Context: an optimization exercise on an open-source flow, tuned for small area. The choices shown serve that exercise and are no tape-out recipe. Only simulation tests tie the RTL to the original design; equivalence was not proved. Not every run is shown, and edits may drop behaviour that the tests do not exercise. Power figures rest on the tool's default switching activity, not on a simulated workload.

File: flow/run.sh
#!/bin/bash
# synth_recipe.tcl (not shown) runs the flow's synth.tcl, then flattens the netlist and writes it again
# the make line also repeats each setting of config.mk as NAME=value (left out here)
make -C /OpenROAD-flow-scripts/flow DESIGN_CONFIG=/design/flow/config.mk WORK_HOME=/design/flow/orfs CLKGATE_MAP_FILE= SYNTH_SCRIPT=/design/flow/synth_recipe.tcl finish
File: flow/config.mk
export PLATFORM = sky130hd
export DESIGN_NAME = PWMC
export DESIGN_NICKNAME = PWMC
export VERILOG_FILES = /design/flow/design.v
export SDC_FILE = /design/flow/constraint.sdc
export NUM_CORES = 4
export LEC_CHECK = 0
export CAP_MARGIN = 20
export CORE_MARGIN = 2
export CORE_UTILIZATION = 40
export SLEW_MARGIN = 20
File: flow/constraint.sdc
create_clock -name core_clock -period 10.0 [get_ports {sys_clk}]
set_input_delay 2.0000 -clock core_clock [delete_from_list [all_inputs] [get_ports {sys_clk}]]
set_output_delay 2.0000 -clock core_clock [all_outputs]
set_load 0.01 [all_outputs]
File: flow/design.v
module hlcp_sync(
                sys_clk,
                sys_resetb,
                scl_in,
                sda_in,
                scl_in_rs,
                sda_in_rs
               );
input                        sys_clk;             
input                        sys_resetb;         
input                        scl_in;           
input                        sda_in;           
output                       scl_in_rs;        
output                       sda_in_rs;        
reg         scl_in_s, sda_in_s;              
reg         scl_in_rs, sda_in_rs;            
always @(posedge sys_clk or negedge sys_resetb)
  if (!sys_resetb)
    begin
        scl_in_s <=  1'b1;
        sda_in_s <=  1'b1;
        scl_in_rs <=  1'b1;
        sda_in_rs <=  1'b1;
    end
  else
    begin
        scl_in_s <=  scl_in;
        sda_in_s <=  sda_in;
        scl_in_rs <=  scl_in_s;
        sda_in_rs <=  sda_in_s;
    end
endmodule
module serial_crc_ccitt (
sys_clk     ,
sys_resetb   ,
enable  ,
data_in ,
CMD, 
CRC_M,
init,
CTS,
CTS_error
);
input        sys_clk;
input        sys_resetb;
input        enable;               
input       data_in;              
input [3:0] CMD;
input [3:0] CRC_M;          
input       init;           
output       CTS;           
output       CTS_error;     
reg  [3:0] lfsr;
reg  [2:0] count_init;
reg        flag;
reg  [3:0] enable_counter;
reg        report_flag;
reg  [5:0] count_enable;
wire [3:0] crc_out;
assign crc_out = lfsr;
assign CTS           = (init==1'b1&&crc_out==CRC_M)? 1'b1 : 1'b0;  
assign CTS_error     = (init==1'b1&&crc_out!=CRC_M)? 1'b1 : 1'b0;  
always @ (posedge sys_clk or negedge sys_resetb)
if (!sys_resetb) begin
  lfsr <= 4'b0000;
end 
else if (init) begin
  lfsr <= 4'b0000;
end
else if (enable==1'b1&&flag==1'b1&&!report_flag&&enable_counter<4'h8) begin  
    lfsr[0]  <= data_in ^ lfsr[3];                             
    lfsr[1]  <= lfsr[0] ^ data_in ^ lfsr[3];
    lfsr[2]  <= lfsr[1];
    lfsr[3]  <= lfsr[2];
end 
always@(posedge sys_clk or negedge sys_resetb) begin
  if(!sys_resetb) begin
    report_flag <= 1'b0;
  end
  else if(count_enable==5'd17) begin
    report_flag <= 1'b0;
  end  
  else if(CMD==4'b1110&&init)begin
    report_flag <= 1'b1;
  end
end
always@(posedge sys_clk or negedge sys_resetb) begin
  if(!sys_resetb) begin
    count_enable <= 5'b0;
  end
  else if(report_flag==1'b1&&enable) begin
    count_enable <= count_enable + 1'b1;
  end  
  else if(count_enable==5'd17) begin
    count_enable <= 5'b0;
  end
  else begin
    count_enable <= count_enable;
  end
end
always @ (posedge sys_clk or negedge sys_resetb)begin
if (!sys_resetb) begin
  flag <= 1'b0;
  count_init <= 1'b1;
end
else if (init) begin
  flag <= 1'b0;
  count_init <= 3'd1;
end
else if(report_flag) begin
  count_init <= 3'b1;
end
else if (enable==1'b1&&flag==1'b0) begin
  count_init <= count_init + 1'b1;
  if(count_init==3'd4) begin
    flag <= 1'b1;
  end
end
end
always @ (posedge sys_clk or negedge sys_resetb)
begin
if (!sys_resetb) begin
    enable_counter <= 1'b0;
end
else if(init)
    enable_counter <= 1'b0;
else if(report_flag)
    enable_counter <= 4'b0;    
else if(enable) begin
    enable_counter <= enable_counter + 1'b1;
    if(enable_counter==4'd8)
       enable_counter <= 1'b0; 
end
else
    enable_counter <= enable_counter;
end
endmodule
module hlcp_bit_ctrl(
                    sys_clk,        
                    sys_resetb,     
                    cmd,            
                    core_txd,       
                    scl_i,          
                    sda_i,          
                    clk_r,          
                    pending,        
                    con_stop,       
                    con_start,      
                    start,          
                    stop,           
                    wait_start,     
                    wait_stop,      
                    mb_state,       
                    fetch,          
                    bit_ack,        
                    bit_ack_stop,   
                    bit_ack_start,  
                    busy,           
                    al,             
                    core_rxd,       
                    scl_oen,        
                    sda_oen,         
                    master_busy_o,
                    sr,
                    flag_for_SDA_stabilize
                   );
input        sys_clk;                  
input        sys_resetb;              
input  [4:0] cmd;                   
input        core_txd;              
input        scl_i;                 
input        sda_i;                 
input        clk_r;                 
input        pending;               
input        start;                 
input        stop;                  
input        wait_start;            
input        wait_stop;             
input        flag_for_SDA_stabilize;
output [4:0] mb_state;              
output       fetch;                 
output       bit_ack;               
output       bit_ack_stop;          
output       bit_ack_start;         
output       busy;                  
output       al;                    
output       core_rxd;              
output       scl_oen;               
output       sda_oen;               
output       con_stop;              
output       con_start;             
output wire master_busy_o;
reg   master_busy;        
input wire [7:0] sr;
wire        sys_clk;
wire        sys_resetb;
wire  [4:0] cmd;
wire        core_txd;
wire        scl_i;
wire        sda_i;
wire        clk_r;
wire        pending;
wire        con_stop;
wire        con_start;
wire        start;
wire        stop;
reg         fetch;
reg         bit_ack;
reg         bit_ack_stop;
reg         bit_ack_start;
reg         busy;
reg         al;
reg         core_rxd;
reg         scl_oen;
reg         sda_oen;
reg         scl_c, sda_c;            
reg         dscl_oen;                
reg         sda_chk;                 
wire        clk_en;                  
wire        slave_wait;
wire        al_ignore;
always @(posedge sys_clk or negedge sys_resetb)
if(!sys_resetb)
  dscl_oen <= 1'b0;
else
  dscl_oen <=  scl_oen;
wire start_t = (wait_start) ? start : 1'b0;
wire stop_t  = (wait_stop ) ? stop  : 1'b0;
assign slave_wait = ((dscl_oen && !scl_c)||(!dscl_oen && scl_c)) & !start_t & !stop_t;
assign al_ignore = (scl_oen && !scl_i)||(!scl_oen && scl_i);
assign clk_en = !slave_wait & clk_r & !pending;
reg scl_p, sda_p;
reg sta_condition;
reg sto_condition;
always @(posedge sys_clk or negedge sys_resetb)
  if (!sys_resetb)
    begin
        scl_c <=  1'b1;
        sda_c <=  1'b1;
        scl_p <=  1'b1;
        sda_p <=  1'b1;
    end
  else
    begin
        scl_c <=  scl_i;
        sda_c <=  sda_i;
        scl_p <=  scl_c;
        sda_p <=  sda_c;
    end
always @(posedge sys_clk or negedge sys_resetb)
  if (~sys_resetb)
    begin
        sta_condition <=  1'b0;
        sto_condition <=  1'b0;
    end
  else
    begin
        sta_condition <=  ~sda_c &  sda_p & scl_c & scl_p;
        sto_condition <=   sda_c & ~sda_p & scl_c & scl_p;
    end
assign con_stop =  sto_condition;
assign con_start = sta_condition;
always @(posedge sys_clk or negedge sys_resetb)
  if(!sys_resetb)
    busy <=  1'b0;
  else
    busy <=  (sta_condition | busy) & ~sto_condition;
reg cmd_stop;
reg cmd_stop_d;
always @(posedge sys_clk or negedge sys_resetb)
  if (~sys_resetb)
    cmd_stop <=  1'b0;
  else if (clk_en)
    cmd_stop <=  cmd == 5'b01000;
  else
    cmd_stop <= cmd_stop;
 always @(posedge sys_clk or negedge sys_resetb)
  if (~sys_resetb)
    cmd_stop_d <=  1'b0;
  else if (clk_en)
    cmd_stop_d <= cmd_stop ;
  else
    cmd_stop_d <= cmd_stop_d;
always @(posedge sys_clk or negedge sys_resetb)
  if (~sys_resetb)
    master_busy <=  1'b0;
  else if (sta_condition)
    master_busy <=  1'b1;
  else if (sto_condition)
    master_busy <=  1'b0;
  else if (al)
    master_busy <=  1'b0;
  else
    master_busy <=  master_busy;
assign master_busy_o = master_busy;
always @(posedge sys_clk or negedge sys_resetb)
  if (~sys_resetb)
    al <=  1'b0;
  else
      al <= (sda_chk & ~sda_c & sda_oen & ~al_ignore) | (sto_condition & ~cmd_stop_d & master_busy);
always @(posedge sys_clk or negedge sys_resetb)
   if (~sys_resetb)
     core_rxd <= 0;
   else if(scl_c & ~scl_p)
     core_rxd <=  sda_c;
   else
     core_rxd <= core_rxd;
reg [4:0] c_state;
reg [4:0] count_fetch;
always@(posedge sys_clk or negedge sys_resetb)begin
    if(!sys_resetb) begin
        count_fetch <= 5'd0;
    end
    else if(pending) begin
        count_fetch <= 5'b0;
    end
    else if(count_fetch==5'd20) begin
        count_fetch <= count_fetch;
    end
    else if(bit_ack&&count_fetch!=5'd20) begin
        count_fetch <= count_fetch + 1'b1;
    end
    else begin
        count_fetch <= count_fetch;
    end
end
parameter  IDLE    = 5'b0_0000; 
parameter  START1  = 5'b0_0001; 
parameter  START2  = 5'b0_0010; 
parameter  START3  = 5'b0_0011; 
parameter  START4  = 5'b0_0100; 
parameter  START5  = 5'b0_0101; 
parameter  STOP1   = 5'b0_0110; 
parameter  STOP2   = 5'b0_0111; 
parameter  STOP3   = 5'b0_1000; 
parameter  STOP4   = 5'b0_1001; 
parameter  RD1     = 5'b0_1010; 
parameter  RD2     = 5'b0_1011; 
parameter  RD3     = 5'b0_1100; 
parameter  RD4     = 5'b0_1101; 
parameter  WR1     = 5'b0_1110; 
parameter  WR2     = 5'b0_1111; 
parameter  WR3     = 5'b1_0000;
parameter  WR4     = 5'b1_0001;
parameter  WAITING = 5'b1_0010;
always @(posedge sys_clk or negedge sys_resetb)
  if (!sys_resetb)
    begin
        c_state       <=  IDLE;
        bit_ack       <=  1'b0;
        bit_ack_stop  <=  1'b0;
        bit_ack_start <=  1'b0;
        scl_oen       <=  1'b1;
        sda_oen       <=  1'b1;
        sda_chk       <=  1'b0;
        fetch         <=  1'b0;
    end
  else if (al)
    begin
        c_state       <=  IDLE;
        bit_ack       <=  1'b0;
        bit_ack_stop  <=  1'b0;
        bit_ack_start <=  1'b0;
        scl_oen       <=  1'b1;
        sda_oen       <=  1'b1;
        sda_chk       <=  1'b0;
        fetch         <=  1'b0;
    end
  else
    begin
        bit_ack       <=  1'b0;       
        bit_ack_stop  <=  1'b0;
        bit_ack_start <=  1'b0;
        fetch <= 1'b0;
        if(flag_for_SDA_stabilize)
                  sda_oen <=  1'b0;
        if (clk_en)       
          case (c_state)  
            IDLE:
            begin
                case (cmd)  
                  5'b00001:
                     c_state <=  START1;
                  5'b01000:
                     c_state <=  STOP1;
                  5'b00010:
                     c_state <=  WR1;
                  5'b00100:
                     c_state <=  RD1;
                  5'b10000:
                     c_state <=  WAITING;
                  default:
                    c_state  <=  IDLE;
                endcase
                scl_oen <=  scl_oen;  
                sda_oen <=  sda_oen;  
                sda_chk <=  1'b0;     
            end
            START1:
            begin
                c_state <=  START2;
                scl_oen <=  scl_oen;  
                sda_oen <=  1'b1;     
                sda_chk <=  1'b0;     
            end
            START2:
            begin
                c_state <=  START3;
                scl_oen <=  1'b1;  
                sda_oen <=  1'b1;  
                sda_chk <=  1'b0;  
            end
            START3:
            begin
                c_state <=  START4;
                scl_oen <=  1'b1;  
                sda_oen <=  1'b0;  
                sda_chk <=  1'b0;  
            end
            START4:
            begin
                c_state <=  START5;
                scl_oen <=  1'b1;  
                sda_oen <=  1'b0;  
                sda_chk <=  1'b0;  
            end
            START5:
            begin
                c_state <=  IDLE;
                bit_ack <=  1'b1;
                bit_ack_start  <=  1'b1;
                scl_oen <=  1'b0;  
                sda_oen <=  1'b0;  
                sda_chk <=  1'b0;  
            end
            STOP1:
            begin
                c_state <=  STOP2;
                scl_oen <=  1'b0;  
                sda_oen <=  1'b0;  
                sda_chk <=  1'b0;  
            end
            STOP2:
            begin
                c_state <=  STOP3;
                scl_oen <=  1'b1;  
                sda_oen <=  1'b0;  
                sda_chk <=  1'b0;  
            end
            STOP3:
            begin
                c_state <=  STOP4;
                scl_oen <=  1'b1;  
                sda_oen <=  1'b0;  
                sda_chk <=  1'b0;  
            end
            STOP4:
            begin
                c_state      <=  IDLE;
                bit_ack      <=  1'b1;
                bit_ack_stop <=  1'b1;
                scl_oen      <=  1'b1;  
                sda_oen      <=  1'b1;  
                sda_chk      <=  1'b0;  
            end
            RD1:
            begin
                if(flag_for_SDA_stabilize)
                  sda_oen <=  1'b0;
                else                  
                  sda_oen <=  1'b1;  
                c_state <=  RD2;
                scl_oen <=  1'b0; 
                sda_chk <=  1'b0;  
            end
            RD2:
            begin
                if(stop)
                  scl_oen <=  1'b0;  
                else
                  scl_oen <=  1'b1;
                if(flag_for_SDA_stabilize)
                  sda_oen <=  1'b0;
                else                  
                  sda_oen <=  1'b1;  
                c_state <=  RD3;
                sda_chk <=  1'b0;  
            end
            RD3:
            begin
                if(stop)
                  scl_oen <=  1'b0;  
                else
                  scl_oen <=  1'b1;              
                if(flag_for_SDA_stabilize)
                  sda_oen <=  1'b0;
                else                  
                  sda_oen <=  1'b1;  
                c_state <=  RD4;
                sda_chk <=  1'b0;  
            end
            RD4:
            begin
                if(flag_for_SDA_stabilize)
                  sda_oen <=  1'b0;
                else                  
                  sda_oen <=  1'b1;  
                c_state <=  IDLE;
                bit_ack <=  1'b1;
                scl_oen <=  1'b0;  
                sda_chk <=  1'b0;  
                fetch   <=  1'b1;
            end
            WR1:
            begin
                c_state <=  WR2;
                scl_oen <=  1'b0;  
                sda_oen <=  core_txd;   
                sda_chk <=  1'b0;  
            end
            WR2:
            begin
                c_state <=  WR3;
                scl_oen <=  1'b1;  
                sda_oen <=  core_txd;   
                sda_chk <=  1'b1;  
            end
            WR3:
            begin
                c_state <=  WR4;
                scl_oen <=  1'b1;  
                sda_oen <=  core_txd;
                sda_chk <=  1'b1;  
            end
            WR4:
            begin
                c_state <=  IDLE;
                bit_ack <=  1'b1;
                scl_oen <=  1'b0;  
                sda_oen <=  core_txd;
                sda_chk <=  1'b0;  
            end
            WAITING:
             begin
                 c_state <=  IDLE;
                 scl_oen <=  1'b0;  
                 sda_oen <=  sda_oen;   
                 sda_chk <=  1'b0;  
             end
       default:
            c_state <= IDLE;
       endcase
       else
                 c_state <= c_state;
    end
assign mb_state = c_state;
endmodule
module hlcp_master      (sys_clk,
                        clk_r,
                        sys_resetb,
                        txd,
                        ack_in,
                        ack_out,
                        rxd,
                        scl_i,
                        sda_i,
                        scl_oen,
                        sda_oen,
                        busy,
                        al,
                        start,
                        stop,
                        wait_start,
                        wait_stop,
                        m_rd,
                        m_wr,
                        pending,
                        m_state,
                        mb_state,
                        int_mtx,
                        int_mrx_w,
                        con_stop,
                        con_start,
                        start_off,
                        stop_off,
                        fetch,
                        rxd_report
                        );
input        sys_clk;           
input        clk_r;             
input        sys_resetb;        
input        start;             
input        stop;              
input        wait_start;        
input        wait_stop;         
input  [7:0] txd;               
input        ack_in;            
output       ack_out;           
output [7:0] rxd;               
output       busy;              
output       al;                
input        scl_i;             
input        sda_i;             
output       scl_oen;           
output       sda_oen;           
input        m_rd;              
input        m_wr;              
input        pending;           
output [2:0] m_state;           
output [4:0] mb_state;          
output       int_mtx;           
output       int_mrx_w;         
output       con_stop;          
output       con_start;         
output       start_off;         
output       stop_off;          
output       fetch;
output [15:0]    rxd_report;
wire       sys_clk;
wire       clk_r;
wire       sys_resetb;
wire       start;          
wire       stop;           
wire [7:0] txd;            
wire       ack_in;         
reg        ack_out;        
reg        byte_ack;       
reg [7:0]  rxd;            
wire       busy;           
wire       al;             
wire       scl_i;          
wire       sda_i;          
wire       scl_oen;        
wire       sda_oen;        
wire       m_rd;           
wire       m_wr;           
wire       pending;        
wire       int_mtx;        
wire       int_mrx_w;        
wire       con_stop;       
wire       con_start;      
reg        start_off;      
reg        stop_off;       
wire       fetch;          
reg [4:0] core_cmd;   
reg       core_txd;   
reg       shift;      
reg       ld;         
reg [3:0] c_state;    
reg       handshake;  
wire      core_rxd;
reg [3:0] counter;
wire      cnt_done;
reg [7:0] sr;
reg [15:0] rxd_report;
wire edge_detect;
wire int_mrx;
always@(posedge sys_clk or negedge sys_resetb)
    if(!sys_resetb)
        rxd_report <= 16'b0;
    else if(int_mrx)
        rxd_report <= {rxd_report[7:0],rxd};
    else
        rxd_report <= rxd_report;            
wire bit_ack;
wire bit_ack_stop;
wire bit_ack_start;
reg [7:0] ld_cnt;
parameter  ST_IDLE    = 3'b000;
parameter  ST_START   = 3'b001;
parameter  ST_READ    = 3'b010;
parameter  ST_WRITE   = 3'b011;
parameter  ST_ACK     = 3'b100;
parameter  ST_STOP    = 3'b101;
parameter  ST_WAIT    = 3'b110;
parameter  ST_ACK2    = 3'b111;
parameter  ST_READ2   = 4'd8;
reg [4:0] count_fetch;
always@(posedge sys_clk or negedge sys_resetb)begin
    if(!sys_resetb) begin
        count_fetch <= 5'd0;
    end
    else if(count_fetch==5'b10001) begin
        count_fetch <= 5'b0;
    end
    else if(c_state==4'h2&&bit_ack) begin
        count_fetch <= count_fetch + 1'b1;
    end
    else begin
        count_fetch <= count_fetch;
    end
end
reg ld_two;
reg flag_for_SDA_stabilize;
wire done0;
reg  done1;
always@(posedge sys_clk or negedge sys_resetb)begin
    if(!sys_resetb)
        flag_for_SDA_stabilize <= 1'b0;
    else if(m_rd && (count_fetch == 5'h10))
        flag_for_SDA_stabilize <= 1'b1;
    else if(mb_state == 5'h7)
        flag_for_SDA_stabilize <= 1'b0;
    else
        flag_for_SDA_stabilize <= flag_for_SDA_stabilize;
end
always@(posedge sys_clk or negedge sys_resetb)begin
if(!sys_resetb)
 counter <= 4'h7;
else if(ld_two)      
 counter <= 4'h7;
else if(ld)
 counter <= 4'h7;
else if(shift|fetch)
 counter <= counter-1;
 else
 counter <= counter;
end
assign cnt_done = ~(|counter);
assign done0 = ~(|counter) & scl_i;
always@(posedge sys_clk or negedge sys_resetb)begin
if(!sys_resetb)
   done1 <= 1'b0;
else
   done1 <= done0;
 end
wire ld_data;
reg pending_d;   
always@(posedge sys_clk or negedge sys_resetb)begin
   if(!sys_resetb)
     pending_d <= 1'b0;
   else
     pending_d <= pending;
end
assign ld_data = pending_d & !pending;
assign edge_detect = pending_d!=pending;
wire edge_detect_bit_ack;
reg   bit_ack_d;
assign edge_detect_bit_ack = bit_ack!=bit_ack_d;
always@(posedge sys_clk or negedge sys_resetb)begin
   if(!sys_resetb)
     bit_ack_d <= 1'b0;
   else
     bit_ack_d <= bit_ack;
end
always@(posedge sys_clk or negedge sys_resetb)begin
if(!sys_resetb)             
  sr <= 8'b0;
else if(((ld_data & (m_wr))|(m_wr & ld & !pending)))  
  sr <= txd;
else if ((shift|fetch|handshake))           
  sr <= {sr[6:0], core_rxd};
else
  sr <= sr;
end
always@(posedge sys_clk or negedge sys_resetb)begin
if(!sys_resetb)             
  ld_cnt <= 8'd0;
else if (stop_off)
  ld_cnt <= 8'd0;
else if (byte_ack)          
  ld_cnt <= ld_cnt + 1'b1;
else
  ld_cnt <= ld_cnt;
end
always@(posedge sys_clk or negedge sys_resetb) begin
if(!sys_resetb)
        rxd <= 1'b0;
    else if(count_fetch==5'b01000)
        rxd <= sr;
    else if(count_fetch==5'b10000)
        rxd <= sr;
    else
        rxd <= rxd;
end
assign int_mtx = byte_ack & m_wr & !start & !stop;
assign int_mrx = !done0 & done1 & m_rd & (c_state == ST_ACK) ;
reg int_mrx_r;
always@(posedge sys_clk or negedge sys_resetb)
begin
    if(!sys_resetb) begin
        int_mrx_r <= 1'b0;
    end
    else
        int_mrx_r <= int_mrx;
end
assign int_mrx_w = int_mrx_r;
reg [3:0] flag;
always @(posedge sys_clk or negedge sys_resetb )
        if(!sys_resetb)
        begin
            core_cmd <= 5'b00000;
            core_txd <= 1'b0;
            shift    <= 1'b0;
            ld       <= 1'b0;
            byte_ack  <= 1'b0;
            c_state  <= ST_IDLE;
            ack_out  <= 1'b0;
            start_off <=1'b0;
            stop_off <=1'b0;
            handshake <= 1'b0;
            flag <= 1'b0;
            ld_two <= 1'b0;
        end
        else if(al)       
        begin
            core_cmd <= 5'b00000;
            core_txd <= 1'b0;
            shift    <= 1'b0;
            ld       <= 1'b0;
            byte_ack  <= 1'b0;
            c_state  <= ST_IDLE;
            ack_out  <= 1'b0;
            start_off <=1'b0;
            stop_off <=1'b0;
            handshake <= 1'b0;
        end
        else  begin       
            core_txd  <=  sr[7];
            shift     <=  1'b0;
            ld        <=  1'b0;
            byte_ack  <=  1'b0;
            start_off <=  1'b0;
            stop_off  <=  1'b0;
            handshake <=  1'b0;
            case(c_state)
                ST_IDLE:
                    if (start & (m_wr||m_rd))          
                    begin
                        c_state  <=  ST_START;
                        core_cmd <=  5'b00001;
                        ld <=  1'b1;
                    end
                    else begin 
                        c_state <= ST_IDLE;
                        core_cmd <= 5'b00000;
                    end
                ST_START:
                    if(bit_ack_start && m_rd) begin
                        start_off <= 1'b1;
                        ld_two <= 1'b1;          
                        c_state  <=  ST_READ;
                        core_cmd <=  5'b00100;
                    end
                    else if (bit_ack_start && m_wr) begin       
                        start_off <= 1'b1;
                        ld <=  1'b1;
                        c_state  <=  ST_WRITE;
                        core_cmd <=  5'b00010;
                    end
                    else    
                        c_state <= ST_START;
                ST_READ:
                    if (bit_ack) begin        
                        if (cnt_done)       
                        begin
                            c_state  <=  ST_ACK;
                            core_cmd <=  5'b00100;
                        end
                        else               
                        begin
                            c_state  <=  ST_READ;    
                            core_cmd <=  5'b00100;  
                            ld_two   <=  1'b0;
                        end
                    end
                    else begin 
                        c_state  <=  ST_READ;
                    end
                ST_WRITE:
                    if (pending) begin
                        if(stop)
                        begin
                            c_state  <=  ST_STOP;
                            core_cmd <=  5'b01000;
                        end
                        else if(start)
                        begin
                            c_state  <=  ST_START;
                            core_cmd <=  5'b00001;
                        end
                        else if(m_wr)
                        begin
                            c_state  <=  ST_WRITE;
                            core_cmd <=  5'b00010;
                        end
                        else if(m_rd)
                        begin
                            handshake <= 1'b1;
                            c_state  <=  ST_READ;
                            core_cmd <=  5'b00100;
                        end
                        else    
                            c_state <= ST_WRITE;
                    end
                    else
                    if (bit_ack) begin        
                        if (cnt_done)       
                        begin
                            c_state  <=  ST_ACK;
                            core_cmd <=  5'b00100;
                        end
                        else               
                        begin
                            c_state  <=  ST_WRITE;    
                            core_cmd <=  5'b00010;  
                            shift    <=  1'b1;
                        end
                    end
                    else   
                        c_state <= ST_WRITE;
                ST_ACK:
                    if(bit_ack)begin
                        ld <= 1'b1;
                        byte_ack <= 1'b1;
                        c_state  <= ST_WAIT;
                        core_cmd <= 5'b10000;
                        ack_out  <= sda_i;
                    end
                ST_STOP:
                    if (bit_ack_stop)begin
                        stop_off <= 1'b1;
                        c_state  <=  ST_IDLE;
                        core_cmd <=  5'b00000;
                    end
                    else   
                        c_state  <=  ST_STOP;
                ST_WAIT:
                    if(!pending||sr==8'hff) begin
                        if(stop) begin
                            c_state  <=  ST_STOP;
                            core_cmd <=  5'b01000;
                            ld <= 1'b1;
                        end
                        else if(start) begin
                            c_state  <=  ST_START;
                            core_cmd <=  5'b00001;
                            ld <= 1'b1;
                        end
                        else if(m_wr) begin
                            c_state  <=  ST_WRITE;
                            core_cmd <=  5'b00010;
                            ld <= 1'b1;
                        end
                        else if(m_rd) begin
                            c_state  <=  ST_READ;
                            core_cmd <=  5'b00100;
                            ld <= 1'b1;
                        end
                        else  begin  
                            c_state  <=  ST_WAIT;
                            core_cmd <=  5'b10000;
                            ld <= 1'b1;
                        end
                    end
                    else begin  
                        c_state  <=  ST_WAIT;
                    end
                default: begin
                    c_state  <=  ST_IDLE;
                    core_txd  <=  sr[7];
                    shift     <=  1'b0;
                    ld        <=  1'b0;
                    byte_ack  <=  1'b0;
                    start_off <=  1'b0;
                    stop_off  <=  1'b0;
                    handshake <=  1'b0;
                    end
            endcase
        end
assign m_state = c_state;
hlcp_bit_ctrl  u_bit_ctrl (
                         .sys_clk(sys_clk),
                         .sys_resetb(sys_resetb),
                         .cmd(core_cmd),
                         .bit_ack(bit_ack),
                         .bit_ack_stop(bit_ack_stop),
                         .bit_ack_start(bit_ack_start),
                         .busy(busy),
                         .al(al),
                         .core_txd(core_txd),
                         .core_rxd(core_rxd),
                         .scl_i(scl_i),
                         .scl_oen(scl_oen),
                         .sda_i(sda_i),
                         .sda_oen(sda_oen),
                         .clk_r(clk_r),
                         .pending(pending),
                         .con_stop(con_stop),
                         .con_start(con_start),
                         .fetch(fetch),
                         .mb_state(mb_state),
                         .start(start),
                         .stop(stop),
                         .wait_start(wait_start),
                         .wait_stop(wait_stop),
                         .sr(sr),
                         .flag_for_SDA_stabilize(flag_for_SDA_stabilize)
                        );
endmodule
module hlcp_divider (sys_clk,
                    sys_resetb,
                    ck_ratio,
                    clk_r,
                    core_en
                    );
input       sys_clk;     
input       sys_resetb;  
input [5:0] ck_ratio;    
output      clk_r;       
input       core_en;     
wire        sys_clk;
wire        sys_resetb;
wire  [5:0] ck_ratio;
wire        clk_r;
wire        core_en;
reg [6:0]   count1;
reg         div1;
always@(posedge sys_clk or negedge sys_resetb) begin
if(!sys_resetb)
  count1 <= 0;
else
  count1 <= count1+1;
end
always@(count1 or ck_ratio) begin
  case(ck_ratio[2:0])
  3'b000: div1 = 1;                              
  3'b001: div1 = (count1[0]   == 1'b1);          
  3'b010: div1 = (count1[1:0] == 2'b11);         
  3'b011: div1 = (count1[2:0] == 3'b111);        
  3'b100: div1 = (count1[3:0] == 4'b1111);       
  3'b101: div1 = (count1[4:0] == 5'b11111);      
  3'b110: div1 = (count1[5:0] == 6'b111111);     
  3'b111: div1 = (count1[6:0] == 7'b1111111);    
  default: div1 = 1;
  endcase
end
reg [3:0] count2;
reg       div2;
always@(posedge sys_clk or negedge sys_resetb) begin
if(!sys_resetb)
  count2 <= 0;
else if(div2)
  count2 <= 0;
else if(div1)
  count2 <= count2+1;
else
  count2 <= count2;
end
always@(div1 or count2 or ck_ratio) begin
if(ck_ratio[2:0]!=0) begin
  case(ck_ratio[5:3])
  3'b000: div2 = div1;
  3'b001: div2 = (count2 == 4'h2);
  3'b010: div2 = (count2 == 4'h3);
  3'b011: div2 = (count2 == 4'h4);
  3'b100: div2 = (count2 == 4'h5);
  3'b101: div2 = (count2 == 4'h6);
  3'b110: div2 = (count2 == 4'h7);
  3'b111: div2 = (count2 == 4'h8);
  default: div2 = div1;
  endcase
end
else begin
   case(ck_ratio[5:3])
   3'b000: div2 = div1;
   3'b001: div2 = (count2 == 4'h1);
   3'b010: div2 = (count2 == 4'h2);
   3'b011: div2 = (count2 == 4'h3);
   3'b100: div2 = (count2 == 4'h4);
   3'b101: div2 = (count2 == 4'h5);
   3'b110: div2 = (count2 == 4'h6);
   3'b111: div2 = (count2 == 4'h7);
   default: div2 = div1;
   endcase
end
end
reg div_clk;
always@(posedge sys_clk or negedge sys_resetb) begin
if(!sys_resetb)
  div_clk <= 0;
else if(div2)
  div_clk <= ~div_clk;
else
  div_clk <= div_clk;
end
assign clk_r = core_en & div2 & !div_clk;
endmodule
module hlcp_reg  (sys_clk,
                 sys_resetb,
                 sys_addr,
                 sys_wr,
                 sys_sel,
                 sys_rd,
                 sys_wdata,
                 sys_rdata,
                 ck_ratio,
                 hlcp_ackout,
                 start,
                 stop,
                 wait_start,
                 wait_stop,
                 hlcp_saddr_70,
                 al,
                 busy,
                 m_rxd,
                 s_rxd,
                 m_txd,
                 s_txd,
                 core_en,
                 m_rd,
                 m_wr,
                 s_rd,
                 s_wr,
                 g_call,
                 addr_match,
                 m_ack_in,
                 s_ack_in,
                 pending,
                 m_state,
                 mb_state,
                 s_state,
                 int_mtx,
                 int_mrx,
                 int_stx,
                 int_srx,
                 int_stop,
                 rst_sm_n,
                 add_mode,
                 hlcp_int,
                 start_off,
                 stop_off,
                 ack_check,
                 s_stretching,
                 stxr_change
                 );
input                         sys_clk;          
input                         sys_resetb;       
input  [3:0]                  sys_addr;         
input                         sys_wr;           
input                         sys_sel;          
input                         sys_rd;           
input  [31:0]                  sys_wdata;        
output [31:0]                  sys_rdata;        
output [5:0]                  ck_ratio;         
output                        hlcp_ackout;       
output                        start;            
output                        stop;             
output                        wait_start;       
output                        wait_stop;        
output [7:0]                  hlcp_saddr_70;     
input                         al;               
input                         busy;             
input  [7:0]                  m_rxd;            
input  [7:0]                  s_rxd;            
output [7:0]                  m_txd;            
output [7:0]                  s_txd;            
output                        core_en;          
output                        m_rd;             
output                        m_wr;             
output                        s_rd;             
output                        s_wr;             
input                         g_call;           
input                         addr_match;       
input                         m_ack_in;         
input                         s_ack_in;         
output                        pending;          
input  [2:0]                  m_state;          
input  [4:0]                  mb_state;         
input  [3:0]                  s_state;          
input                         int_mtx;          
input                         int_mrx;          
input                         int_stx;          
input                         int_srx;          
input                         int_stop;         
output                        rst_sm_n;         
output                        add_mode;         
output                        hlcp_int;          
input                         start_off;        
input                         stop_off;         
output                        ack_check;        
output                        s_stretching;     
output                        stxr_change;      
parameter ADDR_HLCPMTXR  = 4'h0; 
parameter ADDR_HLCPMRXR  = 4'h1;
parameter ADDR_HLCPSTXR  = 4'h2; 
parameter ADDR_HLCPSRXR  = 4'h3;
parameter ADDR_HLCPIER   = 4'h4; 
parameter ADDR_HLCPISR   = 4'h5; 
parameter ADDR_HLCPLCMR  = 4'h6;
parameter ADDR_HLCPLSR   = 4'h7;
parameter ADDR_HLCPCONR  = 4'h8; 
parameter ADDR_HLCPOPR   = 4'h9; 
parameter ADDR_HLCPDIV   = 4'hA; 
parameter ADDR_HLCPSADDL = 4'hB;
parameter ADDR_HLCPSADDH = 4'hC;
parameter ADDR_CRCTRANSDCNT = 4'hD;
wire  [31:0]                   sys_rdata;
wire [5:0]                    ck_ratio;
wire                          hlcp_ackout;
wire                          start;
wire                          stop;
wire                          resume;
wire [7:0]                    hlcp_saddr_70;
wire                         hlcp_single_device_write;
wire                          al;
wire                          busy;
wire [7:0]                    m_rxd;
wire [7:0]                    s_rxd;
wire [7:0]                    m_txd;
wire [7:0]                    s_txd;
wire                          core_en;
wire                          m_rd;
wire                          m_wr;
wire                          s_rd;
wire                          s_wr;
wire                          g_call;
wire                          addr_match;
wire                          m_ack_in;
wire                          s_ack_in;
reg                           pending;
wire                          int_mtx;
wire                          int_mrx;
wire                          int_stx;
wire                          int_srx;
wire                          int_stop;
wire                          rst_sm_n;
wire                          add_mode;
wire                           hlcp_int;
wire                          hlcp_int_i;
wire                          start_off;
wire                          stop_off;
wire                          ack_check;
reg                           s_stretching;
wire                          stxr_change;
reg   [7:0]                  hlcpmtxr;
reg   [7:0]                  hlcpmrxr;
reg   [7:0]                  hlcpstxr;
reg   [7:0]                  hlcpsrxr;
reg   [7:0]                  hlcpsaddr_h;
reg   [9:0]                  hlcpier;
reg   [9:0]                  hlcpisr;
reg   [2:0]                  hlcplcmr;
reg   [1:0]                  hlcplsr;
reg   [7:0]                  hlcpconr;
reg   [2:0]                  hlcpopr;
reg   [5:0]                  hlcpdiv;
wire hlcpmtxr_wen;       
wire hlcpstxr_wen;       
wire hlcpsaddh_wen;      
wire hlcpsaddl_wen;      
wire hlcpier_wen;        
wire hlcpisr_wen;        
wire hlcplcmr_wen;       
wire hlcpconr_wen;       
wire hlcpopr_wen;        
wire hlcpdiv_wen;        
wire wr_enable;
wire rd_enable;
assign wr_enable = sys_sel & sys_wr; 
reg sys_wr_reg;
always @(posedge sys_clk or negedge sys_resetb) begin
    if (!sys_resetb)
        sys_wr_reg  <= 1'b0;
    else
        sys_wr_reg  <= sys_wr;
end
assign rd_enable = sys_sel & sys_rd;
assign hlcpmtxr_wen  =  wr_enable & (sys_addr == ADDR_HLCPMTXR);
assign hlcpstxr_wen  =  wr_enable & (sys_addr == ADDR_HLCPSTXR);
assign hlcpier_wen   =  wr_enable & (sys_addr == ADDR_HLCPIER);
assign hlcpisr_wen   =  wr_enable & (sys_addr == ADDR_HLCPISR);
assign hlcplcmr_wen  =  wr_enable & (sys_addr == ADDR_HLCPLCMR);
assign hlcpconr_wen  =  wr_enable & (sys_addr == ADDR_HLCPCONR);
assign hlcpopr_wen   =  wr_enable & (sys_addr == ADDR_HLCPOPR);
assign hlcpdiv_wen   =  wr_enable & (sys_addr == ADDR_HLCPDIV);
assign hlcpsaddh_wen =  wr_enable & (sys_addr == ADDR_HLCPSADDH);
always@(posedge sys_clk or negedge sys_resetb)begin
    if(!sys_resetb)
      hlcpmtxr <= 0;
    else if (hlcpmtxr_wen)
      hlcpmtxr[7:0] <= sys_wdata[7:0];
    else
      hlcpmtxr[7:0] <=  hlcpmtxr[7:0];
  end
assign m_txd = hlcpmtxr[7:0];
always@(posedge sys_clk or negedge sys_resetb) begin
   if(!sys_resetb)
     hlcpmrxr <= 0;
   else if(m_rd)
     hlcpmrxr <= m_rxd;
   else
     hlcpmrxr[7:0] <=  hlcpmrxr[7:0];
 end
reg  [7:0] hlcpstxr_d;  
  always@(posedge sys_clk or negedge sys_resetb)begin
    if(!sys_resetb)
      hlcpstxr <= 0;
    else if (hlcpstxr_wen)
      hlcpstxr[7:0] <= sys_wdata[7:0];
    else
      hlcpstxr[7:0] <=  hlcpstxr[7:0];
  end
assign s_txd = hlcpstxr[7:0];
always@(posedge sys_clk or negedge sys_resetb) begin
   if(!sys_resetb)
     hlcpstxr_d <= 0;
   else
     hlcpstxr_d <= hlcpstxr;
end
assign stxr_change = (hlcpstxr_d != hlcpstxr);
always@(posedge sys_clk or negedge sys_resetb) begin
   if(!sys_resetb)
     hlcpsrxr <= 0;
   else if(s_rd)
     hlcpsrxr <= s_rxd; 
   else
     hlcpsrxr[7:0] <=  hlcpsrxr[7:0];
end
   always@(posedge sys_clk or negedge sys_resetb)begin
    if(!sys_resetb)
      hlcpsaddr_h <= 8'hff;
    else if (hlcpsaddh_wen)
      hlcpsaddr_h <= sys_wdata[7:0];
    else
      hlcpsaddr_h <=  hlcpsaddr_h;
  end
assign hlcp_saddr_70  = hlcpsaddr_h[7:0];
always@(posedge sys_clk or negedge sys_resetb)begin
    if(!sys_resetb)
      hlcpier <= 0;
    else if (hlcpier_wen)
      hlcpier <= sys_wdata[9:0];
    else
      hlcpier <= hlcpier;
  end
wire    int_mtx_i;
wire    int_mrx_i;
wire    int_stx_i;
wire    int_srx_i;
wire    addr_match_i;
wire    g_call_i;
wire    int_stop_i;
wire    al_i;
assign  al_i          = hlcpier[7] & hlcpisr[7];
assign  int_stop_i    = hlcpier[6] & hlcpisr[6];
assign  g_call_i      = hlcpier[5] & hlcpisr[5];
assign  addr_match_i  = hlcpier[4] & hlcpisr[4];
assign  int_srx_i     = hlcpier[3] & hlcpisr[3];
assign  int_stx_i     = hlcpier[2] & hlcpisr[2];
assign  int_mrx_i     = hlcpier[1] & hlcpisr[1];
assign  int_mtx_i     = hlcpier[0] & hlcpisr[0];
assign hlcp_int = (al_i | int_stop_i |g_call_i |addr_match_i|int_srx_i |int_stx_i|int_mrx_i |int_mtx_i);
always@(posedge sys_clk or negedge sys_resetb)begin
    if(!sys_resetb)
      hlcpisr <= 0;
    else if (hlcpisr_wen) begin
      hlcpisr[9] <= sys_wdata[9]?hlcpisr[9]:1'b0;
      hlcpisr[8] <= sys_wdata[8]?hlcpisr[8]:1'b0;
      hlcpisr[7] <= sys_wdata[7]?hlcpisr[7]:1'b0;
      hlcpisr[6] <= sys_wdata[6]?hlcpisr[6]:1'b0;
      hlcpisr[5] <= sys_wdata[5]?hlcpisr[5]:1'b0;
      hlcpisr[4] <= sys_wdata[4]?hlcpisr[4]:1'b0;
      hlcpisr[3] <= sys_wdata[3]?hlcpisr[3]:1'b0;
      hlcpisr[2] <= sys_wdata[2]?hlcpisr[2]:1'b0;
      hlcpisr[1] <= sys_wdata[1]?hlcpisr[1]:1'b0;
      hlcpisr[0] <= sys_wdata[0]?hlcpisr[0]:1'b0;
     end
    else if(int_mtx)
       hlcpisr[0] <= 1'b1;
    else if(int_mrx)
       hlcpisr[1] <= 1'b1;
    else if(int_stx)
       hlcpisr[2] <= 1'b1;
    else if(int_srx)
       hlcpisr[3] <= 1'b1;
    else if(addr_match)
       hlcpisr[4] <= 1'b1;
    else if(g_call)
       hlcpisr[5] <= 1'b1;
    else if(int_stop)
       hlcpisr[6] <= 1'b1;
    else if(al && hlcpconr[2])
       hlcpisr[7] <= 1'b1;
    else
       hlcpisr <= hlcpisr;
  end
wire   pending_i;
assign pending_i = |hlcpisr;   
wire   stretching_i;
assign stretching_i = |hlcpisr[6:2];   
always@(posedge sys_clk or negedge sys_resetb)begin
   if(!sys_resetb)
      pending <= 0;
   else if(resume)
      pending <= 0;
   else if(pending_i)
      pending <= 1'b1;
   else
      pending <= pending;
  end
always@(posedge sys_clk or negedge sys_resetb)begin
   if(!sys_resetb)
      s_stretching <= 0;
   else if(resume)
      s_stretching <= 0;
   else if(stretching_i)
      s_stretching <= 1'b1;
   else
      s_stretching <= s_stretching;
  end
always@(posedge sys_clk or negedge sys_resetb)begin
    if(!sys_resetb)
      hlcplcmr <= 0;
    else if (hlcplcmr_wen)
      hlcplcmr <= sys_wdata[2 :0];
    else if (start_off)
      hlcplcmr[0] <= 1'b0;
    else if (stop_off)
      hlcplcmr[1] <= 1'b0;
    else if(!pending)
      hlcplcmr[2] <= 1'b0;
    else
      hlcplcmr <= hlcplcmr;
  end
assign start  = hlcplcmr[0];
assign stop   = hlcplcmr[1];
assign resume = hlcplcmr[2];
wire    ack_bit;    
assign  ack_bit = (s_wr)? s_ack_in : m_ack_in;
always@(posedge sys_clk or negedge sys_resetb) begin
    if(!sys_resetb)
      hlcplsr <= 0;
    else
      hlcplsr<= {ack_bit,busy};
  end
assign ack_check = hlcplsr[1];
always@(posedge sys_clk or negedge sys_resetb)begin
    if(!sys_resetb)
      hlcpconr <= 0;
    else if (hlcpconr_wen)
      hlcpconr <= sys_wdata[7 :0];
    else
      hlcpconr <= hlcpconr;
  end
assign wait_stop  = hlcpconr[7];
assign wait_start = hlcpconr[6];
assign hlcp_ackout = hlcpconr[4];
assign m_wr       = (hlcpconr[2] &  hlcpconr[3]);
assign m_rd       = (hlcpconr[2] & !hlcpconr[3]);
assign s_wr       = (hlcpconr[0] &  hlcpconr[1]);
assign s_rd       = (hlcpconr[0] & !hlcpconr[1]);
always@(posedge sys_clk or negedge sys_resetb)begin
    if(!sys_resetb)
      hlcpopr <= 0;
    else if (hlcpopr_wen)
      hlcpopr <= sys_wdata[2 :0];
    else
      hlcpopr <= hlcpopr;
  end
assign core_en   = hlcpopr[0];
assign rst_sm_n  = !(hlcpopr[1] && hlcpopr[2]);
assign add_mode  = hlcpopr[2];
always@(posedge sys_clk or negedge sys_resetb) begin
    if(!sys_resetb)
      hlcpdiv <= 0;
    else if(hlcpdiv_wen)
      hlcpdiv <= sys_wdata[5:0];
    else
      hlcpdiv <= hlcpdiv;
  end
assign ck_ratio  = hlcpdiv[5:0];
reg [31:0] pre_rdata;
always@(*) begin
  if(rd_enable) begin
    case (sys_addr)
      ADDR_HLCPMTXR : pre_rdata = {24'd0, hlcpmtxr};
      ADDR_HLCPMRXR : pre_rdata = {24'd0, hlcpmrxr};
      ADDR_HLCPSTXR : pre_rdata = {24'd0, hlcpstxr};
      ADDR_HLCPSRXR : pre_rdata = {24'd0, hlcpsrxr};
      ADDR_HLCPIER  : pre_rdata = {22'd0, hlcpier};
      ADDR_HLCPISR  : pre_rdata = {22'd0, hlcpisr};
      ADDR_HLCPLCMR : pre_rdata = {24'd0, s_state, 1'b0, hlcplcmr};
      ADDR_HLCPLSR  : pre_rdata = {24'd0, 1'b0, m_state, 2'h0, hlcplsr};
      ADDR_HLCPCONR : pre_rdata = {24'd0, hlcpconr};
      ADDR_HLCPOPR  : pre_rdata = {24'd0, mb_state, hlcpopr};
      ADDR_HLCPDIV  : pre_rdata = {24'd0, 2'h0, hlcpdiv};
      ADDR_HLCPSADDH: pre_rdata = {24'd0, hlcpsaddr_h};
      default      : pre_rdata = 32'h0;
    endcase
  end
  else
    pre_rdata = 32'h0;
end
assign sys_rdata = pre_rdata;
endmodule
module hlcp_slv (  sys_clk,
                  sys_resetb,
                  scl_i,
                  scl_oen,
                  sda_i,
                  sda_oen,
                  clk_r,
                  hlcp_saddr_70,
                  int_stx,
                  int_srx,
                  pending,
                  s_state,
                  con_start,
                  con_stop,
                  s_rd,
                  s_wr,
                  addr_match,
                  g_call,
                  core_en,
                  ack_in,
                  ack_out,
                  txd,
                  rxd,
                  rst_sm_n,
                  add_mode,
                  int_stop,
                  ack_check,
                  s_stretching,
                  stxr_change,
                  CMD,
                  ID_i,
                  busy,
                  CTS,
                  CTS_error,
                  init_output,
                  CRC_M,
                  match_w
                  );
input             sys_clk;          
input             sys_resetb;      
input             scl_i;         
output            scl_oen;       
input             sda_i;         
output            sda_oen;       
input             clk_r;
input  [7:0]      hlcp_saddr_70;  
output            int_stx;       
output            int_srx;       
input             pending;       
output [3:0]      s_state;       
input             con_start;     
input             con_stop;      
input             s_rd;          
input             s_wr;          
output            addr_match;    
output            g_call;        
input             core_en;       
input             ack_in;        
output            ack_out;       
input  [7:0]      txd;           
output [7:0]      rxd;           
output            CTS;
output            CTS_error;
input             rst_sm_n;      
input             add_mode;      
output            int_stop;      
input             ack_check;     
input             s_stretching;  
input             stxr_change;   
input  wire   [3:0]      CMD;
input  wire   [7:0]      ID_i;
input  wire              busy;
output wire              init_output;
output                   match_w;
input  [3:0]             CRC_M;
wire             sys_clk;
wire             sys_resetb;
wire             scl_i;
wire             scl_oen;
wire             sda_i;
reg              sda_oen;
wire   [7:0]     hlcp_saddr_70;
reg              int_stx;
reg              int_srx;
wire             pending;
wire             con_start;
wire             con_stop;
wire             s_rd;
wire             s_wr;
reg              addr_match;
reg              g_call;
wire             core_en;
wire             ack_in;
reg              ack_out;
wire   [7:0]     txd;
reg    [7:0]     rxd;
wire             rst_sm_n;
wire             add_mode;
wire             int_stop;
wire             ack_check;
wire             s_stretching;
wire             stxr_change;
reg    [4:0]     fetch_r;  
wire             CTS_error;
reg              load;
reg              shift;
reg              shift_wr;   
reg              stop_check;  
reg              addr_chk;  
reg              counter_flag;
reg              flag_once;
reg scl_d1;
reg scl_d2;
wire scl_r;
wire scl_f;
reg init; 
reg [3:0] counter_CSTX;
wire CMD_report;
assign CMD_report = (CMD==4'b1110) ? 1'b1 : 1'b0;
reg [3:0]  s_state;
parameter   IDLE          = 4'b0000;
parameter   GET_ADD       = 4'b0001;  
parameter   ADD_ACK       = 4'b0010;
parameter   READ          = 4'b0011;
parameter   WRITE         = 4'b0100;
parameter   DATA_ACK      = 4'b0101;
parameter   INT_RD        = 4'b0110;
parameter   INT_ADD       = 4'b0111;
parameter   STANDBY       = 4'b1000;
parameter   POST_ADD_ACK  = 4'b1001;
parameter   POST_ACK      = 4'b1010;
parameter   PRE_WRITE     = 4'b1011;
parameter   ROW           = 5'd0;
parameter   COLUMN        = 3'd0;
always@(posedge sys_clk or negedge sys_resetb) begin
  if (!sys_resetb) begin
     scl_d1 <= 0;
     scl_d2 <= 0;
     end
  else begin
     scl_d1 <= scl_i;
     scl_d2 <= scl_d1;
     end
end
assign scl_r = scl_d1 & !scl_d2 & core_en;    
assign scl_f = !scl_d1 & scl_d2 & core_en;    
reg data_in;
always@(posedge sys_clk or negedge sys_resetb) begin
if(!sys_resetb)
   data_in <= 1'b0;
else if(scl_r)
   data_in <= sda_i;
else
   data_in <= data_in;
end
reg [2:0] s_cnt;
wire      cnt_done0;
reg       cnt_done1;
reg       cnt_done;
always@(posedge sys_clk or negedge sys_resetb) begin
if(!sys_resetb)
   s_cnt <= 3'h7;
else if (load)
   s_cnt <= 3'h7;
else if (shift)             
   s_cnt <= s_cnt -1'h1;
else
   s_cnt <= s_cnt;
end
assign  cnt_done0 = (~|s_cnt);
always@(posedge sys_clk or negedge sys_resetb) begin
if(!sys_resetb)
 cnt_done1 <= 1'b0;
else if(scl_f)
 cnt_done1 <= cnt_done0;
else if(scl_r)
 cnt_done1 <= 1'b0;
else
 cnt_done1 <= cnt_done1;
end
always@(posedge sys_clk or negedge sys_resetb) begin
if(!sys_resetb)
 cnt_done <= 1'b0;
else if (cnt_done1)
 cnt_done <= 1'b1;
else
 cnt_done <= 1'b0;
end
reg stxr_change_d;  
always@(posedge sys_clk or negedge sys_resetb) begin
if(!sys_resetb) begin
  stxr_change_d <= 1'b0;
end
else begin
  stxr_change_d <= stxr_change;
end
end
reg load_d;  
always@(posedge sys_clk or negedge sys_resetb) begin
if(!sys_resetb)
  load_d <= 1'b0;
else
  load_d <= load;
end
reg  match2_r;
always@(posedge sys_clk or negedge sys_resetb) begin
   if(!sys_resetb) begin
      match2_r <= 1'b0;
   end
   else if(CMD==4'b1110&&CTS==1'b1)
      match2_r <= 1'b1;
   else if(init)
      match2_r <= 1'b0;
   else begin
      match2_r <= match2_r;
   end
end
wire             match_w;
wire             match0;
wire             match1;
wire             match2;
assign match0 = (CMD==4'b1110) ? 1'b1 : 1'b0;
assign match1 = (ID_i=={ROW,COLUMN}||ID_i=={ROW,COLUMN+1'b1}||ID_i=={ROW+1'b1,COLUMN}||ID_i=={ROW+1'b1,COLUMN+1'b1})? 1'b1 : 1'b0;
assign match2 = match2_r; 
assign match_w = match0 & match1 & match2;
reg [7:0] sr;
always@(posedge sys_clk or negedge sys_resetb) begin
if(!sys_resetb)
  sr <= 8'b0;
else if((load | stxr_change))
  sr <= txd;
else if(((shift & s_rd)   ) )  
  sr <= {sr[6:0], data_in};                     
else if(((load_d | stxr_change_d) | ( shift & s_wr) | shift_wr))              
  sr <= {sr[6:0], sda_i};
else
  sr <= sr;
end
wire     CMD_reserved;
assign   CMD_reserved = (CMD==4'b0000||CMD==4'b0001||CMD==4'b0010||CMD==4'b0011||CMD==4'b1111) ? 1'b1 : 1'b0;
reg counter_flag_d;  
always@(posedge sys_clk or negedge sys_resetb) begin
   if(!sys_resetb) begin
      counter_flag_d <= 1'b0;
   end
   else begin
      counter_flag_d <= counter_flag;
   end
end
assign CMD_1B = ((CMD==4'b1100)||(CMD==4'b1101)) ? 1'b1 : 1'b0;
reg [4:0] count_init;
wire      done_init;
reg       done_init_d;
reg       done_init_dd;
always@(posedge sys_clk or negedge sys_resetb) begin
	if(!sys_resetb) begin
		count_init <= 5'd15;
	end
	else if(init==1'b1) begin
		count_init <= 5'd10;
	end
	else if(count_init==5'd0) begin
		count_init <= count_init;
	end
	else begin
		count_init <= count_init - 1'b1;
	end
end
assign done_init  = (count_init==4'd1)  ? 5'b1 : 4'b0;
always@(posedge sys_clk or negedge sys_resetb) begin
	if(!sys_resetb) begin
		done_init_d <= 1'b0;
	end
	else begin
		done_init_d <= done_init;
	end
end
always@(posedge sys_clk or negedge sys_resetb) begin
	if(!sys_resetb) begin
		done_init_dd <= 1'b0;
	end
	else begin
		done_init_dd <= done_init_d;
	end
end
reg    flag_1B;  
reg    init_delay_flag;
always@(posedge sys_clk or negedge sys_resetb) begin
   if(!sys_resetb)
      flag_1B <= 1'b0;
   else if(s_state==STANDBY)
      flag_1B <= 1'b0;
   else if(s_state==ADD_ACK&&!flag_1B&&s_rd)
      flag_1B <= 1'b1;
end
always@(posedge sys_clk or negedge sys_resetb) begin
   if(!sys_resetb) begin
      init    <= 1'b0;
      fetch_r <= 5'b0;
      init_delay_flag <= 1'b0;
   end
   else if(s_state==STANDBY) begin
      init_delay_flag <= 1'b0;
      fetch_r <= 5'b0;
   end
   else if(s_state==READ&&s_rd)begin
         if(cnt_done&&!(CMD_report)) begin
            fetch_r <= fetch_r + 1'b1;
         end
   end 
   else if(s_state==ADD_ACK&&!flag_1B&&s_rd)begin
            fetch_r <= fetch_r + 1'b1;
   end     
   else if(s_state==4'h6&&CMD_report&&s_rd) begin
            fetch_r <= fetch_r + 1'b1;
   end   
   else if(s_state==DATA_ACK) begin
      case(CMD)
         4'b0100 : begin
            if(fetch_r==5'd8) begin
               init    <= 1'b1;
               fetch_r <= 5'b0;
            end
            else begin
               init <= 1'b0;
               fetch_r <= fetch_r;
            end
         end
         4'b0101 : begin
            if((fetch_r==5'd8)&&(ID_i[7:3]==5'd31)) begin
               init    <= 1'b1;
               fetch_r <= 5'b0;
            end
            else if(fetch_r==5'd14) begin
               init    <= 1'b1;
               fetch_r <= 5'b0;
            end
            else begin
               init <= 1'b0;
               fetch_r <= fetch_r;
            end         
         end
         4'b0110 : begin
            if((fetch_r==5'd8)&&(ID_i[2:0]==3'd7)) begin
               init    <= 1'b1;
               fetch_r <= 5'b0;
            end
            else if(fetch_r==5'd14) begin
               init    <= 1'b1;
               fetch_r <= 5'b0;
            end
            else begin
               init <= 1'b0;
               fetch_r <= fetch_r;
            end 
         end
         4'b0111 : begin
            if(fetch_r==5'd8&&(ID_i[2:0]==3'd7&&ID_i[7:3]==5'd31)) begin
               init    <= 1'b1;
               fetch_r <= 5'b0;
            end
            else if(fetch_r==5'd14&&(ID_i[7:3]==5'd31)) begin
               init    <= 1'b1;
               fetch_r <= 5'b0;
            end
            else if(fetch_r==4'd14&&(ID_i[2:0]==3'd7))  begin
               init    <= 1'b1;
               fetch_r <= 5'b0;
            end
            else if(fetch_r==5'd26) begin
               init    <= 1'b1;
               fetch_r <= 5'b0;
            end
            else begin
               init <= 1'b0;
               fetch_r <= fetch_r;
            end             
         end
         4'b1000 : begin
           if(fetch_r==5'd2) begin
               init    <= 1'b1;
               fetch_r <= 5'b0;
            end
            else begin
               init <= 1'b0;
               fetch_r <= fetch_r;
            end
         end
         4'b1001: begin
            if(fetch_r==5'd2) begin
               init    <= 1'b1;
               fetch_r <= 5'b0;
            end
            else begin
               init <= 1'b0;
               fetch_r <= fetch_r;
            end
         end 
         4'b1010 : begin
           if(fetch_r==5'd3) begin
               init    <= 1'b1;
               fetch_r <= 5'b0;
            end
            else begin
               init <= 1'b0;
               fetch_r <= fetch_r;
            end
         end
         4'b1011 : begin
           if(fetch_r==5'd3) begin
               init    <= 1'b1;
               fetch_r <= 5'b0;
            end
            else begin
               init <= 1'b0;
               fetch_r <= fetch_r;
            end
         end
         4'b1100 : begin
            if(fetch_r==5'd1&&!counter_flag_d) begin
               init    <= 1'b1;
               fetch_r <= 5'b0;
            end
            else begin
               init <= 1'b0;
               fetch_r <= fetch_r;
            end            
         end 
         4'b1101 : begin
            if(fetch_r==5'd1&&!counter_flag_d) begin
               init    <= 1'b1;
               fetch_r <= 5'b0;
            end
            else begin
               init <= 1'b0;
               fetch_r <= fetch_r;
            end
         end    
         4'b1110 : begin
            if(fetch_r==5'd2&&(!init_delay_flag))begin
               init    <= 1'b1;
               fetch_r <= 5'b0;
               if(CMD_report)
                  init_delay_flag <= 1'b1;
            end            
            else if(fetch_r==5'd2&&init_delay_flag)begin
               fetch_r <= 5'b0;
               if(CMD_report)
                  init_delay_flag <= 1'b0;
            end
            else begin
               init <= 1'b0;
               fetch_r <= fetch_r;
            end
         end
         4'b0001 : begin
            if(fetch_r==5'd1&&!counter_flag_d) begin
               init    <= 1'b1;
               fetch_r <= 5'b0;
            end
            else begin
               init <= 1'b0;
               fetch_r <= fetch_r;
            end
         end
         4'b0010 : begin
            if(fetch_r==5'd1&&!counter_flag_d) begin
               init    <= 1'b1;
               fetch_r <= 5'b0;
            end
            else begin
               init <= 1'b0;
               fetch_r <= fetch_r;
            end
         end
         4'b0011 : begin
            if(fetch_r==5'd1&&!counter_flag_d) begin
               init    <= 1'b1;
               fetch_r <= 5'b0;
            end
            else begin
               init <= 1'b0;
               fetch_r <= fetch_r;
            end
         end
         4'b1111 : begin
            if(fetch_r==5'd1&&!counter_flag_d) begin
               init    <= 1'b1;
               fetch_r <= 5'b0;
            end
            else begin
               init <= 1'b0;
               fetch_r <= fetch_r;
            end
         end                                    
         default : begin
            init <= 1'b0;
            fetch_r <= fetch_r;
         end                                             
      endcase
   end
   else begin
      init    <= 1'b0;
      fetch_r <= fetch_r;
   end
end
always@(*) begin
   if((CMD==4'b1100&&sr[3:0]==4'h9)||(CMD==4'b1101&&sr[3:0]==4'hb))
      counter_flag = 1'b0;
   else if(((CMD==4'b0000)&&(sr[3:0]==4'h1))||((CMD==4'b0001)&&(sr[3:0]==4'h3))||((CMD==4'b0010)&&(sr[3:0]==4'h5))||((CMD==4'b0011)&&(sr[3:0]==4'h7)))   
      counter_flag = 1'b0;
   else if(CMD_1B||CMD_reserved)
      counter_flag = 1'b1;
   else
      counter_flag = 1'b0;
end
always@(posedge sys_clk or negedge sys_resetb) begin
if(!sys_resetb) begin
   s_state <= IDLE;
   load <= 1'b0;
   addr_match <= 1'b0;
   g_call <= 1'b0;
   sda_oen <= 1'b1;
   int_srx <= 1'b0;
   int_stx <= 1'b0;
   ack_out <=1'b0;
   shift <= 1'b0;
   shift_wr <= 1'b0;
   stop_check <= 1'b0;
   addr_chk <= 1'b0;
   flag_once      <= 1'b0;
   counter_CSTX   <= 4'b0;
   end
else if(!rst_sm_n) begin   
   s_state <= IDLE;
   load <= 1'b0;
   addr_match <= 1'b0;
   g_call <= 1'b0;
   sda_oen <= 1'b1;
   int_srx <= 1'b0;
   int_stx <= 1'b0;
   ack_out <=1'b0;
   shift <= 1'b0;
   shift_wr <= 1'b0;
   stop_check <= 1'b0;
   addr_chk <= 1'b0;
   counter_CSTX   <= 4'b0;
   end
else if(con_stop) begin  
   s_state <= IDLE;
   load <= 1'b0;
   addr_match <= 1'b0;
   g_call <= 1'b0;
   sda_oen <= 1'b1;
   int_srx <= 1'b0;
   int_stx <= 1'b0;
   ack_out <=1'b0;
   shift <= 1'b0;
   shift_wr <= 1'b0;
   stop_check <= 1'b0;
   addr_chk <= 1'b0;
   counter_CSTX   <= 4'b0;   
   end
else begin
    load <= 1'b0;
    addr_match <= 1'b0;
    int_srx <= 1'b0;
    int_stx <= 1'b0;
    shift <= 1'b0;
    shift_wr <= 1'b0;
    addr_chk <= 1'b0;
  case(s_state)
  IDLE:
    if( (((CMD==4'b1110))&&counter_CSTX<2'd2) | (con_start & (s_rd | s_wr))) begin      
       s_state <= STANDBY;
    end
    else
       s_state <= IDLE;
  STANDBY:
     if(scl_f) begin
       s_state <= GET_ADD;
       load <= 1'b1;
       stop_check <= 1'b1;
     end
     else
       s_state <= STANDBY;
  GET_ADD:                  
     if(cnt_done)begin      
        sda_oen <= 1'b1;
        s_state <=  INT_ADD;
     end
     else if(scl_f)begin   
       s_state <=  GET_ADD ;
       shift   <= 1'b1;
       addr_chk <= 1'b1;
       stop_check <= 1'b0;
     end
     else
       s_state <= GET_ADD;
  INT_ADD: begin
       if(!pending) begin
          s_state <= ADD_ACK;  
       end
       else
          sda_oen <= ~ack_in;    
      end
  ADD_ACK:
      if(scl_f) begin
          shift <= 1'b1;
          load <= 1'b1;
        if(s_wr) begin
            s_state <= POST_ADD_ACK;
        end
        else if(s_rd) begin
            s_state <= DATA_ACK;
            int_srx <= 1'b1;
        end
        else
            s_state <= READ;
      end
      else begin
        sda_oen <= ~ack_in;
      end
 READ: begin
     if(con_start) begin
       s_state <= STANDBY;
        load <= 1'b1;
        end
     else if(con_stop)
        s_state <= IDLE;
     else begin
       if(cnt_done) begin
         s_state <= INT_RD;
         int_srx <= 1'b1;
       end
       else if(scl_f) begin
         shift <= 1'b1;
       end
       else begin
        sda_oen <= 1'b1;
       end
     end
 end
 POST_ADD_ACK:
       begin
        int_stx <= 1'b1;
        s_state <= PRE_WRITE;
        shift_wr <= 1'b1;
       end
 PRE_WRITE:
       begin
       sda_oen <= sr[7]; 
       s_state <= WRITE;
       end
  INT_RD:
      if(!pending) begin
          s_state <= DATA_ACK;  
      end
      else begin
          sda_oen <= ~ack_in;    
      end
  WRITE:
     if(con_stop)
       s_state <= IDLE;
     else if(con_start) begin
       s_state <= STANDBY;
     end
     else if((CMD_report)&&(counter_CSTX<2'd2))begin
      if(cnt_done) begin
         s_state <= DATA_ACK;
         counter_CSTX <= counter_CSTX + 1'b1;
      end        
      else 
         if(scl_f) begin
            sda_oen   <= sr[7]; 
            shift <= 1'b1;
         end
         else if(stxr_change_d|load_d)
            sda_oen   <= sr[7]; 
         else
            sda_oen   <= sda_oen;
     end
     else begin
      s_state <= DATA_ACK;
     end    
   DATA_ACK: begin
      if(s_rd) begin                            
        if(scl_f) begin
          s_state <= READ;
          shift <= 1'b1;
          load <= 1'b1;
         end
        else begin
          sda_oen <= ~ack_in;
          s_state <= DATA_ACK;
         end
      end
      else  begin
        if(scl_f) begin
          s_state <= POST_ACK;
          load <= 1'b1;
        end
        else  begin
          ack_out <= sda_i;
          sda_oen <= 1'b1;
        end
      end
   end
  POST_ACK: begin
     if(ack_check) begin
        s_state <= WRITE;
        int_stx <= 1'b1;
     end
     else begin
        s_state <= WRITE;
        shift_wr <= 1'b1;
        sda_oen <= sda_oen;
     end
  end
   default:
         s_state <= IDLE;
endcase
end
end
assign scl_oen = !s_stretching;
assign int_stop = con_stop & ((stop_check && s_cnt == 3'b111) || s_cnt != 3'b111);
wire   [3:0] CRC_M;               
wire   [3:0] crc_out;
wire         CTS;
wire         CTS_w;
assign CTS = !(CMD_reserved) ? CTS_w : 1'b0;
serial_crc_ccitt	u_hlcp_crc_s (
			.sys_clk(sys_clk),
			.sys_resetb(sys_resetb),
			.enable(shift),      
			.data_in(sda_i),      
         .CMD(CMD),        
         .CRC_M(CRC_M),        
         .init(done_init_d),   
         .CTS(CTS_w),          
         .CTS_error(CTS_error) 
);
assign                   init_output = done_init_d;
always@(posedge sys_clk or negedge sys_resetb) begin
   if(!sys_resetb)
     rxd <= 8'b0;
   else if((s_state==4'h3)&&(s_cnt==3'h0))
     rxd <= sr;     
   else if(((s_state==4'h2)&&(s_cnt==3'h7)))
     rxd <= sr;
   else
     rxd <= rxd;
end
endmodule
module hlcp_top( 
                sys_resetb,
                sys_clk,
                sys_sel,
                sys_rd,
                sys_wr,
                sys_addr,
                sys_wdata,
                sys_rdata,
                scl_in,
                scl_out,
                scl_oen,
                sda_in,
                sda_out,
                sda_oen,
                hlcp_int,
                CMD,
                ID_i,
                CTS,
                CTS_error,
                CRC_M,
                init,
                con_start,
                con_stop,
                match_w,
                rxd_report
               );
input                       sys_resetb;         
input                       sys_clk;            
input                       sys_sel;            
input                       sys_rd;             
input                       sys_wr;             
input [3:0]                 sys_addr;           
input [31:0]                 sys_wdata;          
output[31:0]                 sys_rdata;          
input                       scl_in;             
output                      scl_out;            
output                      scl_oen;            
input                       sda_in;             
output                      sda_out;            
output                      sda_oen;            
output                      hlcp_int;            
output wire                 CTS;
output wire                 CTS_error;
input     [3:0]             CMD;
input     [7:0]             ID_i;
output                      init;
output                      con_start;
output                      con_stop;
output    [15:0]            rxd_report;
wire                        scl_out;
wire                        scl_oen;
wire                        sda_out;
wire                        sda_oen;
wire                        sda_oen_o;
wire  [31:0]                sys_rdata;
wire                        hlcp_int;
wire                        scl_oen_m;
wire                        scl_oen_s;
wire                        sda_oen_m;
wire                        sda_oen_s;
wire                        clk_r;
wire  [7:0]                 m_txd;
wire  [7:0]                 s_txd;
wire  [7:0]                 m_rxd;
wire  [7:0]                 s_rxd;
wire                        busy;
wire                        al;
wire                        core_en;
wire                        start;
wire                        stop;
wire                        wait_start;
wire                        wait_stop;
wire                        m_rd;
wire                        m_wr;
wire                        s_rd;
wire                        s_wr;
wire                        g_call;  
wire                        addr_match;
wire                        pending;
wire [2:0]                  m_state;
wire [4:0]                  mb_state;
wire [3:0]                  s_state;
wire [7:0]                  hlcp_saddr_70;
wire [5:0]                  ck_ratio;
wire                        hlcp_ackout;
wire                        m_ackout;
wire                        s_ackout;
wire                        int_mtx;
wire                        int_mrx;
wire                        int_stx;
wire                        int_srx;
wire                        con_stop;
wire                        con_start;
wire                        rst_sm_n;
wire                        add_mode;
wire                        int_stop;
wire                        start_off;
wire                        stop_off;
wire                        ack_check;
wire                        s_stretching;
wire                        stxr_change;
wire                        scl_in_rs;
wire                        sda_in_rs;
output                        match_w;
assign scl_out = 1'b0;
assign sda_out = 1'b0;
assign scl_oen = scl_oen_m & scl_oen_s;
assign sda_oen = sda_oen_m & sda_oen_s;
input [3:0]                 CRC_M;
parameter   ROW           = 5'd0;
parameter   COLUMN        = 3'd0;
hlcp_sync    u_hlcp_sync(.sys_clk(sys_clk),
                       .sys_resetb(sys_resetb),
                       .scl_in(scl_in),
                       .sda_in(sda_in),
                       .scl_in_rs(scl_in_rs),
                       .sda_in_rs(sda_in_rs)
                       );
hlcp_reg    u_hlcp_reg  (
			.sys_clk(sys_clk),
                       .sys_addr(sys_addr),
                       .sys_wr(sys_wr),
                       .sys_sel(sys_sel),
                       .sys_rd(sys_rd),
                       .sys_wdata(sys_wdata),
                       .sys_rdata(sys_rdata),
                       .sys_resetb(sys_resetb),
                       .ck_ratio(ck_ratio),
                       .hlcp_ackout(hlcp_ackout),
                       .start(start),
                       .stop(stop),
                       .start_off(start_off),
                       .stop_off(stop_off),		
                       .wait_start(wait_start),
                       .wait_stop(wait_stop),
                       .hlcp_saddr_70(hlcp_saddr_70),
                       .busy(busy),
                       .m_rxd(m_rxd),
                       .s_rxd(s_rxd),
                       .m_txd(m_txd),
                       .s_txd(s_txd),
                       .core_en(core_en),
                       .m_rd(m_rd),
                       .m_wr(m_wr),
                       .s_rd(s_rd),
                       .s_wr(s_wr),
                       .int_mtx(int_mtx),			 
                       .int_mrx(int_mrx),			 
                       .int_stx(int_stx),			 
                       .int_srx(int_srx),			 
                       .addr_match(addr_match),		 
                       .g_call(g_call),				 
                       .int_stop(int_stop),			 
                       .al(al),						 
                       .m_ack_in(m_ackout),
                       .s_ack_in(s_ackout),
                       .pending(pending),
                       .m_state(m_state),
                       .mb_state(mb_state),
					   .s_state(s_state),
					   .rst_sm_n(rst_sm_n),
                       .add_mode(add_mode),
                       .hlcp_int(hlcp_int),
                       .ack_check(ack_check),
                       .s_stretching(s_stretching),
                       .stxr_change(stxr_change)
                       );
hlcp_master u_hlcp_master (.sys_clk(sys_clk),
                         .clk_r(clk_r),
                         .sys_resetb(sys_resetb),
                         .txd(m_txd),
                         .ack_in(hlcp_ackout),
                         .ack_out(m_ackout),
                         .rxd(m_rxd),
                         .scl_i(scl_in_rs),
                         .sda_i(sda_in_rs),
                         .scl_oen(scl_oen_m),
                         .sda_oen(sda_oen_m),
                         .busy(busy),
                         .al(al),
                         .start(start),
                         .stop(stop),
                         .wait_start(wait_start),
                         .wait_stop(wait_stop),
                         .m_rd(m_rd),
                         .m_wr(m_wr),
                         .pending(pending),
                         .m_state(m_state),
                         .mb_state(mb_state),
                         .int_mtx(int_mtx),
                         .int_mrx_w(int_mrx),
                         .con_stop(con_stop),
                         .con_start(con_start),
                         .start_off(start_off),
                         .stop_off(stop_off),
                         .rxd_report(rxd_report)
                          );
hlcp_divider u_hlcp_divider (.sys_clk(sys_clk),
                           .sys_resetb(sys_resetb),
                           .ck_ratio(ck_ratio),
                           .clk_r(clk_r),
                           .core_en(core_en)
                          );
hlcp_slv  #(.ROW(ROW), .COLUMN(COLUMN))
            u_hlcp_slave    ( .sys_clk(sys_clk),
                           .sys_resetb(sys_resetb),
                           .scl_i(scl_in_rs),
                           .scl_oen(scl_oen_s),
                           .sda_i(sda_in_rs),
                           .sda_oen(sda_oen_s),
                           .clk_r(clk_r),
                           .hlcp_saddr_70(hlcp_saddr_70),
                           .int_stx(int_stx),
                           .int_srx(int_srx),
                           .pending(pending),
                           .s_state(s_state),
                           .s_rd(s_rd),
                           .s_wr(s_wr),
                           .addr_match(addr_match),
                           .g_call(g_call),
                           .core_en(core_en),
                           .con_stop(con_stop),
                           .con_start(con_start),
                           .ack_in(hlcp_ackout),
                           .ack_out(s_ackout),
                           .txd(s_txd),
                           .rxd(s_rxd),
                           .rst_sm_n(rst_sm_n),
                           .add_mode(add_mode),
                           .int_stop(int_stop),
                           .ack_check(ack_check),
                           .s_stretching(s_stretching),
                           .stxr_change(stxr_change),
                           .CMD(CMD),
                           .ID_i(ID_i),
                           .busy(busy),
                           .CTS(CTS),
                           .CTS_error(CTS_error),
                           .init_output(init),
                           .CRC_M(CRC_M),
                           .match_w(match_w)
                         );
endmodule
module command_processor(
    sys_clk,
    sys_resetb,
    start_count,  
    error_flag     
);
input           sys_clk;
input           sys_resetb;
input           start_count;
output          error_flag;
parameter       THRESHOLD = 20; 
parameter       SIZE      = THRESHOLD << 2;
parameter       ERROR_THRESHOLD = (2**THRESHOLD-1);  
reg [SIZE-1:0] error_counter;
reg            error_flag;
reg            en;
always@(posedge sys_clk or negedge sys_resetb) begin
    if(!sys_resetb)
        en <= 1'b0;
    else if(start_count)
        en <= 1'b1;
    else
        en <= en;
end
always@(posedge sys_clk or negedge sys_resetb) begin
    if(!sys_resetb)
        error_counter <= 16'b0;
    else if(en)
        if(start_count)         
            error_counter <= 16'b0;
        else if(error_counter==ERROR_THRESHOLD-1'b1)
            error_counter <= error_counter;
        else
            error_counter <= error_counter + 1'b1;
end
always@*
    if (error_counter >= (ERROR_THRESHOLD>>1)-1'b1) begin
        error_flag = 1'b1;
    end else begin
        error_flag = 1'b0;
    end
endmodule
module	state_machine(
            sys_clk,
            sys_resetb,
			scl_in,				
			sda_in,				
			LED_Error_Frame_0_i,
			LED_Error_Frame_1_i,
			CMD,				
			Operand_ID,			
			DATA_o,
			loop_count,
			sda_oen,				
			scl_oen,				
			init,					
			CTS,				 
			CTS_error,			 
			error_flag
);
parameter ROW = 5'b0;				
parameter COLUMN = 3'b0;			
input sys_clk;
input sys_resetb;
input scl_in;
input sda_in;
input [7:0] LED_Error_Frame_0_i;
input [7:0] LED_Error_Frame_1_i;
output [3:0]  CMD;
output [7:0]  Operand_ID;
output [47:0] DATA_o;
output [1:0]  loop_count;
output		  sda_oen;
output		  scl_oen;
output		  init;
output		  CTS;
output		  CTS_error;
output 	      error_flag;
reg  PSEL;
reg  PREAD;
reg  PWRITE;
reg  PWRITE_reg;
reg  [5:0] PADDR;
reg  [5:0] PADDR_reg;
reg  [31:0] PWDATA;
reg  [31:0] PWDATA_reg;
reg   [4:0]  cnt;
wire [31:0] PRDATA;
reg	[1:0] state_APB;
reg [1:0] state_APB_nxt;
reg [7:0]    data_reg[7:0];
reg			 count_flag;
reg 		 flag_enable;
reg [1:0] 	 loop_count;
reg 	  CTS_error_occur;  
reg 	  CTS_error_flag; 			 
reg		  CTS_error_flag_init;		 
reg [7:0] LED_Error_Frame_0_r;		 
reg [7:0] LED_Error_Frame_1_r;		 
wire [3:0] CRC;
wire [3:0] CMD_w;
wire [7:0] Operand_ID;
wire [7:0] DATA0;
wire [7:0] DATA1;
wire [7:0] DATA2;
wire [7:0] DATA3;
wire [7:0] DATA4;
wire [7:0] DATA5;
wire hlcp_int;
wire con_start;
wire con_stop;
wire scl_in_rs, sda_in_rs;
wire match_w;
wire hlcp_int_falling;
wire error_flag;
hlcp_sync    u_hlcp_sync(.sys_clk(sys_clk),
                       .sys_resetb(sys_resetb),
                       .scl_in(scl_in),
                       .sda_in(sda_in),
                       .scl_in_rs(scl_in_rs),
                       .sda_in_rs(sda_in_rs)
                       );
hlcp_top #(.ROW(ROW), .COLUMN(COLUMN)) 
			u_hlcp_brightness( 
                .sys_resetb(sys_resetb),
                .sys_clk(sys_clk),
                .sys_sel(PSEL),
                .sys_rd(PREAD),
                .sys_wr(PWRITE),
                .sys_addr(PADDR),
                .sys_wdata(PWDATA),
                .sys_rdata(PRDATA),
                .scl_in(scl_in_rs),
                .scl_out(scl_out),
                .scl_oen(scl_oen),
                .sda_in(sda_in_rs),
                .sda_out(sda_out),
                .sda_oen(sda_oen),
                .hlcp_int(hlcp_int),
				.CMD(CMD),
				.ID_i(Operand_ID),
				.CTS(CTS),
				.CTS_error(CTS_error),
				.CRC_M(CRC),
				.init(init),
				.con_start(con_start),
				.con_stop(con_stop),
				.match_w(match_w),
				.rxd_report()
               );
assign     CMD = CMD_w;			   
reg [4:0]  Data_rx_cnt;
wire       CMD_report;
wire 	   CMD_report_wire;
assign 	   CMD_report = (CMD==4'b1110) ? 1'b1 : 1'b0;
assign     CMD_report_wire = (CMD==4'b1110&&state_APB==2'h2) ? 1'b1 : 1'b0;
always@(posedge sys_clk or negedge sys_resetb) begin
	if(!sys_resetb)
		count_flag <= 1'b0;  
	else if(CMD_report&&cnt==6'd22)
		count_flag <= 1'h0;										 
	else if(CMD_report_wire&&(cnt==6'd9)&&(hlcp_int))
		count_flag <= 1'b1;
	else 
		count_flag <= count_flag;
end
always@(posedge sys_clk or negedge sys_resetb) begin
	if(!sys_resetb) begin
		cnt 			 <= 5'd0;  
		flag_enable 	 <= 1'b1;  
	end
	else if(CMD_report_wire&&count_flag) begin
		case(cnt)
		5'd9 :  cnt <= 5'd10;
		5'd15 : cnt <= 5'd16;
		5'd19 : begin 
			flag_enable <= 1'b0;
			if(hlcp_int) cnt <= 5'd20;
		end
		5'd22 : cnt <= 5'd0;
		default : cnt <= cnt + 1'b1;
		endcase
	end
	else if(state_APB==2'h2) begin
		if((cnt==5'd5||cnt==5'd9)&&(hlcp_int)) begin
			cnt <= 5'd6;												 
			flag_enable <= 1'b1;
		end
		else if(cnt==5'd5||cnt==5'd9) begin								 
			flag_enable <= 1'b0;
		end
		else begin
			cnt <= cnt + 1'b1;
			flag_enable <= flag_enable;
		end
	end
	else if(hlcp_int) begin						 
			flag_enable <= 1'b1;
	end
	else begin
			cnt 		 <= cnt;
			flag_enable  <= flag_enable;
	end
end
always@(posedge sys_clk or negedge sys_resetb) begin
	if(!sys_resetb) begin
		PSEL <= 1'b0; PWRITE  <=  1'b0;
		PREAD   <=  1'b0; PADDR   <=  'b0;
		PWDATA <= 'b0;
	end
	else if((flag_enable))begin
		case(state_APB)
		2'h0 : begin
					PSEL    <=  1'b0;
					PWRITE  <=  1'b0;
					PREAD   <=  1'b0;
			end
		2'h1 : begin
					PSEL    <=  1'b1;
					PWRITE  <=  PWRITE_reg;
					PADDR   <=  PADDR_reg;										
					PWDATA  <=  PWDATA_reg;
			end
		2'h2 : begin
					PREAD   <=  1'b1;
			end
		default : begin
					PSEL    <=  1'b0;
					PWRITE  <=  1'b0;
					PREAD   <=  1'b0;
			end
		endcase
	end
	else begin
		PSEL <= PSEL; PWRITE  <=  PWRITE;
		PREAD   <=  PREAD; PADDR   <=  PADDR;
		PWDATA <= PWDATA;
	end
end
always @(posedge sys_clk or negedge sys_resetb) begin
	if(!sys_resetb) begin
		state_APB <= 2'h0;
	end
	else if((flag_enable)) begin
		case(state_APB)
			2'h0 : state_APB   <= 2'h1;
			2'h1 : state_APB   <= 2'h2;
			2'h2 : state_APB <= 2'h0;
			default : state_APB <= 2'h0;
		endcase
	end
	else begin
		state_APB 	<= 2'h0;
	end
end
always @(posedge sys_clk or negedge sys_resetb) begin
if(!sys_resetb) begin
	state_APB_nxt<=2'h0;
	PWRITE_reg <='b0;
	PADDR_reg  <='b0;
	PWDATA_reg <='b0;
end
else begin	
	state_APB_nxt <= 2'h0;
	PWRITE_reg<=PWRITE_reg;
	PADDR_reg<=PADDR_reg;
	PWDATA_reg <= PWDATA_reg;
	case(cnt)
		5'd0 : begin
			PWRITE_reg<='b1;
			PADDR_reg<=4'h8;
			PWDATA_reg<='b0000_0001;
		end	
		5'd1 : begin
			PWRITE_reg<='b1;
			PADDR_reg<=4'h5;
			PWDATA_reg<='b0;			
		end
		5'd2 : begin
			PWRITE_reg<='b1;
			PADDR_reg<=4'h4;
			PWDATA_reg<='hFF;
		end
		5'd3 : begin
			PWRITE_reg<='b1;
			PADDR_reg<=4'h6;
			PWDATA_reg<='b001;
		end
		5'd4 : begin
			PWRITE_reg<='b1;
			PADDR_reg<=4'h9;
			PWDATA_reg<='b1;
		end
		5'd6 : begin
			PWRITE_reg<='b0;
			PADDR_reg<=4'h3;
			PWDATA_reg<='b0;
		end
		5'd7 : begin
			PWRITE_reg<='b1;
			PADDR_reg<=4'h5;
			PWDATA_reg<='b0;
		end
		5'd8 : begin
			PWRITE_reg<='b1;
			PADDR_reg<=4'h6;
			PWDATA_reg<='h4;
		end
		5'd10 : begin
			PWRITE_reg<='b1;
			PADDR_reg  <=4'hC;
			PWDATA_reg <='b0;
		end					
		5'd11 : begin
			PWRITE_reg<='b1;
			PADDR_reg<=4'h8;
			PWDATA_reg<='b0000_0011;
		end
		5'd12 : begin
			PWRITE_reg<='b1;
			PADDR_reg<=4'h5;
			PWDATA_reg<='b0;
		end
		5'd13 : begin
			PWRITE_reg<='b1;
			PADDR_reg<=4'h4;
			PWDATA_reg<='hFF;
		end
		5'd14 : begin
			PWRITE_reg<='b1;
			PADDR_reg<=4'h6;
			PWDATA_reg<='b0001;
		end		
		5'd16 : begin
			PWRITE_reg <= 'b1;
			PADDR_reg  <= 4'h2;
			PWDATA_reg <= LED_Error_Frame_0_r;
		end
		5'd17 : begin
			PWRITE_reg<='b1;
			PADDR_reg<=4'h5;
			PWDATA_reg<='b0000;
		end	
		5'd18 : begin
			PWRITE_reg<='b1;
			PADDR_reg<=4'h6;
			PWDATA_reg<='b0100;
		end	
		5'd20 : begin
			PWRITE_reg <= 'b1;
			PADDR_reg  <= 4'h2;
			PWDATA_reg <= LED_Error_Frame_1_r;
		end
		5'd21 : begin
			PWRITE_reg<='b1;
			PADDR_reg<=4'h5;
			PWDATA_reg<='b0000;
		end	
		5'd22 : begin
			PWRITE_reg<='b1;
			PADDR_reg<=4'h6;
			PWDATA_reg<='b0110;
		end
	endcase
	end
end
always@(posedge sys_clk or negedge sys_resetb) begin
	if(!sys_resetb)
		CTS_error_flag_init <= 1'b0;
	else if(con_stop&&(match_w))  
		CTS_error_flag_init <= ~CTS_error_flag_init; 	
	else
		CTS_error_flag_init <= CTS_error_flag_init; 	
end
reg hlcp_int_r0;
always@(posedge sys_clk or negedge sys_resetb) begin
	if(!sys_resetb)
		hlcp_int_r0 <= 1'b0;
	else
		hlcp_int_r0 <= hlcp_int;
end
assign hlcp_int_falling = (hlcp_int_r0&~hlcp_int);
always@(posedge sys_clk) begin
	if(!sys_resetb) begin
		data_reg[0] <= 8'b0; data_reg[1] <= 8'b0;
		data_reg[2] <= 8'b0; data_reg[3] <= 8'b0;
		data_reg[4] <= 8'b0; data_reg[5] <= 8'b0;
		data_reg[6] <= 8'b0; data_reg[7] <= 8'b0;		
	end	
	else if(state_APB==2'h0&&cnt==6'h7) begin		 
		data_reg[Data_rx_cnt] <= PRDATA[7:0];
	end
	else begin
		data_reg[0] <= data_reg[0]; data_reg[1] <= data_reg[1];
		data_reg[2] <= data_reg[2]; data_reg[3] <= data_reg[3];
		data_reg[4] <= data_reg[4]; data_reg[5] <= data_reg[5];
		data_reg[6] <= data_reg[6]; data_reg[7] <= data_reg[7];		
	end
end
always@(posedge sys_clk or negedge sys_resetb) begin
	if(!sys_resetb) 
		Data_rx_cnt <= 5'b0; 
	else if(init)									 
		Data_rx_cnt <= 5'd0;
	else if(hlcp_int_falling)							     
		Data_rx_cnt <= Data_rx_cnt + 1'b1;
	else if(con_start)										 
		Data_rx_cnt <= 5'b0;
	else if(Data_rx_cnt==5'd8) 								 
		Data_rx_cnt <= 5'd2;
	else 
		Data_rx_cnt <= Data_rx_cnt;		
end
always@(posedge sys_clk or negedge sys_resetb) begin
	if(!sys_resetb)
		loop_count <= 2'b0;
	else if(init)											 
		loop_count  <= 2'b0;
	else if(Data_rx_cnt==5'd8)								 
		loop_count  <= loop_count + 1'b1;
	else
		loop_count <= loop_count;		
end
assign CRC = data_reg[0][7:4];
assign CMD_w = data_reg[0][3:0];
assign Operand_ID = data_reg[1];
assign DATA0 = data_reg[2];
assign DATA1 = data_reg[3];
assign DATA2 = data_reg[4];
assign DATA3 = data_reg[5];
assign DATA4 = data_reg[6];
assign DATA5 = data_reg[7];
assign DATA_o = {DATA5,DATA4,DATA3,DATA2,DATA1,DATA0};
reg error_flag_r2;
wire error_flag_w;
reg [4:0] Data_rx_cnt_d;
wire Data_rx_cnt_edge;
reg  Data_rx_cnt_edge_d;
always@(posedge sys_clk or negedge sys_resetb)
	if(!sys_resetb) begin
		Data_rx_cnt_d <= 5'b0;
	end
	else begin
		Data_rx_cnt_d <= Data_rx_cnt;
	end
always@(posedge sys_clk or negedge sys_resetb)
	if(!sys_resetb) begin
		Data_rx_cnt_edge_d <= 1'b0;
	end
	else begin
		Data_rx_cnt_edge_d <= Data_rx_cnt_edge;
	end
assign Data_rx_cnt_edge = (~Data_rx_cnt_d&Data_rx_cnt)? 1'b1 : 1'b0;
reg delay;
always@(posedge sys_clk or negedge sys_resetb) begin
	if(!sys_resetb)
		delay <= 1'b0;
	else
		delay <= error_flag_w;
end
always@(posedge sys_clk or negedge sys_resetb) begin
	if(!sys_resetb)
		error_flag_r2 <= 1'b0;
	else if((Data_rx_cnt==5'b1)&&Data_rx_cnt_edge)
		error_flag_r2 <= 1'b0;
	else if((delay)&&Data_rx_cnt_edge)
		error_flag_r2 <= 1'b1;
	else
		error_flag_r2 <= error_flag_r2;	
end
command_processor DATA_FORMAT_maintain(
	.sys_clk(sys_clk),
	.sys_resetb(sys_resetb),
	.start_count(hlcp_int_falling),
	.error_flag(error_flag_w)
);
assign error_flag = error_flag_r2;
	always@(posedge sys_clk or negedge sys_resetb) begin
		if(!sys_resetb)
			CTS_error_occur <= 1'b0;
		else if(CTS_error_flag_init)
			CTS_error_occur <= 1'b0;					 
		else if(CTS_error)
			CTS_error_occur <= 1'b1;   
		else 
			CTS_error_occur <= CTS_error_occur;
	end
	always@(posedge sys_clk or negedge sys_resetb) begin
		if(~sys_resetb) begin
			LED_Error_Frame_0_r <= 8'hff;
		end
		else if(CTS_error_flag_init)begin
			LED_Error_Frame_0_r <=	8'b0000_0000;															 
		end
		else if(!CTS_error_flag_init && init)begin
			LED_Error_Frame_0_r <= LED_Error_Frame_0_i;														 
		end
		else begin
			LED_Error_Frame_0_r <= LED_Error_Frame_0_r;
		end
	end
	always@(posedge sys_clk or negedge sys_resetb) begin
		if(~sys_resetb) begin
			LED_Error_Frame_1_r <= 8'hff;
		end
		else if(CTS_error_flag_init)begin
			LED_Error_Frame_1_r <=	8'b0000_0000;															 
		end
		else if(!CTS_error_flag_init && init)begin
			LED_Error_Frame_1_r <= {LED_Error_Frame_1_i[7:4],CTS_error_occur,LED_Error_Frame_1_i[2:0]};		 
		end
		else begin
			LED_Error_Frame_1_r <= LED_Error_Frame_1_r;
		end
		end
endmodule
module CMD_reciever(
        sys_clk,
        sys_resetb,
        scl_in,
        sda_in,
        LED_Error_Frame_0_i,
        LED_Error_Frame_1_i,
        sda_oen,
        scl_oen,        
        CMD,
        Operand_ID,
        DATA_o,
        loop_count,
        init,
        CTS,
        CTS_error,
        error_flag
);
input               sys_clk;
input               sys_resetb;
input               sda_in;
input               scl_in;
input [7:0]         LED_Error_Frame_0_i;
input [7:0]         LED_Error_Frame_1_i;
output        sda_oen;
output        scl_oen;
output     [3:0]    CMD;
output     [7:0]    Operand_ID;
output     [47:0]   DATA_o;
output     [1:0]    loop_count;
output        init;
output        CTS;
output        CTS_error;
output        error_flag;
wire              sys_clk;
wire              sys_resetb;
wire              sda_in;
wire              scl_in;
wire     [3:0]    CMD;
wire     [7:0]    Operand_ID;
wire     [47:0]   DATA_o;
wire      [1:0]   loop_count;
wire              sda_oen;
wire              scl_oen;
wire              init;
wire              CTS;
wire              CTS_error;
wire              error_flag;
parameter ROW = 5'b0;
parameter COLUMN = 3'b0;
hlcp_sync    u_hlcp_sync(.sys_clk(sys_clk),
                       .sys_resetb(sys_resetb),
                       .scl_in(scl_in),
                       .sda_in(sda_in),
                       .scl_in_rs(scl_in_rs),
                       .sda_in_rs(sda_in_rs)
                       );
state_machine #(.ROW(ROW), .COLUMN(COLUMN)) brighteness_state_machine 
        (
        .sys_clk(sys_clk),
        .sys_resetb(sys_resetb),
        .scl_in(scl_in_rs),
        .sda_in(sda_in_rs),
        .LED_Error_Frame_0_i(LED_Error_Frame_0_i),
        .LED_Error_Frame_1_i(LED_Error_Frame_1_i),
        .CMD(CMD),              
        .Operand_ID(Operand_ID),                
        .DATA_o(DATA_o),
        .loop_count(loop_count),
        .sda_oen(sda_oen),
        .scl_oen(scl_oen),
        .init(init),            
        .CTS(CTS),                                       
        .CTS_error(CTS_error),                            
        .error_flag(error_flag)
        );
endmodule
(* DONT_TOUCH = "yes" *)
module DATA_Process_IDU(
    sys_clk,
    sys_resetb,
    CMD,
    Operand_ID,
    DATA_loop_0,
    DATA_loop_1,
    DATA_loop_2,
    DATA_loop_3,
    DATA0_i,
    DATA1_i,
    DATA2_i,
    DATA3_i,
    init,
    DATA0_o,
    DATA1_o,
    DATA2_o,
    DATA3_o
);
parameter ROW = 5'd0;
parameter COLUMN = 3'd0;
input sys_clk;
input sys_resetb;
input [3:0] CMD;
input [7:0] Operand_ID;
input [47:0] DATA_loop_0;
input [47:0] DATA_loop_1;
input [47:0] DATA_loop_2;
input [47:0] DATA_loop_3;
input [47:0] DATA0_i;
input [47:0] DATA1_i;
input [47:0] DATA2_i;
input [47:0] DATA3_i;
input       init;
output [47:0] DATA0_o;
output [47:0] DATA1_o;
output [47:0] DATA2_o;
output [47:0] DATA3_o;
wire [2:0]  signal;
reg  [4:0]  select;
wire  [3:0]  PWMC_Boundary;
wire   Immediate_6x1;
wire   Immediate_6x2;
wire   Immediate_12x1;
wire   Immediate_12x2;
reg [47:0] DATA0_o;
reg [47:0] DATA1_o;
reg [47:0] DATA2_o;
reg [47:0] DATA3_o;
wire EDGE_between_PWMC_COLUMN0;
wire EDGE_between_PWMC_COLUMN1;
wire EDGE_between_PWMC_ROW0;
wire EDGE_between_PWMC_ROW1;
wire EDGE_Immediate_12x2_right;
wire EDGE_Immediate_12x2_bottom;
wire EDGE_Immediate_12x2_edge;
wire [2:0] Immediate_12x2_merge;
assign EDGE_between_PWMC_COLUMN0 =   ((!(COLUMN==3'b0))&&(ROW==Operand_ID[7:3])&&((COLUMN-1)==Operand_ID[2:0])&&(Operand_ID[3]==1'b0))         ? 1'b1 : 1'b0;
assign EDGE_between_PWMC_COLUMN1 =   ((!(COLUMN==3'b0))&&(ROW+1'b1==Operand_ID[7:3])&&((COLUMN-1)==Operand_ID[2:0])&&(Operand_ID[3]==1'b1))    ? 1'b1 : 1'b0;
assign EDGE_between_PWMC_ROW0    =   ((!(ROW==5'b0))&&(COLUMN==Operand_ID[2:0])&&((ROW-1)==Operand_ID[7:3])&&(Operand_ID[0]==1'b0))            ? 1'b1 : 1'b0;
assign EDGE_between_PWMC_ROW1    =   ((!(ROW==5'b0))&&(COLUMN+1'b1==Operand_ID[2:0])&&((ROW-1)==Operand_ID[7:3])&&(Operand_ID[0]==1'b1))       ? 1'b1 : 1'b0;
assign EDGE_Immediate_12x2_right =  ((!(COLUMN==3'b0))&&(ROW+1'b1==Operand_ID[7:3])&&((COLUMN-1)==Operand_ID[2:0]))                            ? 1'b1 : 1'b0;
assign EDGE_Immediate_12x2_bottom = ((!(ROW==5'b0))&&(ROW-1'b1==Operand_ID[7:3])&&((COLUMN+1)==Operand_ID[2:0]))                               ? 1'b1 : 1'b0;
assign EDGE_Immediate_12x2_edge = ((!(ROW==5'b0)&&!(COLUMN==3'b0))&&(ROW-1'b1==Operand_ID[7:3])&&((COLUMN-1)==Operand_ID[2:0]))                ? 1'b1 : 1'b0;
assign   Immediate_6x1  = (CMD==4'b0100) ? 1'b1 : 1'b0;
assign   Immediate_6x2  = (CMD==4'b0101) ? 1'b1 : 1'b0;
assign   Immediate_12x1 = (CMD==4'b0110) ? 1'b1 : 1'b0;
assign   Immediate_12x2 = (CMD==4'b0111) ? 1'b1 : 1'b0;
assign   signal =    {Operand_ID=={ROW,COLUMN}} ? 3'd0 :
                     {Operand_ID=={ROW,COLUMN+1'b1}} ? 3'd1 :
                     {Operand_ID=={ROW+1'b1,COLUMN}} ? 3'd2 :
                     {Operand_ID=={ROW+1'b1,COLUMN+1'b1}} ? 3'd3: 3'd4;
assign PWMC_Boundary = (CMD!=4'b0111) ? {EDGE_between_PWMC_ROW1,EDGE_between_PWMC_ROW0,EDGE_between_PWMC_COLUMN1,EDGE_between_PWMC_COLUMN0} : 1'b0;
assign Immediate_12x2_merge = (CMD==4'b0111) ? {EDGE_Immediate_12x2_right,EDGE_Immediate_12x2_bottom,EDGE_Immediate_12x2_edge} : 1'b0;
always@* begin
    select = 1'b0;
    case(CMD)
        4'b0100: begin
             case(signal)
                3'd0 : select = 5'd13;
                3'd1 : select = 5'd14;
                3'd2 : select = 5'd15;
                3'd3 : select = 5'd16;      
            endcase
        end
        4'b0101: begin
             case(signal)
                3'd0 : select = 5'd1;
                3'd1 : select = 5'd2;
                3'd2 : select = 5'd3;
                3'd3 : select = 5'd4;      
            endcase           
        end
        4'b0110: begin
            case(signal)
                3'd0 : select = 5'd5;
                3'd1 : select = 5'd6;
                3'd2 : select = 5'd7;
                3'd3 : select = 5'd8;     
            endcase
        end
        4'b0111: begin
            case(signal)
                3'd0 : select = 5'd9;
                3'd1 : select = 5'd10;
                3'd2 : select = 5'd11;
                3'd3 : select = 5'd12;                
            endcase
        end
    endcase
end
always@* begin
DATA0_o = DATA_loop_0;
DATA1_o = DATA_loop_1;
DATA2_o = DATA_loop_2;
DATA3_o = DATA_loop_3;
if(init) begin
case(select)
  5'd0 : begin
    case(PWMC_Boundary)
      4'b0000 : begin
          case(Immediate_12x2_merge)
          3'b001 : begin
            DATA0_o = DATA3_i;
          end
          3'b010 : begin
            DATA0_o = DATA2_i;
            DATA1_o = DATA3_i;
          end
          3'b100 : begin
            DATA0_o = DATA1_i;
            DATA2_o = DATA3_i;
          end         
          endcase
      end
      4'b0001 : begin
        DATA0_o = DATA1_i;
      end
      4'b0010 : begin
        DATA2_o = DATA1_i;
      end
      4'b0100 : begin
        DATA0_o = DATA1_i;
      end
      4'b1000 : begin
        DATA1_o = DATA1_i;         
      end
    endcase
  end
  5'd1 :  begin
    DATA0_o = DATA0_i;
    DATA2_o = DATA1_i;
  end
  5'd2 : begin
    DATA1_o = DATA0_i;
    DATA3_o = DATA1_i;        
  end
  5'd3 : begin
    DATA2_o = DATA0_i;
  end
  5'd4 : begin
    DATA3_o = DATA0_i;
  end
  5'd5 : begin
    DATA0_o = DATA0_i;
    DATA1_o = DATA1_i;
  end
  5'd6 : begin
    DATA1_o = DATA0_i;
  end
  5'd7 : begin
    DATA2_o = DATA0_i;
    DATA3_o = DATA1_i;
  end
  5'd8 : begin
    DATA3_o = DATA0_i;  
  end
  5'd9 : begin
    DATA0_o = DATA0_i;
    DATA1_o = DATA1_i;
    DATA2_o = DATA2_i;
    DATA3_o = DATA3_i;
  end
  5'd10 : begin
    DATA1_o = DATA0_i;
    DATA3_o = DATA3_i;
    if(Operand_ID[2:0]==3'd7) begin
      DATA1_o = DATA0_i;
      DATA3_o = DATA1_i;
    end  
  end
  5'd11 : begin
    DATA2_o = DATA0_i;
    DATA3_o = DATA0_i;
  end
  5'd12 : begin
    DATA3_o = DATA0_i;  
  end
  5'd13 : begin
    DATA0_o = DATA0_i;
  end
  5'd14 : begin
    DATA1_o = DATA0_i;
  end
  5'd15 : begin
    DATA2_o = DATA0_i;
  end
  5'd16 : begin
    DATA3_o = DATA0_i;
  end      
endcase
end
end
endmodule
module Linear_Save_Restore(
    sys_clk,
    sys_resetb,
    CMD,
    Operand_ID,
    DATA_i,
    init,
    CTS,
    DATA_o
);
input sys_clk;
input sys_resetb;
input [3:0] CMD;
input [7:0] Operand_ID;
input [95:0]  DATA_i;
input         init;
input         CTS;
output [95:0] DATA_o;
wire [95:0]          DATA_o;
reg [1:0]           coeff;   
reg [5:0]           offset;  
reg signed  [10:0]  signed_offset_r;  
reg  [10:0] linear_r;
reg  [7:0]  prev_pwm[11:0];
reg [3:0] count_init;
wire      done_init;
reg       done_init_d;
always@(posedge sys_clk or negedge sys_resetb) begin
	if(!sys_resetb) begin
		count_init <= 4'd15;
	end
	else if(init) begin
		count_init <= 4'd15;
	end
	else if(count_init==4'd0) begin
		count_init <= count_init;
	end
	else begin
		count_init <= count_init - 1'b1;
	end
end
assign done_init = (count_init==4'd1) ? 4'b1 : 4'b0;
always@(posedge sys_clk or negedge sys_resetb) begin
	if(!sys_resetb) begin
		done_init_d <= 1'b0;
	end
	else begin
		done_init_d <= done_init;
	end
end
always@(*) begin
    coeff = 2'b0;
    offset = 6'b0;
    signed_offset_r = 11'b0;
    if((CMD==4'b1001)&&count_init) begin                                                       
        coeff  = Operand_ID[7:6];                                                               
        offset = Operand_ID[5:0];                                                               
        signed_offset_r = {offset[5],offset[5],offset[5],offset[5],offset[5],offset};   
    end
end
reg [7:0] DATA;
always@*begin
case(count_init)
4'd15 : DATA = DATA_i[95:88];
4'd14 : DATA = DATA_i[87:80];
4'd13 : DATA = DATA_i[79:72];
4'd12 : DATA = DATA_i[71:64];
4'd11 : DATA = DATA_i[63:56];
4'd10 : DATA = DATA_i[55:48];
4'd9 : DATA = DATA_i[47:40];
4'd8 : DATA = DATA_i[39:32];
4'd7 : DATA = DATA_i[31:24];
4'd6 : DATA = DATA_i[23:16];
4'd5 : DATA = DATA_i[15:8];
4'd4 : DATA = DATA_i[7:0];
default : DATA = 96'b0;
endcase
end
reg [95:0]  DATA_linear;
always@(*) begin
    linear_r = DATA;        
    if(CMD==4'b1001&&count_init) begin
    case(coeff)
            2'b00 : begin
                linear_r  = {4'b0,linear_r[7:1]} + signed_offset_r;
            end
            2'b01 : begin
                linear_r  = linear_r + signed_offset_r;
            end
            2'b10 : begin
                linear_r  = linear_r + {4'b0,linear_r[7:1]} + signed_offset_r;
            end
            2'b11 : begin
                linear_r  = {2'b0,linear_r[7:0],1'b0} + signed_offset_r;
            end               
    endcase
    end
    if(linear_r[10])
            linear_r = 8'b0;
    else if((linear_r[9]||linear_r[8]))    
            linear_r = 8'd255;
end
always@(posedge sys_clk or negedge sys_resetb) begin
    if(!sys_resetb)
        DATA_linear <= 96'b0;
    else if(CMD==4'b1001&&count_init>4'h3)
        DATA_linear <= {DATA_linear[87:0],linear_r[7:0]};
    else
        DATA_linear <= DATA_linear;
end
always@(posedge sys_clk or negedge sys_resetb) begin
    if(!sys_resetb) begin
        prev_pwm[11] <= 8'b0; prev_pwm[10] <= 8'b0;
        prev_pwm[9]  <= 8'b0; prev_pwm[8]   <= 8'b0;
        prev_pwm[7]  <= 8'b0; prev_pwm[6]   <= 8'b0;
        prev_pwm[5]  <= 8'b0; prev_pwm[4]   <= 8'b0;
        prev_pwm[3]  <= 8'b0; prev_pwm[2]   <= 8'b0;
        prev_pwm[1]  <= 8'b0; prev_pwm[0]   <= 8'b0;                
    end
    else if(CMD==4'b1100&&CTS) begin
        prev_pwm[11] <=  DATA_i[95:88]; prev_pwm[10] <=  DATA_i[87:80];
        prev_pwm[9] <= DATA_i[79:72]; prev_pwm[8] <=  DATA_i[71:64];
        prev_pwm[7] <= DATA_i[63:56]; prev_pwm[6] <=  DATA_i[55:48];
        prev_pwm[5] <= DATA_i[47:40]; prev_pwm[4] <= DATA_i[39:32];
        prev_pwm[3] <= DATA_i[31:24]; prev_pwm[2] <= DATA_i[23:16];
        prev_pwm[1] <= DATA_i[15:8];  prev_pwm[0] <= DATA_i[7:0];
    end
    else begin
        prev_pwm[11] <= prev_pwm[11]; prev_pwm[10] <= prev_pwm[10];
        prev_pwm[9] <= prev_pwm[9]; prev_pwm[8] <= prev_pwm[8];
        prev_pwm[7] <= prev_pwm[7]; prev_pwm[6] <= prev_pwm[6];        
        prev_pwm[5] <= prev_pwm[5]; prev_pwm[4] <= prev_pwm[4];
        prev_pwm[3] <= prev_pwm[3]; prev_pwm[2] <= prev_pwm[2];
        prev_pwm[1] <= prev_pwm[1]; prev_pwm[0] <= prev_pwm[0];
    end
end
assign DATA_o = (CMD==4'b1001&&done_init_d) ? DATA_linear :
                (CMD==4'b1101&&done_init_d) ? {prev_pwm[11],prev_pwm[10],prev_pwm[9],prev_pwm[8],prev_pwm[7],prev_pwm[6],prev_pwm[5],prev_pwm[4],prev_pwm[3],prev_pwm[2],prev_pwm[1],prev_pwm[0]} :
                DATA_i;
endmodule
module Instruction_Decoder_Unit(
    sys_clk,
    sys_resetb,
    CMD,
    Operand_ID,
    DATA_i0,
    DATA_i1,
    DATA_i2,
    DATA_i3,
    DATA_loop_0,
    DATA_loop_1,
    DATA_loop_2,
    DATA_loop_3,        
    init,
    CTS,
    DATA_output_0,
    DATA_output_1,
    DATA_output_2,
    DATA_output_3
);
parameter ROW = 5'b0;
parameter COLUMN = 3'b0;
input       sys_clk;
input       sys_resetb;
input   [3:0] CMD;
input   [7:0] Operand_ID;
input   [47:0] DATA_i0;
input   [47:0] DATA_i1;
input   [47:0] DATA_i2;
input   [47:0] DATA_i3;
input   [47:0] DATA_loop_0;         
input   [47:0] DATA_loop_1;
input   [47:0] DATA_loop_2;
input   [47:0] DATA_loop_3;
input          init;
input          CTS;
output   [47:0] DATA_output_0;
output   [47:0] DATA_output_1;
output   [47:0] DATA_output_2;
output   [47:0] DATA_output_3;
wire       sys_clk;
wire       sys_resetb;
wire   [3:0] CMD;
wire   [7:0] Operand_ID;
wire [47:0] DATA0_w;
wire [47:0] DATA1_w;
wire [47:0] DATA2_w;
wire [47:0] DATA3_w;
wire [47:0] Wire_B0;
wire [47:0] Wire_B1;
wire [47:0] Wire_B2;
wire [47:0] Wire_B3;
wire [47:0] Wire_C0;
wire [47:0] Wire_C1;
wire [47:0] Wire_C2;
wire [47:0] Wire_C3;
wire [47:0] Wire_D0;
wire [47:0] Wire_D1;
wire [47:0] Wire_D2;
wire [47:0] Wire_D3;
reg [3:0] count_init;
reg [3:0] count_CTS;
wire      done_init;
wire      done_CTS;
reg       done_init_d;
reg       done_CTS_d;
always@(posedge sys_clk or negedge sys_resetb) begin
	if(!sys_resetb) begin
		count_init <= 4'd15;
	end
	else if(init) begin
		count_init <= 4'd15;
	end
	else if(count_init==4'd0) begin
		count_init <= count_init;
	end
	else begin
		count_init <= count_init - 1'b1;
	end
end
always@(posedge sys_clk or negedge sys_resetb) begin
	if(!sys_resetb) begin
		count_CTS <= 4'd15;
	end
	else if(CTS) begin
		count_CTS <= 4'd15;
	end
	else if(count_CTS==4'd0) begin
		count_CTS <= count_CTS;
	end
	else begin
		count_CTS <= count_CTS - 1'b1;
	end
end
assign done_init = (count_init==4'd1) ? 4'b1 : 4'b0;
assign done_CTS  = (count_CTS==4'd1)  ? 4'b1 : 4'b0;
always@(posedge sys_clk or negedge sys_resetb) begin
	if(!sys_resetb) begin
		done_init_d <= 1'b0;
	end
	else begin
		done_init_d <= done_init;
	end
end
always@(posedge sys_clk or negedge sys_resetb) begin
	if(!sys_resetb) begin
		done_CTS_d <= 1'b0;
	end
	else begin
		done_CTS_d <= done_CTS;
	end
end
wire   Immediate_6x1;
wire   Immediate_6x2;
wire   Immediate_12x1;
wire   Immediate_12x2;
wire   Fill;
wire   CMD_COLUMN0;
wire   CMD_COLUMN1;
wire   CMD_ROW0;
wire   CMD_ROW1;
wire [2:0] position;
assign position = ((CMD==4'b1011)&&((Operand_ID[2:0]==COLUMN||Operand_ID[2:0]==COLUMN+1'b1))) ? Operand_ID[7:5] : 3'd6;
wire [47:0] DATA_COLUMN0;
assign DATA_COLUMN0 = (position == 3'd5) ? {DATA_i0[7:0],Wire_B0[39:0]} :
                      (position == 3'd4) ? {Wire_B0[47:40],DATA_i0[7:0],Wire_B0[31:0]} :
                      (position == 3'd3) ? {Wire_B0[47:32],DATA_i0[7:0],Wire_B0[23:0]} :
                      (position == 3'd2) ? {Wire_B0[47:32],DATA_i0[7:0],Wire_B0[23:0]} :
                      (position == 3'd1) ? {Wire_B0[47:32],DATA_i0[7:0],Wire_B0[23:0]} :
                      (position == 3'd0) ? {Wire_B0[47:32],DATA_i0[7:0],Wire_B0[23:0]} : Wire_B0;
wire [47:0] DATA_COLUMN1;
assign DATA_COLUMN1 = (position == 3'd5) ? {DATA_i0[7:0],Wire_B1[39:0]} :
                      (position == 3'd4) ? {Wire_B1[47:40],DATA_i0[7:0],Wire_B1[31:0]} :
                      (position == 3'd3) ? {Wire_B1[47:32],DATA_i0[7:0],Wire_B1[23:0]} :
                      (position == 3'd2) ? {Wire_B1[47:32],DATA_i0[7:0],Wire_B1[23:0]} :
                      (position == 3'd1) ? {Wire_B1[47:32],DATA_i0[7:0],Wire_B1[23:0]} :
                      (position == 3'd0) ? {Wire_B1[47:32],DATA_i0[7:0],Wire_B1[23:0]} : Wire_B1;
wire [47:0] DATA_COLUMN2;
assign DATA_COLUMN2 = (position == 3'd5) ? {DATA_i0[7:0],Wire_B2[39:0]} :
                      (position == 3'd4) ? {Wire_B2[47:40],DATA_i0[7:0],Wire_B2[31:0]} :
                      (position == 3'd3) ? {Wire_B2[47:32],DATA_i0[7:0],Wire_B2[23:0]} :
                      (position == 3'd2) ? {Wire_B2[47:32],DATA_i0[7:0],Wire_B2[23:0]} :
                      (position == 3'd1) ? {Wire_B2[47:32],DATA_i0[7:0],Wire_B2[23:0]} :
                      (position == 3'd0) ? {Wire_B2[47:32],DATA_i0[7:0],Wire_B2[23:0]} : Wire_B2;
wire [47:0] DATA_COLUMN3;
assign DATA_COLUMN3 = (position == 3'd5) ? {DATA_i0[7:0],Wire_B3[39:0]} :
                      (position == 3'd4) ? {Wire_B3[47:40],DATA_i0[7:0],Wire_B3[31:0]} :
                      (position == 3'd3) ? {Wire_B3[47:32],DATA_i0[7:0],Wire_B3[23:0]} :
                      (position == 3'd2) ? {Wire_B3[47:32],DATA_i0[7:0],Wire_B3[23:0]} :
                      (position == 3'd1) ? {Wire_B3[47:32],DATA_i0[7:0],Wire_B3[23:0]} :
                      (position == 3'd0) ? {Wire_B3[47:32],DATA_i0[7:0],Wire_B3[23:0]} : Wire_B3;                                            
assign   Immediate_6x1  = (CMD==4'b0100) ? 1'b1 : 1'b0;
assign   Immediate_6x2  = (CMD==4'b0101) ? 1'b1 : 1'b0;
assign   Immediate_12x1 = (CMD==4'b0110) ? 1'b1 : 1'b0;
assign   Immediate_12x2 = (CMD==4'b0111) ? 1'b1 : 1'b0;
assign   Fill           = (CMD==4'b1000) ? 1'b1 : 1'b0;
assign   CMD_COLUMN0 = (CMD==4'b1011&&(Operand_ID[2:0]==(COLUMN)))      ? 1'b1 : 1'b0;
assign   CMD_COLUMN1 = (CMD==4'b1011&&(Operand_ID[2:0]==(COLUMN+1'b1))) ? 1'b1 : 1'b0;
assign   CMD_ROW0    = (CMD==4'b1010&&(Operand_ID[7:3]==(ROW)))         ? 1'b1 : 1'b0;
assign   CMD_ROW1    = (CMD==4'b1010&&(Operand_ID[7:3]==(ROW+1'b1)))    ? 1'b1 : 1'b0;
DATA_Process_IDU #(.ROW(ROW), .COLUMN(COLUMN)) IMMEDIATE_Process(
    .sys_clk(sys_clk),
    .sys_resetb(sys_resetb),
    .CMD(CMD),
    .Operand_ID(Operand_ID),
    .DATA_loop_0(DATA_loop_0),
    .DATA_loop_1(DATA_loop_1),
    .DATA_loop_2(DATA_loop_2),
    .DATA_loop_3(DATA_loop_3),            
    .DATA0_i(DATA_i0),
    .DATA1_i(DATA_i1),
    .DATA2_i(DATA_i2),
    .DATA3_i(DATA_i3),
    .init(done_init_d),
    .DATA0_o(DATA0_w),
    .DATA1_o(DATA1_w),
    .DATA2_o(DATA2_w),
    .DATA3_o(DATA3_w)
);
assign Wire_B0 = (done_init_d & (Fill)) ? {6{Operand_ID}} : DATA0_w;      
assign Wire_B1 = (done_init_d & (Fill)) ? {6{Operand_ID}} : DATA1_w;
assign Wire_B2 = (done_init_d & (Fill)) ? {6{Operand_ID}} : DATA2_w;
assign Wire_B3 = (done_init_d & (Fill)) ? {6{Operand_ID}} : DATA3_w;
assign Wire_C0 = (done_init_d & CMD_COLUMN0)      ? DATA_COLUMN0 : Wire_B0;  
assign Wire_C1 = (done_init_d & CMD_COLUMN1)      ? DATA_COLUMN1 : Wire_B1;
assign Wire_C2 = (done_init_d & CMD_COLUMN0)      ? DATA_COLUMN2 : Wire_B2;
assign Wire_C3 = (done_init_d & CMD_COLUMN1)      ? DATA_COLUMN3 : Wire_B3;
assign Wire_D0 = ((done_init_d & CMD_ROW0))      ? {6{DATA_i0[7:0]}} : Wire_C0;  
assign Wire_D1 = ((done_init_d & CMD_ROW0))      ? {6{DATA_i0[7:0]}} : Wire_C1;
assign Wire_D2 = ((done_init_d & CMD_ROW1))      ? {6{DATA_i0[7:0]}} : Wire_C2;
assign Wire_D3 = ((done_init_d & CMD_ROW1))      ? {6{DATA_i0[7:0]}} : Wire_C3;
Linear_Save_Restore Process0(
    .sys_clk(sys_clk),
    .sys_resetb(sys_resetb),
    .CMD(CMD),
    .Operand_ID(Operand_ID),
    .DATA_i({Wire_D1,Wire_D0}),
    .init(init),
    .CTS(done_CTS_d),
    .DATA_o({DATA_output_1,DATA_output_0})
);
Linear_Save_Restore Process1(
    .sys_clk(sys_clk),
    .sys_resetb(sys_resetb),
    .CMD(CMD),
    .Operand_ID(Operand_ID),
    .DATA_i({Wire_D3,Wire_D2}),
    .init(init),
    .CTS(done_CTS_d),
    .DATA_o({DATA_output_3,DATA_output_2})
);
endmodule
module Brightness_PWM(
    sys_clk,
    sys_resetb,
    DATA_i,
    CTS,
    DATA_Brightness_o,
    pwm_o
);
input                  sys_clk;
input                  sys_resetb;
input    [47:0]        DATA_i;
input                  CTS;
output  [5:0]           pwm_o;
output  [47:0]          DATA_Brightness_o;
reg     [47:0]          DATA_Brightness_o;
reg     [5:0]           pwm;
reg     [7:0]           PWM_COUNT;
wire    [5:0]           pwm_o;
always @(posedge sys_clk or negedge sys_resetb) begin
    if (!sys_resetb) begin
        DATA_Brightness_o <= 48'b0;
    end
    else if(CTS) begin
        DATA_Brightness_o <= DATA_i;                     
    end
    else begin
        DATA_Brightness_o <= DATA_Brightness_o;
    end
end
always@(posedge sys_clk or negedge sys_resetb) 
if(!sys_resetb)
    PWM_COUNT <= 8'b0;
else  begin
    PWM_COUNT <= PWM_COUNT + 1'b1;
end
always@(posedge sys_clk or negedge sys_resetb) begin
    if(!sys_resetb) begin
        pwm[5] <= 1'b0;
    end
    else if(PWM_COUNT < DATA_Brightness_o[47:40]) begin         
        pwm[5] <= 1'b1;
    end
    else begin
        pwm[5] <= 1'b0;
    end
end
always@(posedge sys_clk or negedge sys_resetb) begin
    if(!sys_resetb) begin
        pwm[4] <= 1'b0;
    end
    else if(PWM_COUNT < DATA_Brightness_o[39:32]) begin
        pwm[4] <= 1'b1;
    end
    else begin
        pwm[4] <= 1'b0;
    end
end
always@(posedge sys_clk or negedge sys_resetb) begin
    if(!sys_resetb) begin
        pwm[3] <= 1'b0;
    end
    else if(PWM_COUNT < DATA_Brightness_o[31:24]) begin
        pwm[3] <= 1'b1;
    end
    else begin
        pwm[3] <= 1'b0;
    end
end
always@(posedge sys_clk or negedge sys_resetb) begin
    if(!sys_resetb) begin
        pwm[2] <= 1'b0;
    end
    else if(PWM_COUNT < DATA_Brightness_o[23:16]) begin
        pwm[2] <= 1'b1;
    end
    else begin
        pwm[2] <= 1'b0;
    end
end
always@(posedge sys_clk or negedge sys_resetb) begin
    if(!sys_resetb) begin
        pwm[1] <= 1'b0;
    end
    else if(PWM_COUNT < DATA_Brightness_o[15:8]) begin
        pwm[1] <= 1'b1;
    end
    else begin
        pwm[1] <= 1'b0;
    end
end
always@(posedge sys_clk or negedge sys_resetb) begin
    if(!sys_resetb) begin
        pwm[0] <= 1'b0;
    end
    else if(PWM_COUNT < DATA_Brightness_o[7:0]) begin
        pwm[0] <= 1'b1;
    end
    else begin
        pwm[0] <= 1'b0;
    end
end
assign pwm_o = {pwm[5],pwm[4],pwm[3],pwm[2],pwm[1],pwm[0]};
endmodule
(* DONT_TOUCH = "yes" *)
module TURN_ON_PWM(
    sys_clk,
    sys_resetb,
    CMD,
    DATA_i0,
    DATA_i1,
    DATA_i2,
    DATA_i3,
    CTS,
    error_flag,
    DATA_loop_0,
    DATA_loop_1,
    DATA_loop_2,
    DATA_loop_3,
    pwm_o
);
input           sys_clk;
input           sys_resetb;
input  [3:0]    CMD;
input  [47:0]   DATA_i0;
input  [47:0]   DATA_i1;
input  [47:0]   DATA_i2;
input  [47:0]   DATA_i3;
input           CTS;
input           error_flag;
output [47:0] DATA_loop_0;
output [47:0] DATA_loop_1;
output [47:0] DATA_loop_2;
output [47:0] DATA_loop_3;
output [23:0]   pwm_o;
reg [3:0] count_CTS;
wire done_CTS;
reg done_CTS_d;
wire  [47:0]   DATA_w0;
wire  [47:0]   DATA_w1;
wire  [47:0]   DATA_w2;
wire  [47:0]   DATA_w3;
assign DATA_w0 = (!(CMD==4'b1110)&&!error_flag) ? DATA_i0 : DATA_loop_0;
assign DATA_w1 = (!(CMD==4'b1110)&&!error_flag) ? DATA_i1 : DATA_loop_1;
assign DATA_w2 = (!(CMD==4'b1110)&&!error_flag) ? DATA_i2 : DATA_loop_2;
assign DATA_w3 = (!(CMD==4'b1110)&&!error_flag) ? DATA_i3 : DATA_loop_3;
always@(posedge sys_clk or negedge sys_resetb) begin 
	if(!sys_resetb) begin
		count_CTS <= 4'd15;
	end
	else if(CTS) begin
		count_CTS <= 4'd15;
	end
	else if(count_CTS==1'b0) begin
		count_CTS <= count_CTS;
	end
	else begin
		count_CTS <= count_CTS - 1'b1;
	end
end
assign done_CTS  = (count_CTS==4'd1)  ? 4'b1 : 4'b0;
always@(posedge sys_clk or negedge sys_resetb) begin
	if(!sys_resetb) begin
		done_CTS_d <= 1'b0;
	end
	else begin
		done_CTS_d <= done_CTS;
	end
end
Brightness_PWM PWMG00(
    .sys_clk(sys_clk),
    .sys_resetb(sys_resetb),
    .DATA_i(DATA_w0),
    .CTS(done_CTS_d),
	.DATA_Brightness_o(DATA_loop_0),                      
    .pwm_o(pwm_o[5:0])
);
Brightness_PWM PWMG01(
    .sys_clk(sys_clk),
    .sys_resetb(sys_resetb),
    .DATA_i(DATA_w1),
    .CTS(done_CTS_d),
    .DATA_Brightness_o(DATA_loop_1),
    .pwm_o(pwm_o[11:6])
);
Brightness_PWM PWMG10(
    .sys_clk(sys_clk),
    .sys_resetb(sys_resetb),
    .DATA_i(DATA_w2),
    .CTS(done_CTS_d),
    .DATA_Brightness_o(DATA_loop_2),
    .pwm_o(pwm_o[17:12])
);
Brightness_PWM PWMG11(
    .sys_clk(sys_clk),
    .sys_resetb(sys_resetb),
    .DATA_i(DATA_w3),
    .CTS(done_CTS_d),
    .DATA_Brightness_o(DATA_loop_3),
    .pwm_o(pwm_o[23:18])
);
endmodule
module PWMC(
        sys_clk,             
        sys_resetb,          
        SCL,
        SDA,
        sda_in,
        scl_in,
        short_i_0,
        open_i_0,
        overheat_0,
        overvoltage_0,
        undervoltage_0,
        short_i_1,
        open_i_1,
        overheat_1,
        overvoltage_1,
        undervoltage_1,
        short_i_2,
        open_i_2,
        overheat_2,
        overvoltage_2,
        undervoltage_2,
        short_i_3,
        open_i_3,
        overheat_3,
        overvoltage_3,
        undervoltage_3,                
        DATA_Brightness_o,
        CTS,
        pwm_o
        );
parameter ROW = 5'd0;                           
parameter COLUMN = 3'b1;                        
input               sys_clk;
input               sys_resetb;
output              SCL;
output              SDA;
input               sda_in;
input               scl_in;
input    [5:0]           short_i_0;
input    [5:0]           open_i_0;
input                    overheat_0;
input                    overvoltage_0;
input                    undervoltage_0;
input    [5:0]           short_i_1;
input    [5:0]           open_i_1;
input                    overheat_1;
input                    overvoltage_1;
input                    undervoltage_1;
input    [5:0]           short_i_2;
input    [5:0]           open_i_2;
input                    overheat_2;
input                    overvoltage_2;
input                    undervoltage_2;
input    [5:0]           short_i_3;
input    [5:0]           open_i_3;
input                    overheat_3;
input                    overvoltage_3;
input                    undervoltage_3;
output [191:0]       DATA_Brightness_o;
output              CTS;
output [23:0]       pwm_o;
wire                        scl_in_rs;
wire                        sda_in_rs;
wire                        scl_oen, sda_oen;
wire    [3:0]               CMD;
wire    [7:0]               Operand_ID;
wire    [1:0]               loop_count;
wire       init;
wire       CTS;                        
wire       CTS_error;                  
wire       error_flag;
wire [47:0] DATA_LED_w;
wire [47:0] DATA_LED0_w;
wire [47:0] DATA_LED1_w;
wire [47:0] DATA_LED2_w;
wire [47:0] DATA_LED3_w;
wire [47:0] DATA_LED0_w2;
wire [47:0] DATA_LED1_w2;
wire [47:0] DATA_LED2_w2;
wire [47:0] DATA_LED3_w2;
assign SDA = (~sda_oen) ?  1'b0 : 1'b1;
assign SCL = (~scl_oen) ?  1'b0 : 1'b1;
reg   [7:0] LED_Error_Frame_0;
reg   [7:0] LED_Error_Frame_1;
reg [47:0] DATA0_r;
reg [47:0] DATA1_r;
reg [47:0] DATA2_r;
reg [47:0] DATA3_r;
always@(*) begin
        LED_Error_Frame_0 = 8'b11111111;
        LED_Error_Frame_1 = 8'b11111111;
        if(CMD==4'b1110&&CTS)begin
                case(Operand_ID)
                  {ROW,COLUMN} : begin
                        LED_Error_Frame_0 = {short_i_0,open_i_0[5:4]};
                        LED_Error_Frame_1 = {open_i_0[3:0],1'b1,overheat_0,overvoltage_0,undervoltage_0};
                  end              
                  {ROW,COLUMN+1'b1} : begin
                        LED_Error_Frame_0 = {short_i_1,open_i_1[5:4]};
                        LED_Error_Frame_1 = {open_i_1[3:0],1'b1,overheat_1,overvoltage_1,undervoltage_1};                        
                  end
                  {ROW+1'b1,COLUMN} : begin
                        LED_Error_Frame_0 = {short_i_2,open_i_2[5:4]};
                        LED_Error_Frame_1 = {open_i_2[3:0],1'b1,overheat_2,overvoltage_2,undervoltage_2};
                  end
                  {ROW+1'b1,COLUMN+1'b1} : begin
                        LED_Error_Frame_0 = {short_i_3,open_i_3[5:4]};
                        LED_Error_Frame_1 = {open_i_3[3:0],1'b1,overheat_3,overvoltage_3,undervoltage_3};
                  end                                 
                endcase
        end                
end
CMD_reciever#(.ROW(ROW), .COLUMN(COLUMN)) Reciever(
        .sys_clk(sys_clk),
        .sys_resetb(sys_resetb),
        .scl_in(scl_in),
        .sda_in(sda_in),
        .sda_oen(sda_oen),
        .scl_oen(scl_oen),
        .CMD(CMD),
        .Operand_ID(Operand_ID),
        .DATA_o(DATA_LED_w),
        .loop_count(loop_count),
        .LED_Error_Frame_0_i(LED_Error_Frame_0),
        .LED_Error_Frame_1_i(LED_Error_Frame_1),
        .init(init),
        .CTS(CTS),
        .CTS_error(CTS_error),
        .error_flag(error_flag)
);
reg [47:0] DATA0_h;
reg [47:0] DATA1_h;
reg [47:0] DATA2_h;
reg [47:0] DATA3_h;
always @(posedge sys_clk or negedge sys_resetb) begin
        if(!sys_resetb) begin
                DATA0_h <= 48'b0;
                DATA1_h <= 48'b0;
                DATA2_h <= 48'b0;
                DATA3_h <= 48'b0;
        end
        else begin
                if(loop_count==2'd0) DATA0_h <= DATA_LED_w;
                if(loop_count==2'd1) DATA1_h <= DATA_LED_w;
                if(loop_count==2'd2) DATA2_h <= DATA_LED_w;
                if(loop_count==2'd3) DATA3_h <= DATA_LED_w;
        end
end
always @(*) begin
        DATA0_r = (loop_count==2'd0) ? DATA_LED_w : DATA0_h;
        DATA1_r = (loop_count==2'd1) ? DATA_LED_w : DATA1_h;
        DATA2_r = (loop_count==2'd2) ? DATA_LED_w : DATA2_h;
        DATA3_r = (loop_count==2'd3) ? DATA_LED_w : DATA3_h;
end
Instruction_Decoder_Unit #(.ROW(ROW), .COLUMN(COLUMN)) IDU(
        .sys_clk(sys_clk),
        .sys_resetb(sys_resetb),
        .CMD(CMD),
        .Operand_ID(Operand_ID),
        .DATA_i0(DATA0_r),
        .DATA_i1(DATA1_r),
        .DATA_i2(DATA2_r),
        .DATA_i3(DATA3_r),
        .DATA_loop_0(DATA_LED0_w2),  
        .DATA_loop_1(DATA_LED1_w2),
        .DATA_loop_2(DATA_LED2_w2),
        .DATA_loop_3(DATA_LED3_w2),                        
        .init(init),
        .CTS(CTS),
        .DATA_output_0(DATA_LED0_w),
        .DATA_output_1(DATA_LED1_w),
        .DATA_output_2(DATA_LED2_w),
        .DATA_output_3(DATA_LED3_w)
);
TURN_ON_PWM PWMGenerate(
    .sys_clk(sys_clk),
    .sys_resetb(sys_resetb),
    .DATA_i0(DATA_LED0_w),
    .DATA_i1(DATA_LED1_w),
    .DATA_i2(DATA_LED2_w),
    .DATA_i3(DATA_LED3_w),
    .CTS(CTS),
    .CMD(CMD),
    .DATA_loop_0(DATA_LED0_w2),   
    .DATA_loop_1(DATA_LED1_w2),
    .DATA_loop_2(DATA_LED2_w2),
    .DATA_loop_3(DATA_LED3_w2),
    .error_flag(error_flag),
    .pwm_o(pwm_o)
);
assign DATA_Brightness_o = {DATA_LED3_w2,DATA_LED2_w2,DATA_LED1_w2,DATA_LED0_w2};
endmodule
Figure 1. Wiring heat map (run 1).
22 x 22 tiles, from dark purple (low) to yellow (high), scaled to the fullest tile. Values are wire area over tile area, all layers added.
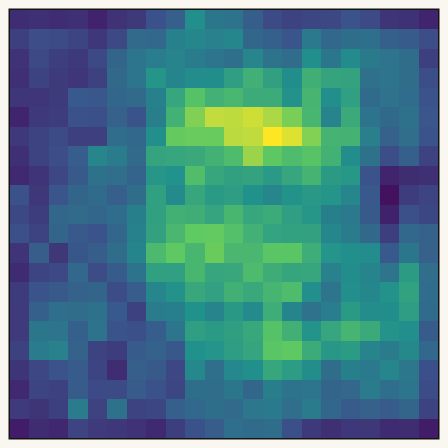
tiles over half the peak	28%
mean over tiles	0.39
densest ninth of the die	center
fullest tile	0.98

Figure 2. Hierarchy map of the flops (run 1).
Drawn at 1 px/um. Other sequential cells in the stronger gray, the rest of the logic in the fainter gray.
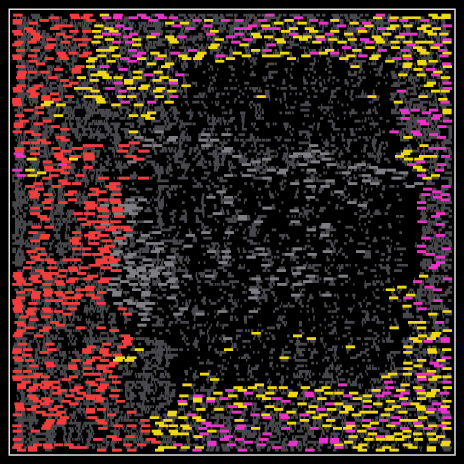
scope	color	sequential cells	where
`PWMGenerate`	magenta	253	all over the die
`IDU`	yellow	404	all over the die
`Reciever`	red	474	a vertical strip on the left
not colored	192
die area: 197400 um^2
final cell count without fillers: 11770

Figure 3. Metal 4 (run 1).
Drawn at 1 px/um. Supply wires on this layer in gray.
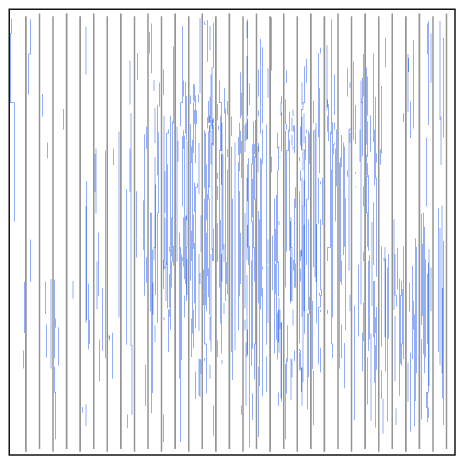
nets with wire on the layer	324
share of all routed wire	6.6%

==> metrics.yaml, run 1 <==
ys.flop_type: "dfrtp_1"
critPathBufInv: 3
gp_congestion: 1.090
crit_type: "register to register"
grt_use_met3: 0.1358
multi_input_area_um2: 40730
grt_remaining_overflow: 0
netlist_instances: 8852
via_per_inst: 6.494
leakage_uw: 0.04032
hold_violations: 0
synthArstFlopShare: 0.9516
wl_mm: 437.4
pin_count: 283
post-route-cell-area_um2: 90200
crit_required_ns: 10.67
synth_edf_count: 64
initial_utilization: 0.4027
fin_tns_setup_ns: 0
power_frac_seq: 0.460
cts_tree: "yes"
pg_clk_uw: 6010
clock-root-buffer: "clkbuf_16"
switchingPower_uw: 3009
drcViolationCount: 0
synth_area_um2: 77550
fmax_mhz: 110.6
drive_above_1_share: 0.1156
crit_path_top_delay_cell: "a221oi_1"
cts_htree_levels: 4
crit_chain: "buf_4 > nor3_1 > nand2_1 > o21ai_0 > nand2_1 > a221oi_1 > o22ai_1 > a221oi_1 > o221ai_1 > nor3_1 > buf_4 > inv_1 > fa_1 > ha_1 > a21boi_0 > o21a_1 > nor2_1 > o21bai_1 > mux2_2 > o31ai_1 > a21o_1 > a22oi_1"
met1_length_mm: 178.7
grt_pass1_vias: 70510
irDropWorstVdd_v: 0.0001865
core_um2: 192600
rsz0062_at_grt: "false"
powerSeq_uw: 5500
cts_setup_buffers: 0
synthAdderAreaFrac: 0.05147
pg_comb_uw: 455
synth-simple-area-share: 0.1857
synth_seq_cells: 1323
routed.top_layer: "met5"
yosys_warnings: 22
final_cell_mix: "1555 x nand2_1, 1183 x dfrtp_1, 660 x nor2_1"
cp_top_family: "compound AO/OA/AOI/OAI gates"
met1_usage: 0.5786
cts_buffer_depth: 3
cts_hold_buf: 0
status: "timing/DRC/antenna clean"
worst_setup_path_end_kind: "register"
tightest_slew_ns: 1.320
yosysSeqAreaShare: 0.4323
route.met2.wl_mm: 181.5
row_count: 161
p_per_area_nw_per_um2: 132.7
yosys.cell_types.count: 105
skew_ns: 0.04698
fillerInstances: 18460
fin_util: 0.4684
holdPathStages: 0
finalSetupViolCount: 0
grt_max_degree: 163
fin_ws_ns: 0.9618
worstSetupStartpointType: "register"
met3WireLength_mm: 47.68
[run 1: area by class of cell]
class | instances | area share
multi-input cells | 6539 | 0.4515
flip-flops and latches | 1323 | 0.3716
repair buffers | 645 | 0.06396
clock buffers | 218 | 0.04945
well taps | 2526 | 0.03504
inverters | 416 | 0.01731
clock inverters | 73 | 0.01020
diodes | 32 | 0.0008877
[run 1: how the worst max path moves through the flow]
stage / from / slack, ns / cells after the start / endpoint
finish: register / 0.96 / 22 / IDU.Process0.DATA_linear[4]$_DFFE_PN0P_
global route: register / 0.81 / 25 / IDU.Process0.DATA_linear[4]$_DFFE_PN0P_
CTS: register / 1.22 / 25 / IDU.Process0.DATA_linear[4]$_DFFE_PN0P_
detailed placement: register / 1.22 / 25 / IDU.Process0.DATA_linear[4]$_DFFE_PN0P_
global placement: register / 1.14 / 26 / IDU.Process1.DATA_linear[2]$_DFFE_PN0P_
floorplan: Reciever.brighteness_state_machine.loop_count[0]$_DFFE_PN0P_ / 3.03 / 29 / IDU.Process1.DATA_linear[7]$_DFFE_PN0P_
## Run 2: files that changed since run 1, shown whole
removed: flow/run.sh
==> flow/design.v <==
module hlcp_sync(
                sys_clk,
                sys_resetb,
                scl_in,
                sda_in,
                scl_in_rs,
                sda_in_rs
               );
input                        sys_clk;             
input                        sys_resetb;         
input                        scl_in;           
input                        sda_in;           
output                       scl_in_rs;        
output                       sda_in_rs;        
reg         scl_in_s, sda_in_s;              
reg         scl_in_rs, sda_in_rs;            
always @(posedge sys_clk or negedge sys_resetb)
  if (!sys_resetb)
    begin
        scl_in_s <=  1'b1;
        sda_in_s <=  1'b1;
        scl_in_rs <=  1'b1;
        sda_in_rs <=  1'b1;
    end
  else
    begin
        scl_in_s <=  scl_in;
        sda_in_s <=  sda_in;
        scl_in_rs <=  scl_in_s;
        sda_in_rs <=  sda_in_s;
    end
endmodule
module serial_crc_ccitt (
sys_clk     ,
sys_resetb   ,
enable  ,
data_in ,
CMD, 
CRC_M,
init,
CTS,
CTS_error
);
input        sys_clk;
input        sys_resetb;
input        enable;               
input       data_in;              
input [3:0] CMD;
input [3:0] CRC_M;          
input       init;           
output       CTS;           
output       CTS_error;     
reg  [3:0] lfsr;
reg  [2:0] count_init;
reg        flag;
reg  [3:0] enable_counter;
reg        report_flag;
reg  [5:0] count_enable;
wire [3:0] crc_out;
assign crc_out = lfsr;
assign CTS           = (init==1'b1&&crc_out==CRC_M)? 1'b1 : 1'b0;  
assign CTS_error     = (init==1'b1&&crc_out!=CRC_M)? 1'b1 : 1'b0;  
always @ (posedge sys_clk or negedge sys_resetb)
if (!sys_resetb) begin
  lfsr <= 4'b0000;
end 
else if (init) begin
  lfsr <= 4'b0000;
end
else if (enable==1'b1&&flag==1'b1&&!report_flag&&enable_counter<4'h8) begin  
    lfsr[0]  <= data_in ^ lfsr[3];                             
    lfsr[1]  <= lfsr[0] ^ data_in ^ lfsr[3];
    lfsr[2]  <= lfsr[1];
    lfsr[3]  <= lfsr[2];
end 
always@(posedge sys_clk or negedge sys_resetb) begin
  if(!sys_resetb) begin
    report_flag <= 1'b0;
  end
  else if(count_enable==5'd17) begin
    report_flag <= 1'b0;
  end  
  else if(CMD==4'b1110&&init)begin
    report_flag <= 1'b1;
  end
end
always@(posedge sys_clk or negedge sys_resetb) begin
  if(!sys_resetb) begin
    count_enable <= 5'b0;
  end
  else if(report_flag==1'b1&&enable) begin
    count_enable <= count_enable + 1'b1;
  end  
  else if(count_enable==5'd17) begin
    count_enable <= 5'b0;
  end
  else begin
    count_enable <= count_enable;
  end
end
always @ (posedge sys_clk or negedge sys_resetb)begin
if (!sys_resetb) begin
  flag <= 1'b0;
  count_init <= 1'b1;
end
else if (init) begin
  flag <= 1'b0;
  count_init <= 3'd1;
end
else if(report_flag) begin
  count_init <= 3'b1;
end
else if (enable==1'b1&&flag==1'b0) begin
  count_init <= count_init + 1'b1;
  if(count_init==3'd4) begin
    flag <= 1'b1;
  end
end
end
always @ (posedge sys_clk or negedge sys_resetb)
begin
if (!sys_resetb) begin
    enable_counter <= 1'b0;
end
else if(init)
    enable_counter <= 1'b0;
else if(report_flag)
    enable_counter <= 4'b0;    
else if(enable) begin
    enable_counter <= enable_counter + 1'b1;
    if(enable_counter==4'd8)
       enable_counter <= 1'b0; 
end
else
    enable_counter <= enable_counter;
end
endmodule
module hlcp_master(
                sys_clk,
                sys_resetb,
                scl_i,
                sda_i,
                busy,
                con_stop,
                con_start,
                scl_c,
                scl_p
               );
input        sys_clk;
input        sys_resetb;
input        scl_i;
input        sda_i;
output       busy;
output       con_stop;
output       con_start;
output       scl_c;
output       scl_p;
reg scl_c, sda_c, scl_p, sda_p;
reg sta_condition, sto_condition;
reg busy;
always @(posedge sys_clk or negedge sys_resetb)
  if (!sys_resetb) begin
    scl_c <= 1'b1;
    sda_c <= 1'b1;
    scl_p <= 1'b1;
    sda_p <= 1'b1;
  end
  else begin
    scl_c <= scl_i;
    sda_c <= sda_i;
    scl_p <= scl_c;
    sda_p <= sda_c;
  end
always @(posedge sys_clk or negedge sys_resetb)
  if (!sys_resetb) begin
    sta_condition <= 1'b0;
    sto_condition <= 1'b0;
  end
  else begin
    sta_condition <= ~sda_c &  sda_p & scl_c & scl_p;
    sto_condition <=  sda_c & ~sda_p & scl_c & scl_p;
  end
assign con_stop  = sto_condition;
assign con_start = sta_condition;
always @(posedge sys_clk or negedge sys_resetb)
  if (!sys_resetb)
    busy <= 1'b0;
  else
    busy <= (sta_condition | busy) & ~sto_condition;
endmodule
module hlcp_reg  (sys_clk,
                 sys_resetb,
                 sys_addr,
                 sys_wr,
                 sys_sel,
                 sys_rd,
                 sys_wdata,
                 sys_rdata,
                 busy,
                 s_rxd,
                 s_txd,
                 core_en,
                 s_rd,
                 s_wr,
                 s_ack_in,
                 pending,
                 s_state,
                 int_stx,
                 int_srx,
                 int_stop,
                 hlcp_int,
                 ack_check,
                 stxr_change
                 );
input                         sys_clk;
input                         sys_resetb;
input  [3:0]                  sys_addr;
input                         sys_wr;
input                         sys_sel;
input                         sys_rd;
input  [7:0]                  sys_wdata;
output [7:0]                  sys_rdata;
input                         busy;
input  [7:0]                  s_rxd;
output [7:0]                  s_txd;
output                        core_en;
output                        s_rd;
output                        s_wr;
input                         s_ack_in;
output                        pending;
input  [3:0]                  s_state;
input                         int_stx;
input                         int_srx;
input                         int_stop;
output                        hlcp_int;
output                        ack_check;
output                        stxr_change;
wire wr_enable = sys_sel & sys_wr;
wire rd_enable = sys_sel & sys_rd;
wire stxr_wen  = wr_enable & (sys_addr == 4'h2);
wire ier_wen   = wr_enable & (sys_addr == 4'h4);
wire isr_wen   = wr_enable & (sys_addr == 4'h5);
wire lcmr_wen  = wr_enable & (sys_addr == 4'h6);
wire conr_wen  = wr_enable & (sys_addr == 4'h8);
wire opr_wen   = wr_enable & (sys_addr == 4'h9);
wire saddh_wen = wr_enable & (sys_addr == 4'hC);
reg [7:0] hlcpstxr;
reg       stxr_chg;
always @(posedge sys_clk or negedge sys_resetb)
  if (!sys_resetb) begin
    hlcpstxr <= 8'h00;
    stxr_chg <= 1'b0;
  end
  else begin
    stxr_chg <= stxr_wen & (sys_wdata != hlcpstxr);
    if (stxr_wen)
      hlcpstxr <= sys_wdata;
  end
assign s_txd = hlcpstxr;
assign stxr_change = stxr_chg;
reg [7:0] hlcpsrxr;
always @(posedge sys_clk or negedge sys_resetb)
  if (!sys_resetb)
    hlcpsrxr <= 8'h00;
  else if (s_rd)
    hlcpsrxr <= s_rxd;
reg saddh_ff;
always @(posedge sys_clk or negedge sys_resetb)
  if (!sys_resetb)
    saddh_ff <= 1'b1;
  else if (saddh_wen)
    saddh_ff <= 1'b0;
reg ier_on;
always @(posedge sys_clk or negedge sys_resetb)
  if (!sys_resetb)
    ier_on <= 1'b0;
  else if (ier_wen)
    ier_on <= 1'b1;
reg isr2, isr3, isr6;
always @(posedge sys_clk or negedge sys_resetb)
  if (!sys_resetb) begin
    isr2 <= 1'b0;
    isr3 <= 1'b0;
    isr6 <= 1'b0;
  end
  else if (isr_wen) begin
    isr2 <= 1'b0;
    isr3 <= 1'b0;
    isr6 <= 1'b0;
  end
  else if (int_stx)
    isr2 <= 1'b1;
  else if (int_srx)
    isr3 <= 1'b1;
  else if (int_stop)
    isr6 <= 1'b1;
assign hlcp_int = ier_on & (isr2 | isr3 | isr6);
reg [2:0] hlcplcmr;
wire      resume = hlcplcmr[2];
reg pending;
always @(posedge sys_clk or negedge sys_resetb)
  if (!sys_resetb)
    pending <= 1'b0;
  else if (resume)
    pending <= 1'b0;
  else if (isr2 | isr3 | isr6)
    pending <= 1'b1;
always @(posedge sys_clk or negedge sys_resetb)
  if (!sys_resetb)
    hlcplcmr <= 3'b000;
  else if (lcmr_wen)
    hlcplcmr <= sys_wdata[2:0];
  else if (!pending)
    hlcplcmr[2] <= 1'b0;
reg [1:0] hlcplsr;
always @(posedge sys_clk or negedge sys_resetb)
  if (!sys_resetb)
    hlcplsr <= 2'b00;
  else
    hlcplsr <= {s_wr & s_ack_in, busy};
assign ack_check = hlcplsr[1];
reg [1:0] hlcpconr;
always @(posedge sys_clk or negedge sys_resetb)
  if (!sys_resetb)
    hlcpconr <= 2'b00;
  else if (conr_wen)
    hlcpconr <= sys_wdata[1:0];
assign s_wr = hlcpconr[0] &  hlcpconr[1];
assign s_rd = hlcpconr[0] & !hlcpconr[1];
reg core_en;
always @(posedge sys_clk or negedge sys_resetb)
  if (!sys_resetb)
    core_en <= 1'b0;
  else if (opr_wen)
    core_en <= sys_wdata[0];
reg [7:0] pre_rdata;
always @(*) begin
  pre_rdata = 8'h00;
  if (rd_enable) begin
    case (sys_addr)
      4'h2 : pre_rdata = hlcpstxr;
      4'h3 : pre_rdata = hlcpsrxr;
      4'h4 : pre_rdata = {8{ier_on}};
      4'h5 : pre_rdata = {1'b0, isr6, 2'b00, isr3, isr2, 2'b00};
      4'h6 : pre_rdata = {s_state, 1'b0, hlcplcmr};
      4'h7 : pre_rdata = {6'b000000, hlcplsr};
      4'h8 : pre_rdata = {6'b000000, hlcpconr};
      4'h9 : pre_rdata = {7'b0000000, core_en};
      4'hC : pre_rdata = {8{saddh_ff}};
      default : pre_rdata = 8'h00;
    endcase
  end
end
assign sys_rdata = pre_rdata;
endmodule
module hlcp_slv (  sys_clk,
                  sys_resetb,
                  scl_i,
                  scl_oen,
                  sda_i,
                  sda_oen,
                  clk_r,
                  hlcp_saddr_70,
                  int_stx,
                  int_srx,
                  pending,
                  s_state,
                  con_start,
                  con_stop,
                  s_rd,
                  s_wr,
                  addr_match,
                  g_call,
                  core_en,
                  ack_in,
                  ack_out,
                  txd,
                  rxd,
                  rst_sm_n,
                  add_mode,
                  int_stop,
                  ack_check,
                  s_stretching,
                  stxr_change,
                  CMD,
                  ID_i,
                  busy,
                  CTS,
                  CTS_error,
                  init_output,
                  CRC_M,
                  match_w,
                  scl_c,
                  scl_p
                  );
input             scl_c;         
input             scl_p;         
input             sys_clk;          
input             sys_resetb;      
input             scl_i;         
output            scl_oen;       
input             sda_i;         
output            sda_oen;       
input             clk_r;
input  [7:0]      hlcp_saddr_70;  
output            int_stx;       
output            int_srx;       
input             pending;       
output [3:0]      s_state;       
input             con_start;     
input             con_stop;      
input             s_rd;          
input             s_wr;          
output            addr_match;    
output            g_call;        
input             core_en;       
input             ack_in;        
output            ack_out;       
input  [7:0]      txd;           
output [7:0]      rxd;           
output            CTS;
output            CTS_error;
input             rst_sm_n;      
input             add_mode;      
output            int_stop;      
input             ack_check;     
input             s_stretching;  
input             stxr_change;   
input  wire   [3:0]      CMD;
input  wire   [7:0]      ID_i;
input  wire              busy;
output wire              init_output;
output                   match_w;
input  [3:0]             CRC_M;
wire             sys_clk;
wire             sys_resetb;
wire             scl_i;
wire             scl_oen;
wire             sda_i;
reg              sda_oen;
wire   [7:0]     hlcp_saddr_70;
reg              int_stx;
reg              int_srx;
wire             pending;
wire             con_start;
wire             con_stop;
wire             s_rd;
wire             s_wr;
reg              addr_match;
reg              g_call;
wire             core_en;
wire             ack_in;
reg              ack_out;
wire   [7:0]     txd;
reg    [7:0]     rxd;
wire             rst_sm_n;
wire             add_mode;
wire             int_stop;
wire             ack_check;
wire             s_stretching;
wire             stxr_change;
reg    [4:0]     fetch_r;  
wire             CTS_error;
reg              load;
reg              shift;
reg              shift_wr;   
reg              stop_check;  
reg              addr_chk;  
reg              counter_flag;
reg              flag_once;
reg scl_d1;
reg scl_d2;
wire scl_r;
wire scl_f;
reg init; 
reg [1:0] counter_CSTX;
wire CMD_report;
assign CMD_report = (CMD==4'b1110) ? 1'b1 : 1'b0;
reg [3:0]  s_state;
parameter   IDLE          = 4'b0000;
parameter   GET_ADD       = 4'b0001;  
parameter   ADD_ACK       = 4'b0010;
parameter   READ          = 4'b0011;
parameter   WRITE         = 4'b0100;
parameter   DATA_ACK      = 4'b0101;
parameter   INT_RD        = 4'b0110;
parameter   INT_ADD       = 4'b0111;
parameter   STANDBY       = 4'b1000;
parameter   POST_ADD_ACK  = 4'b1001;
parameter   POST_ACK      = 4'b1010;
parameter   PRE_WRITE     = 4'b1011;
parameter   ROW           = 5'd0;
parameter   COLUMN        = 3'd0;
always@(*) begin
   scl_d1 = scl_c;
   scl_d2 = scl_p;
end
assign scl_r = scl_d1 & !scl_d2 & core_en;    
assign scl_f = !scl_d1 & scl_d2 & core_en;    
reg data_in;
always@(posedge sys_clk or negedge sys_resetb) begin
if(!sys_resetb)
   data_in <= 1'b0;
else if(scl_r)
   data_in <= sda_i;
else
   data_in <= data_in;
end
reg [2:0] s_cnt;
wire      cnt_done0;
reg       cnt_done1;
reg       cnt_done;
always@(posedge sys_clk or negedge sys_resetb) begin
if(!sys_resetb)
   s_cnt <= 3'h7;
else if (load)
   s_cnt <= 3'h7;
else if (shift)             
   s_cnt <= s_cnt -1'h1;
else
   s_cnt <= s_cnt;
end
assign  cnt_done0 = (~|s_cnt);
always@(posedge sys_clk or negedge sys_resetb) begin
if(!sys_resetb)
 cnt_done1 <= 1'b0;
else if(scl_f)
 cnt_done1 <= cnt_done0;
else if(scl_r)
 cnt_done1 <= 1'b0;
else
 cnt_done1 <= cnt_done1;
end
always@(posedge sys_clk or negedge sys_resetb) begin
if(!sys_resetb)
 cnt_done <= 1'b0;
else if (cnt_done1)
 cnt_done <= 1'b1;
else
 cnt_done <= 1'b0;
end
reg stxr_change_d;  
always@(posedge sys_clk or negedge sys_resetb) begin
if(!sys_resetb) begin
  stxr_change_d <= 1'b0;
end
else begin
  stxr_change_d <= stxr_change;
end
end
reg load_d;  
always@(posedge sys_clk or negedge sys_resetb) begin
if(!sys_resetb)
  load_d <= 1'b0;
else
  load_d <= load;
end
reg  match2_r;
always@(posedge sys_clk or negedge sys_resetb) begin
   if(!sys_resetb) begin
      match2_r <= 1'b0;
   end
   else if(CMD==4'b1110&&CTS==1'b1)
      match2_r <= 1'b1;
   else if(init)
      match2_r <= 1'b0;
   else begin
      match2_r <= match2_r;
   end
end
wire             match_w;
wire             match0;
wire             match1;
wire             match2;
assign match0 = (CMD==4'b1110) ? 1'b1 : 1'b0;
assign match1 = (ID_i=={ROW,COLUMN}||ID_i=={ROW,COLUMN+1'b1}||ID_i=={ROW+1'b1,COLUMN}||ID_i=={ROW+1'b1,COLUMN+1'b1})? 1'b1 : 1'b0;
assign match2 = match2_r; 
assign match_w = match0 & match1 & match2;
reg [7:0] sr;
always@(posedge sys_clk or negedge sys_resetb) begin
if(!sys_resetb)
  sr <= 8'b0;
else if((load | stxr_change))
  sr <= txd;
else if(((shift & s_rd)   ) )  
  sr <= {sr[6:0], data_in};                     
else if(((load_d | stxr_change_d) | ( shift & s_wr) | shift_wr))              
  sr <= {sr[6:0], sda_i};
else
  sr <= sr;
end
wire     CMD_reserved;
assign   CMD_reserved = (CMD==4'b0000||CMD==4'b0001||CMD==4'b0010||CMD==4'b0011||CMD==4'b1111) ? 1'b1 : 1'b0;
reg counter_flag_d;  
always@(posedge sys_clk or negedge sys_resetb) begin
   if(!sys_resetb) begin
      counter_flag_d <= 1'b0;
   end
   else begin
      counter_flag_d <= counter_flag;
   end
end
assign CMD_1B = ((CMD==4'b1100)||(CMD==4'b1101)) ? 1'b1 : 1'b0;
reg [3:0] count_init;
wire      done_init;
reg       done_init_d;
reg       done_init_dd;
always@(posedge sys_clk or negedge sys_resetb) begin
	if(!sys_resetb) begin
		count_init <= 4'd15;
	end
	else if(init==1'b1) begin
		count_init <= 4'd10;
	end
	else if(count_init==4'd0) begin
		count_init <= count_init;
	end
	else begin
		count_init <= count_init - 1'b1;
	end
end
assign done_init  = (count_init==4'd1)  ? 5'b1 : 4'b0;
always@(posedge sys_clk or negedge sys_resetb) begin
	if(!sys_resetb) begin
		done_init_d <= 1'b0;
	end
	else begin
		done_init_d <= done_init;
	end
end
always@(posedge sys_clk or negedge sys_resetb) begin
	if(!sys_resetb) begin
		done_init_dd <= 1'b0;
	end
	else begin
		done_init_dd <= done_init_d;
	end
end
reg    flag_1B;  
reg    init_delay_flag;
always@(posedge sys_clk or negedge sys_resetb) begin
   if(!sys_resetb)
      flag_1B <= 1'b0;
   else if(s_state==STANDBY)
      flag_1B <= 1'b0;
   else if(s_state==ADD_ACK&&!flag_1B&&s_rd)
      flag_1B <= 1'b1;
end
always@(posedge sys_clk or negedge sys_resetb) begin
   if(!sys_resetb) begin
      init    <= 1'b0;
      fetch_r <= 5'b0;
      init_delay_flag <= 1'b0;
   end
   else if(s_state==STANDBY) begin
      init_delay_flag <= 1'b0;
      fetch_r <= 5'b0;
   end
   else if(s_state==READ&&s_rd)begin
         if(cnt_done&&!(CMD_report)) begin
            fetch_r <= fetch_r + 1'b1;
         end
   end 
   else if(s_state==ADD_ACK&&!flag_1B&&s_rd)begin
            fetch_r <= fetch_r + 1'b1;
   end     
   else if(s_state==4'h6&&CMD_report&&s_rd) begin
            fetch_r <= fetch_r + 1'b1;
   end   
   else if(s_state==DATA_ACK) begin
      case(CMD)
         4'b0100 : begin
            if(fetch_r==5'd8) begin
               init    <= 1'b1;
               fetch_r <= 5'b0;
            end
            else begin
               init <= 1'b0;
               fetch_r <= fetch_r;
            end
         end
         4'b0101 : begin
            if((fetch_r==5'd8)&&(ID_i[7:3]==5'd31)) begin
               init    <= 1'b1;
               fetch_r <= 5'b0;
            end
            else if(fetch_r==5'd14) begin
               init    <= 1'b1;
               fetch_r <= 5'b0;
            end
            else begin
               init <= 1'b0;
               fetch_r <= fetch_r;
            end         
         end
         4'b0110 : begin
            if((fetch_r==5'd8)&&(ID_i[2:0]==3'd7)) begin
               init    <= 1'b1;
               fetch_r <= 5'b0;
            end
            else if(fetch_r==5'd14) begin
               init    <= 1'b1;
               fetch_r <= 5'b0;
            end
            else begin
               init <= 1'b0;
               fetch_r <= fetch_r;
            end 
         end
         4'b0111 : begin
            if(fetch_r==5'd8&&(ID_i[2:0]==3'd7&&ID_i[7:3]==5'd31)) begin
               init    <= 1'b1;
               fetch_r <= 5'b0;
            end
            else if(fetch_r==5'd14&&(ID_i[7:3]==5'd31)) begin
               init    <= 1'b1;
               fetch_r <= 5'b0;
            end
            else if(fetch_r==4'd14&&(ID_i[2:0]==3'd7))  begin
               init    <= 1'b1;
               fetch_r <= 5'b0;
            end
            else if(fetch_r==5'd26) begin
               init    <= 1'b1;
               fetch_r <= 5'b0;
            end
            else begin
               init <= 1'b0;
               fetch_r <= fetch_r;
            end             
         end
         4'b1000 : begin
           if(fetch_r==5'd2) begin
               init    <= 1'b1;
               fetch_r <= 5'b0;
            end
            else begin
               init <= 1'b0;
               fetch_r <= fetch_r;
            end
         end
         4'b1001: begin
            if(fetch_r==5'd2) begin
               init    <= 1'b1;
               fetch_r <= 5'b0;
            end
            else begin
               init <= 1'b0;
               fetch_r <= fetch_r;
            end
         end 
         4'b1010 : begin
           if(fetch_r==5'd3) begin
               init    <= 1'b1;
               fetch_r <= 5'b0;
            end
            else begin
               init <= 1'b0;
               fetch_r <= fetch_r;
            end
         end
         4'b1011 : begin
           if(fetch_r==5'd3) begin
               init    <= 1'b1;
               fetch_r <= 5'b0;
            end
            else begin
               init <= 1'b0;
               fetch_r <= fetch_r;
            end
         end
         4'b1100 : begin
            if(fetch_r==5'd1&&!counter_flag_d) begin
               init    <= 1'b1;
               fetch_r <= 5'b0;
            end
            else begin
               init <= 1'b0;
               fetch_r <= fetch_r;
            end            
         end 
         4'b1101 : begin
            if(fetch_r==5'd1&&!counter_flag_d) begin
               init    <= 1'b1;
               fetch_r <= 5'b0;
            end
            else begin
               init <= 1'b0;
               fetch_r <= fetch_r;
            end
         end    
         4'b1110 : begin
            if(fetch_r==5'd2&&(!init_delay_flag))begin
               init    <= 1'b1;
               fetch_r <= 5'b0;
               if(CMD_report)
                  init_delay_flag <= 1'b1;
            end            
            else if(fetch_r==5'd2&&init_delay_flag)begin
               fetch_r <= 5'b0;
               if(CMD_report)
                  init_delay_flag <= 1'b0;
            end
            else begin
               init <= 1'b0;
               fetch_r <= fetch_r;
            end
         end
         4'b0001 : begin
            if(fetch_r==5'd1&&!counter_flag_d) begin
               init    <= 1'b1;
               fetch_r <= 5'b0;
            end
            else begin
               init <= 1'b0;
               fetch_r <= fetch_r;
            end
         end
         4'b0010 : begin
            if(fetch_r==5'd1&&!counter_flag_d) begin
               init    <= 1'b1;
               fetch_r <= 5'b0;
            end
            else begin
               init <= 1'b0;
               fetch_r <= fetch_r;
            end
         end
         4'b0011 : begin
            if(fetch_r==5'd1&&!counter_flag_d) begin
               init    <= 1'b1;
               fetch_r <= 5'b0;
            end
            else begin
               init <= 1'b0;
               fetch_r <= fetch_r;
            end
         end
         4'b1111 : begin
            if(fetch_r==5'd1&&!counter_flag_d) begin
               init    <= 1'b1;
               fetch_r <= 5'b0;
            end
            else begin
               init <= 1'b0;
               fetch_r <= fetch_r;
            end
         end                                    
         default : begin
            init <= 1'b0;
            fetch_r <= fetch_r;
         end                                             
      endcase
   end
   else begin
      init    <= 1'b0;
      fetch_r <= fetch_r;
   end
end
always@(*) begin
   if((CMD==4'b1100&&sr[3:0]==4'h9)||(CMD==4'b1101&&sr[3:0]==4'hb))
      counter_flag = 1'b0;
   else if(((CMD==4'b0000)&&(sr[3:0]==4'h1))||((CMD==4'b0001)&&(sr[3:0]==4'h3))||((CMD==4'b0010)&&(sr[3:0]==4'h5))||((CMD==4'b0011)&&(sr[3:0]==4'h7)))   
      counter_flag = 1'b0;
   else if(CMD_1B||CMD_reserved)
      counter_flag = 1'b1;
   else
      counter_flag = 1'b0;
end
always@(posedge sys_clk or negedge sys_resetb) begin
if(!sys_resetb) begin
   s_state <= IDLE;
   load <= 1'b0;
   addr_match <= 1'b0;
   g_call <= 1'b0;
   sda_oen <= 1'b1;
   int_srx <= 1'b0;
   int_stx <= 1'b0;
   ack_out <=1'b0;
   shift <= 1'b0;
   shift_wr <= 1'b0;
   stop_check <= 1'b0;
   addr_chk <= 1'b0;
   flag_once      <= 1'b0;
   counter_CSTX   <= 2'b0;
   end
else if(!rst_sm_n) begin   
   s_state <= IDLE;
   load <= 1'b0;
   addr_match <= 1'b0;
   g_call <= 1'b0;
   sda_oen <= 1'b1;
   int_srx <= 1'b0;
   int_stx <= 1'b0;
   ack_out <=1'b0;
   shift <= 1'b0;
   shift_wr <= 1'b0;
   stop_check <= 1'b0;
   addr_chk <= 1'b0;
   counter_CSTX   <= 2'b0;
   end
else if(con_stop) begin  
   s_state <= IDLE;
   load <= 1'b0;
   addr_match <= 1'b0;
   g_call <= 1'b0;
   sda_oen <= 1'b1;
   int_srx <= 1'b0;
   int_stx <= 1'b0;
   ack_out <=1'b0;
   shift <= 1'b0;
   shift_wr <= 1'b0;
   stop_check <= 1'b0;
   addr_chk <= 1'b0;
   counter_CSTX   <= 2'b0;   
   end
else begin
    load <= 1'b0;
    addr_match <= 1'b0;
    int_srx <= 1'b0;
    int_stx <= 1'b0;
    shift <= 1'b0;
    shift_wr <= 1'b0;
    addr_chk <= 1'b0;
  case(s_state)
  IDLE:
    if( (((CMD==4'b1110))&&counter_CSTX<2'd2) | (con_start & (s_rd | s_wr))) begin      
       s_state <= STANDBY;
    end
    else
       s_state <= IDLE;
  STANDBY:
     if(scl_f) begin
       s_state <= GET_ADD;
       load <= 1'b1;
       stop_check <= 1'b1;
     end
     else
       s_state <= STANDBY;
  GET_ADD:                  
     if(cnt_done)begin      
        sda_oen <= 1'b1;
        s_state <=  INT_ADD;
     end
     else if(scl_f)begin   
       s_state <=  GET_ADD ;
       shift   <= 1'b1;
       addr_chk <= 1'b1;
       stop_check <= 1'b0;
     end
     else
       s_state <= GET_ADD;
  INT_ADD: begin
       if(!pending) begin
          s_state <= ADD_ACK;  
       end
       else
          sda_oen <= ~ack_in;    
      end
  ADD_ACK:
      if(scl_f) begin
          shift <= 1'b1;
          load <= 1'b1;
        if(s_wr) begin
            s_state <= POST_ADD_ACK;
        end
        else if(s_rd) begin
            s_state <= DATA_ACK;
            int_srx <= 1'b1;
        end
        else
            s_state <= READ;
      end
      else begin
        sda_oen <= ~ack_in;
      end
 READ: begin
     if(con_start) begin
       s_state <= STANDBY;
        load <= 1'b1;
        end
     else if(con_stop)
        s_state <= IDLE;
     else begin
       if(cnt_done) begin
         s_state <= INT_RD;
         int_srx <= 1'b1;
       end
       else if(scl_f) begin
         shift <= 1'b1;
       end
       else begin
        sda_oen <= 1'b1;
       end
     end
 end
 POST_ADD_ACK:
       begin
        int_stx <= 1'b1;
        s_state <= PRE_WRITE;
        shift_wr <= 1'b1;
       end
 PRE_WRITE:
       begin
       sda_oen <= sr[7]; 
       s_state <= WRITE;
       end
  INT_RD:
      if(!pending) begin
          s_state <= DATA_ACK;  
      end
      else begin
          sda_oen <= ~ack_in;    
      end
  WRITE:
     if(con_stop)
       s_state <= IDLE;
     else if(con_start) begin
       s_state <= STANDBY;
     end
     else if((CMD_report)&&(counter_CSTX<2'd2))begin
      if(cnt_done) begin
         s_state <= DATA_ACK;
         counter_CSTX <= counter_CSTX + 1'b1;
      end        
      else 
         if(scl_f) begin
            sda_oen   <= sr[7]; 
            shift <= 1'b1;
         end
         else if(stxr_change_d|load_d)
            sda_oen   <= sr[7]; 
         else
            sda_oen   <= sda_oen;
     end
     else begin
      s_state <= DATA_ACK;
     end    
   DATA_ACK: begin
      if(s_rd) begin                            
        if(scl_f) begin
          s_state <= READ;
          shift <= 1'b1;
          load <= 1'b1;
         end
        else begin
          sda_oen <= ~ack_in;
          s_state <= DATA_ACK;
         end
      end
      else  begin
        if(scl_f) begin
          s_state <= POST_ACK;
          load <= 1'b1;
        end
        else  begin
          ack_out <= sda_i;
          sda_oen <= 1'b1;
        end
      end
   end
  POST_ACK: begin
     if(ack_check) begin
        s_state <= WRITE;
        int_stx <= 1'b1;
     end
     else begin
        s_state <= WRITE;
        shift_wr <= 1'b1;
        sda_oen <= sda_oen;
     end
  end
   default:
         s_state <= IDLE;
endcase
end
end
assign scl_oen = !s_stretching;
assign int_stop = con_stop & ((stop_check && s_cnt == 3'b111) || s_cnt != 3'b111);
wire   [3:0] CRC_M;               
wire   [3:0] crc_out;
wire         CTS;
wire         CTS_w;
assign CTS = !(CMD_reserved) ? CTS_w : 1'b0;
serial_crc_ccitt	u_hlcp_crc_s (
			.sys_clk(sys_clk),
			.sys_resetb(sys_resetb),
			.enable(shift),      
			.data_in(sda_i),      
         .CMD(CMD),        
         .CRC_M(CRC_M),        
         .init(done_init_d),   
         .CTS(CTS_w),          
         .CTS_error(CTS_error) 
);
assign                   init_output = done_init_d;
always@(posedge sys_clk or negedge sys_resetb) begin
   if(!sys_resetb)
     rxd <= 8'b0;
   else if((s_state==4'h3)&&(s_cnt==3'h0))
     rxd <= sr;     
   else if(((s_state==4'h2)&&(s_cnt==3'h7)))
     rxd <= sr;
   else
     rxd <= rxd;
end
endmodule
module hlcp_top( 
                sys_resetb,
                sys_clk,
                sys_sel,
                sys_rd,
                sys_wr,
                sys_addr,
                sys_wdata,
                sys_rdata,
                scl_in,
                scl_oen,
                sda_in,
                sda_oen,
                hlcp_int,
                CMD,
                ID_i,
                CTS,
                CTS_error,
                CRC_M,
                init,
                con_start,
                con_stop,
                match_w
               );
input                       sys_resetb;
input                       sys_clk;
input                       sys_sel;
input                       sys_rd;
input                       sys_wr;
input [3:0]                 sys_addr;
input [7:0]                 sys_wdata;
output[7:0]                 sys_rdata;
input                       scl_in;
output                      scl_oen;
input                       sda_in;
output                      sda_oen;
output                      hlcp_int;
output                      CTS;
output                      CTS_error;
input     [3:0]             CMD;
input     [7:0]             ID_i;
input     [3:0]             CRC_M;
output                      init;
output                      con_start;
output                      con_stop;
output                      match_w;
parameter   ROW           = 5'd0;
parameter   COLUMN        = 3'd0;
wire        scl_in_rs, sda_in_rs;
wire        scl_c, scl_p;
wire        busy;
wire        pending;
wire        core_en;
wire        s_rd, s_wr;
wire        s_ackout;
wire        ack_check;
wire        stxr_change;
wire [7:0]  s_txd, s_rxd;
wire [3:0]  s_state;
wire        int_stx, int_srx, int_stop;
wire        scl_oen_s, sda_oen_s;
assign scl_oen = scl_oen_s;
assign sda_oen = sda_oen_s;
hlcp_sync    u_hlcp_sync(.sys_clk(sys_clk),
                       .sys_resetb(sys_resetb),
                       .scl_in(scl_in),
                       .sda_in(sda_in),
                       .scl_in_rs(scl_in_rs),
                       .sda_in_rs(sda_in_rs)
                       );
hlcp_reg    u_hlcp_reg  (
                       .sys_clk(sys_clk),
                       .sys_resetb(sys_resetb),
                       .sys_addr(sys_addr),
                       .sys_wr(sys_wr),
                       .sys_sel(sys_sel),
                       .sys_rd(sys_rd),
                       .sys_wdata(sys_wdata),
                       .sys_rdata(sys_rdata),
                       .busy(busy),
                       .s_rxd(s_rxd),
                       .s_txd(s_txd),
                       .core_en(core_en),
                       .s_rd(s_rd),
                       .s_wr(s_wr),
                       .s_ack_in(s_ackout),
                       .pending(pending),
                       .s_state(s_state),
                       .int_stx(int_stx),
                       .int_srx(int_srx),
                       .int_stop(int_stop),
                       .hlcp_int(hlcp_int),
                       .ack_check(ack_check),
                       .stxr_change(stxr_change)
                       );
hlcp_master u_hlcp_master (
                       .sys_clk(sys_clk),
                       .sys_resetb(sys_resetb),
                       .scl_i(scl_in_rs),
                       .sda_i(sda_in_rs),
                       .busy(busy),
                       .con_stop(con_stop),
                       .con_start(con_start),
                       .scl_c(scl_c),
                       .scl_p(scl_p)
                       );
hlcp_slv  #(.ROW(ROW), .COLUMN(COLUMN))
            u_hlcp_slave    ( .sys_clk(sys_clk),
                           .sys_resetb(sys_resetb),
                           .scl_i(scl_in_rs),
                           .scl_oen(scl_oen_s),
                           .sda_i(sda_in_rs),
                           .sda_oen(sda_oen_s),
                           .clk_r(1'b0),
                           .hlcp_saddr_70(8'h00),
                           .int_stx(int_stx),
                           .int_srx(int_srx),
                           .pending(pending),
                           .s_state(s_state),
                           .s_rd(s_rd),
                           .s_wr(s_wr),
                           .addr_match(),
                           .g_call(),
                           .core_en(core_en),
                           .con_stop(con_stop),
                           .con_start(con_start),
                           .ack_in(1'b0),
                           .ack_out(s_ackout),
                           .txd(s_txd),
                           .rxd(s_rxd),
                           .rst_sm_n(1'b1),
                           .add_mode(1'b0),
                           .int_stop(int_stop),
                           .ack_check(ack_check),
                           .s_stretching(pending),
                           .stxr_change(stxr_change),
                           .CMD(CMD),
                           .ID_i(ID_i),
                           .busy(busy),
                           .CTS(CTS),
                           .CTS_error(CTS_error),
                           .init_output(init),
                           .CRC_M(CRC_M),
                           .match_w(match_w),
                           .scl_c(scl_c),
                           .scl_p(scl_p)
                         );
endmodule
module command_processor(
    sys_clk,
    sys_resetb,
    start_count,  
    error_flag     
);
input           sys_clk;
input           sys_resetb;
input           start_count;
output          error_flag;
parameter       THRESHOLD = 20; 
parameter       SIZE      = THRESHOLD;       
parameter       ERROR_THRESHOLD = (2**THRESHOLD-1);  
reg [SIZE-1:0] error_counter;
reg            error_flag;
reg            en;
always@(posedge sys_clk or negedge sys_resetb) begin
    if(!sys_resetb)
        en <= 1'b0;
    else if(start_count)
        en <= 1'b1;
    else
        en <= en;
end
always@(posedge sys_clk or negedge sys_resetb) begin
    if(!sys_resetb)
        error_counter <= 16'b0;
    else if(en)
        if(start_count)         
            error_counter <= 16'b0;
        else if(error_counter==ERROR_THRESHOLD-1'b1)
            error_counter <= error_counter;
        else
            error_counter <= error_counter + 1'b1;
end
always@*
    if (error_counter >= (ERROR_THRESHOLD>>1)-1'b1) begin
        error_flag = 1'b1;
    end else begin
        error_flag = 1'b0;
    end
endmodule
module	state_machine(
            sys_clk,
            sys_resetb,
			scl_in,				
			sda_in,				
			LED_Error_Frame_0_i,
			LED_Error_Frame_1_i,
			CMD,				
			Operand_ID,			
			DATA_o,
			loop_count,
			sda_oen,				
			scl_oen,				
			init,					
			CTS,				 
			CTS_error,			 
			error_flag
);
parameter ROW = 5'b0;				
parameter COLUMN = 3'b0;			
input sys_clk;
input sys_resetb;
input scl_in;
input sda_in;
input [7:0] LED_Error_Frame_0_i;
input [7:0] LED_Error_Frame_1_i;
output [3:0]  CMD;
output [7:0]  Operand_ID;
output [47:0] DATA_o;
output [1:0]  loop_count;
output		  sda_oen;
output		  scl_oen;
output		  init;
output		  CTS;
output		  CTS_error;
output 	      error_flag;
reg  PSEL;
reg  PREAD;
reg  PWRITE;
reg  PWRITE_reg;
reg  [3:0] PADDR;
reg  [3:0] PADDR_reg;
reg  [7:0] PWDATA;
reg  [7:0] PWDATA_reg;
reg   [4:0]  cnt;
wire [7:0] PRDATA;
reg	[1:0] state_APB;
reg [1:0] state_APB_nxt;
reg [7:0]    data_reg[7:0];
reg			 count_flag;
reg 		 flag_enable;
reg [1:0] 	 loop_count;
reg 	  CTS_error_occur;  
reg 	  CTS_error_flag; 			 
reg		  CTS_error_flag_init;		 
reg [7:0] LED_Error_Frame_0_r;		 
reg [7:0] LED_Error_Frame_1_r;		 
wire [3:0] CRC;
wire [3:0] CMD_w;
wire [7:0] Operand_ID;
wire [7:0] DATA0;
wire [7:0] DATA1;
wire [7:0] DATA2;
wire [7:0] DATA3;
wire [7:0] DATA4;
wire [7:0] DATA5;
wire hlcp_int;
wire con_start;
wire con_stop;
wire scl_in_rs, sda_in_rs;
wire match_w;
wire hlcp_int_falling;
wire error_flag;
hlcp_sync    u_hlcp_sync(.sys_clk(sys_clk),
                       .sys_resetb(sys_resetb),
                       .scl_in(scl_in),
                       .sda_in(sda_in),
                       .scl_in_rs(scl_in_rs),
                       .sda_in_rs(sda_in_rs)
                       );
hlcp_top #(.ROW(ROW), .COLUMN(COLUMN)) 
			u_hlcp_brightness( 
                .sys_resetb(sys_resetb),
                .sys_clk(sys_clk),
                .sys_sel(PSEL),
                .sys_rd(PREAD),
                .sys_wr(PWRITE),
                .sys_addr(PADDR),
                .sys_wdata(PWDATA),
                .sys_rdata(PRDATA),
                .scl_in(scl_in_rs),
                .scl_oen(scl_oen),
                .sda_in(sda_in_rs),
                .sda_oen(sda_oen),
                .hlcp_int(hlcp_int),
				.CMD(CMD),
				.ID_i(Operand_ID),
				.CTS(CTS),
				.CTS_error(CTS_error),
				.CRC_M(CRC),
				.init(init),
				.con_start(con_start),
				.con_stop(con_stop),
				.match_w(match_w)
               );
assign     CMD = CMD_w;			   
reg [4:0]  Data_rx_cnt;
wire       CMD_report;
wire 	   CMD_report_wire;
assign 	   CMD_report = (CMD==4'b1110) ? 1'b1 : 1'b0;
assign     CMD_report_wire = (CMD==4'b1110&&state_APB==2'h2) ? 1'b1 : 1'b0;
always@(posedge sys_clk or negedge sys_resetb) begin
	if(!sys_resetb)
		count_flag <= 1'b0;  
	else if(CMD_report&&cnt==6'd22)
		count_flag <= 1'h0;										 
	else if(CMD_report_wire&&(cnt==6'd9)&&(hlcp_int))
		count_flag <= 1'b1;
	else 
		count_flag <= count_flag;
end
always@(posedge sys_clk or negedge sys_resetb) begin
	if(!sys_resetb) begin
		cnt 			 <= 5'd0;  
		flag_enable 	 <= 1'b1;  
	end
	else if(CMD_report_wire&&count_flag) begin
		case(cnt)
		5'd9 :  cnt <= 5'd10;
		5'd15 : cnt <= 5'd16;
		5'd19 : begin 
			flag_enable <= 1'b0;
			if(hlcp_int) cnt <= 5'd20;
		end
		5'd22 : cnt <= 5'd0;
		default : cnt <= cnt + 1'b1;
		endcase
	end
	else if(state_APB==2'h2) begin
		if((cnt==5'd5||cnt==5'd9)&&(hlcp_int)) begin
			cnt <= 5'd6;												 
			flag_enable <= 1'b1;
		end
		else if(cnt==5'd5||cnt==5'd9) begin								 
			flag_enable <= 1'b0;
		end
		else begin
			cnt <= cnt + 1'b1;
			flag_enable <= flag_enable;
		end
	end
	else if(hlcp_int) begin						 
			flag_enable <= 1'b1;
	end
	else begin
			cnt 		 <= cnt;
			flag_enable  <= flag_enable;
	end
end
always@(posedge sys_clk or negedge sys_resetb) begin
	if(!sys_resetb) begin
		PSEL <= 1'b0; PWRITE  <=  1'b0;
		PREAD   <=  1'b0; PADDR   <=  'b0;
		PWDATA <= 'b0;
	end
	else if((flag_enable))begin
		case(state_APB)
		2'h0 : begin
					PSEL    <=  1'b0;
					PWRITE  <=  1'b0;
					PREAD   <=  1'b0;
			end
		2'h1 : begin
					PSEL    <=  1'b1;
					PWRITE  <=  PWRITE_reg;
					PADDR   <=  PADDR_reg;										
					PWDATA  <=  PWDATA_reg;
			end
		2'h2 : begin
					PREAD   <=  1'b1;
			end
		default : begin
					PSEL    <=  1'b0;
					PWRITE  <=  1'b0;
					PREAD   <=  1'b0;
			end
		endcase
	end
	else begin
		PSEL <= PSEL; PWRITE  <=  PWRITE;
		PREAD   <=  PREAD; PADDR   <=  PADDR;
		PWDATA <= PWDATA;
	end
end
always @(posedge sys_clk or negedge sys_resetb) begin
	if(!sys_resetb) begin
		state_APB <= 2'h0;
	end
	else if((flag_enable)) begin
		case(state_APB)
			2'h0 : state_APB   <= 2'h1;
			2'h1 : state_APB   <= 2'h2;
			2'h2 : state_APB <= 2'h0;
			default : state_APB <= 2'h0;
		endcase
	end
	else begin
		state_APB 	<= 2'h0;
	end
end
always @(posedge sys_clk or negedge sys_resetb) begin
if(!sys_resetb) begin
	state_APB_nxt<=2'h0;
	PWRITE_reg <='b0;
	PADDR_reg  <='b0;
	PWDATA_reg <='b0;
end
else begin	
	state_APB_nxt <= 2'h0;
	PWRITE_reg<=PWRITE_reg;
	PADDR_reg<=PADDR_reg;
	PWDATA_reg <= PWDATA_reg;
	case(cnt)
		5'd0 : begin
			PWRITE_reg<='b1;
			PADDR_reg<=4'h8;
			PWDATA_reg<='b0000_0001;
		end	
		5'd1 : begin
			PWRITE_reg<='b1;
			PADDR_reg<=4'h5;
			PWDATA_reg<='b0;			
		end
		5'd2 : begin
			PWRITE_reg<='b1;
			PADDR_reg<=4'h4;
			PWDATA_reg<='hFF;
		end
		5'd3 : begin
			PWRITE_reg<='b1;
			PADDR_reg<=4'h6;
			PWDATA_reg<='b001;
		end
		5'd4 : begin
			PWRITE_reg<='b1;
			PADDR_reg<=4'h9;
			PWDATA_reg<='b1;
		end
		5'd6 : begin
			PWRITE_reg<='b0;
			PADDR_reg<=4'h3;
			PWDATA_reg<='b0;
		end
		5'd7 : begin
			PWRITE_reg<='b1;
			PADDR_reg<=4'h5;
			PWDATA_reg<='b0;
		end
		5'd8 : begin
			PWRITE_reg<='b1;
			PADDR_reg<=4'h6;
			PWDATA_reg<='h4;
		end
		5'd10 : begin
			PWRITE_reg<='b1;
			PADDR_reg  <=4'hC;
			PWDATA_reg <='b0;
		end					
		5'd11 : begin
			PWRITE_reg<='b1;
			PADDR_reg<=4'h8;
			PWDATA_reg<='b0000_0011;
		end
		5'd12 : begin
			PWRITE_reg<='b1;
			PADDR_reg<=4'h5;
			PWDATA_reg<='b0;
		end
		5'd13 : begin
			PWRITE_reg<='b1;
			PADDR_reg<=4'h4;
			PWDATA_reg<='hFF;
		end
		5'd14 : begin
			PWRITE_reg<='b1;
			PADDR_reg<=4'h6;
			PWDATA_reg<='b0001;
		end		
		5'd16 : begin
			PWRITE_reg <= 'b1;
			PADDR_reg  <= 4'h2;
			PWDATA_reg <= LED_Error_Frame_0_r;
		end
		5'd17 : begin
			PWRITE_reg<='b1;
			PADDR_reg<=4'h5;
			PWDATA_reg<='b0000;
		end	
		5'd18 : begin
			PWRITE_reg<='b1;
			PADDR_reg<=4'h6;
			PWDATA_reg<='b0100;
		end	
		5'd20 : begin
			PWRITE_reg <= 'b1;
			PADDR_reg  <= 4'h2;
			PWDATA_reg <= LED_Error_Frame_1_r;
		end
		5'd21 : begin
			PWRITE_reg<='b1;
			PADDR_reg<=4'h5;
			PWDATA_reg<='b0000;
		end	
		5'd22 : begin
			PWRITE_reg<='b1;
			PADDR_reg<=4'h6;
			PWDATA_reg<='b0110;
		end
	endcase
	end
end
always@(posedge sys_clk or negedge sys_resetb) begin
	if(!sys_resetb)
		CTS_error_flag_init <= 1'b0;
	else if(con_stop&&(match_w))  
		CTS_error_flag_init <= ~CTS_error_flag_init; 	
	else
		CTS_error_flag_init <= CTS_error_flag_init; 	
end
reg hlcp_int_r0;
always@(posedge sys_clk or negedge sys_resetb) begin
	if(!sys_resetb)
		hlcp_int_r0 <= 1'b0;
	else
		hlcp_int_r0 <= hlcp_int;
end
assign hlcp_int_falling = (hlcp_int_r0&~hlcp_int);
always@(posedge sys_clk) begin
	if(!sys_resetb) begin
		data_reg[0] <= 8'b0; data_reg[1] <= 8'b0;
		data_reg[2] <= 8'b0; data_reg[3] <= 8'b0;
		data_reg[4] <= 8'b0; data_reg[5] <= 8'b0;
		data_reg[6] <= 8'b0; data_reg[7] <= 8'b0;		
	end	
	else if(state_APB==2'h0&&cnt==6'h7) begin		 
		data_reg[Data_rx_cnt] <= PRDATA[7:0];
	end
	else begin
		data_reg[0] <= data_reg[0]; data_reg[1] <= data_reg[1];
		data_reg[2] <= data_reg[2]; data_reg[3] <= data_reg[3];
		data_reg[4] <= data_reg[4]; data_reg[5] <= data_reg[5];
		data_reg[6] <= data_reg[6]; data_reg[7] <= data_reg[7];		
	end
end
always@(posedge sys_clk or negedge sys_resetb) begin
	if(!sys_resetb) 
		Data_rx_cnt <= 5'b0; 
	else if(init)									 
		Data_rx_cnt <= 5'd0;
	else if(hlcp_int_falling)							     
		Data_rx_cnt <= Data_rx_cnt + 1'b1;
	else if(con_start)										 
		Data_rx_cnt <= 5'b0;
	else if(Data_rx_cnt==5'd8) 								 
		Data_rx_cnt <= 5'd2;
	else 
		Data_rx_cnt <= Data_rx_cnt;		
end
always@(posedge sys_clk or negedge sys_resetb) begin
	if(!sys_resetb)
		loop_count <= 2'b0;
	else if(init)											 
		loop_count  <= 2'b0;
	else if(Data_rx_cnt==5'd8)								 
		loop_count  <= loop_count + 1'b1;
	else
		loop_count <= loop_count;		
end
assign CRC = data_reg[0][7:4];
assign CMD_w = data_reg[0][3:0];
assign Operand_ID = data_reg[1];
assign DATA0 = data_reg[2];
assign DATA1 = data_reg[3];
assign DATA2 = data_reg[4];
assign DATA3 = data_reg[5];
assign DATA4 = data_reg[6];
assign DATA5 = data_reg[7];
assign DATA_o = {DATA5,DATA4,DATA3,DATA2,DATA1,DATA0};
reg error_flag_r2;
wire error_flag_w;
reg [4:0] Data_rx_cnt_d;
wire Data_rx_cnt_edge;
reg  Data_rx_cnt_edge_d;
always@(posedge sys_clk or negedge sys_resetb)
	if(!sys_resetb) begin
		Data_rx_cnt_d <= 5'b0;
	end
	else begin
		Data_rx_cnt_d <= Data_rx_cnt;
	end
always@(posedge sys_clk or negedge sys_resetb)
	if(!sys_resetb) begin
		Data_rx_cnt_edge_d <= 1'b0;
	end
	else begin
		Data_rx_cnt_edge_d <= Data_rx_cnt_edge;
	end
assign Data_rx_cnt_edge = (~Data_rx_cnt_d&Data_rx_cnt)? 1'b1 : 1'b0;
reg delay;
always@(posedge sys_clk or negedge sys_resetb) begin
	if(!sys_resetb)
		delay <= 1'b0;
	else
		delay <= error_flag_w;
end
always@(posedge sys_clk or negedge sys_resetb) begin
	if(!sys_resetb)
		error_flag_r2 <= 1'b0;
	else if((Data_rx_cnt==5'b1)&&Data_rx_cnt_edge)
		error_flag_r2 <= 1'b0;
	else if((delay)&&Data_rx_cnt_edge)
		error_flag_r2 <= 1'b1;
	else
		error_flag_r2 <= error_flag_r2;	
end
command_processor DATA_FORMAT_maintain(
	.sys_clk(sys_clk),
	.sys_resetb(sys_resetb),
	.start_count(hlcp_int_falling),
	.error_flag(error_flag_w)
);
assign error_flag = error_flag_r2;
	always@(posedge sys_clk or negedge sys_resetb) begin
		if(!sys_resetb)
			CTS_error_occur <= 1'b0;
		else if(CTS_error_flag_init)
			CTS_error_occur <= 1'b0;					 
		else if(CTS_error)
			CTS_error_occur <= 1'b1;   
		else 
			CTS_error_occur <= CTS_error_occur;
	end
	always@(posedge sys_clk or negedge sys_resetb) begin
		if(~sys_resetb) begin
			LED_Error_Frame_0_r <= 8'hff;
		end
		else if(CTS_error_flag_init)begin
			LED_Error_Frame_0_r <=	8'b0000_0000;															 
		end
		else if(!CTS_error_flag_init && init)begin
			LED_Error_Frame_0_r <= LED_Error_Frame_0_i;														 
		end
		else begin
			LED_Error_Frame_0_r <= LED_Error_Frame_0_r;
		end
	end
	always@(posedge sys_clk or negedge sys_resetb) begin
		if(~sys_resetb) begin
			LED_Error_Frame_1_r <= 8'hff;
		end
		else if(CTS_error_flag_init)begin
			LED_Error_Frame_1_r <=	8'b0000_0000;															 
		end
		else if(!CTS_error_flag_init && init)begin
			LED_Error_Frame_1_r <= {LED_Error_Frame_1_i[7:4],CTS_error_occur,LED_Error_Frame_1_i[2:0]};		 
		end
		else begin
			LED_Error_Frame_1_r <= LED_Error_Frame_1_r;
		end
		end
endmodule
module CMD_reciever(
        sys_clk,
        sys_resetb,
        scl_in,
        sda_in,
        LED_Error_Frame_0_i,
        LED_Error_Frame_1_i,
        sda_oen,
        scl_oen,        
        CMD,
        Operand_ID,
        DATA_o,
        loop_count,
        init,
        CTS,
        CTS_error,
        error_flag
);
input               sys_clk;
input               sys_resetb;
input               sda_in;
input               scl_in;
input [7:0]         LED_Error_Frame_0_i;
input [7:0]         LED_Error_Frame_1_i;
output        sda_oen;
output        scl_oen;
output     [3:0]    CMD;
output     [7:0]    Operand_ID;
output     [47:0]   DATA_o;
output     [1:0]    loop_count;
output        init;
output        CTS;
output        CTS_error;
output        error_flag;
wire              sys_clk;
wire              sys_resetb;
wire              sda_in;
wire              scl_in;
wire     [3:0]    CMD;
wire     [7:0]    Operand_ID;
wire     [47:0]   DATA_o;
wire      [1:0]   loop_count;
wire              sda_oen;
wire              scl_oen;
wire              init;
wire              CTS;
wire              CTS_error;
wire              error_flag;
parameter ROW = 5'b0;
parameter COLUMN = 3'b0;
hlcp_sync    u_hlcp_sync(.sys_clk(sys_clk),
                       .sys_resetb(sys_resetb),
                       .scl_in(scl_in),
                       .sda_in(sda_in),
                       .scl_in_rs(scl_in_rs),
                       .sda_in_rs(sda_in_rs)
                       );
state_machine #(.ROW(ROW), .COLUMN(COLUMN)) brighteness_state_machine 
        (
        .sys_clk(sys_clk),
        .sys_resetb(sys_resetb),
        .scl_in(scl_in_rs),
        .sda_in(sda_in_rs),
        .LED_Error_Frame_0_i(LED_Error_Frame_0_i),
        .LED_Error_Frame_1_i(LED_Error_Frame_1_i),
        .CMD(CMD),              
        .Operand_ID(Operand_ID),                
        .DATA_o(DATA_o),
        .loop_count(loop_count),
        .sda_oen(sda_oen),
        .scl_oen(scl_oen),
        .init(init),            
        .CTS(CTS),                                       
        .CTS_error(CTS_error),                            
        .error_flag(error_flag)
        );
endmodule
module Linear_Save_Restore(
    DATA_i,
    count_init,
    Operand_ID,
    DATA_o
);
input  [95:0] DATA_i;
input  [3:0]  count_init;
input  [7:0]  Operand_ID;
output [7:0]  DATA_o;
wire [1:0]  coeff = Operand_ID[7:6];
wire [10:0] signed_offset_r = {{5{Operand_ID[5]}}, Operand_ID[5:0]};
reg [7:0] DATA;
always@* begin
    case(count_init)
    4'd15 : DATA = DATA_i[95:88];
    4'd14 : DATA = DATA_i[87:80];
    4'd13 : DATA = DATA_i[79:72];
    4'd12 : DATA = DATA_i[71:64];
    4'd11 : DATA = DATA_i[63:56];
    4'd10 : DATA = DATA_i[55:48];
    4'd9  : DATA = DATA_i[47:40];
    4'd8  : DATA = DATA_i[39:32];
    4'd7  : DATA = DATA_i[31:24];
    4'd6  : DATA = DATA_i[23:16];
    4'd5  : DATA = DATA_i[15:8];
    default : DATA = DATA_i[7:0];
    endcase
end
wire [9:0]  opA = (coeff==2'b00) ? {2'b0, DATA[7:1]} :
                  (coeff==2'b11) ? {1'b0, DATA, 1'b0} : {2'b0, DATA};
wire [9:0]  opB = (coeff==2'b10) ? {3'b0, DATA[7:1]} : 10'b0;
wire [10:0] linear_r = {1'b0, opA} + {1'b0, opB} + signed_offset_r;
assign DATA_o = linear_r[10] ? 8'd0 : (linear_r[9] | linear_r[8]) ? 8'd255 : linear_r[7:0];
endmodule
module Instruction_Decoder_Unit(
    sys_clk,
    sys_resetb,
    CMD,
    Operand_ID,
    DATA_w,
    loop_count,
    init,
    CTS,
    error_flag,
    DATA_Brightness_o,
    pwm_o
);
parameter ROW = 5'b0;
parameter COLUMN = 3'b0;
input           sys_clk;
input           sys_resetb;
input   [3:0]   CMD;
input   [7:0]   Operand_ID;
input   [47:0]  DATA_w;          
input   [1:0]   loop_count;      
input           init;
input           CTS;
input           error_flag;
output  [191:0] DATA_Brightness_o;
output  [23:0]  pwm_o;
wire [7:0] ID = Operand_ID;
reg [47:0] DATA0_h, DATA1_h, DATA2_h, DATA3_h;
always @(posedge sys_clk or negedge sys_resetb) begin
    if(!sys_resetb) begin
        DATA0_h <= 48'b0;
        DATA1_h <= 48'b0;
        DATA2_h <= 48'b0;
        DATA3_h <= 48'b0;
    end
    else begin
        if(loop_count==2'd0) DATA0_h <= DATA_w;
        if(loop_count==2'd1) DATA1_h <= DATA_w;
        if(loop_count==2'd2) DATA2_h <= DATA_w;
        if(loop_count==2'd3) DATA3_h <= DATA_w;
    end
end
wire [47:0] R0 = (loop_count==2'd0) ? DATA_w : DATA0_h;
wire [47:0] R1 = (loop_count==2'd1) ? DATA_w : DATA1_h;
wire [47:0] R2 = (loop_count==2'd2) ? DATA_w : DATA2_h;
wire [47:0] R3 = (loop_count==2'd3) ? DATA_w : DATA3_h;
wire [7:0]  b0 = R0[7:0];
reg [3:0] count_init;
reg [3:0] count_CTS;
reg       done_init_d;
reg       done_CTS_d;
always@(posedge sys_clk or negedge sys_resetb) begin
    if(!sys_resetb) begin
        count_init  <= 4'd15;
        count_CTS   <= 4'd15;
        done_init_d <= 1'b0;
        done_CTS_d  <= 1'b0;
    end
    else begin
        if(init)                 count_init <= 4'd15;
        else if(count_init!=4'd0) count_init <= count_init - 1'b1;
        if(CTS)                  count_CTS <= 4'd15;
        else if(count_CTS!=4'd0)  count_CTS <= count_CTS - 1'b1;
        done_init_d <= (count_init==4'd1);
        done_CTS_d  <= (count_CTS==4'd1);
    end
end
wire Di = done_init_d;
wire Dc = done_CTS_d;
wire c4 = (CMD==4'b0100);
wire c5 = (CMD==4'b0101);
wire c6 = (CMD==4'b0110);
wire c7 = (CMD==4'b0111);
wire c8 = (CMD==4'b1000);
wire c9 = (CMD==4'b1001);
wire cA = (CMD==4'b1010);
wire cB = (CMD==4'b1011);
wire cC = (CMD==4'b1100);
wire cD = (CMD==4'b1101);
wire cE = (CMD==4'b1110);
wire cI = c4 | c5 | c6 | c7;
wire a0 = (ID=={ROW,COLUMN});
wire a1 = (ID=={ROW,COLUMN+3'd1});
wire a2 = (ID=={ROW+5'd1,COLUMN});
wire a3 = (ID=={ROW+5'd1,COLUMN+3'd1});
wire z0 = (ID==8'h00);           
wire z8 = (ID==8'h08);           
wire row0 = cA & (ID[7:3]==ROW);
wire row1 = cA & (ID[7:3]==ROW+5'd1);
wire col0 = cB & (ID[2:0]==COLUMN);
wire col1 = cB & (ID[2:0]==COLUMN+3'd1);
wire pos5 = (ID[7:5]==3'd5);
wire pos4 = (ID[7:5]==3'd4);
wire pos3 = ~ID[7];               
wire s00 = cI & a0;                                       
wire s01 = (z0 & ~c7 & ~c8 & ~cA) | (c7 & z8);            
wire s10 = cI & a1;                                       
wire s11 = (c6 | c7) & a0;                                
wire s20 = cI & a2;                                       
wire s21 = (c5 & a0) | (z8 & ~c7 & ~c8 & ~cA);            
wire s22 = c7 & a0;                                       
wire s23 = c7 & z8;                                       
wire s30 = ((c4 | c5 | c6) & a3) | (c7 & (a2 | a3));      
wire s31 = (c5 & a1) | (c6 & a2);                         
wire s33 = c7 & (a0 | a1);                                
wire [5:0] colb = {pos5, pos4, pos3, 3'b000};
wire [5:0] b0_0 = {6{row0}} | ({6{col0}} & colb);
wire [5:0] b0_1 = {6{row0}} | ({6{col1}} & colb);
wire [5:0] b0_2 = {6{row1}} | ({6{col0}} & colb);
wire [5:0] b0_3 = {6{row1}} | ({6{col1}} & colb);
reg  [191:0] DATA_Brightness_o;
wire [47:0]  L0 = DATA_Brightness_o[47:0];
wire [47:0]  L1 = DATA_Brightness_o[95:48];
wire [47:0]  L2 = DATA_Brightness_o[143:96];
wire [47:0]  L3 = DATA_Brightness_o[191:144];
function [47:0] led;
    input        en;
    input [47:0] L;
    input        sa; input [47:0] A;
    input        sb; input [47:0] B;
    input        sc; input [47:0] C;
    input        sd; input [47:0] D;
    input        sf;
    input [5:0]  sb0;
    input [7:0]  fillv;
    input [7:0]  b0v;
    integer j;
    reg ka, kb, kc, kd, kf, k0, kl;
    begin
        for (j = 0; j < 6; j = j + 1) begin
            k0 = en & sb0[j];
            kf = en & ~sb0[j] & sf;
            ka = en & ~sb0[j] & ~sf & sa;
            kb = en & ~sb0[j] & ~sf & ~sa & sb;
            kc = en & ~sb0[j] & ~sf & ~sa & ~sb & sc;
            kd = en & ~sb0[j] & ~sf & ~sa & ~sb & ~sc & sd;
            kl = ~(k0 | kf | ka | kb | kc | kd);
            led[8*j +: 8] = ({8{kl}} & L[8*j +: 8]) | ({8{k0}} & b0v) | ({8{kf}} & fillv) |
                            ({8{ka}} & A[8*j +: 8]) | ({8{kb}} & B[8*j +: 8]) |
                            ({8{kc}} & C[8*j +: 8]) | ({8{kd}} & D[8*j +: 8]);
        end
    end
endfunction
wire [47:0] D0 = led(Di, L0, s00, R0, s01, R1, 1'b0, R2, 1'b0, R3, c8, b0_0, ID, b0);
wire [47:0] D1 = led(Di, L1, s10, R0, s11, R1, 1'b0, R2, 1'b0, R3, c8, b0_1, ID, b0);
wire [47:0] D2 = led(Di, L2, s20, R0, s21, R1, s22,  R2, s23,  R3, c8, b0_2, ID, b0);
wire [47:0] D3 = led(Di, L3, s30, R0, s31, R1, 1'b0, R2, s33,  R3, c8, b0_3, ID, b0);
wire [191:0] Dall = {D3, D2, D1, D0};
reg [191:0] prev_pwm;
always@(posedge sys_clk or negedge sys_resetb) begin
    if(!sys_resetb)
        prev_pwm <= 192'b0;
    else if(cC & Dc)
        prev_pwm <= Dall;
end
wire [7:0] lin0_v, lin1_v;
Linear_Save_Restore LIN0(.DATA_i({D1, D0}), .count_init(count_init), .Operand_ID(ID), .DATA_o(lin0_v));
Linear_Save_Restore LIN1(.DATA_i({D3, D2}), .count_init(count_init), .Operand_ID(ID), .DATA_o(lin1_v));
reg [95:0] DATA_linear0, DATA_linear1;
always@(posedge sys_clk or negedge sys_resetb) begin
    if(!sys_resetb) begin
        DATA_linear0 <= 96'b0;
        DATA_linear1 <= 96'b0;
    end
    else if(c9 && count_init>4'h3) begin
        DATA_linear0 <= {DATA_linear0[87:0], lin0_v};
        DATA_linear1 <= {DATA_linear1[87:0], lin1_v};
    end
end
wire ld    = Dc & ~cE & ~error_flag;
wire ld_lin = ld & Di & c9;
wire ld_prv = ld & Di & cD;
wire ld_d   = ld & ~(Di & (c9 | cD));
wire [191:0] bri_next = ({192{ld_lin}} & {DATA_linear1, DATA_linear0}) |
                        ({192{ld_prv}} & prev_pwm) |
                        ({192{ld_d}}   & Dall) |
                        ({192{~ld}}    & DATA_Brightness_o);
always @(posedge sys_clk or negedge sys_resetb) begin
    if (!sys_resetb)
        DATA_Brightness_o <= 192'b0;
    else
        DATA_Brightness_o <= bri_next;
end
TURN_ON_PWM PWMGenerate(
    .sys_clk(sys_clk),
    .sys_resetb(sys_resetb),
    .DATA_i(DATA_Brightness_o),
    .pwm_o(pwm_o)
);
endmodule
module TURN_ON_PWM(
    sys_clk,
    sys_resetb,
    DATA_i,
    pwm_o
);
input           sys_clk;
input           sys_resetb;
input  [191:0]  DATA_i;
output [23:0]   pwm_o;
reg [7:0]  PWM_COUNT;
reg [23:0] pwm;
integer i;
function lt8;
    input [7:0] a;
    input [7:0] b;
    integer k;
    reg r;
    begin
        r = 1'b0;
        for (k = 0; k < 8; k = k + 1)
            r = (~a[k] & b[k]) | (~(a[k] & ~b[k]) & r);
        lt8 = r;
    end
endfunction
always@(posedge sys_clk or negedge sys_resetb) begin
    if(!sys_resetb) begin
        PWM_COUNT <= 8'b0;
        pwm       <= 24'b0;
    end
    else begin
        PWM_COUNT <= PWM_COUNT + 1'b1;
        for (i = 0; i < 24; i = i + 1)
            pwm[i] <= lt8(PWM_COUNT, DATA_i[8*i +: 8]);
    end
end
assign pwm_o = pwm;
endmodule
module PWMC(
        sys_clk,             
        sys_resetb,          
        SCL,
        SDA,
        sda_in,
        scl_in,
        short_i_0,
        open_i_0,
        overheat_0,
        overvoltage_0,
        undervoltage_0,
        short_i_1,
        open_i_1,
        overheat_1,
        overvoltage_1,
        undervoltage_1,
        short_i_2,
        open_i_2,
        overheat_2,
        overvoltage_2,
        undervoltage_2,
        short_i_3,
        open_i_3,
        overheat_3,
        overvoltage_3,
        undervoltage_3,                
        DATA_Brightness_o,
        CTS,
        pwm_o
        );
parameter ROW = 5'd0;                           
parameter COLUMN = 3'b1;                        
input               sys_clk;
input               sys_resetb;
output              SCL;
output              SDA;
input               sda_in;
input               scl_in;
input    [5:0]           short_i_0;
input    [5:0]           open_i_0;
input                    overheat_0;
input                    overvoltage_0;
input                    undervoltage_0;
input    [5:0]           short_i_1;
input    [5:0]           open_i_1;
input                    overheat_1;
input                    overvoltage_1;
input                    undervoltage_1;
input    [5:0]           short_i_2;
input    [5:0]           open_i_2;
input                    overheat_2;
input                    overvoltage_2;
input                    undervoltage_2;
input    [5:0]           short_i_3;
input    [5:0]           open_i_3;
input                    overheat_3;
input                    overvoltage_3;
input                    undervoltage_3;
output [191:0]       DATA_Brightness_o;
output              CTS;
output [23:0]       pwm_o;
wire                        scl_in_rs;
wire                        sda_in_rs;
wire                        scl_oen, sda_oen;
wire    [3:0]               CMD;
wire    [7:0]               Operand_ID;
wire    [1:0]               loop_count;
wire       init;
wire       CTS;                        
wire       CTS_error;                  
wire       error_flag;
wire       done_CTS_d;
wire [47:0] DATA_LED_w;
wire [47:0] DATA_LED0_w;
wire [47:0] DATA_LED1_w;
wire [47:0] DATA_LED2_w;
wire [47:0] DATA_LED3_w;
wire [47:0] DATA_LED0_w2;
wire [47:0] DATA_LED1_w2;
wire [47:0] DATA_LED2_w2;
wire [47:0] DATA_LED3_w2;
assign SDA = (~sda_oen) ?  1'b0 : 1'b1;
assign SCL = (~scl_oen) ?  1'b0 : 1'b1;
reg   [7:0] LED_Error_Frame_0;
reg   [7:0] LED_Error_Frame_1;
reg [47:0] DATA0_r;
reg [47:0] DATA1_r;
reg [47:0] DATA2_r;
reg [47:0] DATA3_r;
always@(*) begin
        LED_Error_Frame_0 = 8'b11111111;
        LED_Error_Frame_1 = 8'b11111111;
        if(CMD==4'b1110&&CTS)begin
                case(Operand_ID)
                  {ROW,COLUMN} : begin
                        LED_Error_Frame_0 = {short_i_0,open_i_0[5:4]};
                        LED_Error_Frame_1 = {open_i_0[3:0],1'b1,overheat_0,overvoltage_0,undervoltage_0};
                  end              
                  {ROW,COLUMN+1'b1} : begin
                        LED_Error_Frame_0 = {short_i_1,open_i_1[5:4]};
                        LED_Error_Frame_1 = {open_i_1[3:0],1'b1,overheat_1,overvoltage_1,undervoltage_1};                        
                  end
                  {ROW+1'b1,COLUMN} : begin
                        LED_Error_Frame_0 = {short_i_2,open_i_2[5:4]};
                        LED_Error_Frame_1 = {open_i_2[3:0],1'b1,overheat_2,overvoltage_2,undervoltage_2};
                  end
                  {ROW+1'b1,COLUMN+1'b1} : begin
                        LED_Error_Frame_0 = {short_i_3,open_i_3[5:4]};
                        LED_Error_Frame_1 = {open_i_3[3:0],1'b1,overheat_3,overvoltage_3,undervoltage_3};
                  end                                 
                endcase
        end                
end
CMD_reciever#(.ROW(ROW), .COLUMN(COLUMN)) Reciever(
        .sys_clk(sys_clk),
        .sys_resetb(sys_resetb),
        .scl_in(scl_in),
        .sda_in(sda_in),
        .sda_oen(sda_oen),
        .scl_oen(scl_oen),
        .CMD(CMD),
        .Operand_ID(Operand_ID),
        .DATA_o(DATA_LED_w),
        .loop_count(loop_count),
        .LED_Error_Frame_0_i(LED_Error_Frame_0),
        .LED_Error_Frame_1_i(LED_Error_Frame_1),
        .init(init),
        .CTS(CTS),
        .CTS_error(CTS_error),
        .error_flag(error_flag)
);
Instruction_Decoder_Unit #(.ROW(ROW), .COLUMN(COLUMN)) IDU(
        .sys_clk(sys_clk),
        .sys_resetb(sys_resetb),
        .CMD(CMD),
        .Operand_ID(Operand_ID),
        .DATA_w(DATA_LED_w),
        .loop_count(loop_count),
        .init(init),
        .CTS(CTS),
        .error_flag(error_flag),
        .DATA_Brightness_o(DATA_Brightness_o),
        .pwm_o(pwm_o)
);
endmodule
==> flow/flow/run.sh <==
#!/bin/bash
# The standard layout (standard.sh, with config.mk's settings) with two
# changes passed to the ORFS scripts through their own variables:
#  - the port buffers use the smallest buffer cell (sky130_fd_sc_hd__buf_1);
#  - clock tree synthesis inserts no dummy loads.
# standard.sh's full output (make and every ORFS step) goes to standard_flow.log
# here; ORFS keeps each step's own log under orfs/logs/.
set -euo pipefail
export BUFFER_PORTS_ARGS="-buffer_cell sky130_fd_sc_hd__buf_1"
export CTS_ARGS="-sink_clustering_enable -repair_clock_nets -buf_list sky130_fd_sc_hd__clkbuf_8 -sink_clustering_size 16 -sink_clustering_max_diameter 40 -dont_use_dummy_load"
bash standard.sh > standard_flow.log 2>&1
==> flow/standard.sh <==
#!/bin/bash
# synth_recipe.tcl (not shown) runs the flow's synth.tcl, then flattens the netlist and writes it again
# the make line also repeats each setting of config.mk as NAME=value (left out here)
make -C /OpenROAD-flow-scripts/flow DESIGN_CONFIG=/design/flow/config.mk WORK_HOME=/design/flow/orfs CLKGATE_MAP_FILE= SYNTH_SCRIPT=/design/flow/synth_recipe.tcl "${@:-finish}"
==> flow/config.mk <==
export PLATFORM = sky130hd
export DESIGN_NAME = PWMC
export DESIGN_NICKNAME = PWMC
export VERILOG_FILES = /design/flow/design.v
export SDC_FILE = /design/flow/constraint.sdc
export NUM_CORES = 4
export LEC_CHECK = 0
export ABC_AREA = 1
export CAP_MARGIN = 20
export CORE_MARGIN = 2
export CORE_UTILIZATION = 60
export CTS_BUF_LIST = sky130_fd_sc_hd__clkbuf_8
export CTS_CLUSTER_DIAMETER = 40
export CTS_CLUSTER_SIZE = 16
export PLACE_DENSITY = 0.7
export SLEW_MARGIN = 20
Figure 4. Port wiring (run 2).
Drawn at 2 px/um.
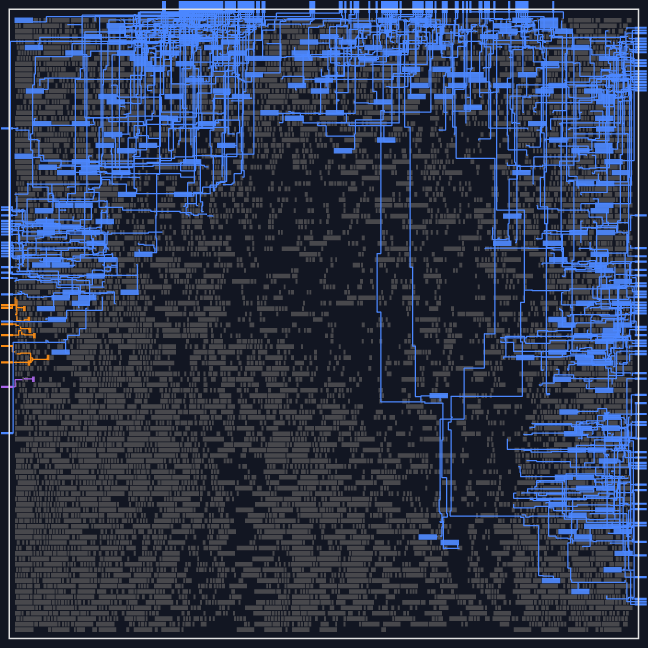
port	color	direction	edge	end cells	wire
`short_i_1`	orange	input	west	6	100 um
`overheat_1`	purple	input	west	1	14.1 um
`DATA_Brightness_o`	blue	output	101 north, 69 east, 22 west	192	20.6 mm

Figure 5. Metal 4 (run 2).
Drawn at 2 px/um. Supply wires on this layer in gray.
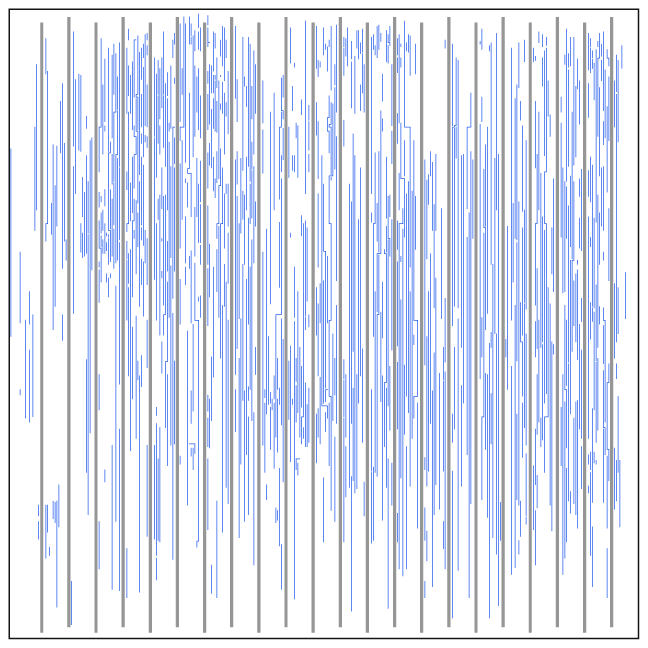
longest straight run	226 um
main direction	vertical
wire length on this layer	29.1 mm
share of all routed wire	11%
nets with wire on the layer	523
Vias: 61180
Detailed Route WL: 275.5 mm

==> metrics.yaml, run 2 <==
gp_congestion: 1.147  # +5.3%
met1_usage: 0.6698  # +0.09117
fin_ws_ns: 2.154  # +1.192 ns
pin_count: 283  # unchanged
r2r-end: "IDU.DATA_linear0[5]$_DFFE_PN0P_"
holdCritStartpoint: "Reciever.u_hlcp_sync.sda_in_s$_DFF_PN1_"
post-synth-top-count-cell: "nand2_1"
via_per_inst: 6.910  # +6.4%
clkPwrFrac: 0.384
cts_tree: "yes"
crit_required_ns: 10.78  # +0.11 ns
core_um2: 95010  # -51%
cp.arrival_ns: 8.63
drive_above_1_share: 0.06850  # -0.04708
power-top-group: "sequential cells"
pg_comb_uw: 346  # -24%
yosys.cell_types.count: 69  # -34%
powerSeq_uw: 4490  # -18%
whs_endpoint: "Reciever.u_hlcp_sync.sda_in_rs$_DFF_PN1_"
power.internal_uw: 5885
fin_tns_setup_ns: 0  # unchanged
grt_pass1_vias: 56920  # -19%
netlist_instances: 7361  # -17%
rsz0062_at_grt: "false"
p_per_area_nw_per_um2: 126.6  # -4.5%
cts_hold_buf: 0  # unchanged
crit_path_top_delay_cell: "edfxtp_1"
clock-root-buffer: "clkbuf_8"
synth_edf_count: 64  # unchanged
hold_violations: 0  # unchanged
initial_utilization: 0.6063  # +0.2037
synth_seq_cells: 1087  # -18%
synthArstFlopShare: 0.9411  # -0.01050
drcViolationCount: 0  # unchanged
skew_ns: 0.08747  # +0.04049 ns
holdPathStages: 0  # unchanged
irDropWorstVdd_v: 0.0001477  # -21%
cp.depth: 32  # +45%
crit_end: "IDU.DATA_linear0[5]$_DFFE_PN0P_"
final_cell_mix: "1961 x nand2_1, 972 x dfrtp_1, 716 x inv_1"
clkLatencyLatePin_ns: 0.90
yosys_warnings: 14  # -36%
cp_top_family: "simple AND/OR/NAND/NOR gates"
total_power_uw: 7851
cts_setup_buffers: 0  # unchanged
finalSetupViolCount: 0  # unchanged
grt_use_met3: 0.2334  # +0.09766
wire_per_inst_um: 31.11
critPathBufInv: 4  # +1
grt_remaining_overflow: 0  # unchanged
ys.flop_type: "dfrtp_1"
worst_setup_path_end_kind: "register"
cts-buffers-inserted: 154
leakage_uw: 0.02869  # -29%
synth_area_um2: 57610  # -26%
slew_headroom: 0.1555
cts_htree_levels: 4  # unchanged
cts_buffer_depth: 3  # unchanged
routed.top_layer: "met5"
row_count: 113  # -30%
hpwl_mm: 198.6
grt_max_degree: 204  # +25%
worstSetupStartpointType: "register"
power_frac_seq: 0.572  # +0.112
r2r_setup_slack_ns: 2.15
comb_power_share: 0.044
hp-class: "register to register"
synthTopCellsByArea: "dfrtp_1 42%, nand2_1 13%, o21ai_0 6.1%"
met1_length_mm: 92.69  # -48%
met3WireLength_mm: 42.38  # -11%
switchingPower_uw: 1966  # -35%
whs_ns: 0.3222
status: "timing/DRC/antenna clean"
fmax_mhz: 127.5  # +15%
post-route-cell-area_um2: 62000  # -31%
crit_type: "register to register"
pg_clk_uw: 3020  # -50%
tightest_slew_ns: 1.258  # -0.06122 ns
yosys-top-cells-count: "1962 x nand2_1, 972 x dfrtp_1, 721 x inv_1, 712 x nor2_1, 703 x o21ai_0"
route.met2.wl_mm: 111.1  # -39%
cts_sinks: 1087
yosysSeqAreaShare: 0.4788  # +0.04657
Figure 6. Hierarchy map of the flops (run 2).
Drawn at 2 px/um. Other cells in gray.
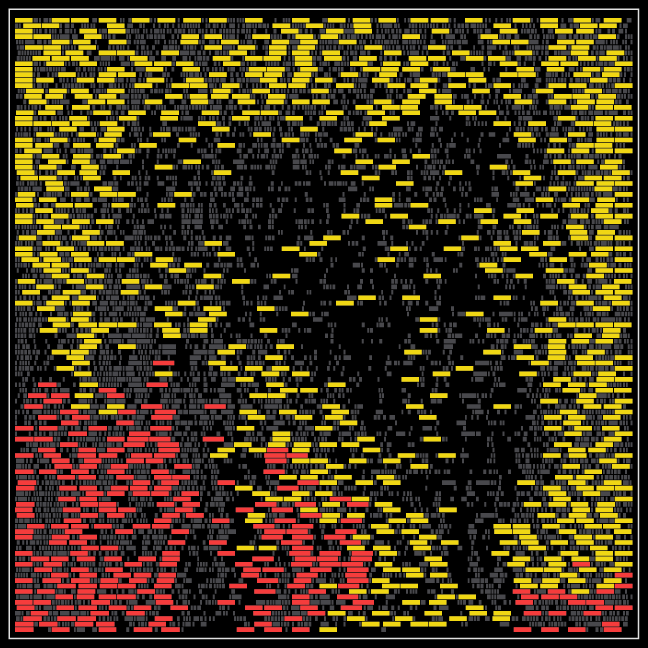
scope	color	sequential cells
`IDU`	yellow	810
`Reciever`	red	277
final cell count without fillers: 8855
Final Core Density: 0.6525
die area: 98510 um^2

Figure 7. Sequential cells grouped by signal name (run 2).
Drawn at 1.5 px/um. Other sequential cells in the stronger gray, the rest of the logic in the fainter gray.
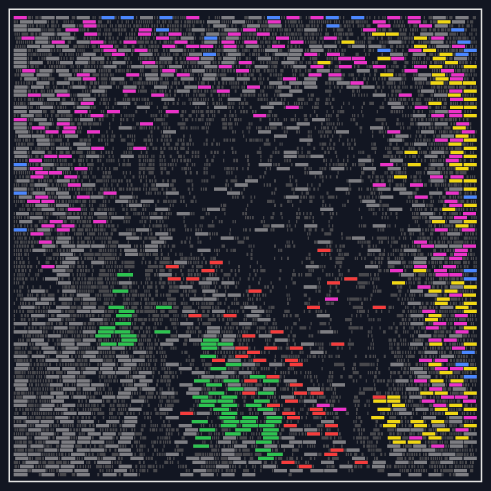
netlist name	color	sequential cells
`IDU.DATA_Brightness_o`	magenta	192
`IDU.DATA2_h`	red	48
`IDU.PWMGenerate.pwm`	blue	24
`Reciever.brighteness_state_machine.data_reg`	green	64
`IDU.DATA_linear1`	yellow	96
not colored	663

[run 2: changes by cell type in the layout (fill, tap and decap cells not counted), moves of 128 or more]
cell,before,now
mux2_2,216,1
a211oi_1,143,6
buf_1,0,281
clkbuf_16,159,0
ha_1,279,58
a21oi_1,471,249
inv_1,410,716
clkbuf_8,26,154
nand2_1,1555,1961
clkdlybuf4s50_1,281,0
nand3_1,230,407
mux2i_1,176,0
buf_4,346,118
dfrtp_1,1183,972
[run 2: kinds of logic (layout without fill, tap and decap cells)]
kind of cell / count (synthesis) / in the layout / synth area share
AOI/OAI and AO/OA: 1685 / 1685 / 0.1753
adders and majority gates: 78 / 78 / 0.01898
muxes: 1 / 1 / 0.0001955
xor gates and xnor gates: 34 / 34 / 0.005169
and+or+nand+nor: 3341 / 3341 / 0.2438
other: 0 / 28 / 0
DFF: 1087 / 1087 / 0.4788
buffers and inverters: 1135 / 1336 / 0.07773
[run 2: layout make-up]
cell class | count | area, um^2
antenna | 28 | 70.07
sequential | 1087 | 27590
tap | 1265 | 1583
fill | 7897 | 33020
timing repair buffer | 407 | 2071
multi-input combinational | 5139 | 25630
clock buffer | 154 | 2120
inverter | 775 | 2933
==> run 3: changes to the inputs <==
--- a/flow/flow/run.sh
+++ b/flow/flow/run.sh
@@ -8,4 +8,4 @@
 set -euo pipefail
 export BUFFER_PORTS_ARGS="-buffer_cell sky130_fd_sc_hd__buf_1"
-export CTS_ARGS="-sink_clustering_enable -repair_clock_nets -buf_list sky130_fd_sc_hd__clkbuf_8 -sink_clustering_size 16 -sink_clustering_max_diameter 40 -dont_use_dummy_load"
+export CTS_ARGS="-sink_clustering_enable -repair_clock_nets -buf_list sky130_fd_sc_hd__clkbuf_8 -sink_clustering_size 12 -sink_clustering_max_diameter 60 -dont_use_dummy_load"
 bash standard.sh > standard_flow.log 2>&1
Figure 8. Hierarchy map of the flops (run 3).
Drawn at 2 px/um. Other cells in gray.
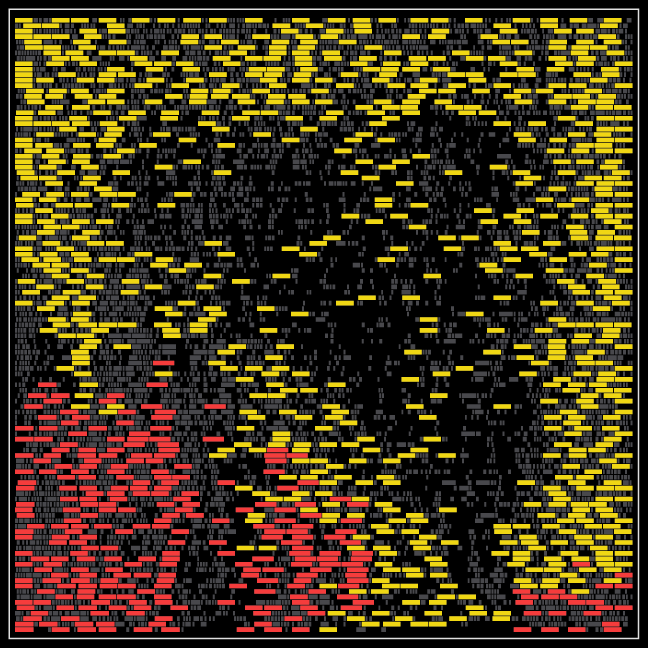
scope	color	sequential cells
`IDU`	yellow	810
`Reciever`	red	277
final cell count without fillers: 8805
Final Core Density: 0.6463

Figure 9. Metal 4 (run 3).
Drawn at 2 px/um. Supply wires on this layer in gray.
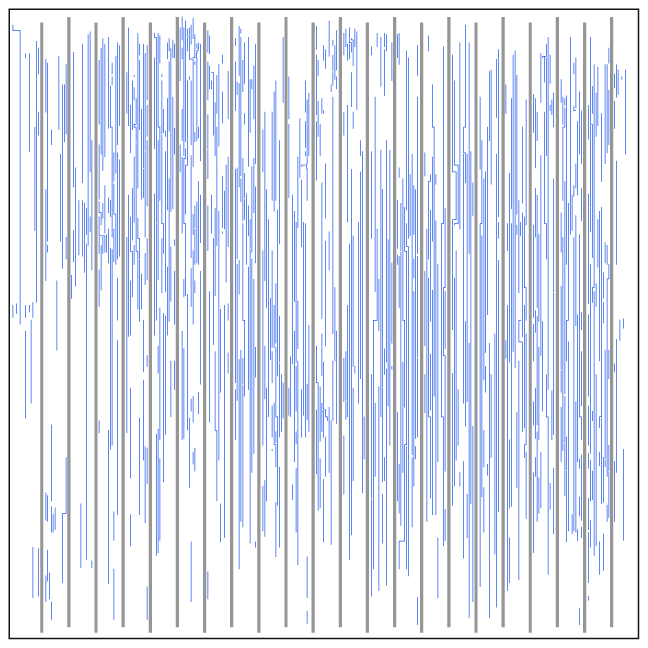
longest straight run	226 um
main direction	vertical
Detailed Route WL: 273.5 mm
Vias: 60470

==> metrics.yaml, run 3 <==
status: "timing/DRC/antenna clean"
path_max_fanout: 45
netlist_instances: 7361  # unchanged
synthAdderAreaFrac: 0.01898  # unchanged
cap_violations: 0
netlist.area_leader.share: 0.4222
crit_path_frequent_cell: "nand2_1"
skew_ns: 0.09207  # +0.004601 ns
tightest_slew_ns: 1.290  # +0.03137 ns
gp_congestion: 1.147  # unchanged
track_usage: 0.5488
ys.flop_type: "dfrtp_1"
total_power_uw: 7412  # -5.6%
drive_above_1_share: 0.06329  # -0.005211
crit_required_ns: 10.72  # -0.06 ns
fin_ws_ns: 2.244  # +0.09003 ns
fin_tns_setup_ns: 0  # unchanged
fin_crit_ns: 7.756
leakage_uw: 0.02839  # -1.0%
drcViolationCount: 0  # unchanged
synthXorXnorAreaFrac: 0.005169  # unchanged
r2r-end: "IDU.DATA_linear1[0]$_DFFE_PN0P_"
clock-root-buffer: "clkbuf_8"
yosysSeqAreaShare: 0.4788  # unchanged
post-synth-top-count-cell: "nand2_1"
die-area_um2: 98510  # unchanged
antenna_found_initial: 19
clkLatencyLatePin_ns: 0.91  # about the same
cts_buffer_depth: 3  # unchanged
cts_tree: "yes"
cts_setup_buffers: 0  # unchanged
drt_iter0_drc: 11900
ant_nets: 0
fin_crit_sh: 0.7756
synth_seq_cells: 1087  # unchanged
synthTopCellsByArea: "dfrtp_1 42%, nand2_1 13%, o21ai_0 6.1%"
yosys.cell_types.count: 69  # unchanged
synth.net_count: 7502
pre_cts_ws_ns: 2.626
r2r_setup_slack_ns: 2.24  # +0.09 ns
hpwl_mm: 198.6  # unchanged
synth_area_um2: 57610  # unchanged
initial_utilization: 0.6063  # unchanged
rsz0062_at_grt: "false"
cts_hold_buf: 0  # unchanged
grt_pass1_wl_mm: 389.7
slew_headroom: 0.1311  # -0.02437
core_um2: 95010  # unchanged
layout_commonest_cell: "nand2_1"
cp_top_family: "simple AND/OR/NAND/NOR gates"
whs_ns: 0.3567  # +0.03451 ns
grt_max_degree: 204  # unchanged
dr.pass1.iters: 10
hp-class: "register to register"
worstRegToRegCells: 30
worst_setup_path_end_kind: "register"
holdPathStages: 0  # unchanged
hold_violations: 0  # unchanged
post_cts_resized: 0
nets: 7664
critPathBufInv: 2  # -2
synth_top_family_by_area: "simple AND/OR/NAND/NOR gates"
drv_slew: 0
dpl.cell_count: 8672
cp.depth: 30  # -6.3%
irDropWorstVdd_v: 0.0001409  # -4.6%
crit_type: "register to register"
cts_htree_levels: 3  # -1
via_per_inst: 6.868  # -0.60%
synth-compound-area-share: 0.1753  # unchanged
grt-busiest-layer: "met2"
placed_cell_area_um2: 59780
final_cell_mix: "1961 x nand2_1, 972 x dfrtp_1, 716 x inv_1"
fmax_mhz: 128.9  # +1.2%
wire_per_inst_um: 31.06  # -0.16%
area_growth_syn_to_layout_pct: 6.598
cp.arrival_ns: 8.47  # -0.16 ns
synthArstFlopShare: 0.9411  # unchanged
met1_usage: 0.6727  # +0.002893
cts-buffers-inserted: 112  # -27%
syn_area_per_cell_um2: 7.826
path_clk_slew_ns: 0.08
gr-usage-met2: 0.7677
crit_end: "IDU.DATA_linear1[0]$_DFFE_PN0P_"
grt_remaining_overflow: 0  # unchanged
synthMuxAreaShare: 0.0001955  # unchanged
synth_top_cell_by_area: "dfrtp_1"
finalSetupViolCount: 0  # unchanged
synth-simple-area-share: 0.2438  # unchanged
worstSetupStartpointType: "register"
grt_use_met3: 0.2097  # -0.02375
yosys-top-cells-count: "1962 x nand2_1, 972 x dfrtp_1, 721 x inv_1, 712 x nor2_1, 703 x o21ai_0"
cts_sinks: 1087  # unchanged
grt_pass1_vias: 56410  # -0.91%
yosys_warnings: 14  # unchanged
synth_edf_count: 64  # unchanged
crit_path_top_delay_cell: "edfxtp_1"
cp_slowest_stage_delay_ns: 0.97
p_per_area_nw_per_um2: 120.7  # -4.7%
Figure 10. Port wiring (run 3).
Drawn at 2 px/um.
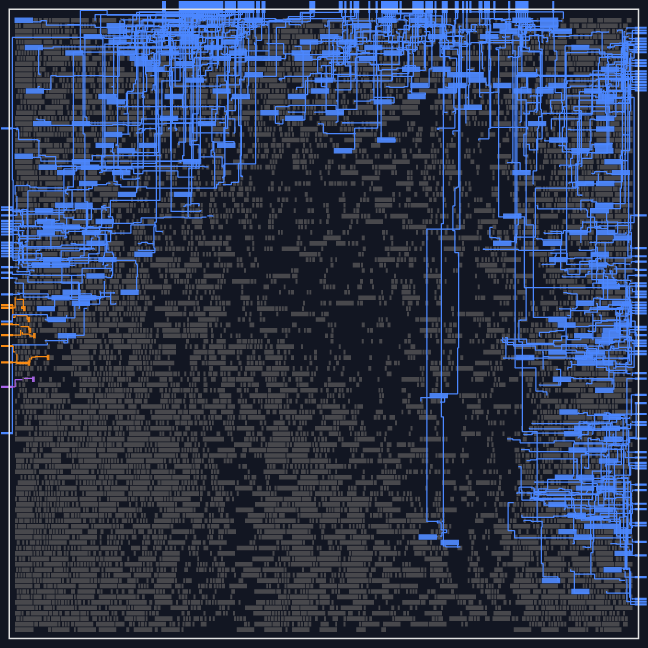
port	color	direction	edge	end cells	wire
`short_i_1`	orange	input	west	6	96.4 um
`overheat_1`	purple	input	west	1	14.1 um
`DATA_Brightness_o`	blue	output	101 north, 69 east, 22 west	192	20.3 mm
I/O pin count: 283
PortBufs: 282

Figure 11. Finished layout with every layer on (run 3).
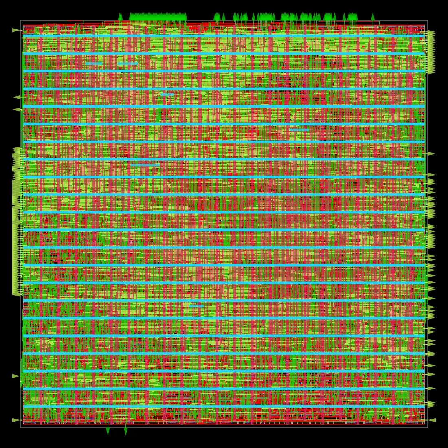
die width: 313.9 um
chip height: 313.9 um
Finished Cell Area: 61410 um^2
row count: 113

-- run 3: cell counts after synthesis --
Identical to the previous run, type by type.
-- run 3: worst register-to-register path: cells and delay by family, from the launching register on --
family | cells | cell delay (ns)
AOI/OAI and AO/OA | 5 | 0.71
DFF | 1 | 0.97
and+or+nand+nor | 21 | 4.17
adders and majority gates | 2 | 0.84
buffers and inverters | 2 | 0.93
-- run 3: cell type report --
| type | instances | area [um^2] |
|---|---|---|
| fillers | 7951 | 33600 |
| flip-flops and latches | 1087 | 27590 |
| multi-input cells | 5139 | 25640 |
| inverters | 775 | 2933 |
| repair buffers | 408 | 2082 |
| well taps | 1265 | 1583 |
| clock buffers | 112 | 1541 |
| diodes | 19 | 47.55 |
-- run 3: layer usage --
metal  share of wire  wire [um]  up-vias
li1                -          -    24790
met1            0.34      92210    28470
met2            0.40     110700     5710
met3            0.15      41510     1497
met4            0.11      29010       12
met5         0.00027         75        -
-- run 3: where the power goes --
part           switching (uW)  internal (uW)  leakage, uW
clock network            1600            988     0.000805
registers                20.3           4460       0.0146
logic                     283           60.9       0.0130
==> run 4: changes to the inputs <==
--- a/flow/config.mk
+++ b/flow/config.mk
@@ -9,8 +9,8 @@
 export CAP_MARGIN = 20
 export CORE_MARGIN = 2
-export CORE_UTILIZATION = 60
+export CORE_UTILIZATION = 70
 export CTS_BUF_LIST = sky130_fd_sc_hd__clkbuf_8
-export CTS_CLUSTER_DIAMETER = 40
-export CTS_CLUSTER_SIZE = 16
-export PLACE_DENSITY = 0.7
+export CTS_CLUSTER_DIAMETER = 60
+export CTS_CLUSTER_SIZE = 12
+export PLACE_DENSITY = 0.8
 export SLEW_MARGIN = 20
Figure 12. Finished layout with every layer on (run 4).
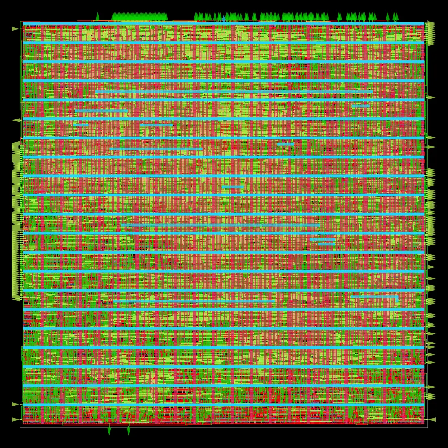
final cell count without fillers: 8613
die area: 84610 um^2
die width: 290.9 um

Figure 13. Metal 4 (run 4).
Drawn at 2 px/um. Supply wires on this layer in gray.
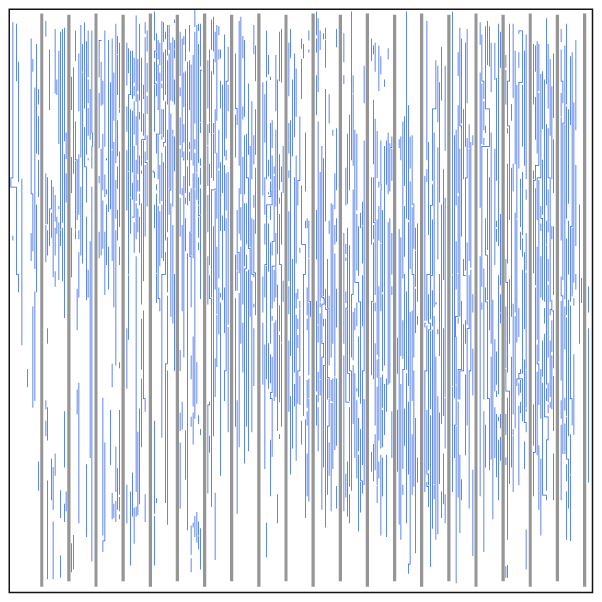
share of all routed wire	12%
nets with wire on the layer	629
Vias: 62140
Detailed Route WL: 262.1 mm

==> metrics.yaml, run 4 <==
cp.arrival_ns: 8.67  # +0.20 ns
fin_crit_ns: 8.043  # +0.2867 ns
crit_required_ns: 10.63  # -0.09 ns
netlist.area_leader.share: 0.4222  # unchanged
yosys-top-cells-count: "1962 x nand2_1, 972 x dfrtp_1, 721 x inv_1, 712 x nor2_1, 703 x o21ai_0"
rsz0062_at_grt: "false"
worstSetupStartpointType: "register"
skew_ns: 0.09596  # +0.003898 ns
cts-buffers-inserted: 109  # -2.7%
synth_top_cell_by_area: "dfrtp_1"
post-synth-top-count-cell: "nand2_1"
numPortBuffers: 282  # unchanged
met3WireLength_mm: 46.41  # +12%
netlist_instances: 7361  # unchanged
grt_max_degree: 166  # -19%
fin_tns_setup_ns: 0  # unchanged
gr-usage-met2: 0.8255  # +0.05777
nClkBuffers: 109  # -2.7%
tightest_slew_ns: 1.434  # +0.1440 ns
route.met2.wl_mm: 101.3  # -8.4%
cts_setup_buffers: 0  # unchanged
cp_slowest_stage_delay_ns: 0.86  # -0.11 ns
drcViolationCount: 0  # unchanged
cts_hold_buf: 0  # unchanged
drive_above_1_share: 0.06179  # -0.001497
dr.pass1.iters: 17  # +7
nets: 7652  # -0.16%
clock-root-buffer: "clkbuf_8"
gp_congestion: 1.247  # +8.7%
multi_input_area_share: 0.4196  # +0.002060
wire_per_inst_um: 30.43  # -2.0%
via_per_inst: 7.215  # +5.1%
seq_cells: 1087  # unchanged
pin_count: 283  # unchanged
synth.net_count: 7502  # unchanged
multi_input_area_um2: 25640  # unchanged
yosysSeqAreaShare: 0.4788  # unchanged
row_count: 105  # -7.1%
inverters_excl_clock: 775  # unchanged
crit_type: "register to register"
yosys_warnings: 14  # unchanged
fin_crit_sh: 0.8043  # +0.02867
cts_htree_levels: 3  # unchanged
buffer_area_frac: 0.03317  # -0.0007337
path_clk_slew_ns: 0.08  # about the same
fin_ws_ns: 1.957  # -0.2867 ns
track_usage: 0.6168  # +0.06800
core_um2: 81720  # -14%
synth_edf_count: 64  # unchanged
leakage_uw: 0.02833  # -0.22%
antenna_found_initial: 33  # +14
area_growth_syn_to_layout_pct: 6.075
slew_headroom: 0.03776  # -0.09336
clkLatencyLatePin_ns: 0.83  # -0.08 ns
fillerInstances: 5994  # -25%
sh_seq_area: 0.4514  # +0.002216
status: "timing/DRC/antenna clean"
synthTopCellsByArea: "dfrtp_1 42%, nand2_1 13%, o21ai_0 6.1%"
ant_nets: 0  # unchanged
hold_violations: 0  # unchanged
nNonClkBuffers: 399  # -2.2%
hp-class: "register to register"
cts_tree: "yes"
holdPathStages: 0  # unchanged
synth_area_um2: 57610  # unchanged
worstRegToRegCells: 30  # unchanged
clock_area_frac: 0.02455  # -0.0005518
synth_seq_cells: 1087  # unchanged
met1_usage: 0.7182  # +0.04553
routed.top_layer: "met5"
final_cell_mix: "1961 x nand2_1, 972 x dfrtp_1, 716 x inv_1"
total_power_uw: 7362  # -0.67%
cts_sinks: 1087  # unchanged
Figure 14. Sequential cells grouped by signal name (run 4).
Drawn at 1.5 px/um. Other sequential cells in the stronger gray, the rest of the logic in the fainter gray.
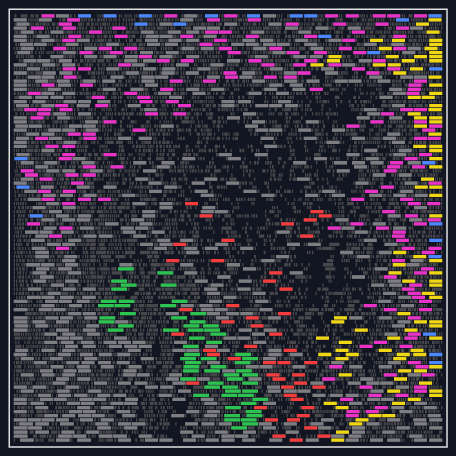
netlist name	color	sequential cells
`IDU.DATA2_h`	red	48
`Reciever.brighteness_state_machine.data_reg`	green	64
`IDU.PWMGenerate.pwm`	blue	24
`IDU.DATA_linear1`	yellow	96
`IDU.DATA_Brightness_o`	magenta	192
not colored	663

Figure 15. Port wiring (run 4).
Drawn at 2 px/um.
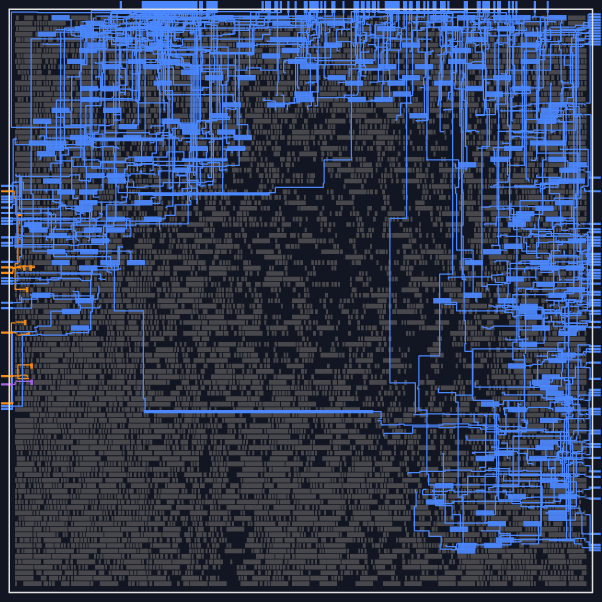
port	color	direction	edge	end cells	wire
`overheat_1`	purple	input	west	1	10.8 um
`short_i_1`	orange	input	west	6	173 um
`DATA_Brightness_o`	blue	output	108 north, 64 east, 20 west	192	21.7 mm

==> run 4: cell counts after synthesis <==
No cell type changed its count.
==> run 4: path summary, 6_finish.rpt <==
path                            slack, ns                             endpoint
worst min-delay path                 0.35                             register
worst min register to register       0.35                             register
max in group asynchronous            6.41  IDU.DATA_Brightness_o[86]$_DFF_PN0_
worst max-delay path                 1.96      IDU.DATA_linear1[7]$_DFFE_PN0P_
worst max register to register       1.96      IDU.DATA_linear1[7]$_DFFE_PN0P_
min in group asynchronous            1.39                            async pin
==> run 4: kinds of logic (layout without fill, tap and decap cells) <==
logic type,Yosys count,in the layout,synth area share
fa+ha+maj,78,78,0.01898
compound gates,1685,1685,0.1753
buf+inv,1135,1283,0.07773
other cells,0,34,0
xor+xnor,34,34,0.005169
flops,1087,1087,0.4788
simple gates,3341,3341,0.2438
mux,1,1,0.0001955
==> run 4: where the power goes <==
part	switching, uW	internal, uW	leakage [uW]
clock	1580	963	0.000784
sequential	20.4	4460	0.0146
combinational	272	58.7	0.0130
==> run 4: critical path: cells and delay by family, from the launching register on <==
kind,cells,cell delay [ns]
simple gates,21,4.50
buf+inv,2,0.86
fa+ha+maj,2,0.83
compound gates,5,0.72
flops,1,0.86
==> run 5: changes to the inputs <==
--- a/flow/flow/run.sh
+++ b/flow/flow/run.sh
@@ -8,4 +8,4 @@
 set -euo pipefail
 export BUFFER_PORTS_ARGS="-buffer_cell sky130_fd_sc_hd__buf_1"
-export CTS_ARGS="-sink_clustering_enable -repair_clock_nets -buf_list sky130_fd_sc_hd__clkbuf_8 -sink_clustering_size 12 -sink_clustering_max_diameter 60 -dont_use_dummy_load"
+export CTS_ARGS="-sink_clustering_enable -repair_clock_nets -buf_list sky130_fd_sc_hd__clkbuf_8 -sink_clustering_size 12 -sink_clustering_max_diameter 80 -dont_use_dummy_load"
 bash standard.sh > standard_flow.log 2>&1
--- a/flow/config.mk
+++ b/flow/config.mk
@@ -9,8 +9,8 @@
 export CAP_MARGIN = 20
 export CORE_MARGIN = 2
-export CORE_UTILIZATION = 70
+export CORE_UTILIZATION = 60
 export CTS_BUF_LIST = sky130_fd_sc_hd__clkbuf_8
-export CTS_CLUSTER_DIAMETER = 60
+export CTS_CLUSTER_DIAMETER = 80
 export CTS_CLUSTER_SIZE = 12
-export PLACE_DENSITY = 0.8
+export PLACE_DENSITY = 0.7
 export SLEW_MARGIN = 20
Figure 16. Port wiring (run 5).
Drawn at 2 px/um.
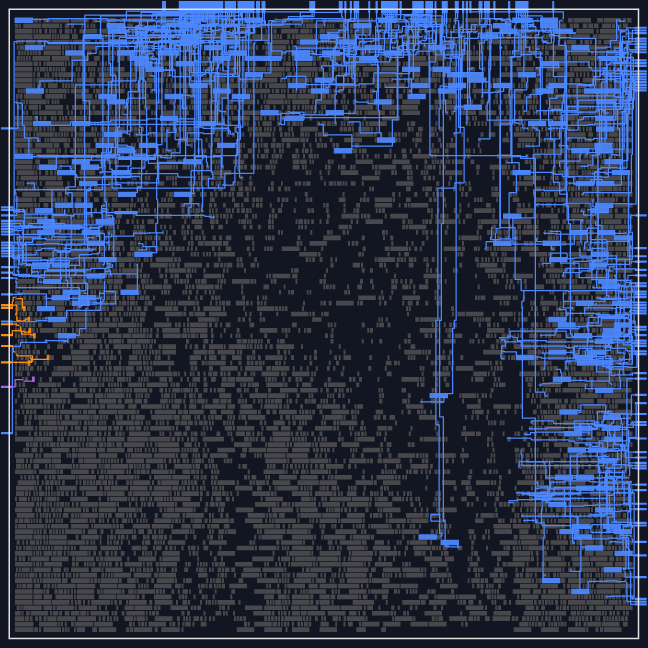
port	color	direction	edge	end cells	wire
`short_i_1`	orange	input	west	6	103 um
`DATA_Brightness_o`	blue	output	101 north, 69 east, 22 west	192	20.5 mm
`overheat_1`	purple	input	west	1	14.1 um

Figure 17. Sequential cells grouped by signal name (run 5).
Drawn at 1.5 px/um. Other sequential cells in the stronger gray, the rest of the logic in the fainter gray.
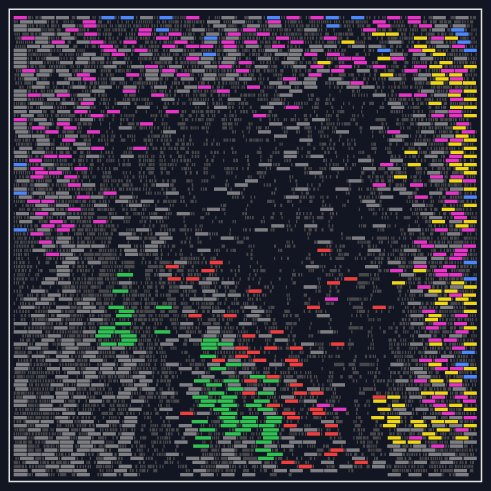
netlist name	color	sequential cells
`Reciever.brighteness_state_machine.data_reg`	green	64
`IDU.DATA_linear1`	yellow	96
`IDU.DATA_Brightness_o`	magenta	192
`IDU.DATA2_h`	red	48
`IDU.PWMGenerate.pwm`	blue	24
not colored	663

==> metrics.yaml, run 5 <==
path_max_fanout: 42
crit_path_top_delay_cell: "edfxtp_1"
vias: 60680  # -2.3%
met3WireLength_mm: 42.54  # -8.4%
holdPathStages: 0  # unchanged
status: "timing/DRC/antenna clean"
cts_tree: "yes"
synth-simple-area-share: 0.2438  # unchanged
irDropWorstVdd_v: 0.0001450
gr-usage-met2: 0.7711  # -0.05435
cts_hold_buf: 0  # unchanged
finalSetupViolCount: 0
cap_violations: 0
worst_setup_path_end_kind: "register"
post_cts_resized: 0
hp-class: "register to register"
crit_end: "IDU.DATA_linear0[5]$_DFFE_PN0P_"
crit_type: "register to register"
fin_crit_sh: 0.7797  # -0.02463
worstRegToRegCells: 30  # unchanged
yosysSeqAreaShare: 0.4788  # unchanged
clkLatencyLatePin_ns: 0.89  # +0.06 ns
yosys.cell_types.count: 69
p_per_area_nw_per_um2: 119.7
gp_congestion: 1.147  # -8.0%
r2r_setup_slack_ns: 2.20  # +0.25 ns
synthMuxAreaShare: 0.0001955  # unchanged
via_per_inst: 6.896  # -4.4%
grt_pass1_wl_mm: 392.2
crit_required_ns: 10.77  # +0.14 ns
grt_max_degree: 204  # +23%
fillerInstances: 7973  # +33%
row_count: 113  # +7.6%
grt_remaining_overflow: 0
pin_count: 283  # unchanged
cp_top_family: "simple AND/OR/NAND/NOR gates"
drcViolationCount: 0  # unchanged
synth-compound-area-share: 0.1753  # unchanged
synthTopCellsByArea: "dfrtp_1 42%, nand2_1 13%, o21ai_0 6.1%"
cts-buffers-inserted: 103  # -5.5%
netlist.area_leader.share: 0.4222  # unchanged
cp.arrival_ns: 8.57  # -0.10 ns
cts_setup_buffers: 0  # unchanged
grt-busiest-layer: "met2"
area_growth_syn_to_layout_pct: 6.442
cp.depth: 30  # unchanged
grt_use_met3: 0.2277
dpl.cell_count: 8672
core_um2: 95010  # +16%
drt_iter0_drc: 11790
synth.net_count: 7502  # unchanged
cp_slowest_stage_delay_ns: 0.78  # -0.08 ns
crit_path_frequent_cell: "nand2_1"
critPathBufInv: 5  # +3
yosys_warnings: 14  # unchanged
drive_above_1_share: 0.06243  # +0.0006326
whs_ns: 0.3579
rsz0062_at_grt: "false"
antenna_found_initial: 23  # -30%
worstSetupStartpointType: "register"
layout_commonest_cell: "nand2_1"
cts_buffer_depth: 3
slew_headroom: 0.1299  # +0.09210
r2r-end: "IDU.DATA_linear0[5]$_DFFE_PN0P_"
track_usage: 0.5519  # -0.06490
dr.pass1.iters: 14  # -3
ys.flop_type: "dfrtp_1"
numPortBuffers: 282  # unchanged
drv_slew: 0
fin_ws_ns: 2.204  # +0.2463 ns
grt_pass1_vias: 56630
nets: 7656  # +0.052%
path_clk_slew_ns: 0.08  # about the same
synthArstFlopShare: 0.9411
tightest_slew_ns: 1.292  # -0.1422 ns
synth_top_cell_by_area: "dfrtp_1"
synthXorXnorAreaFrac: 0.005169  # unchanged
skew_ns: 0.06920  # -0.02677 ns
total_power_uw: 7339  # -0.31%
hold_violations: 0  # unchanged
leakage_uw: 0.02834  # about the same
synth_edf_count: 64  # unchanged
netlist_instances: 7361  # unchanged
clock-root-buffer: "clkbuf_8"
placed_cell_area_um2: 59780
fin_crit_ns: 7.797  # -0.2463 ns
yosys-top-cells-count: "1962 x nand2_1, 972 x dfrtp_1, 721 x inv_1, 712 x nor2_1, 703 x o21ai_0"
die-area_um2: 98510  # +16%
synthAdderAreaFrac: 0.01898  # unchanged
fin_tns_setup_ns: 0  # unchanged
fmax_mhz: 128.3
wire_per_inst_um: 31.34  # +3.0%
syn_area_per_cell_um2: 7.826
hpwl_mm: 198.6
ant_nets: 0  # unchanged
initial_utilization: 0.6063
synth_top_family_by_area: "simple AND/OR/NAND/NOR gates"
synth_area_um2: 57610  # unchanged
met1_length_mm: 91.97
route.met2.wl_mm: 111.2  # +9.8%
cts_sinks: 1087  # unchanged
final_cell_mix: "1961 x nand2_1, 972 x dfrtp_1, 716 x inv_1"
cts_htree_levels: 3  # unchanged
met1_usage: 0.6683  # -0.04993
synth_seq_cells: 1087  # unchanged
routed.top_layer: "met5"
pre_cts_ws_ns: 2.626
post-synth-top-count-cell: "nand2_1"
Figure 18. Finished layout with every layer on (run 5).
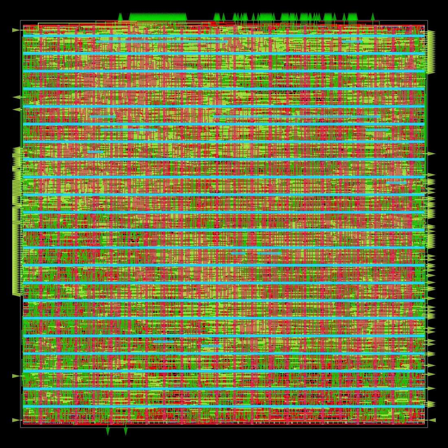
final cell count without fillers: 8800
Finished Cell Area: 61320 um^2
Final Core Density: 0.6454
Detailed Route WL: 275.8 mm
die width: 313.9 um

Figure 19. Hierarchy map of the flops (run 5).
Drawn at 2 px/um. Other cells in gray.
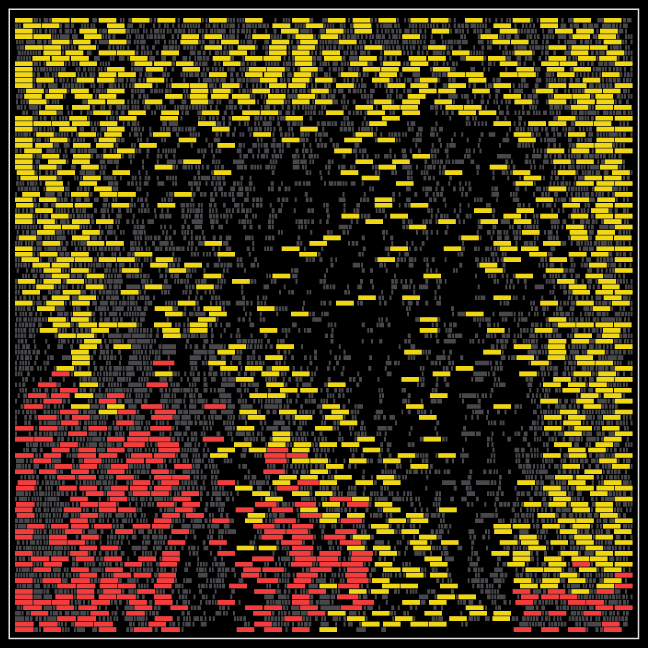
scope	color	sequential cells
`Reciever`	red	277
`IDU`	yellow	810

==> run 5: cell counts after synthesis <==
Identical to the previous run, type by type.
==> run 5: kinds of logic (layout without fill, tap and decap cells) <==
logic type               count (synthesis)  count (layout)
other                                    0              22
adder cells (fa/ha/maj)                 78              78
AO/OA/AOI/OAI                         1685            1685
buffers and inverters                 1135            1287
XOR/XNOR                                34              34
multiplexers                             1               1
AND/OR/NAND/NOR                       3341            3341
flip-flops                            1087            1087
==> run 5: area by class of cell <==
| cell class | count | area [um^2] | share of cell area |
|---|---|---|---|
| Inverter | 775 | 2933 | 0.04783 |
| Sequential cell | 1087 | 27590 | 0.4499 |
| Tap cell | 1265 | 1583 | 0.02581 |
| Multi-Input combinational cell | 5139 | 25640 | 0.4181 |
| Antenna cell | 22 | 55.05 | 0.0008978 |
| Timing Repair Buffer | 409 | 2110 | 0.03440 |
| Clock buffer | 103 | 1418 | 0.02312 |
==> run 5: power breakdown <==
part	internal [uW]	switching (uW)	total, uW
clock network	912	1600	2510
logic	62.1	285	347
registers	4460	20.4	4480
==> run 6: changes to the inputs <==
==> flow/run.sh (new file) <==
#!/bin/bash
# synth_recipe.tcl (not shown) runs the flow's synth.tcl, then flattens the netlist and writes it again
# the make line also repeats each setting of config.mk as NAME=value (left out here)
make -C /OpenROAD-flow-scripts/flow DESIGN_CONFIG=/design/flow/config.mk WORK_HOME=/design/flow/orfs CLKGATE_MAP_FILE= SYNTH_SCRIPT=/design/flow/synth_recipe.tcl finish
--- a/flow/config.mk
+++ b/flow/config.mk
@@ -11,6 +11,6 @@
 export CORE_UTILIZATION = 60
 export CTS_BUF_LIST = sky130_fd_sc_hd__clkbuf_8
-export CTS_CLUSTER_DIAMETER = 80
-export CTS_CLUSTER_SIZE = 12
+export CTS_CLUSTER_DIAMETER = 40
+export CTS_CLUSTER_SIZE = 16
 export PLACE_DENSITY = 0.7
 export SLEW_MARGIN = 20
removed: flow/flow/run.sh
removed: flow/standard.sh
Figure 20. Sequential cells grouped by signal name (run 6).
Drawn at 1.5 px/um. Other sequential cells in the stronger gray, the rest of the logic in the fainter gray.
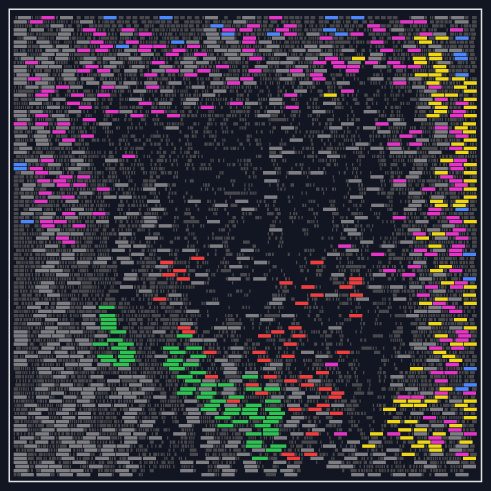
netlist name	color	sequential cells
`IDU.DATA_linear1`	yellow	96
`IDU.PWMGenerate.pwm`	blue	24
`IDU.DATA_Brightness_o`	magenta	192
`IDU.DATA2_h`	red	48
`Reciever.brighteness_state_machine.data_reg`	green	64
not colored	663
Final Core Density: 0.6846
FF+latch area: 27590 um^2
sequential share of cell area: 0.4241
Seq group: 4490 uW

Figure 21. Finished layout with every layer on (run 6).
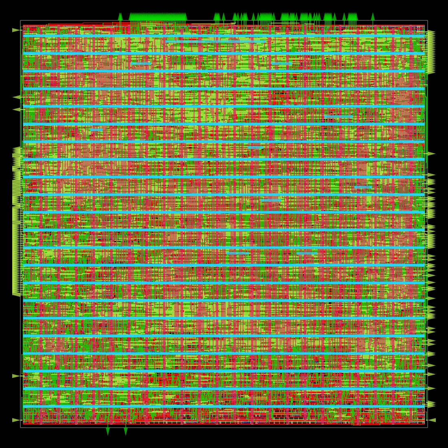
die area: 98510 um^2
Finished Cell Area: 65050 um^2
final cell count without fillers: 8965
Detailed Route WL: 283.0 mm

==> metrics.yaml, run 6 <==
status: "timing/DRC/antenna clean"
syn_area_per_cell_um2: 7.826  # unchanged
worstRegToRegCells: 37  # +23%
drive_above_1_share: 0.08008  # +0.01765
holdCritStartpoint: "Reciever.u_hlcp_sync.sda_in_rs$_DFF_PN1_"
power-top-group: "sequential cells"
met1_usage: 0.6757  # +0.007450
core_um2: 95010  # unchanged
yosys-top-cells-count: "1962 x nand2_1, 972 x dfrtp_1, 721 x inv_1, 712 x nor2_1, 703 x o21ai_0"
antenna_found_initial: 26  # +13%
ant_nets: 0  # unchanged
cts_sinks: 1087  # unchanged
via_per_inst: 6.978  # +1.2%
die_y_um: 313.9
synth_seq_cells: 1087  # unchanged
pin_count: 283  # unchanged
pg_clk_uw: 4040  # +61%
cp_top_family: "simple AND/OR/NAND/NOR gates"
switchingPower_uw: 2343  # +23%
multi_input_area_um2: 25640  # about the same
irDropWorstVdd_v: 0.0001450  # about the same
route.met2.wl_mm: 114.9  # +3.3%
drv_slew: 0  # unchanged
cp.arrival_ns: 9.50  # +0.93 ns
fin_ws_ns: 1.358  # -0.8452 ns
gp_congestion: 1.145  # -0.22%
power_frac_seq: 0.505  # -0.106
r2r_setup_slack_ns: 1.36  # -0.85 ns
synth_area_um2: 57610  # unchanged
dpl.cell_count: 8667  # -0.058%
swShare: 0.2637  # +0.004521
crit_path_top_delay_cell: "edfxtp_1"
synth_edf_count: 64  # unchanged
initial_utilization: 0.6063  # unchanged
fin_crit_ns: 8.642  # +0.8452 ns
hpwl_mm: 199.1  # +0.28%
path_clk_slew_ns: 0.10  # +0.02 ns
routed.top_layer: "met5"
yosys.cell_types.count: 69  # unchanged
critPathBufInv: 6  # +1
p_per_area_nw_per_um2: 136.6  # +14%
post_cts_resized: 0  # unchanged
area_growth_syn_to_layout_pct: 12.91
cts-buffers-inserted: 151  # +47%
crit_type: "register to register"
clkLatencyLatePin_ns: 0.93  # +0.04 ns
holdPathStages: 0  # unchanged
synthTopCellsByArea: "dfrtp_1 42%, nand2_1 13%, o21ai_0 6.1%"
die-width_um: 313.9  # unchanged
cts_hold_buf: 0  # unchanged
grt_max_degree: 215  # +5.4%
crit_required_ns: 10.86  # +0.09 ns
row_count: 113  # unchanged
total_power_uw: 8886  # +21%
r2r-end: "IDU.DATA_linear0[7]$_DFFE_PN0P_"
fin_tns_setup_ns: 0  # unchanged
comb_power_share: 0.041  # -0.006
leakage_uw: 0.02998  # +5.8%
path_max_fanout: 42  # unchanged
pg_comb_uw: 361  # +4%
placed_cell_area_um2: 61490  # +2.9%
clock-root-buffer: "clkbuf_8"
yosys_warnings: 14  # unchanged
wire_per_inst_um: 31.57  # +0.74%
hold_violations: 0  # unchanged
tightest_slew_ns: 1.326  # +0.03398 ns
clkPwrFrac: 0.455  # +0.113
ys.flop_type: "dfrtp_1"
hp-class: "register to register"
netlist_instances: 7361  # unchanged
drcViolationCount: 0  # unchanged
grt_pass1_vias: 59290  # +4.7%
cts_htree_levels: 4  # +1
grt_use_met3: 0.2498  # +0.02210
power.internal_uw: 6543  # +20%
cts_buffer_depth: 3  # unchanged
drt_iter0_drc: 12430  # +5.4%
layout_commonest_cell: "nand2_1"
grt-busiest-layer: "met2"
fin_crit_sh: 0.8642  # +0.08452
worst_setup_path_end_kind: "register"
numPortBuffers: 282  # unchanged
grt_remaining_overflow: 0  # unchanged
nets: 7702  # +0.60%
post-synth-top-count-cell: "nand2_1"
gr-usage-met2: 0.8014  # +0.03025
skew_ns: 0.05442  # -0.01478 ns
synth_top_cell_by_area: "dfrtp_1"
pre_cts_ws_ns: 2.340  # -0.2856 ns
cap_violations: 0  # unchanged
finalSetupViolCount: 0  # unchanged
grt_pass1_wl_mm: 406.6  # +3.7%
worstSetupStartpointType: "register"
netlist.area_leader.share: 0.4222  # unchanged
synth.net_count: 7502  # unchanged
crit_path_frequent_cell: "nand2_1"
cp_slowest_stage_delay_ns: 0.98  # +0.20 ns
cts_tree: "yes"
final_cell_mix: "1961 x nand2_1, 971 x dfrtp_1, 732 x inv_1"
fmax_mhz: 115.7  # -9.8%
met3WireLength_mm: 44.64  # +4.9%
yosysSeqAreaShare: 0.4788  # unchanged
synthArstFlopShare: 0.9411  # unchanged
slew_headroom: 0.1153  # -0.01453
whs_ns: 0.3415  # -0.01638 ns
dr.pass1.iters: 12  # -2
cts_setup_buffers: 0  # unchanged
fillerInstances: 7281  # -8.7%
met1_length_mm: 91.68  # -0.32%
rsz0062_at_grt: "false"
track_usage: 0.5720  # +0.02007
Figure 22. Port wiring (run 6).
Drawn at 2 px/um.
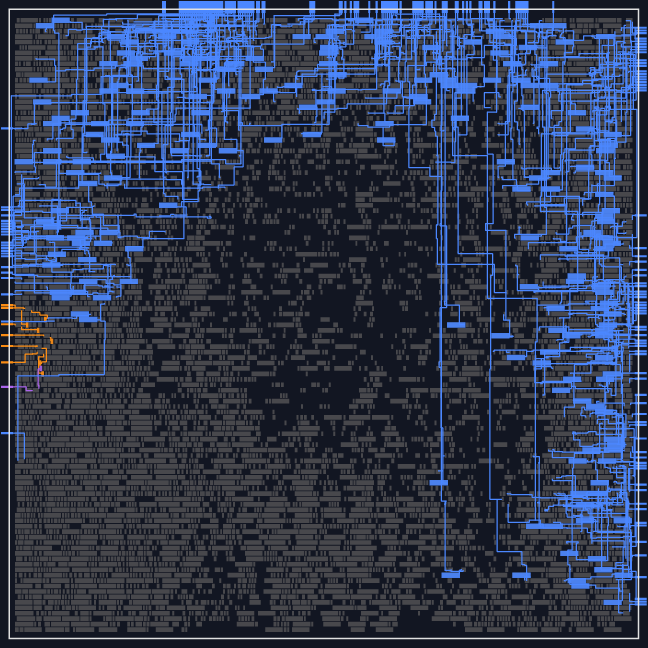
port	color	direction	edge	end cells	wire
`short_i_1`	orange	input	west	6	128 um
`overheat_1`	purple	input	west	1	23.9 um
`DATA_Brightness_o`	blue	output	101 north, 69 east, 22 west	192	20.9 mm

Figure 23. Metal 4 (run 6).
Drawn at 2 px/um. Supply wires on this layer in gray.
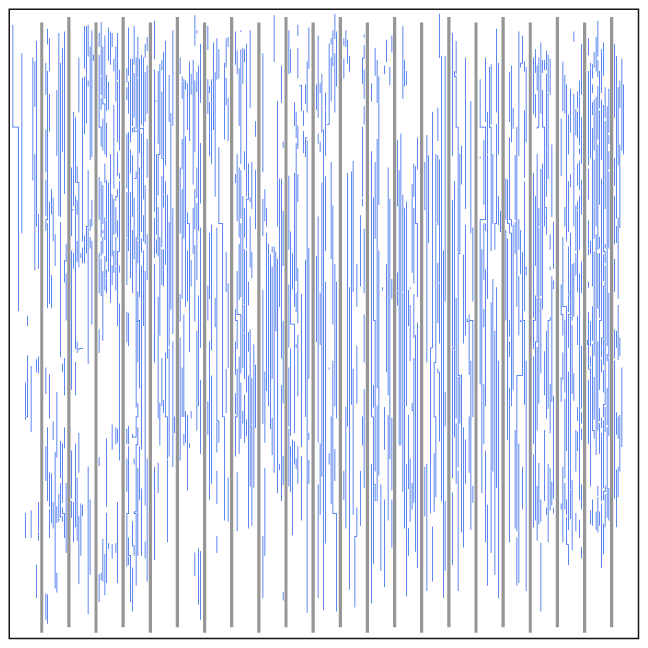
wire length on this layer	31.7 mm
nets with wire on the layer	591
share of all routed wire	11%
main direction	vertical
longest straight run	240 um
Vias: 62560

-- run 6: final cells by class --
type / count / share of cell area
multi-input cells: 5139 / 0.3942
well taps: 1265 / 0.02433
clock inverters: 105 / 0.01689
diodes: 20 / 0.0007694
inverters: 775 / 0.04511
repair buffers: 407 / 0.05926
clock buffers: 167 / 0.03534
flip-flops and latches: 1087 / 0.4241
-- run 6: cells by family after synthesis --
| group | count (synthesis) | share of synthesized area |
|---|---|---|
| muxes | 1 | 0.0001955 |
| buffers and inverters | 1135 | 0.07773 |
| DFF | 1087 | 0.4788 |
| adders and majority gates | 78 | 0.01898 |
| AOI/OAI and AO/OA | 1685 | 0.1753 |
| and+or+nand+nor | 3341 | 0.2438 |
| xor gates and xnor gates | 34 | 0.005169 |
-- run 6: how the worst max path moves through the flow --
stage	start	end	cells past startpoint
floorplan	register	IDU.DATA_linear0[2]$_DFFE_PN0P_	34
global placement	register	IDU.DATA_linear1[3]$_DFFE_PN0P_	36
detailed placement	register	IDU.DATA_linear1[6]$_DFFE_PN0P_	36
CTS	register	IDU.DATA_linear1[6]$_DFFE_PN0P_	36
global route	register	IDU.DATA_linear0[7]$_DFFE_PN0P_	37
finish	register	IDU.DATA_linear0[7]$_DFFE_PN0P_	37
--- run 7: outline of the changes from run 6 ---
flow/design.v: 2254 -> 2773 lines; modules unchanged: 9
  DATA_Process_IDU: new, 214 lines
  Linear_Save_Restore: edited, 35 -> 118 lines
  Instruction_Decoder_Unit: edited, 190 -> 219 lines
  Brightness_PWM: new, 98 lines
  TURN_ON_PWM: edited, 38 -> 83 lines
  PWMC: edited, 146 -> 196 lines
==> module Linear_Save_Restore as of run 7 <==
module Linear_Save_Restore(
    sys_clk,
    sys_resetb,
    CMD,
    Operand_ID,
    DATA_i,
    init,
    CTS,
    count_init,
    done_init_d,
    DATA_o
);
input sys_clk;
input sys_resetb;
input [3:0] CMD;
input [7:0] Operand_ID;
input [95:0]  DATA_i;
input         init;
input         CTS;
input  [3:0]  count_init;    
input         done_init_d;
output [95:0] DATA_o;
wire [95:0]          DATA_o;
reg [1:0]           coeff;   
reg [5:0]           offset;  
reg signed  [10:0]  signed_offset_r;  
reg  [10:0] linear_r;
reg  [7:0]  prev_pwm[11:0];
always@(*) begin
    coeff = 2'b0;
    offset = 6'b0;
    signed_offset_r = 11'b0;
    if((CMD==4'b1001)&&count_init) begin                                                       
        coeff  = Operand_ID[7:6];                                                               
        offset = Operand_ID[5:0];                                                               
        signed_offset_r = {offset[5],offset[5],offset[5],offset[5],offset[5],offset};   
    end
end
reg [7:0] DATA;
always@*begin
case(count_init)
4'd15 : DATA = DATA_i[95:88];
4'd14 : DATA = DATA_i[87:80];
4'd13 : DATA = DATA_i[79:72];
4'd12 : DATA = DATA_i[71:64];
4'd11 : DATA = DATA_i[63:56];
4'd10 : DATA = DATA_i[55:48];
4'd9 : DATA = DATA_i[47:40];
4'd8 : DATA = DATA_i[39:32];
4'd7 : DATA = DATA_i[31:24];
4'd6 : DATA = DATA_i[23:16];
4'd5 : DATA = DATA_i[15:8];
4'd4 : DATA = DATA_i[7:0];
default : DATA = 96'b0;
endcase
end
reg [95:0]  DATA_linear;
always@(*) begin
    linear_r = DATA;        
    if(CMD==4'b1001&&count_init) begin
    case(coeff)
            2'b00 : begin
                linear_r  = {4'b0,linear_r[7:1]} + signed_offset_r;
            end
            2'b01 : begin
                linear_r  = linear_r + signed_offset_r;
            end
            2'b10 : begin
                linear_r  = linear_r + {4'b0,linear_r[7:1]} + signed_offset_r;
            end
            2'b11 : begin
                linear_r  = {2'b0,linear_r[7:0],1'b0} + signed_offset_r;
            end               
    endcase
    end
    if(linear_r[10])
            linear_r = 8'b0;
    else if((linear_r[9]||linear_r[8]))    
            linear_r = 8'd255;
end
always@(posedge sys_clk or negedge sys_resetb) begin
    if(!sys_resetb)
        DATA_linear <= 96'b0;
    else if(CMD==4'b1001&&count_init>4'h3)
        DATA_linear <= {DATA_linear[87:0],linear_r[7:0]};
    else
        DATA_linear <= DATA_linear;
end
always@(posedge sys_clk or negedge sys_resetb) begin
    if(!sys_resetb) begin
        prev_pwm[11] <= 8'b0; prev_pwm[10] <= 8'b0;
        prev_pwm[9]  <= 8'b0; prev_pwm[8]   <= 8'b0;
        prev_pwm[7]  <= 8'b0; prev_pwm[6]   <= 8'b0;
        prev_pwm[5]  <= 8'b0; prev_pwm[4]   <= 8'b0;
        prev_pwm[3]  <= 8'b0; prev_pwm[2]   <= 8'b0;
        prev_pwm[1]  <= 8'b0; prev_pwm[0]   <= 8'b0;                
    end
    else if(CMD==4'b1100&&CTS) begin
        prev_pwm[11] <=  DATA_i[95:88]; prev_pwm[10] <=  DATA_i[87:80];
        prev_pwm[9] <= DATA_i[79:72]; prev_pwm[8] <=  DATA_i[71:64];
        prev_pwm[7] <= DATA_i[63:56]; prev_pwm[6] <=  DATA_i[55:48];
        prev_pwm[5] <= DATA_i[47:40]; prev_pwm[4] <= DATA_i[39:32];
        prev_pwm[3] <= DATA_i[31:24]; prev_pwm[2] <= DATA_i[23:16];
        prev_pwm[1] <= DATA_i[15:8];  prev_pwm[0] <= DATA_i[7:0];
    end
    else begin
        prev_pwm[11] <= prev_pwm[11]; prev_pwm[10] <= prev_pwm[10];
        prev_pwm[9] <= prev_pwm[9]; prev_pwm[8] <= prev_pwm[8];
        prev_pwm[7] <= prev_pwm[7]; prev_pwm[6] <= prev_pwm[6];        
        prev_pwm[5] <= prev_pwm[5]; prev_pwm[4] <= prev_pwm[4];
        prev_pwm[3] <= prev_pwm[3]; prev_pwm[2] <= prev_pwm[2];
        prev_pwm[1] <= prev_pwm[1]; prev_pwm[0] <= prev_pwm[0];
    end
end
assign DATA_o = (CMD==4'b1001&&done_init_d) ? DATA_linear :
                (CMD==4'b1101&&done_init_d) ? {prev_pwm[11],prev_pwm[10],prev_pwm[9],prev_pwm[8],prev_pwm[7],prev_pwm[6],prev_pwm[5],prev_pwm[4],prev_pwm[3],prev_pwm[2],prev_pwm[1],prev_pwm[0]} :
                DATA_i;
endmodule
==> flow/config.mk (replaced) <==
export PLATFORM = sky130hd
export DESIGN_NAME = PWMC
export DESIGN_NICKNAME = PWMC
export VERILOG_FILES = /design/flow/design.v
export SDC_FILE = /design/flow/constraint.sdc
export NUM_CORES = 4
export LEC_CHECK = 0
export CAP_MARGIN = 20
export CORE_MARGIN = 2
export CORE_UTILIZATION = 40
export SLEW_MARGIN = 20
Figure 24. Metal 4 (run 7).
Drawn at 1.5 px/um. Supply wires on this layer in gray.
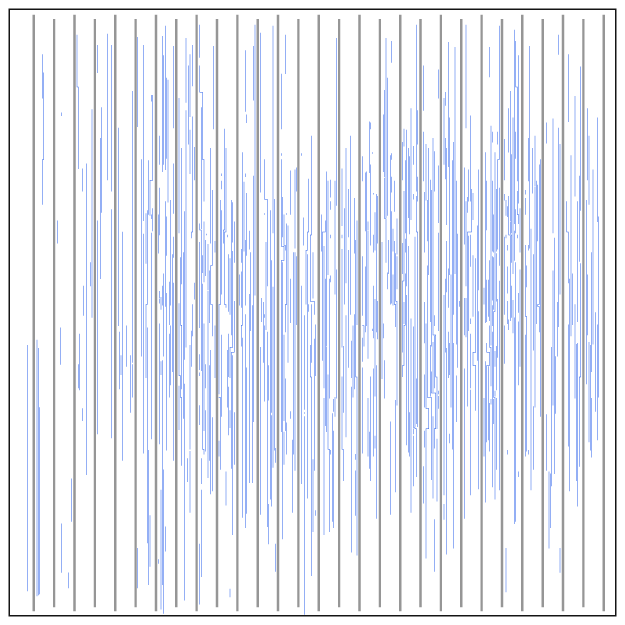
main direction	vertical
share of all routed wire	8.5%
nets with wire on the layer	383
Vias: 64750
Detailed Route WL: 389.7 mm

Figure 25. Port wiring (run 7).
Drawn at 1.5 px/um.
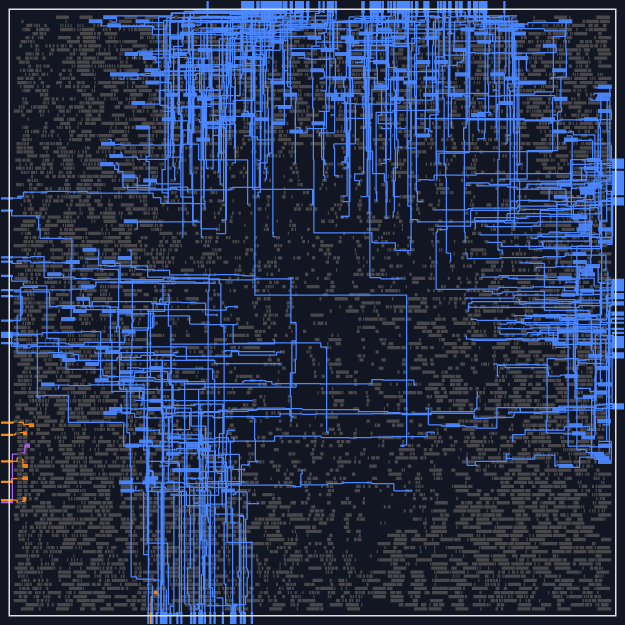
port	color	direction	edge	end cells	wire
`short_i_1`	orange	input	5 west, 1 south	6	65.0 um
`overheat_1`	purple	input	west	1	42.8 um
`DATA_Brightness_o`	blue	output	101 north, 50 east, 29 south, 12 west	192	34.7 mm

==> metrics.yaml, run 7 <==
yosys_warnings: 17  # +3
cp.arrival_ns: 9.77  # +0.27 ns
slew_headroom: 0.04402  # -0.07130
yosys-top-cells-count: "1205 x nand2_1, 972 x dfrtp_1, 580 x o21ai_0, 565 x nor2_1, 448 x a21oi_1"
yosys.cell_types.count: 92  # +33%
finalSetupViolCount: 0  # unchanged
worst_setup_path_end_kind: "register"
synth-compound-area-share: 0.2093  # +0.03403
final_cell_mix: "1202 x nand2_1, 970 x dfrtp_1, 573 x o21ai_0"
route.met2.wl_mm: 159.5  # +39%
nets: 7780  # +1.0%
synth-simple-area-share: 0.1678  # -0.07597
cts_hold_buf: 0  # unchanged
status: "timing/DRC/antenna clean"
wire_per_inst_um: 40.41  # +28%
leakage_uw: 0.03339  # +11%
ys.flop_type: "dfrtp_1"
cts_buffer_depth: 3  # unchanged
grt-busiest-layer: "met2"
syn_area_per_cell_um2: 8.826  # +13%
met1_length_mm: 152.6  # +66%
antenna_found_initial: 66  # +150%
r2r_setup_slack_ns: 0.91  # -0.45 ns
synth_edf_count: 64  # unchanged
netlist_instances: 7226  # -1.8%
rsz0062_at_grt: "false"
synth_seq_cells: 1087  # unchanged
core_um2: 158400  # +67%
grt_pass1_vias: 59770  # +0.81%
synthAdderAreaFrac: 0.05752  # +0.03854
tightest_slew_ns: 1.434  # +0.1084 ns
pre_cts_ws_ns: 1.492  # -0.8486 ns
drive_above_1_share: 0.1238  # +0.04368
layout_commonest_cell: "nand2_1"
fin_crit_sh: 0.9089  # +0.04475
hpwl_mm: 292.5  # +47%
initial_utilization: 0.4027  # -0.2036
p_per_area_nw_per_um2: 131.4  # -3.8%
routed.top_layer: "met5"
drcViolationCount: 0  # unchanged
worstSetupStartpointType: "register"
cts_setup_buffers: 0  # unchanged
synth.net_count: 7570  # +0.91%
crit_path_top_delay_cell: "nor2_1"
skew_ns: 0.04408  # -0.01034 ns
met1_usage: 0.6095  # -0.06618
cts_sinks: 1087  # unchanged
cts_tree: "yes"
synth_top_cell_by_area: "dfrtp_1"
crit_type: "register to register"
post-synth-top-count-cell: "nand2_1"
fmax_mhz: 110.0  # -4.9%
whs_ns: 0.3276  # -0.01390 ns
grt_max_degree: 163  # -24%
via_per_inst: 6.714  # -3.8%
fin_ws_ns: 0.9107  # -0.4475 ns
grt_use_met3: 0.1469  # -0.1028
synth_top_family_by_area: "compound AO/OA/AOI/OAI gates"
netlist.area_leader.share: 0.3814  # -0.04085
synthMuxAreaShare: 0.06968  # +0.06949
drv_slew: 0  # unchanged
synthTopCellsByArea: "dfrtp_1 38%, nand2_1 7.1%, ha_1 5.1%"
hp-class: "register to register"
cap_violations: 0  # unchanged
grt_remaining_overflow: 0  # unchanged
cts_htree_levels: 4  # unchanged
drt_iter0_drc: 9532  # -23%
cts-buffers-inserted: 130  # -14%
synthXorXnorAreaFrac: 0.01346  # +0.008288
r2r-end: "IDU.Process0.DATA_linear[1]$_DFFE_PN0P_"
total_power_uw: 9782  # +10%
path_clk_slew_ns: 0.06  # -0.04 ns
synth_area_um2: 63780  # +11%
crit_required_ns: 10.68  # -0.18 ns
synthArstFlopShare: 0.9411  # unchanged
path_max_fanout: 25  # -40%
clock-root-buffer: "clkbuf_16"
irDropWorstVdd_v: 0.0001885  # +30%
crit_end: "IDU.Process0.DATA_linear[1]$_DFFE_PN0P_"
ant_nets: 0  # unchanged
cp_slowest_stage_delay_ns: 0.84  # -0.14 ns
holdPathStages: 0  # unchanged
track_usage: 0.4695  # -0.1026
pin_count: 283  # unchanged
hold_violations: 0  # unchanged
Figure 26. Finished layout with every layer on (run 7).
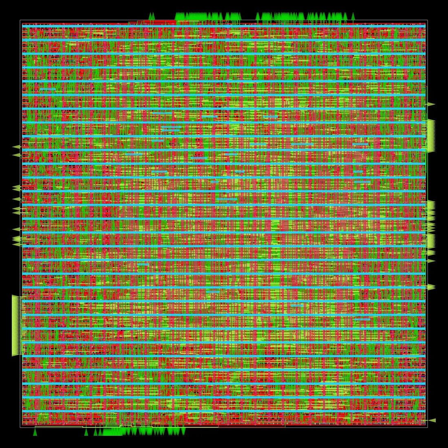
Final Core Density: 0.4702
die area: 162700 um^2
row count: 146
chip height: 403.3 um
Finished Cell Area: 74460 um^2

Figure 27. Hierarchy map of the flops (run 7).
Drawn at 1.5 px/um. Other sequential cells in the stronger gray, the rest of the logic in the fainter gray.
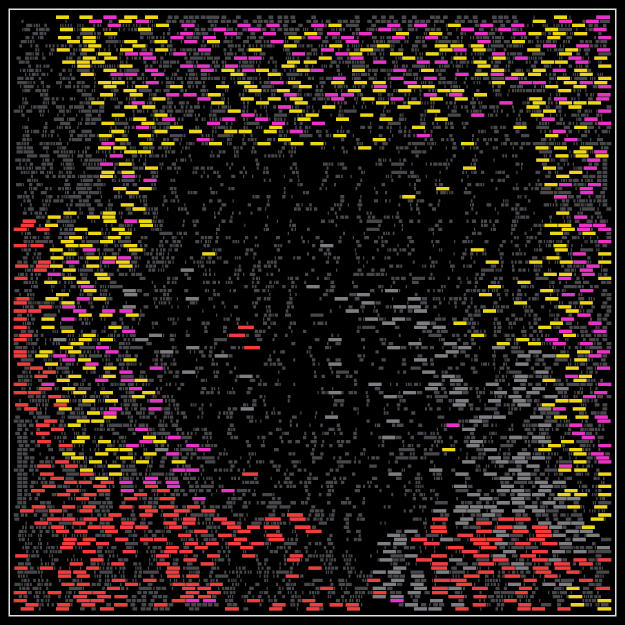
scope	color	sequential cells
`Reciever`	red	277
`PWMGenerate`	magenta	224
`IDU`	yellow	394
not colored	192

-- run 7: layout make-up --
cell class | instances | area (um^2)
Multi-Input combinational cell | 5301 | 33410
Sequential cell | 1087 | 27590
Tap cell | 2072 | 2592
Fill cell | 15350 | 83920
Clock inverter | 52 | 651.9
Antenna cell | 40 | 100.1
Timing Repair Buffer | 561 | 5099
Inverter | 355 | 1333
Clock buffer | 175 | 3686
-- run 7: worst max-delay path: cells and delay by family, from the launching register on --
kind | cells | cell delay [ns]
and+or+nand+nor | 8 | 4.41
AOI/OAI and AO/OA | 11 | 2.38
adders and majority gates | 2 | 0.93
DFF | 1 | 0.69
buffers and inverters | 2 | 0.47
-- run 7: report_power, final --
group          total (uW)  switching [uW]  internal [uW]
sequential           4520            50.9           4470
combinational         352             278           74.3
clock                4910            2110           2800
-- run 7: metrics by stage --
| step | util | instances | cell area, um^2 |
|---|---|---|---|
| 2_1_floorplan | - | 7226 | 63780 |
| 3_3_place_gp | 0.4414 | 9368 | 69910 |
| 3_5_place_dp | 0.4418 | 9372 | 69970 |
| 4_1_cts | 0.4692 | 9599 | 74310 |
| 5_1_grt | 0.4696 | 9607 | 74370 |
| 6_report | 0.4702 | 9643 | 74460 |

==> afterwards: timing with drivers on the ports <==
No port has a modelled driver above. Below, the same layouts with a new extraction and two added sets of constraints. Step 1 (the two cells are an assumption about what drives the block):
set clk [get_ports {sys_clk}]
set_driving_cell -lib_cell sky130_fd_sc_hd__clkbuf_16 $clk
set_driving_cell -lib_cell sky130_fd_sc_hd__buf_2 [delete_from_list [all_inputs] $clk]
Step 2 times the ports against the registers' clock, not the clock port: input delays grow and output delays shrink by t, the midpoint of the rising clock arrivals with the driver on. a / b / c = ideal / step 1 / step 2; a / b = the first two.
run	shift t [ns]	setup WS [ns]	worst setup path after step 2	latest minus earliest clock arrival (ns)	slew at the worst register clock pin (ns)
run 1	0.917	0.962 / 0.962 / 0.962	register to register	0.049 / 0.049	0.08 / 0.08
run 2	0.947	2.154 / 2.154 / 2.154	register to register	0.089 / 0.090	0.10 / 0.10
run 3	0.952	2.244 / 2.244 / 2.244	register to register	0.092 / 0.092	0.10 / 0.10
run 4	0.856	1.957 / 1.957 / 1.957	register to register	0.102 / 0.101	0.10 / 0.10
run 5	0.931	2.204 / 2.204 / 2.204	register to register	0.070 / 0.070	0.11 / 0.11
run 6	0.986	1.358 / 1.358 / 1.358	register to register	0.068 / 0.069	0.11 / 0.11
run 7	0.890	0.911 / 0.911 / 0.911	register to register	0.044 / 0.044	0.07 / 0.07
After both steps every run listed still meets setup and hold.
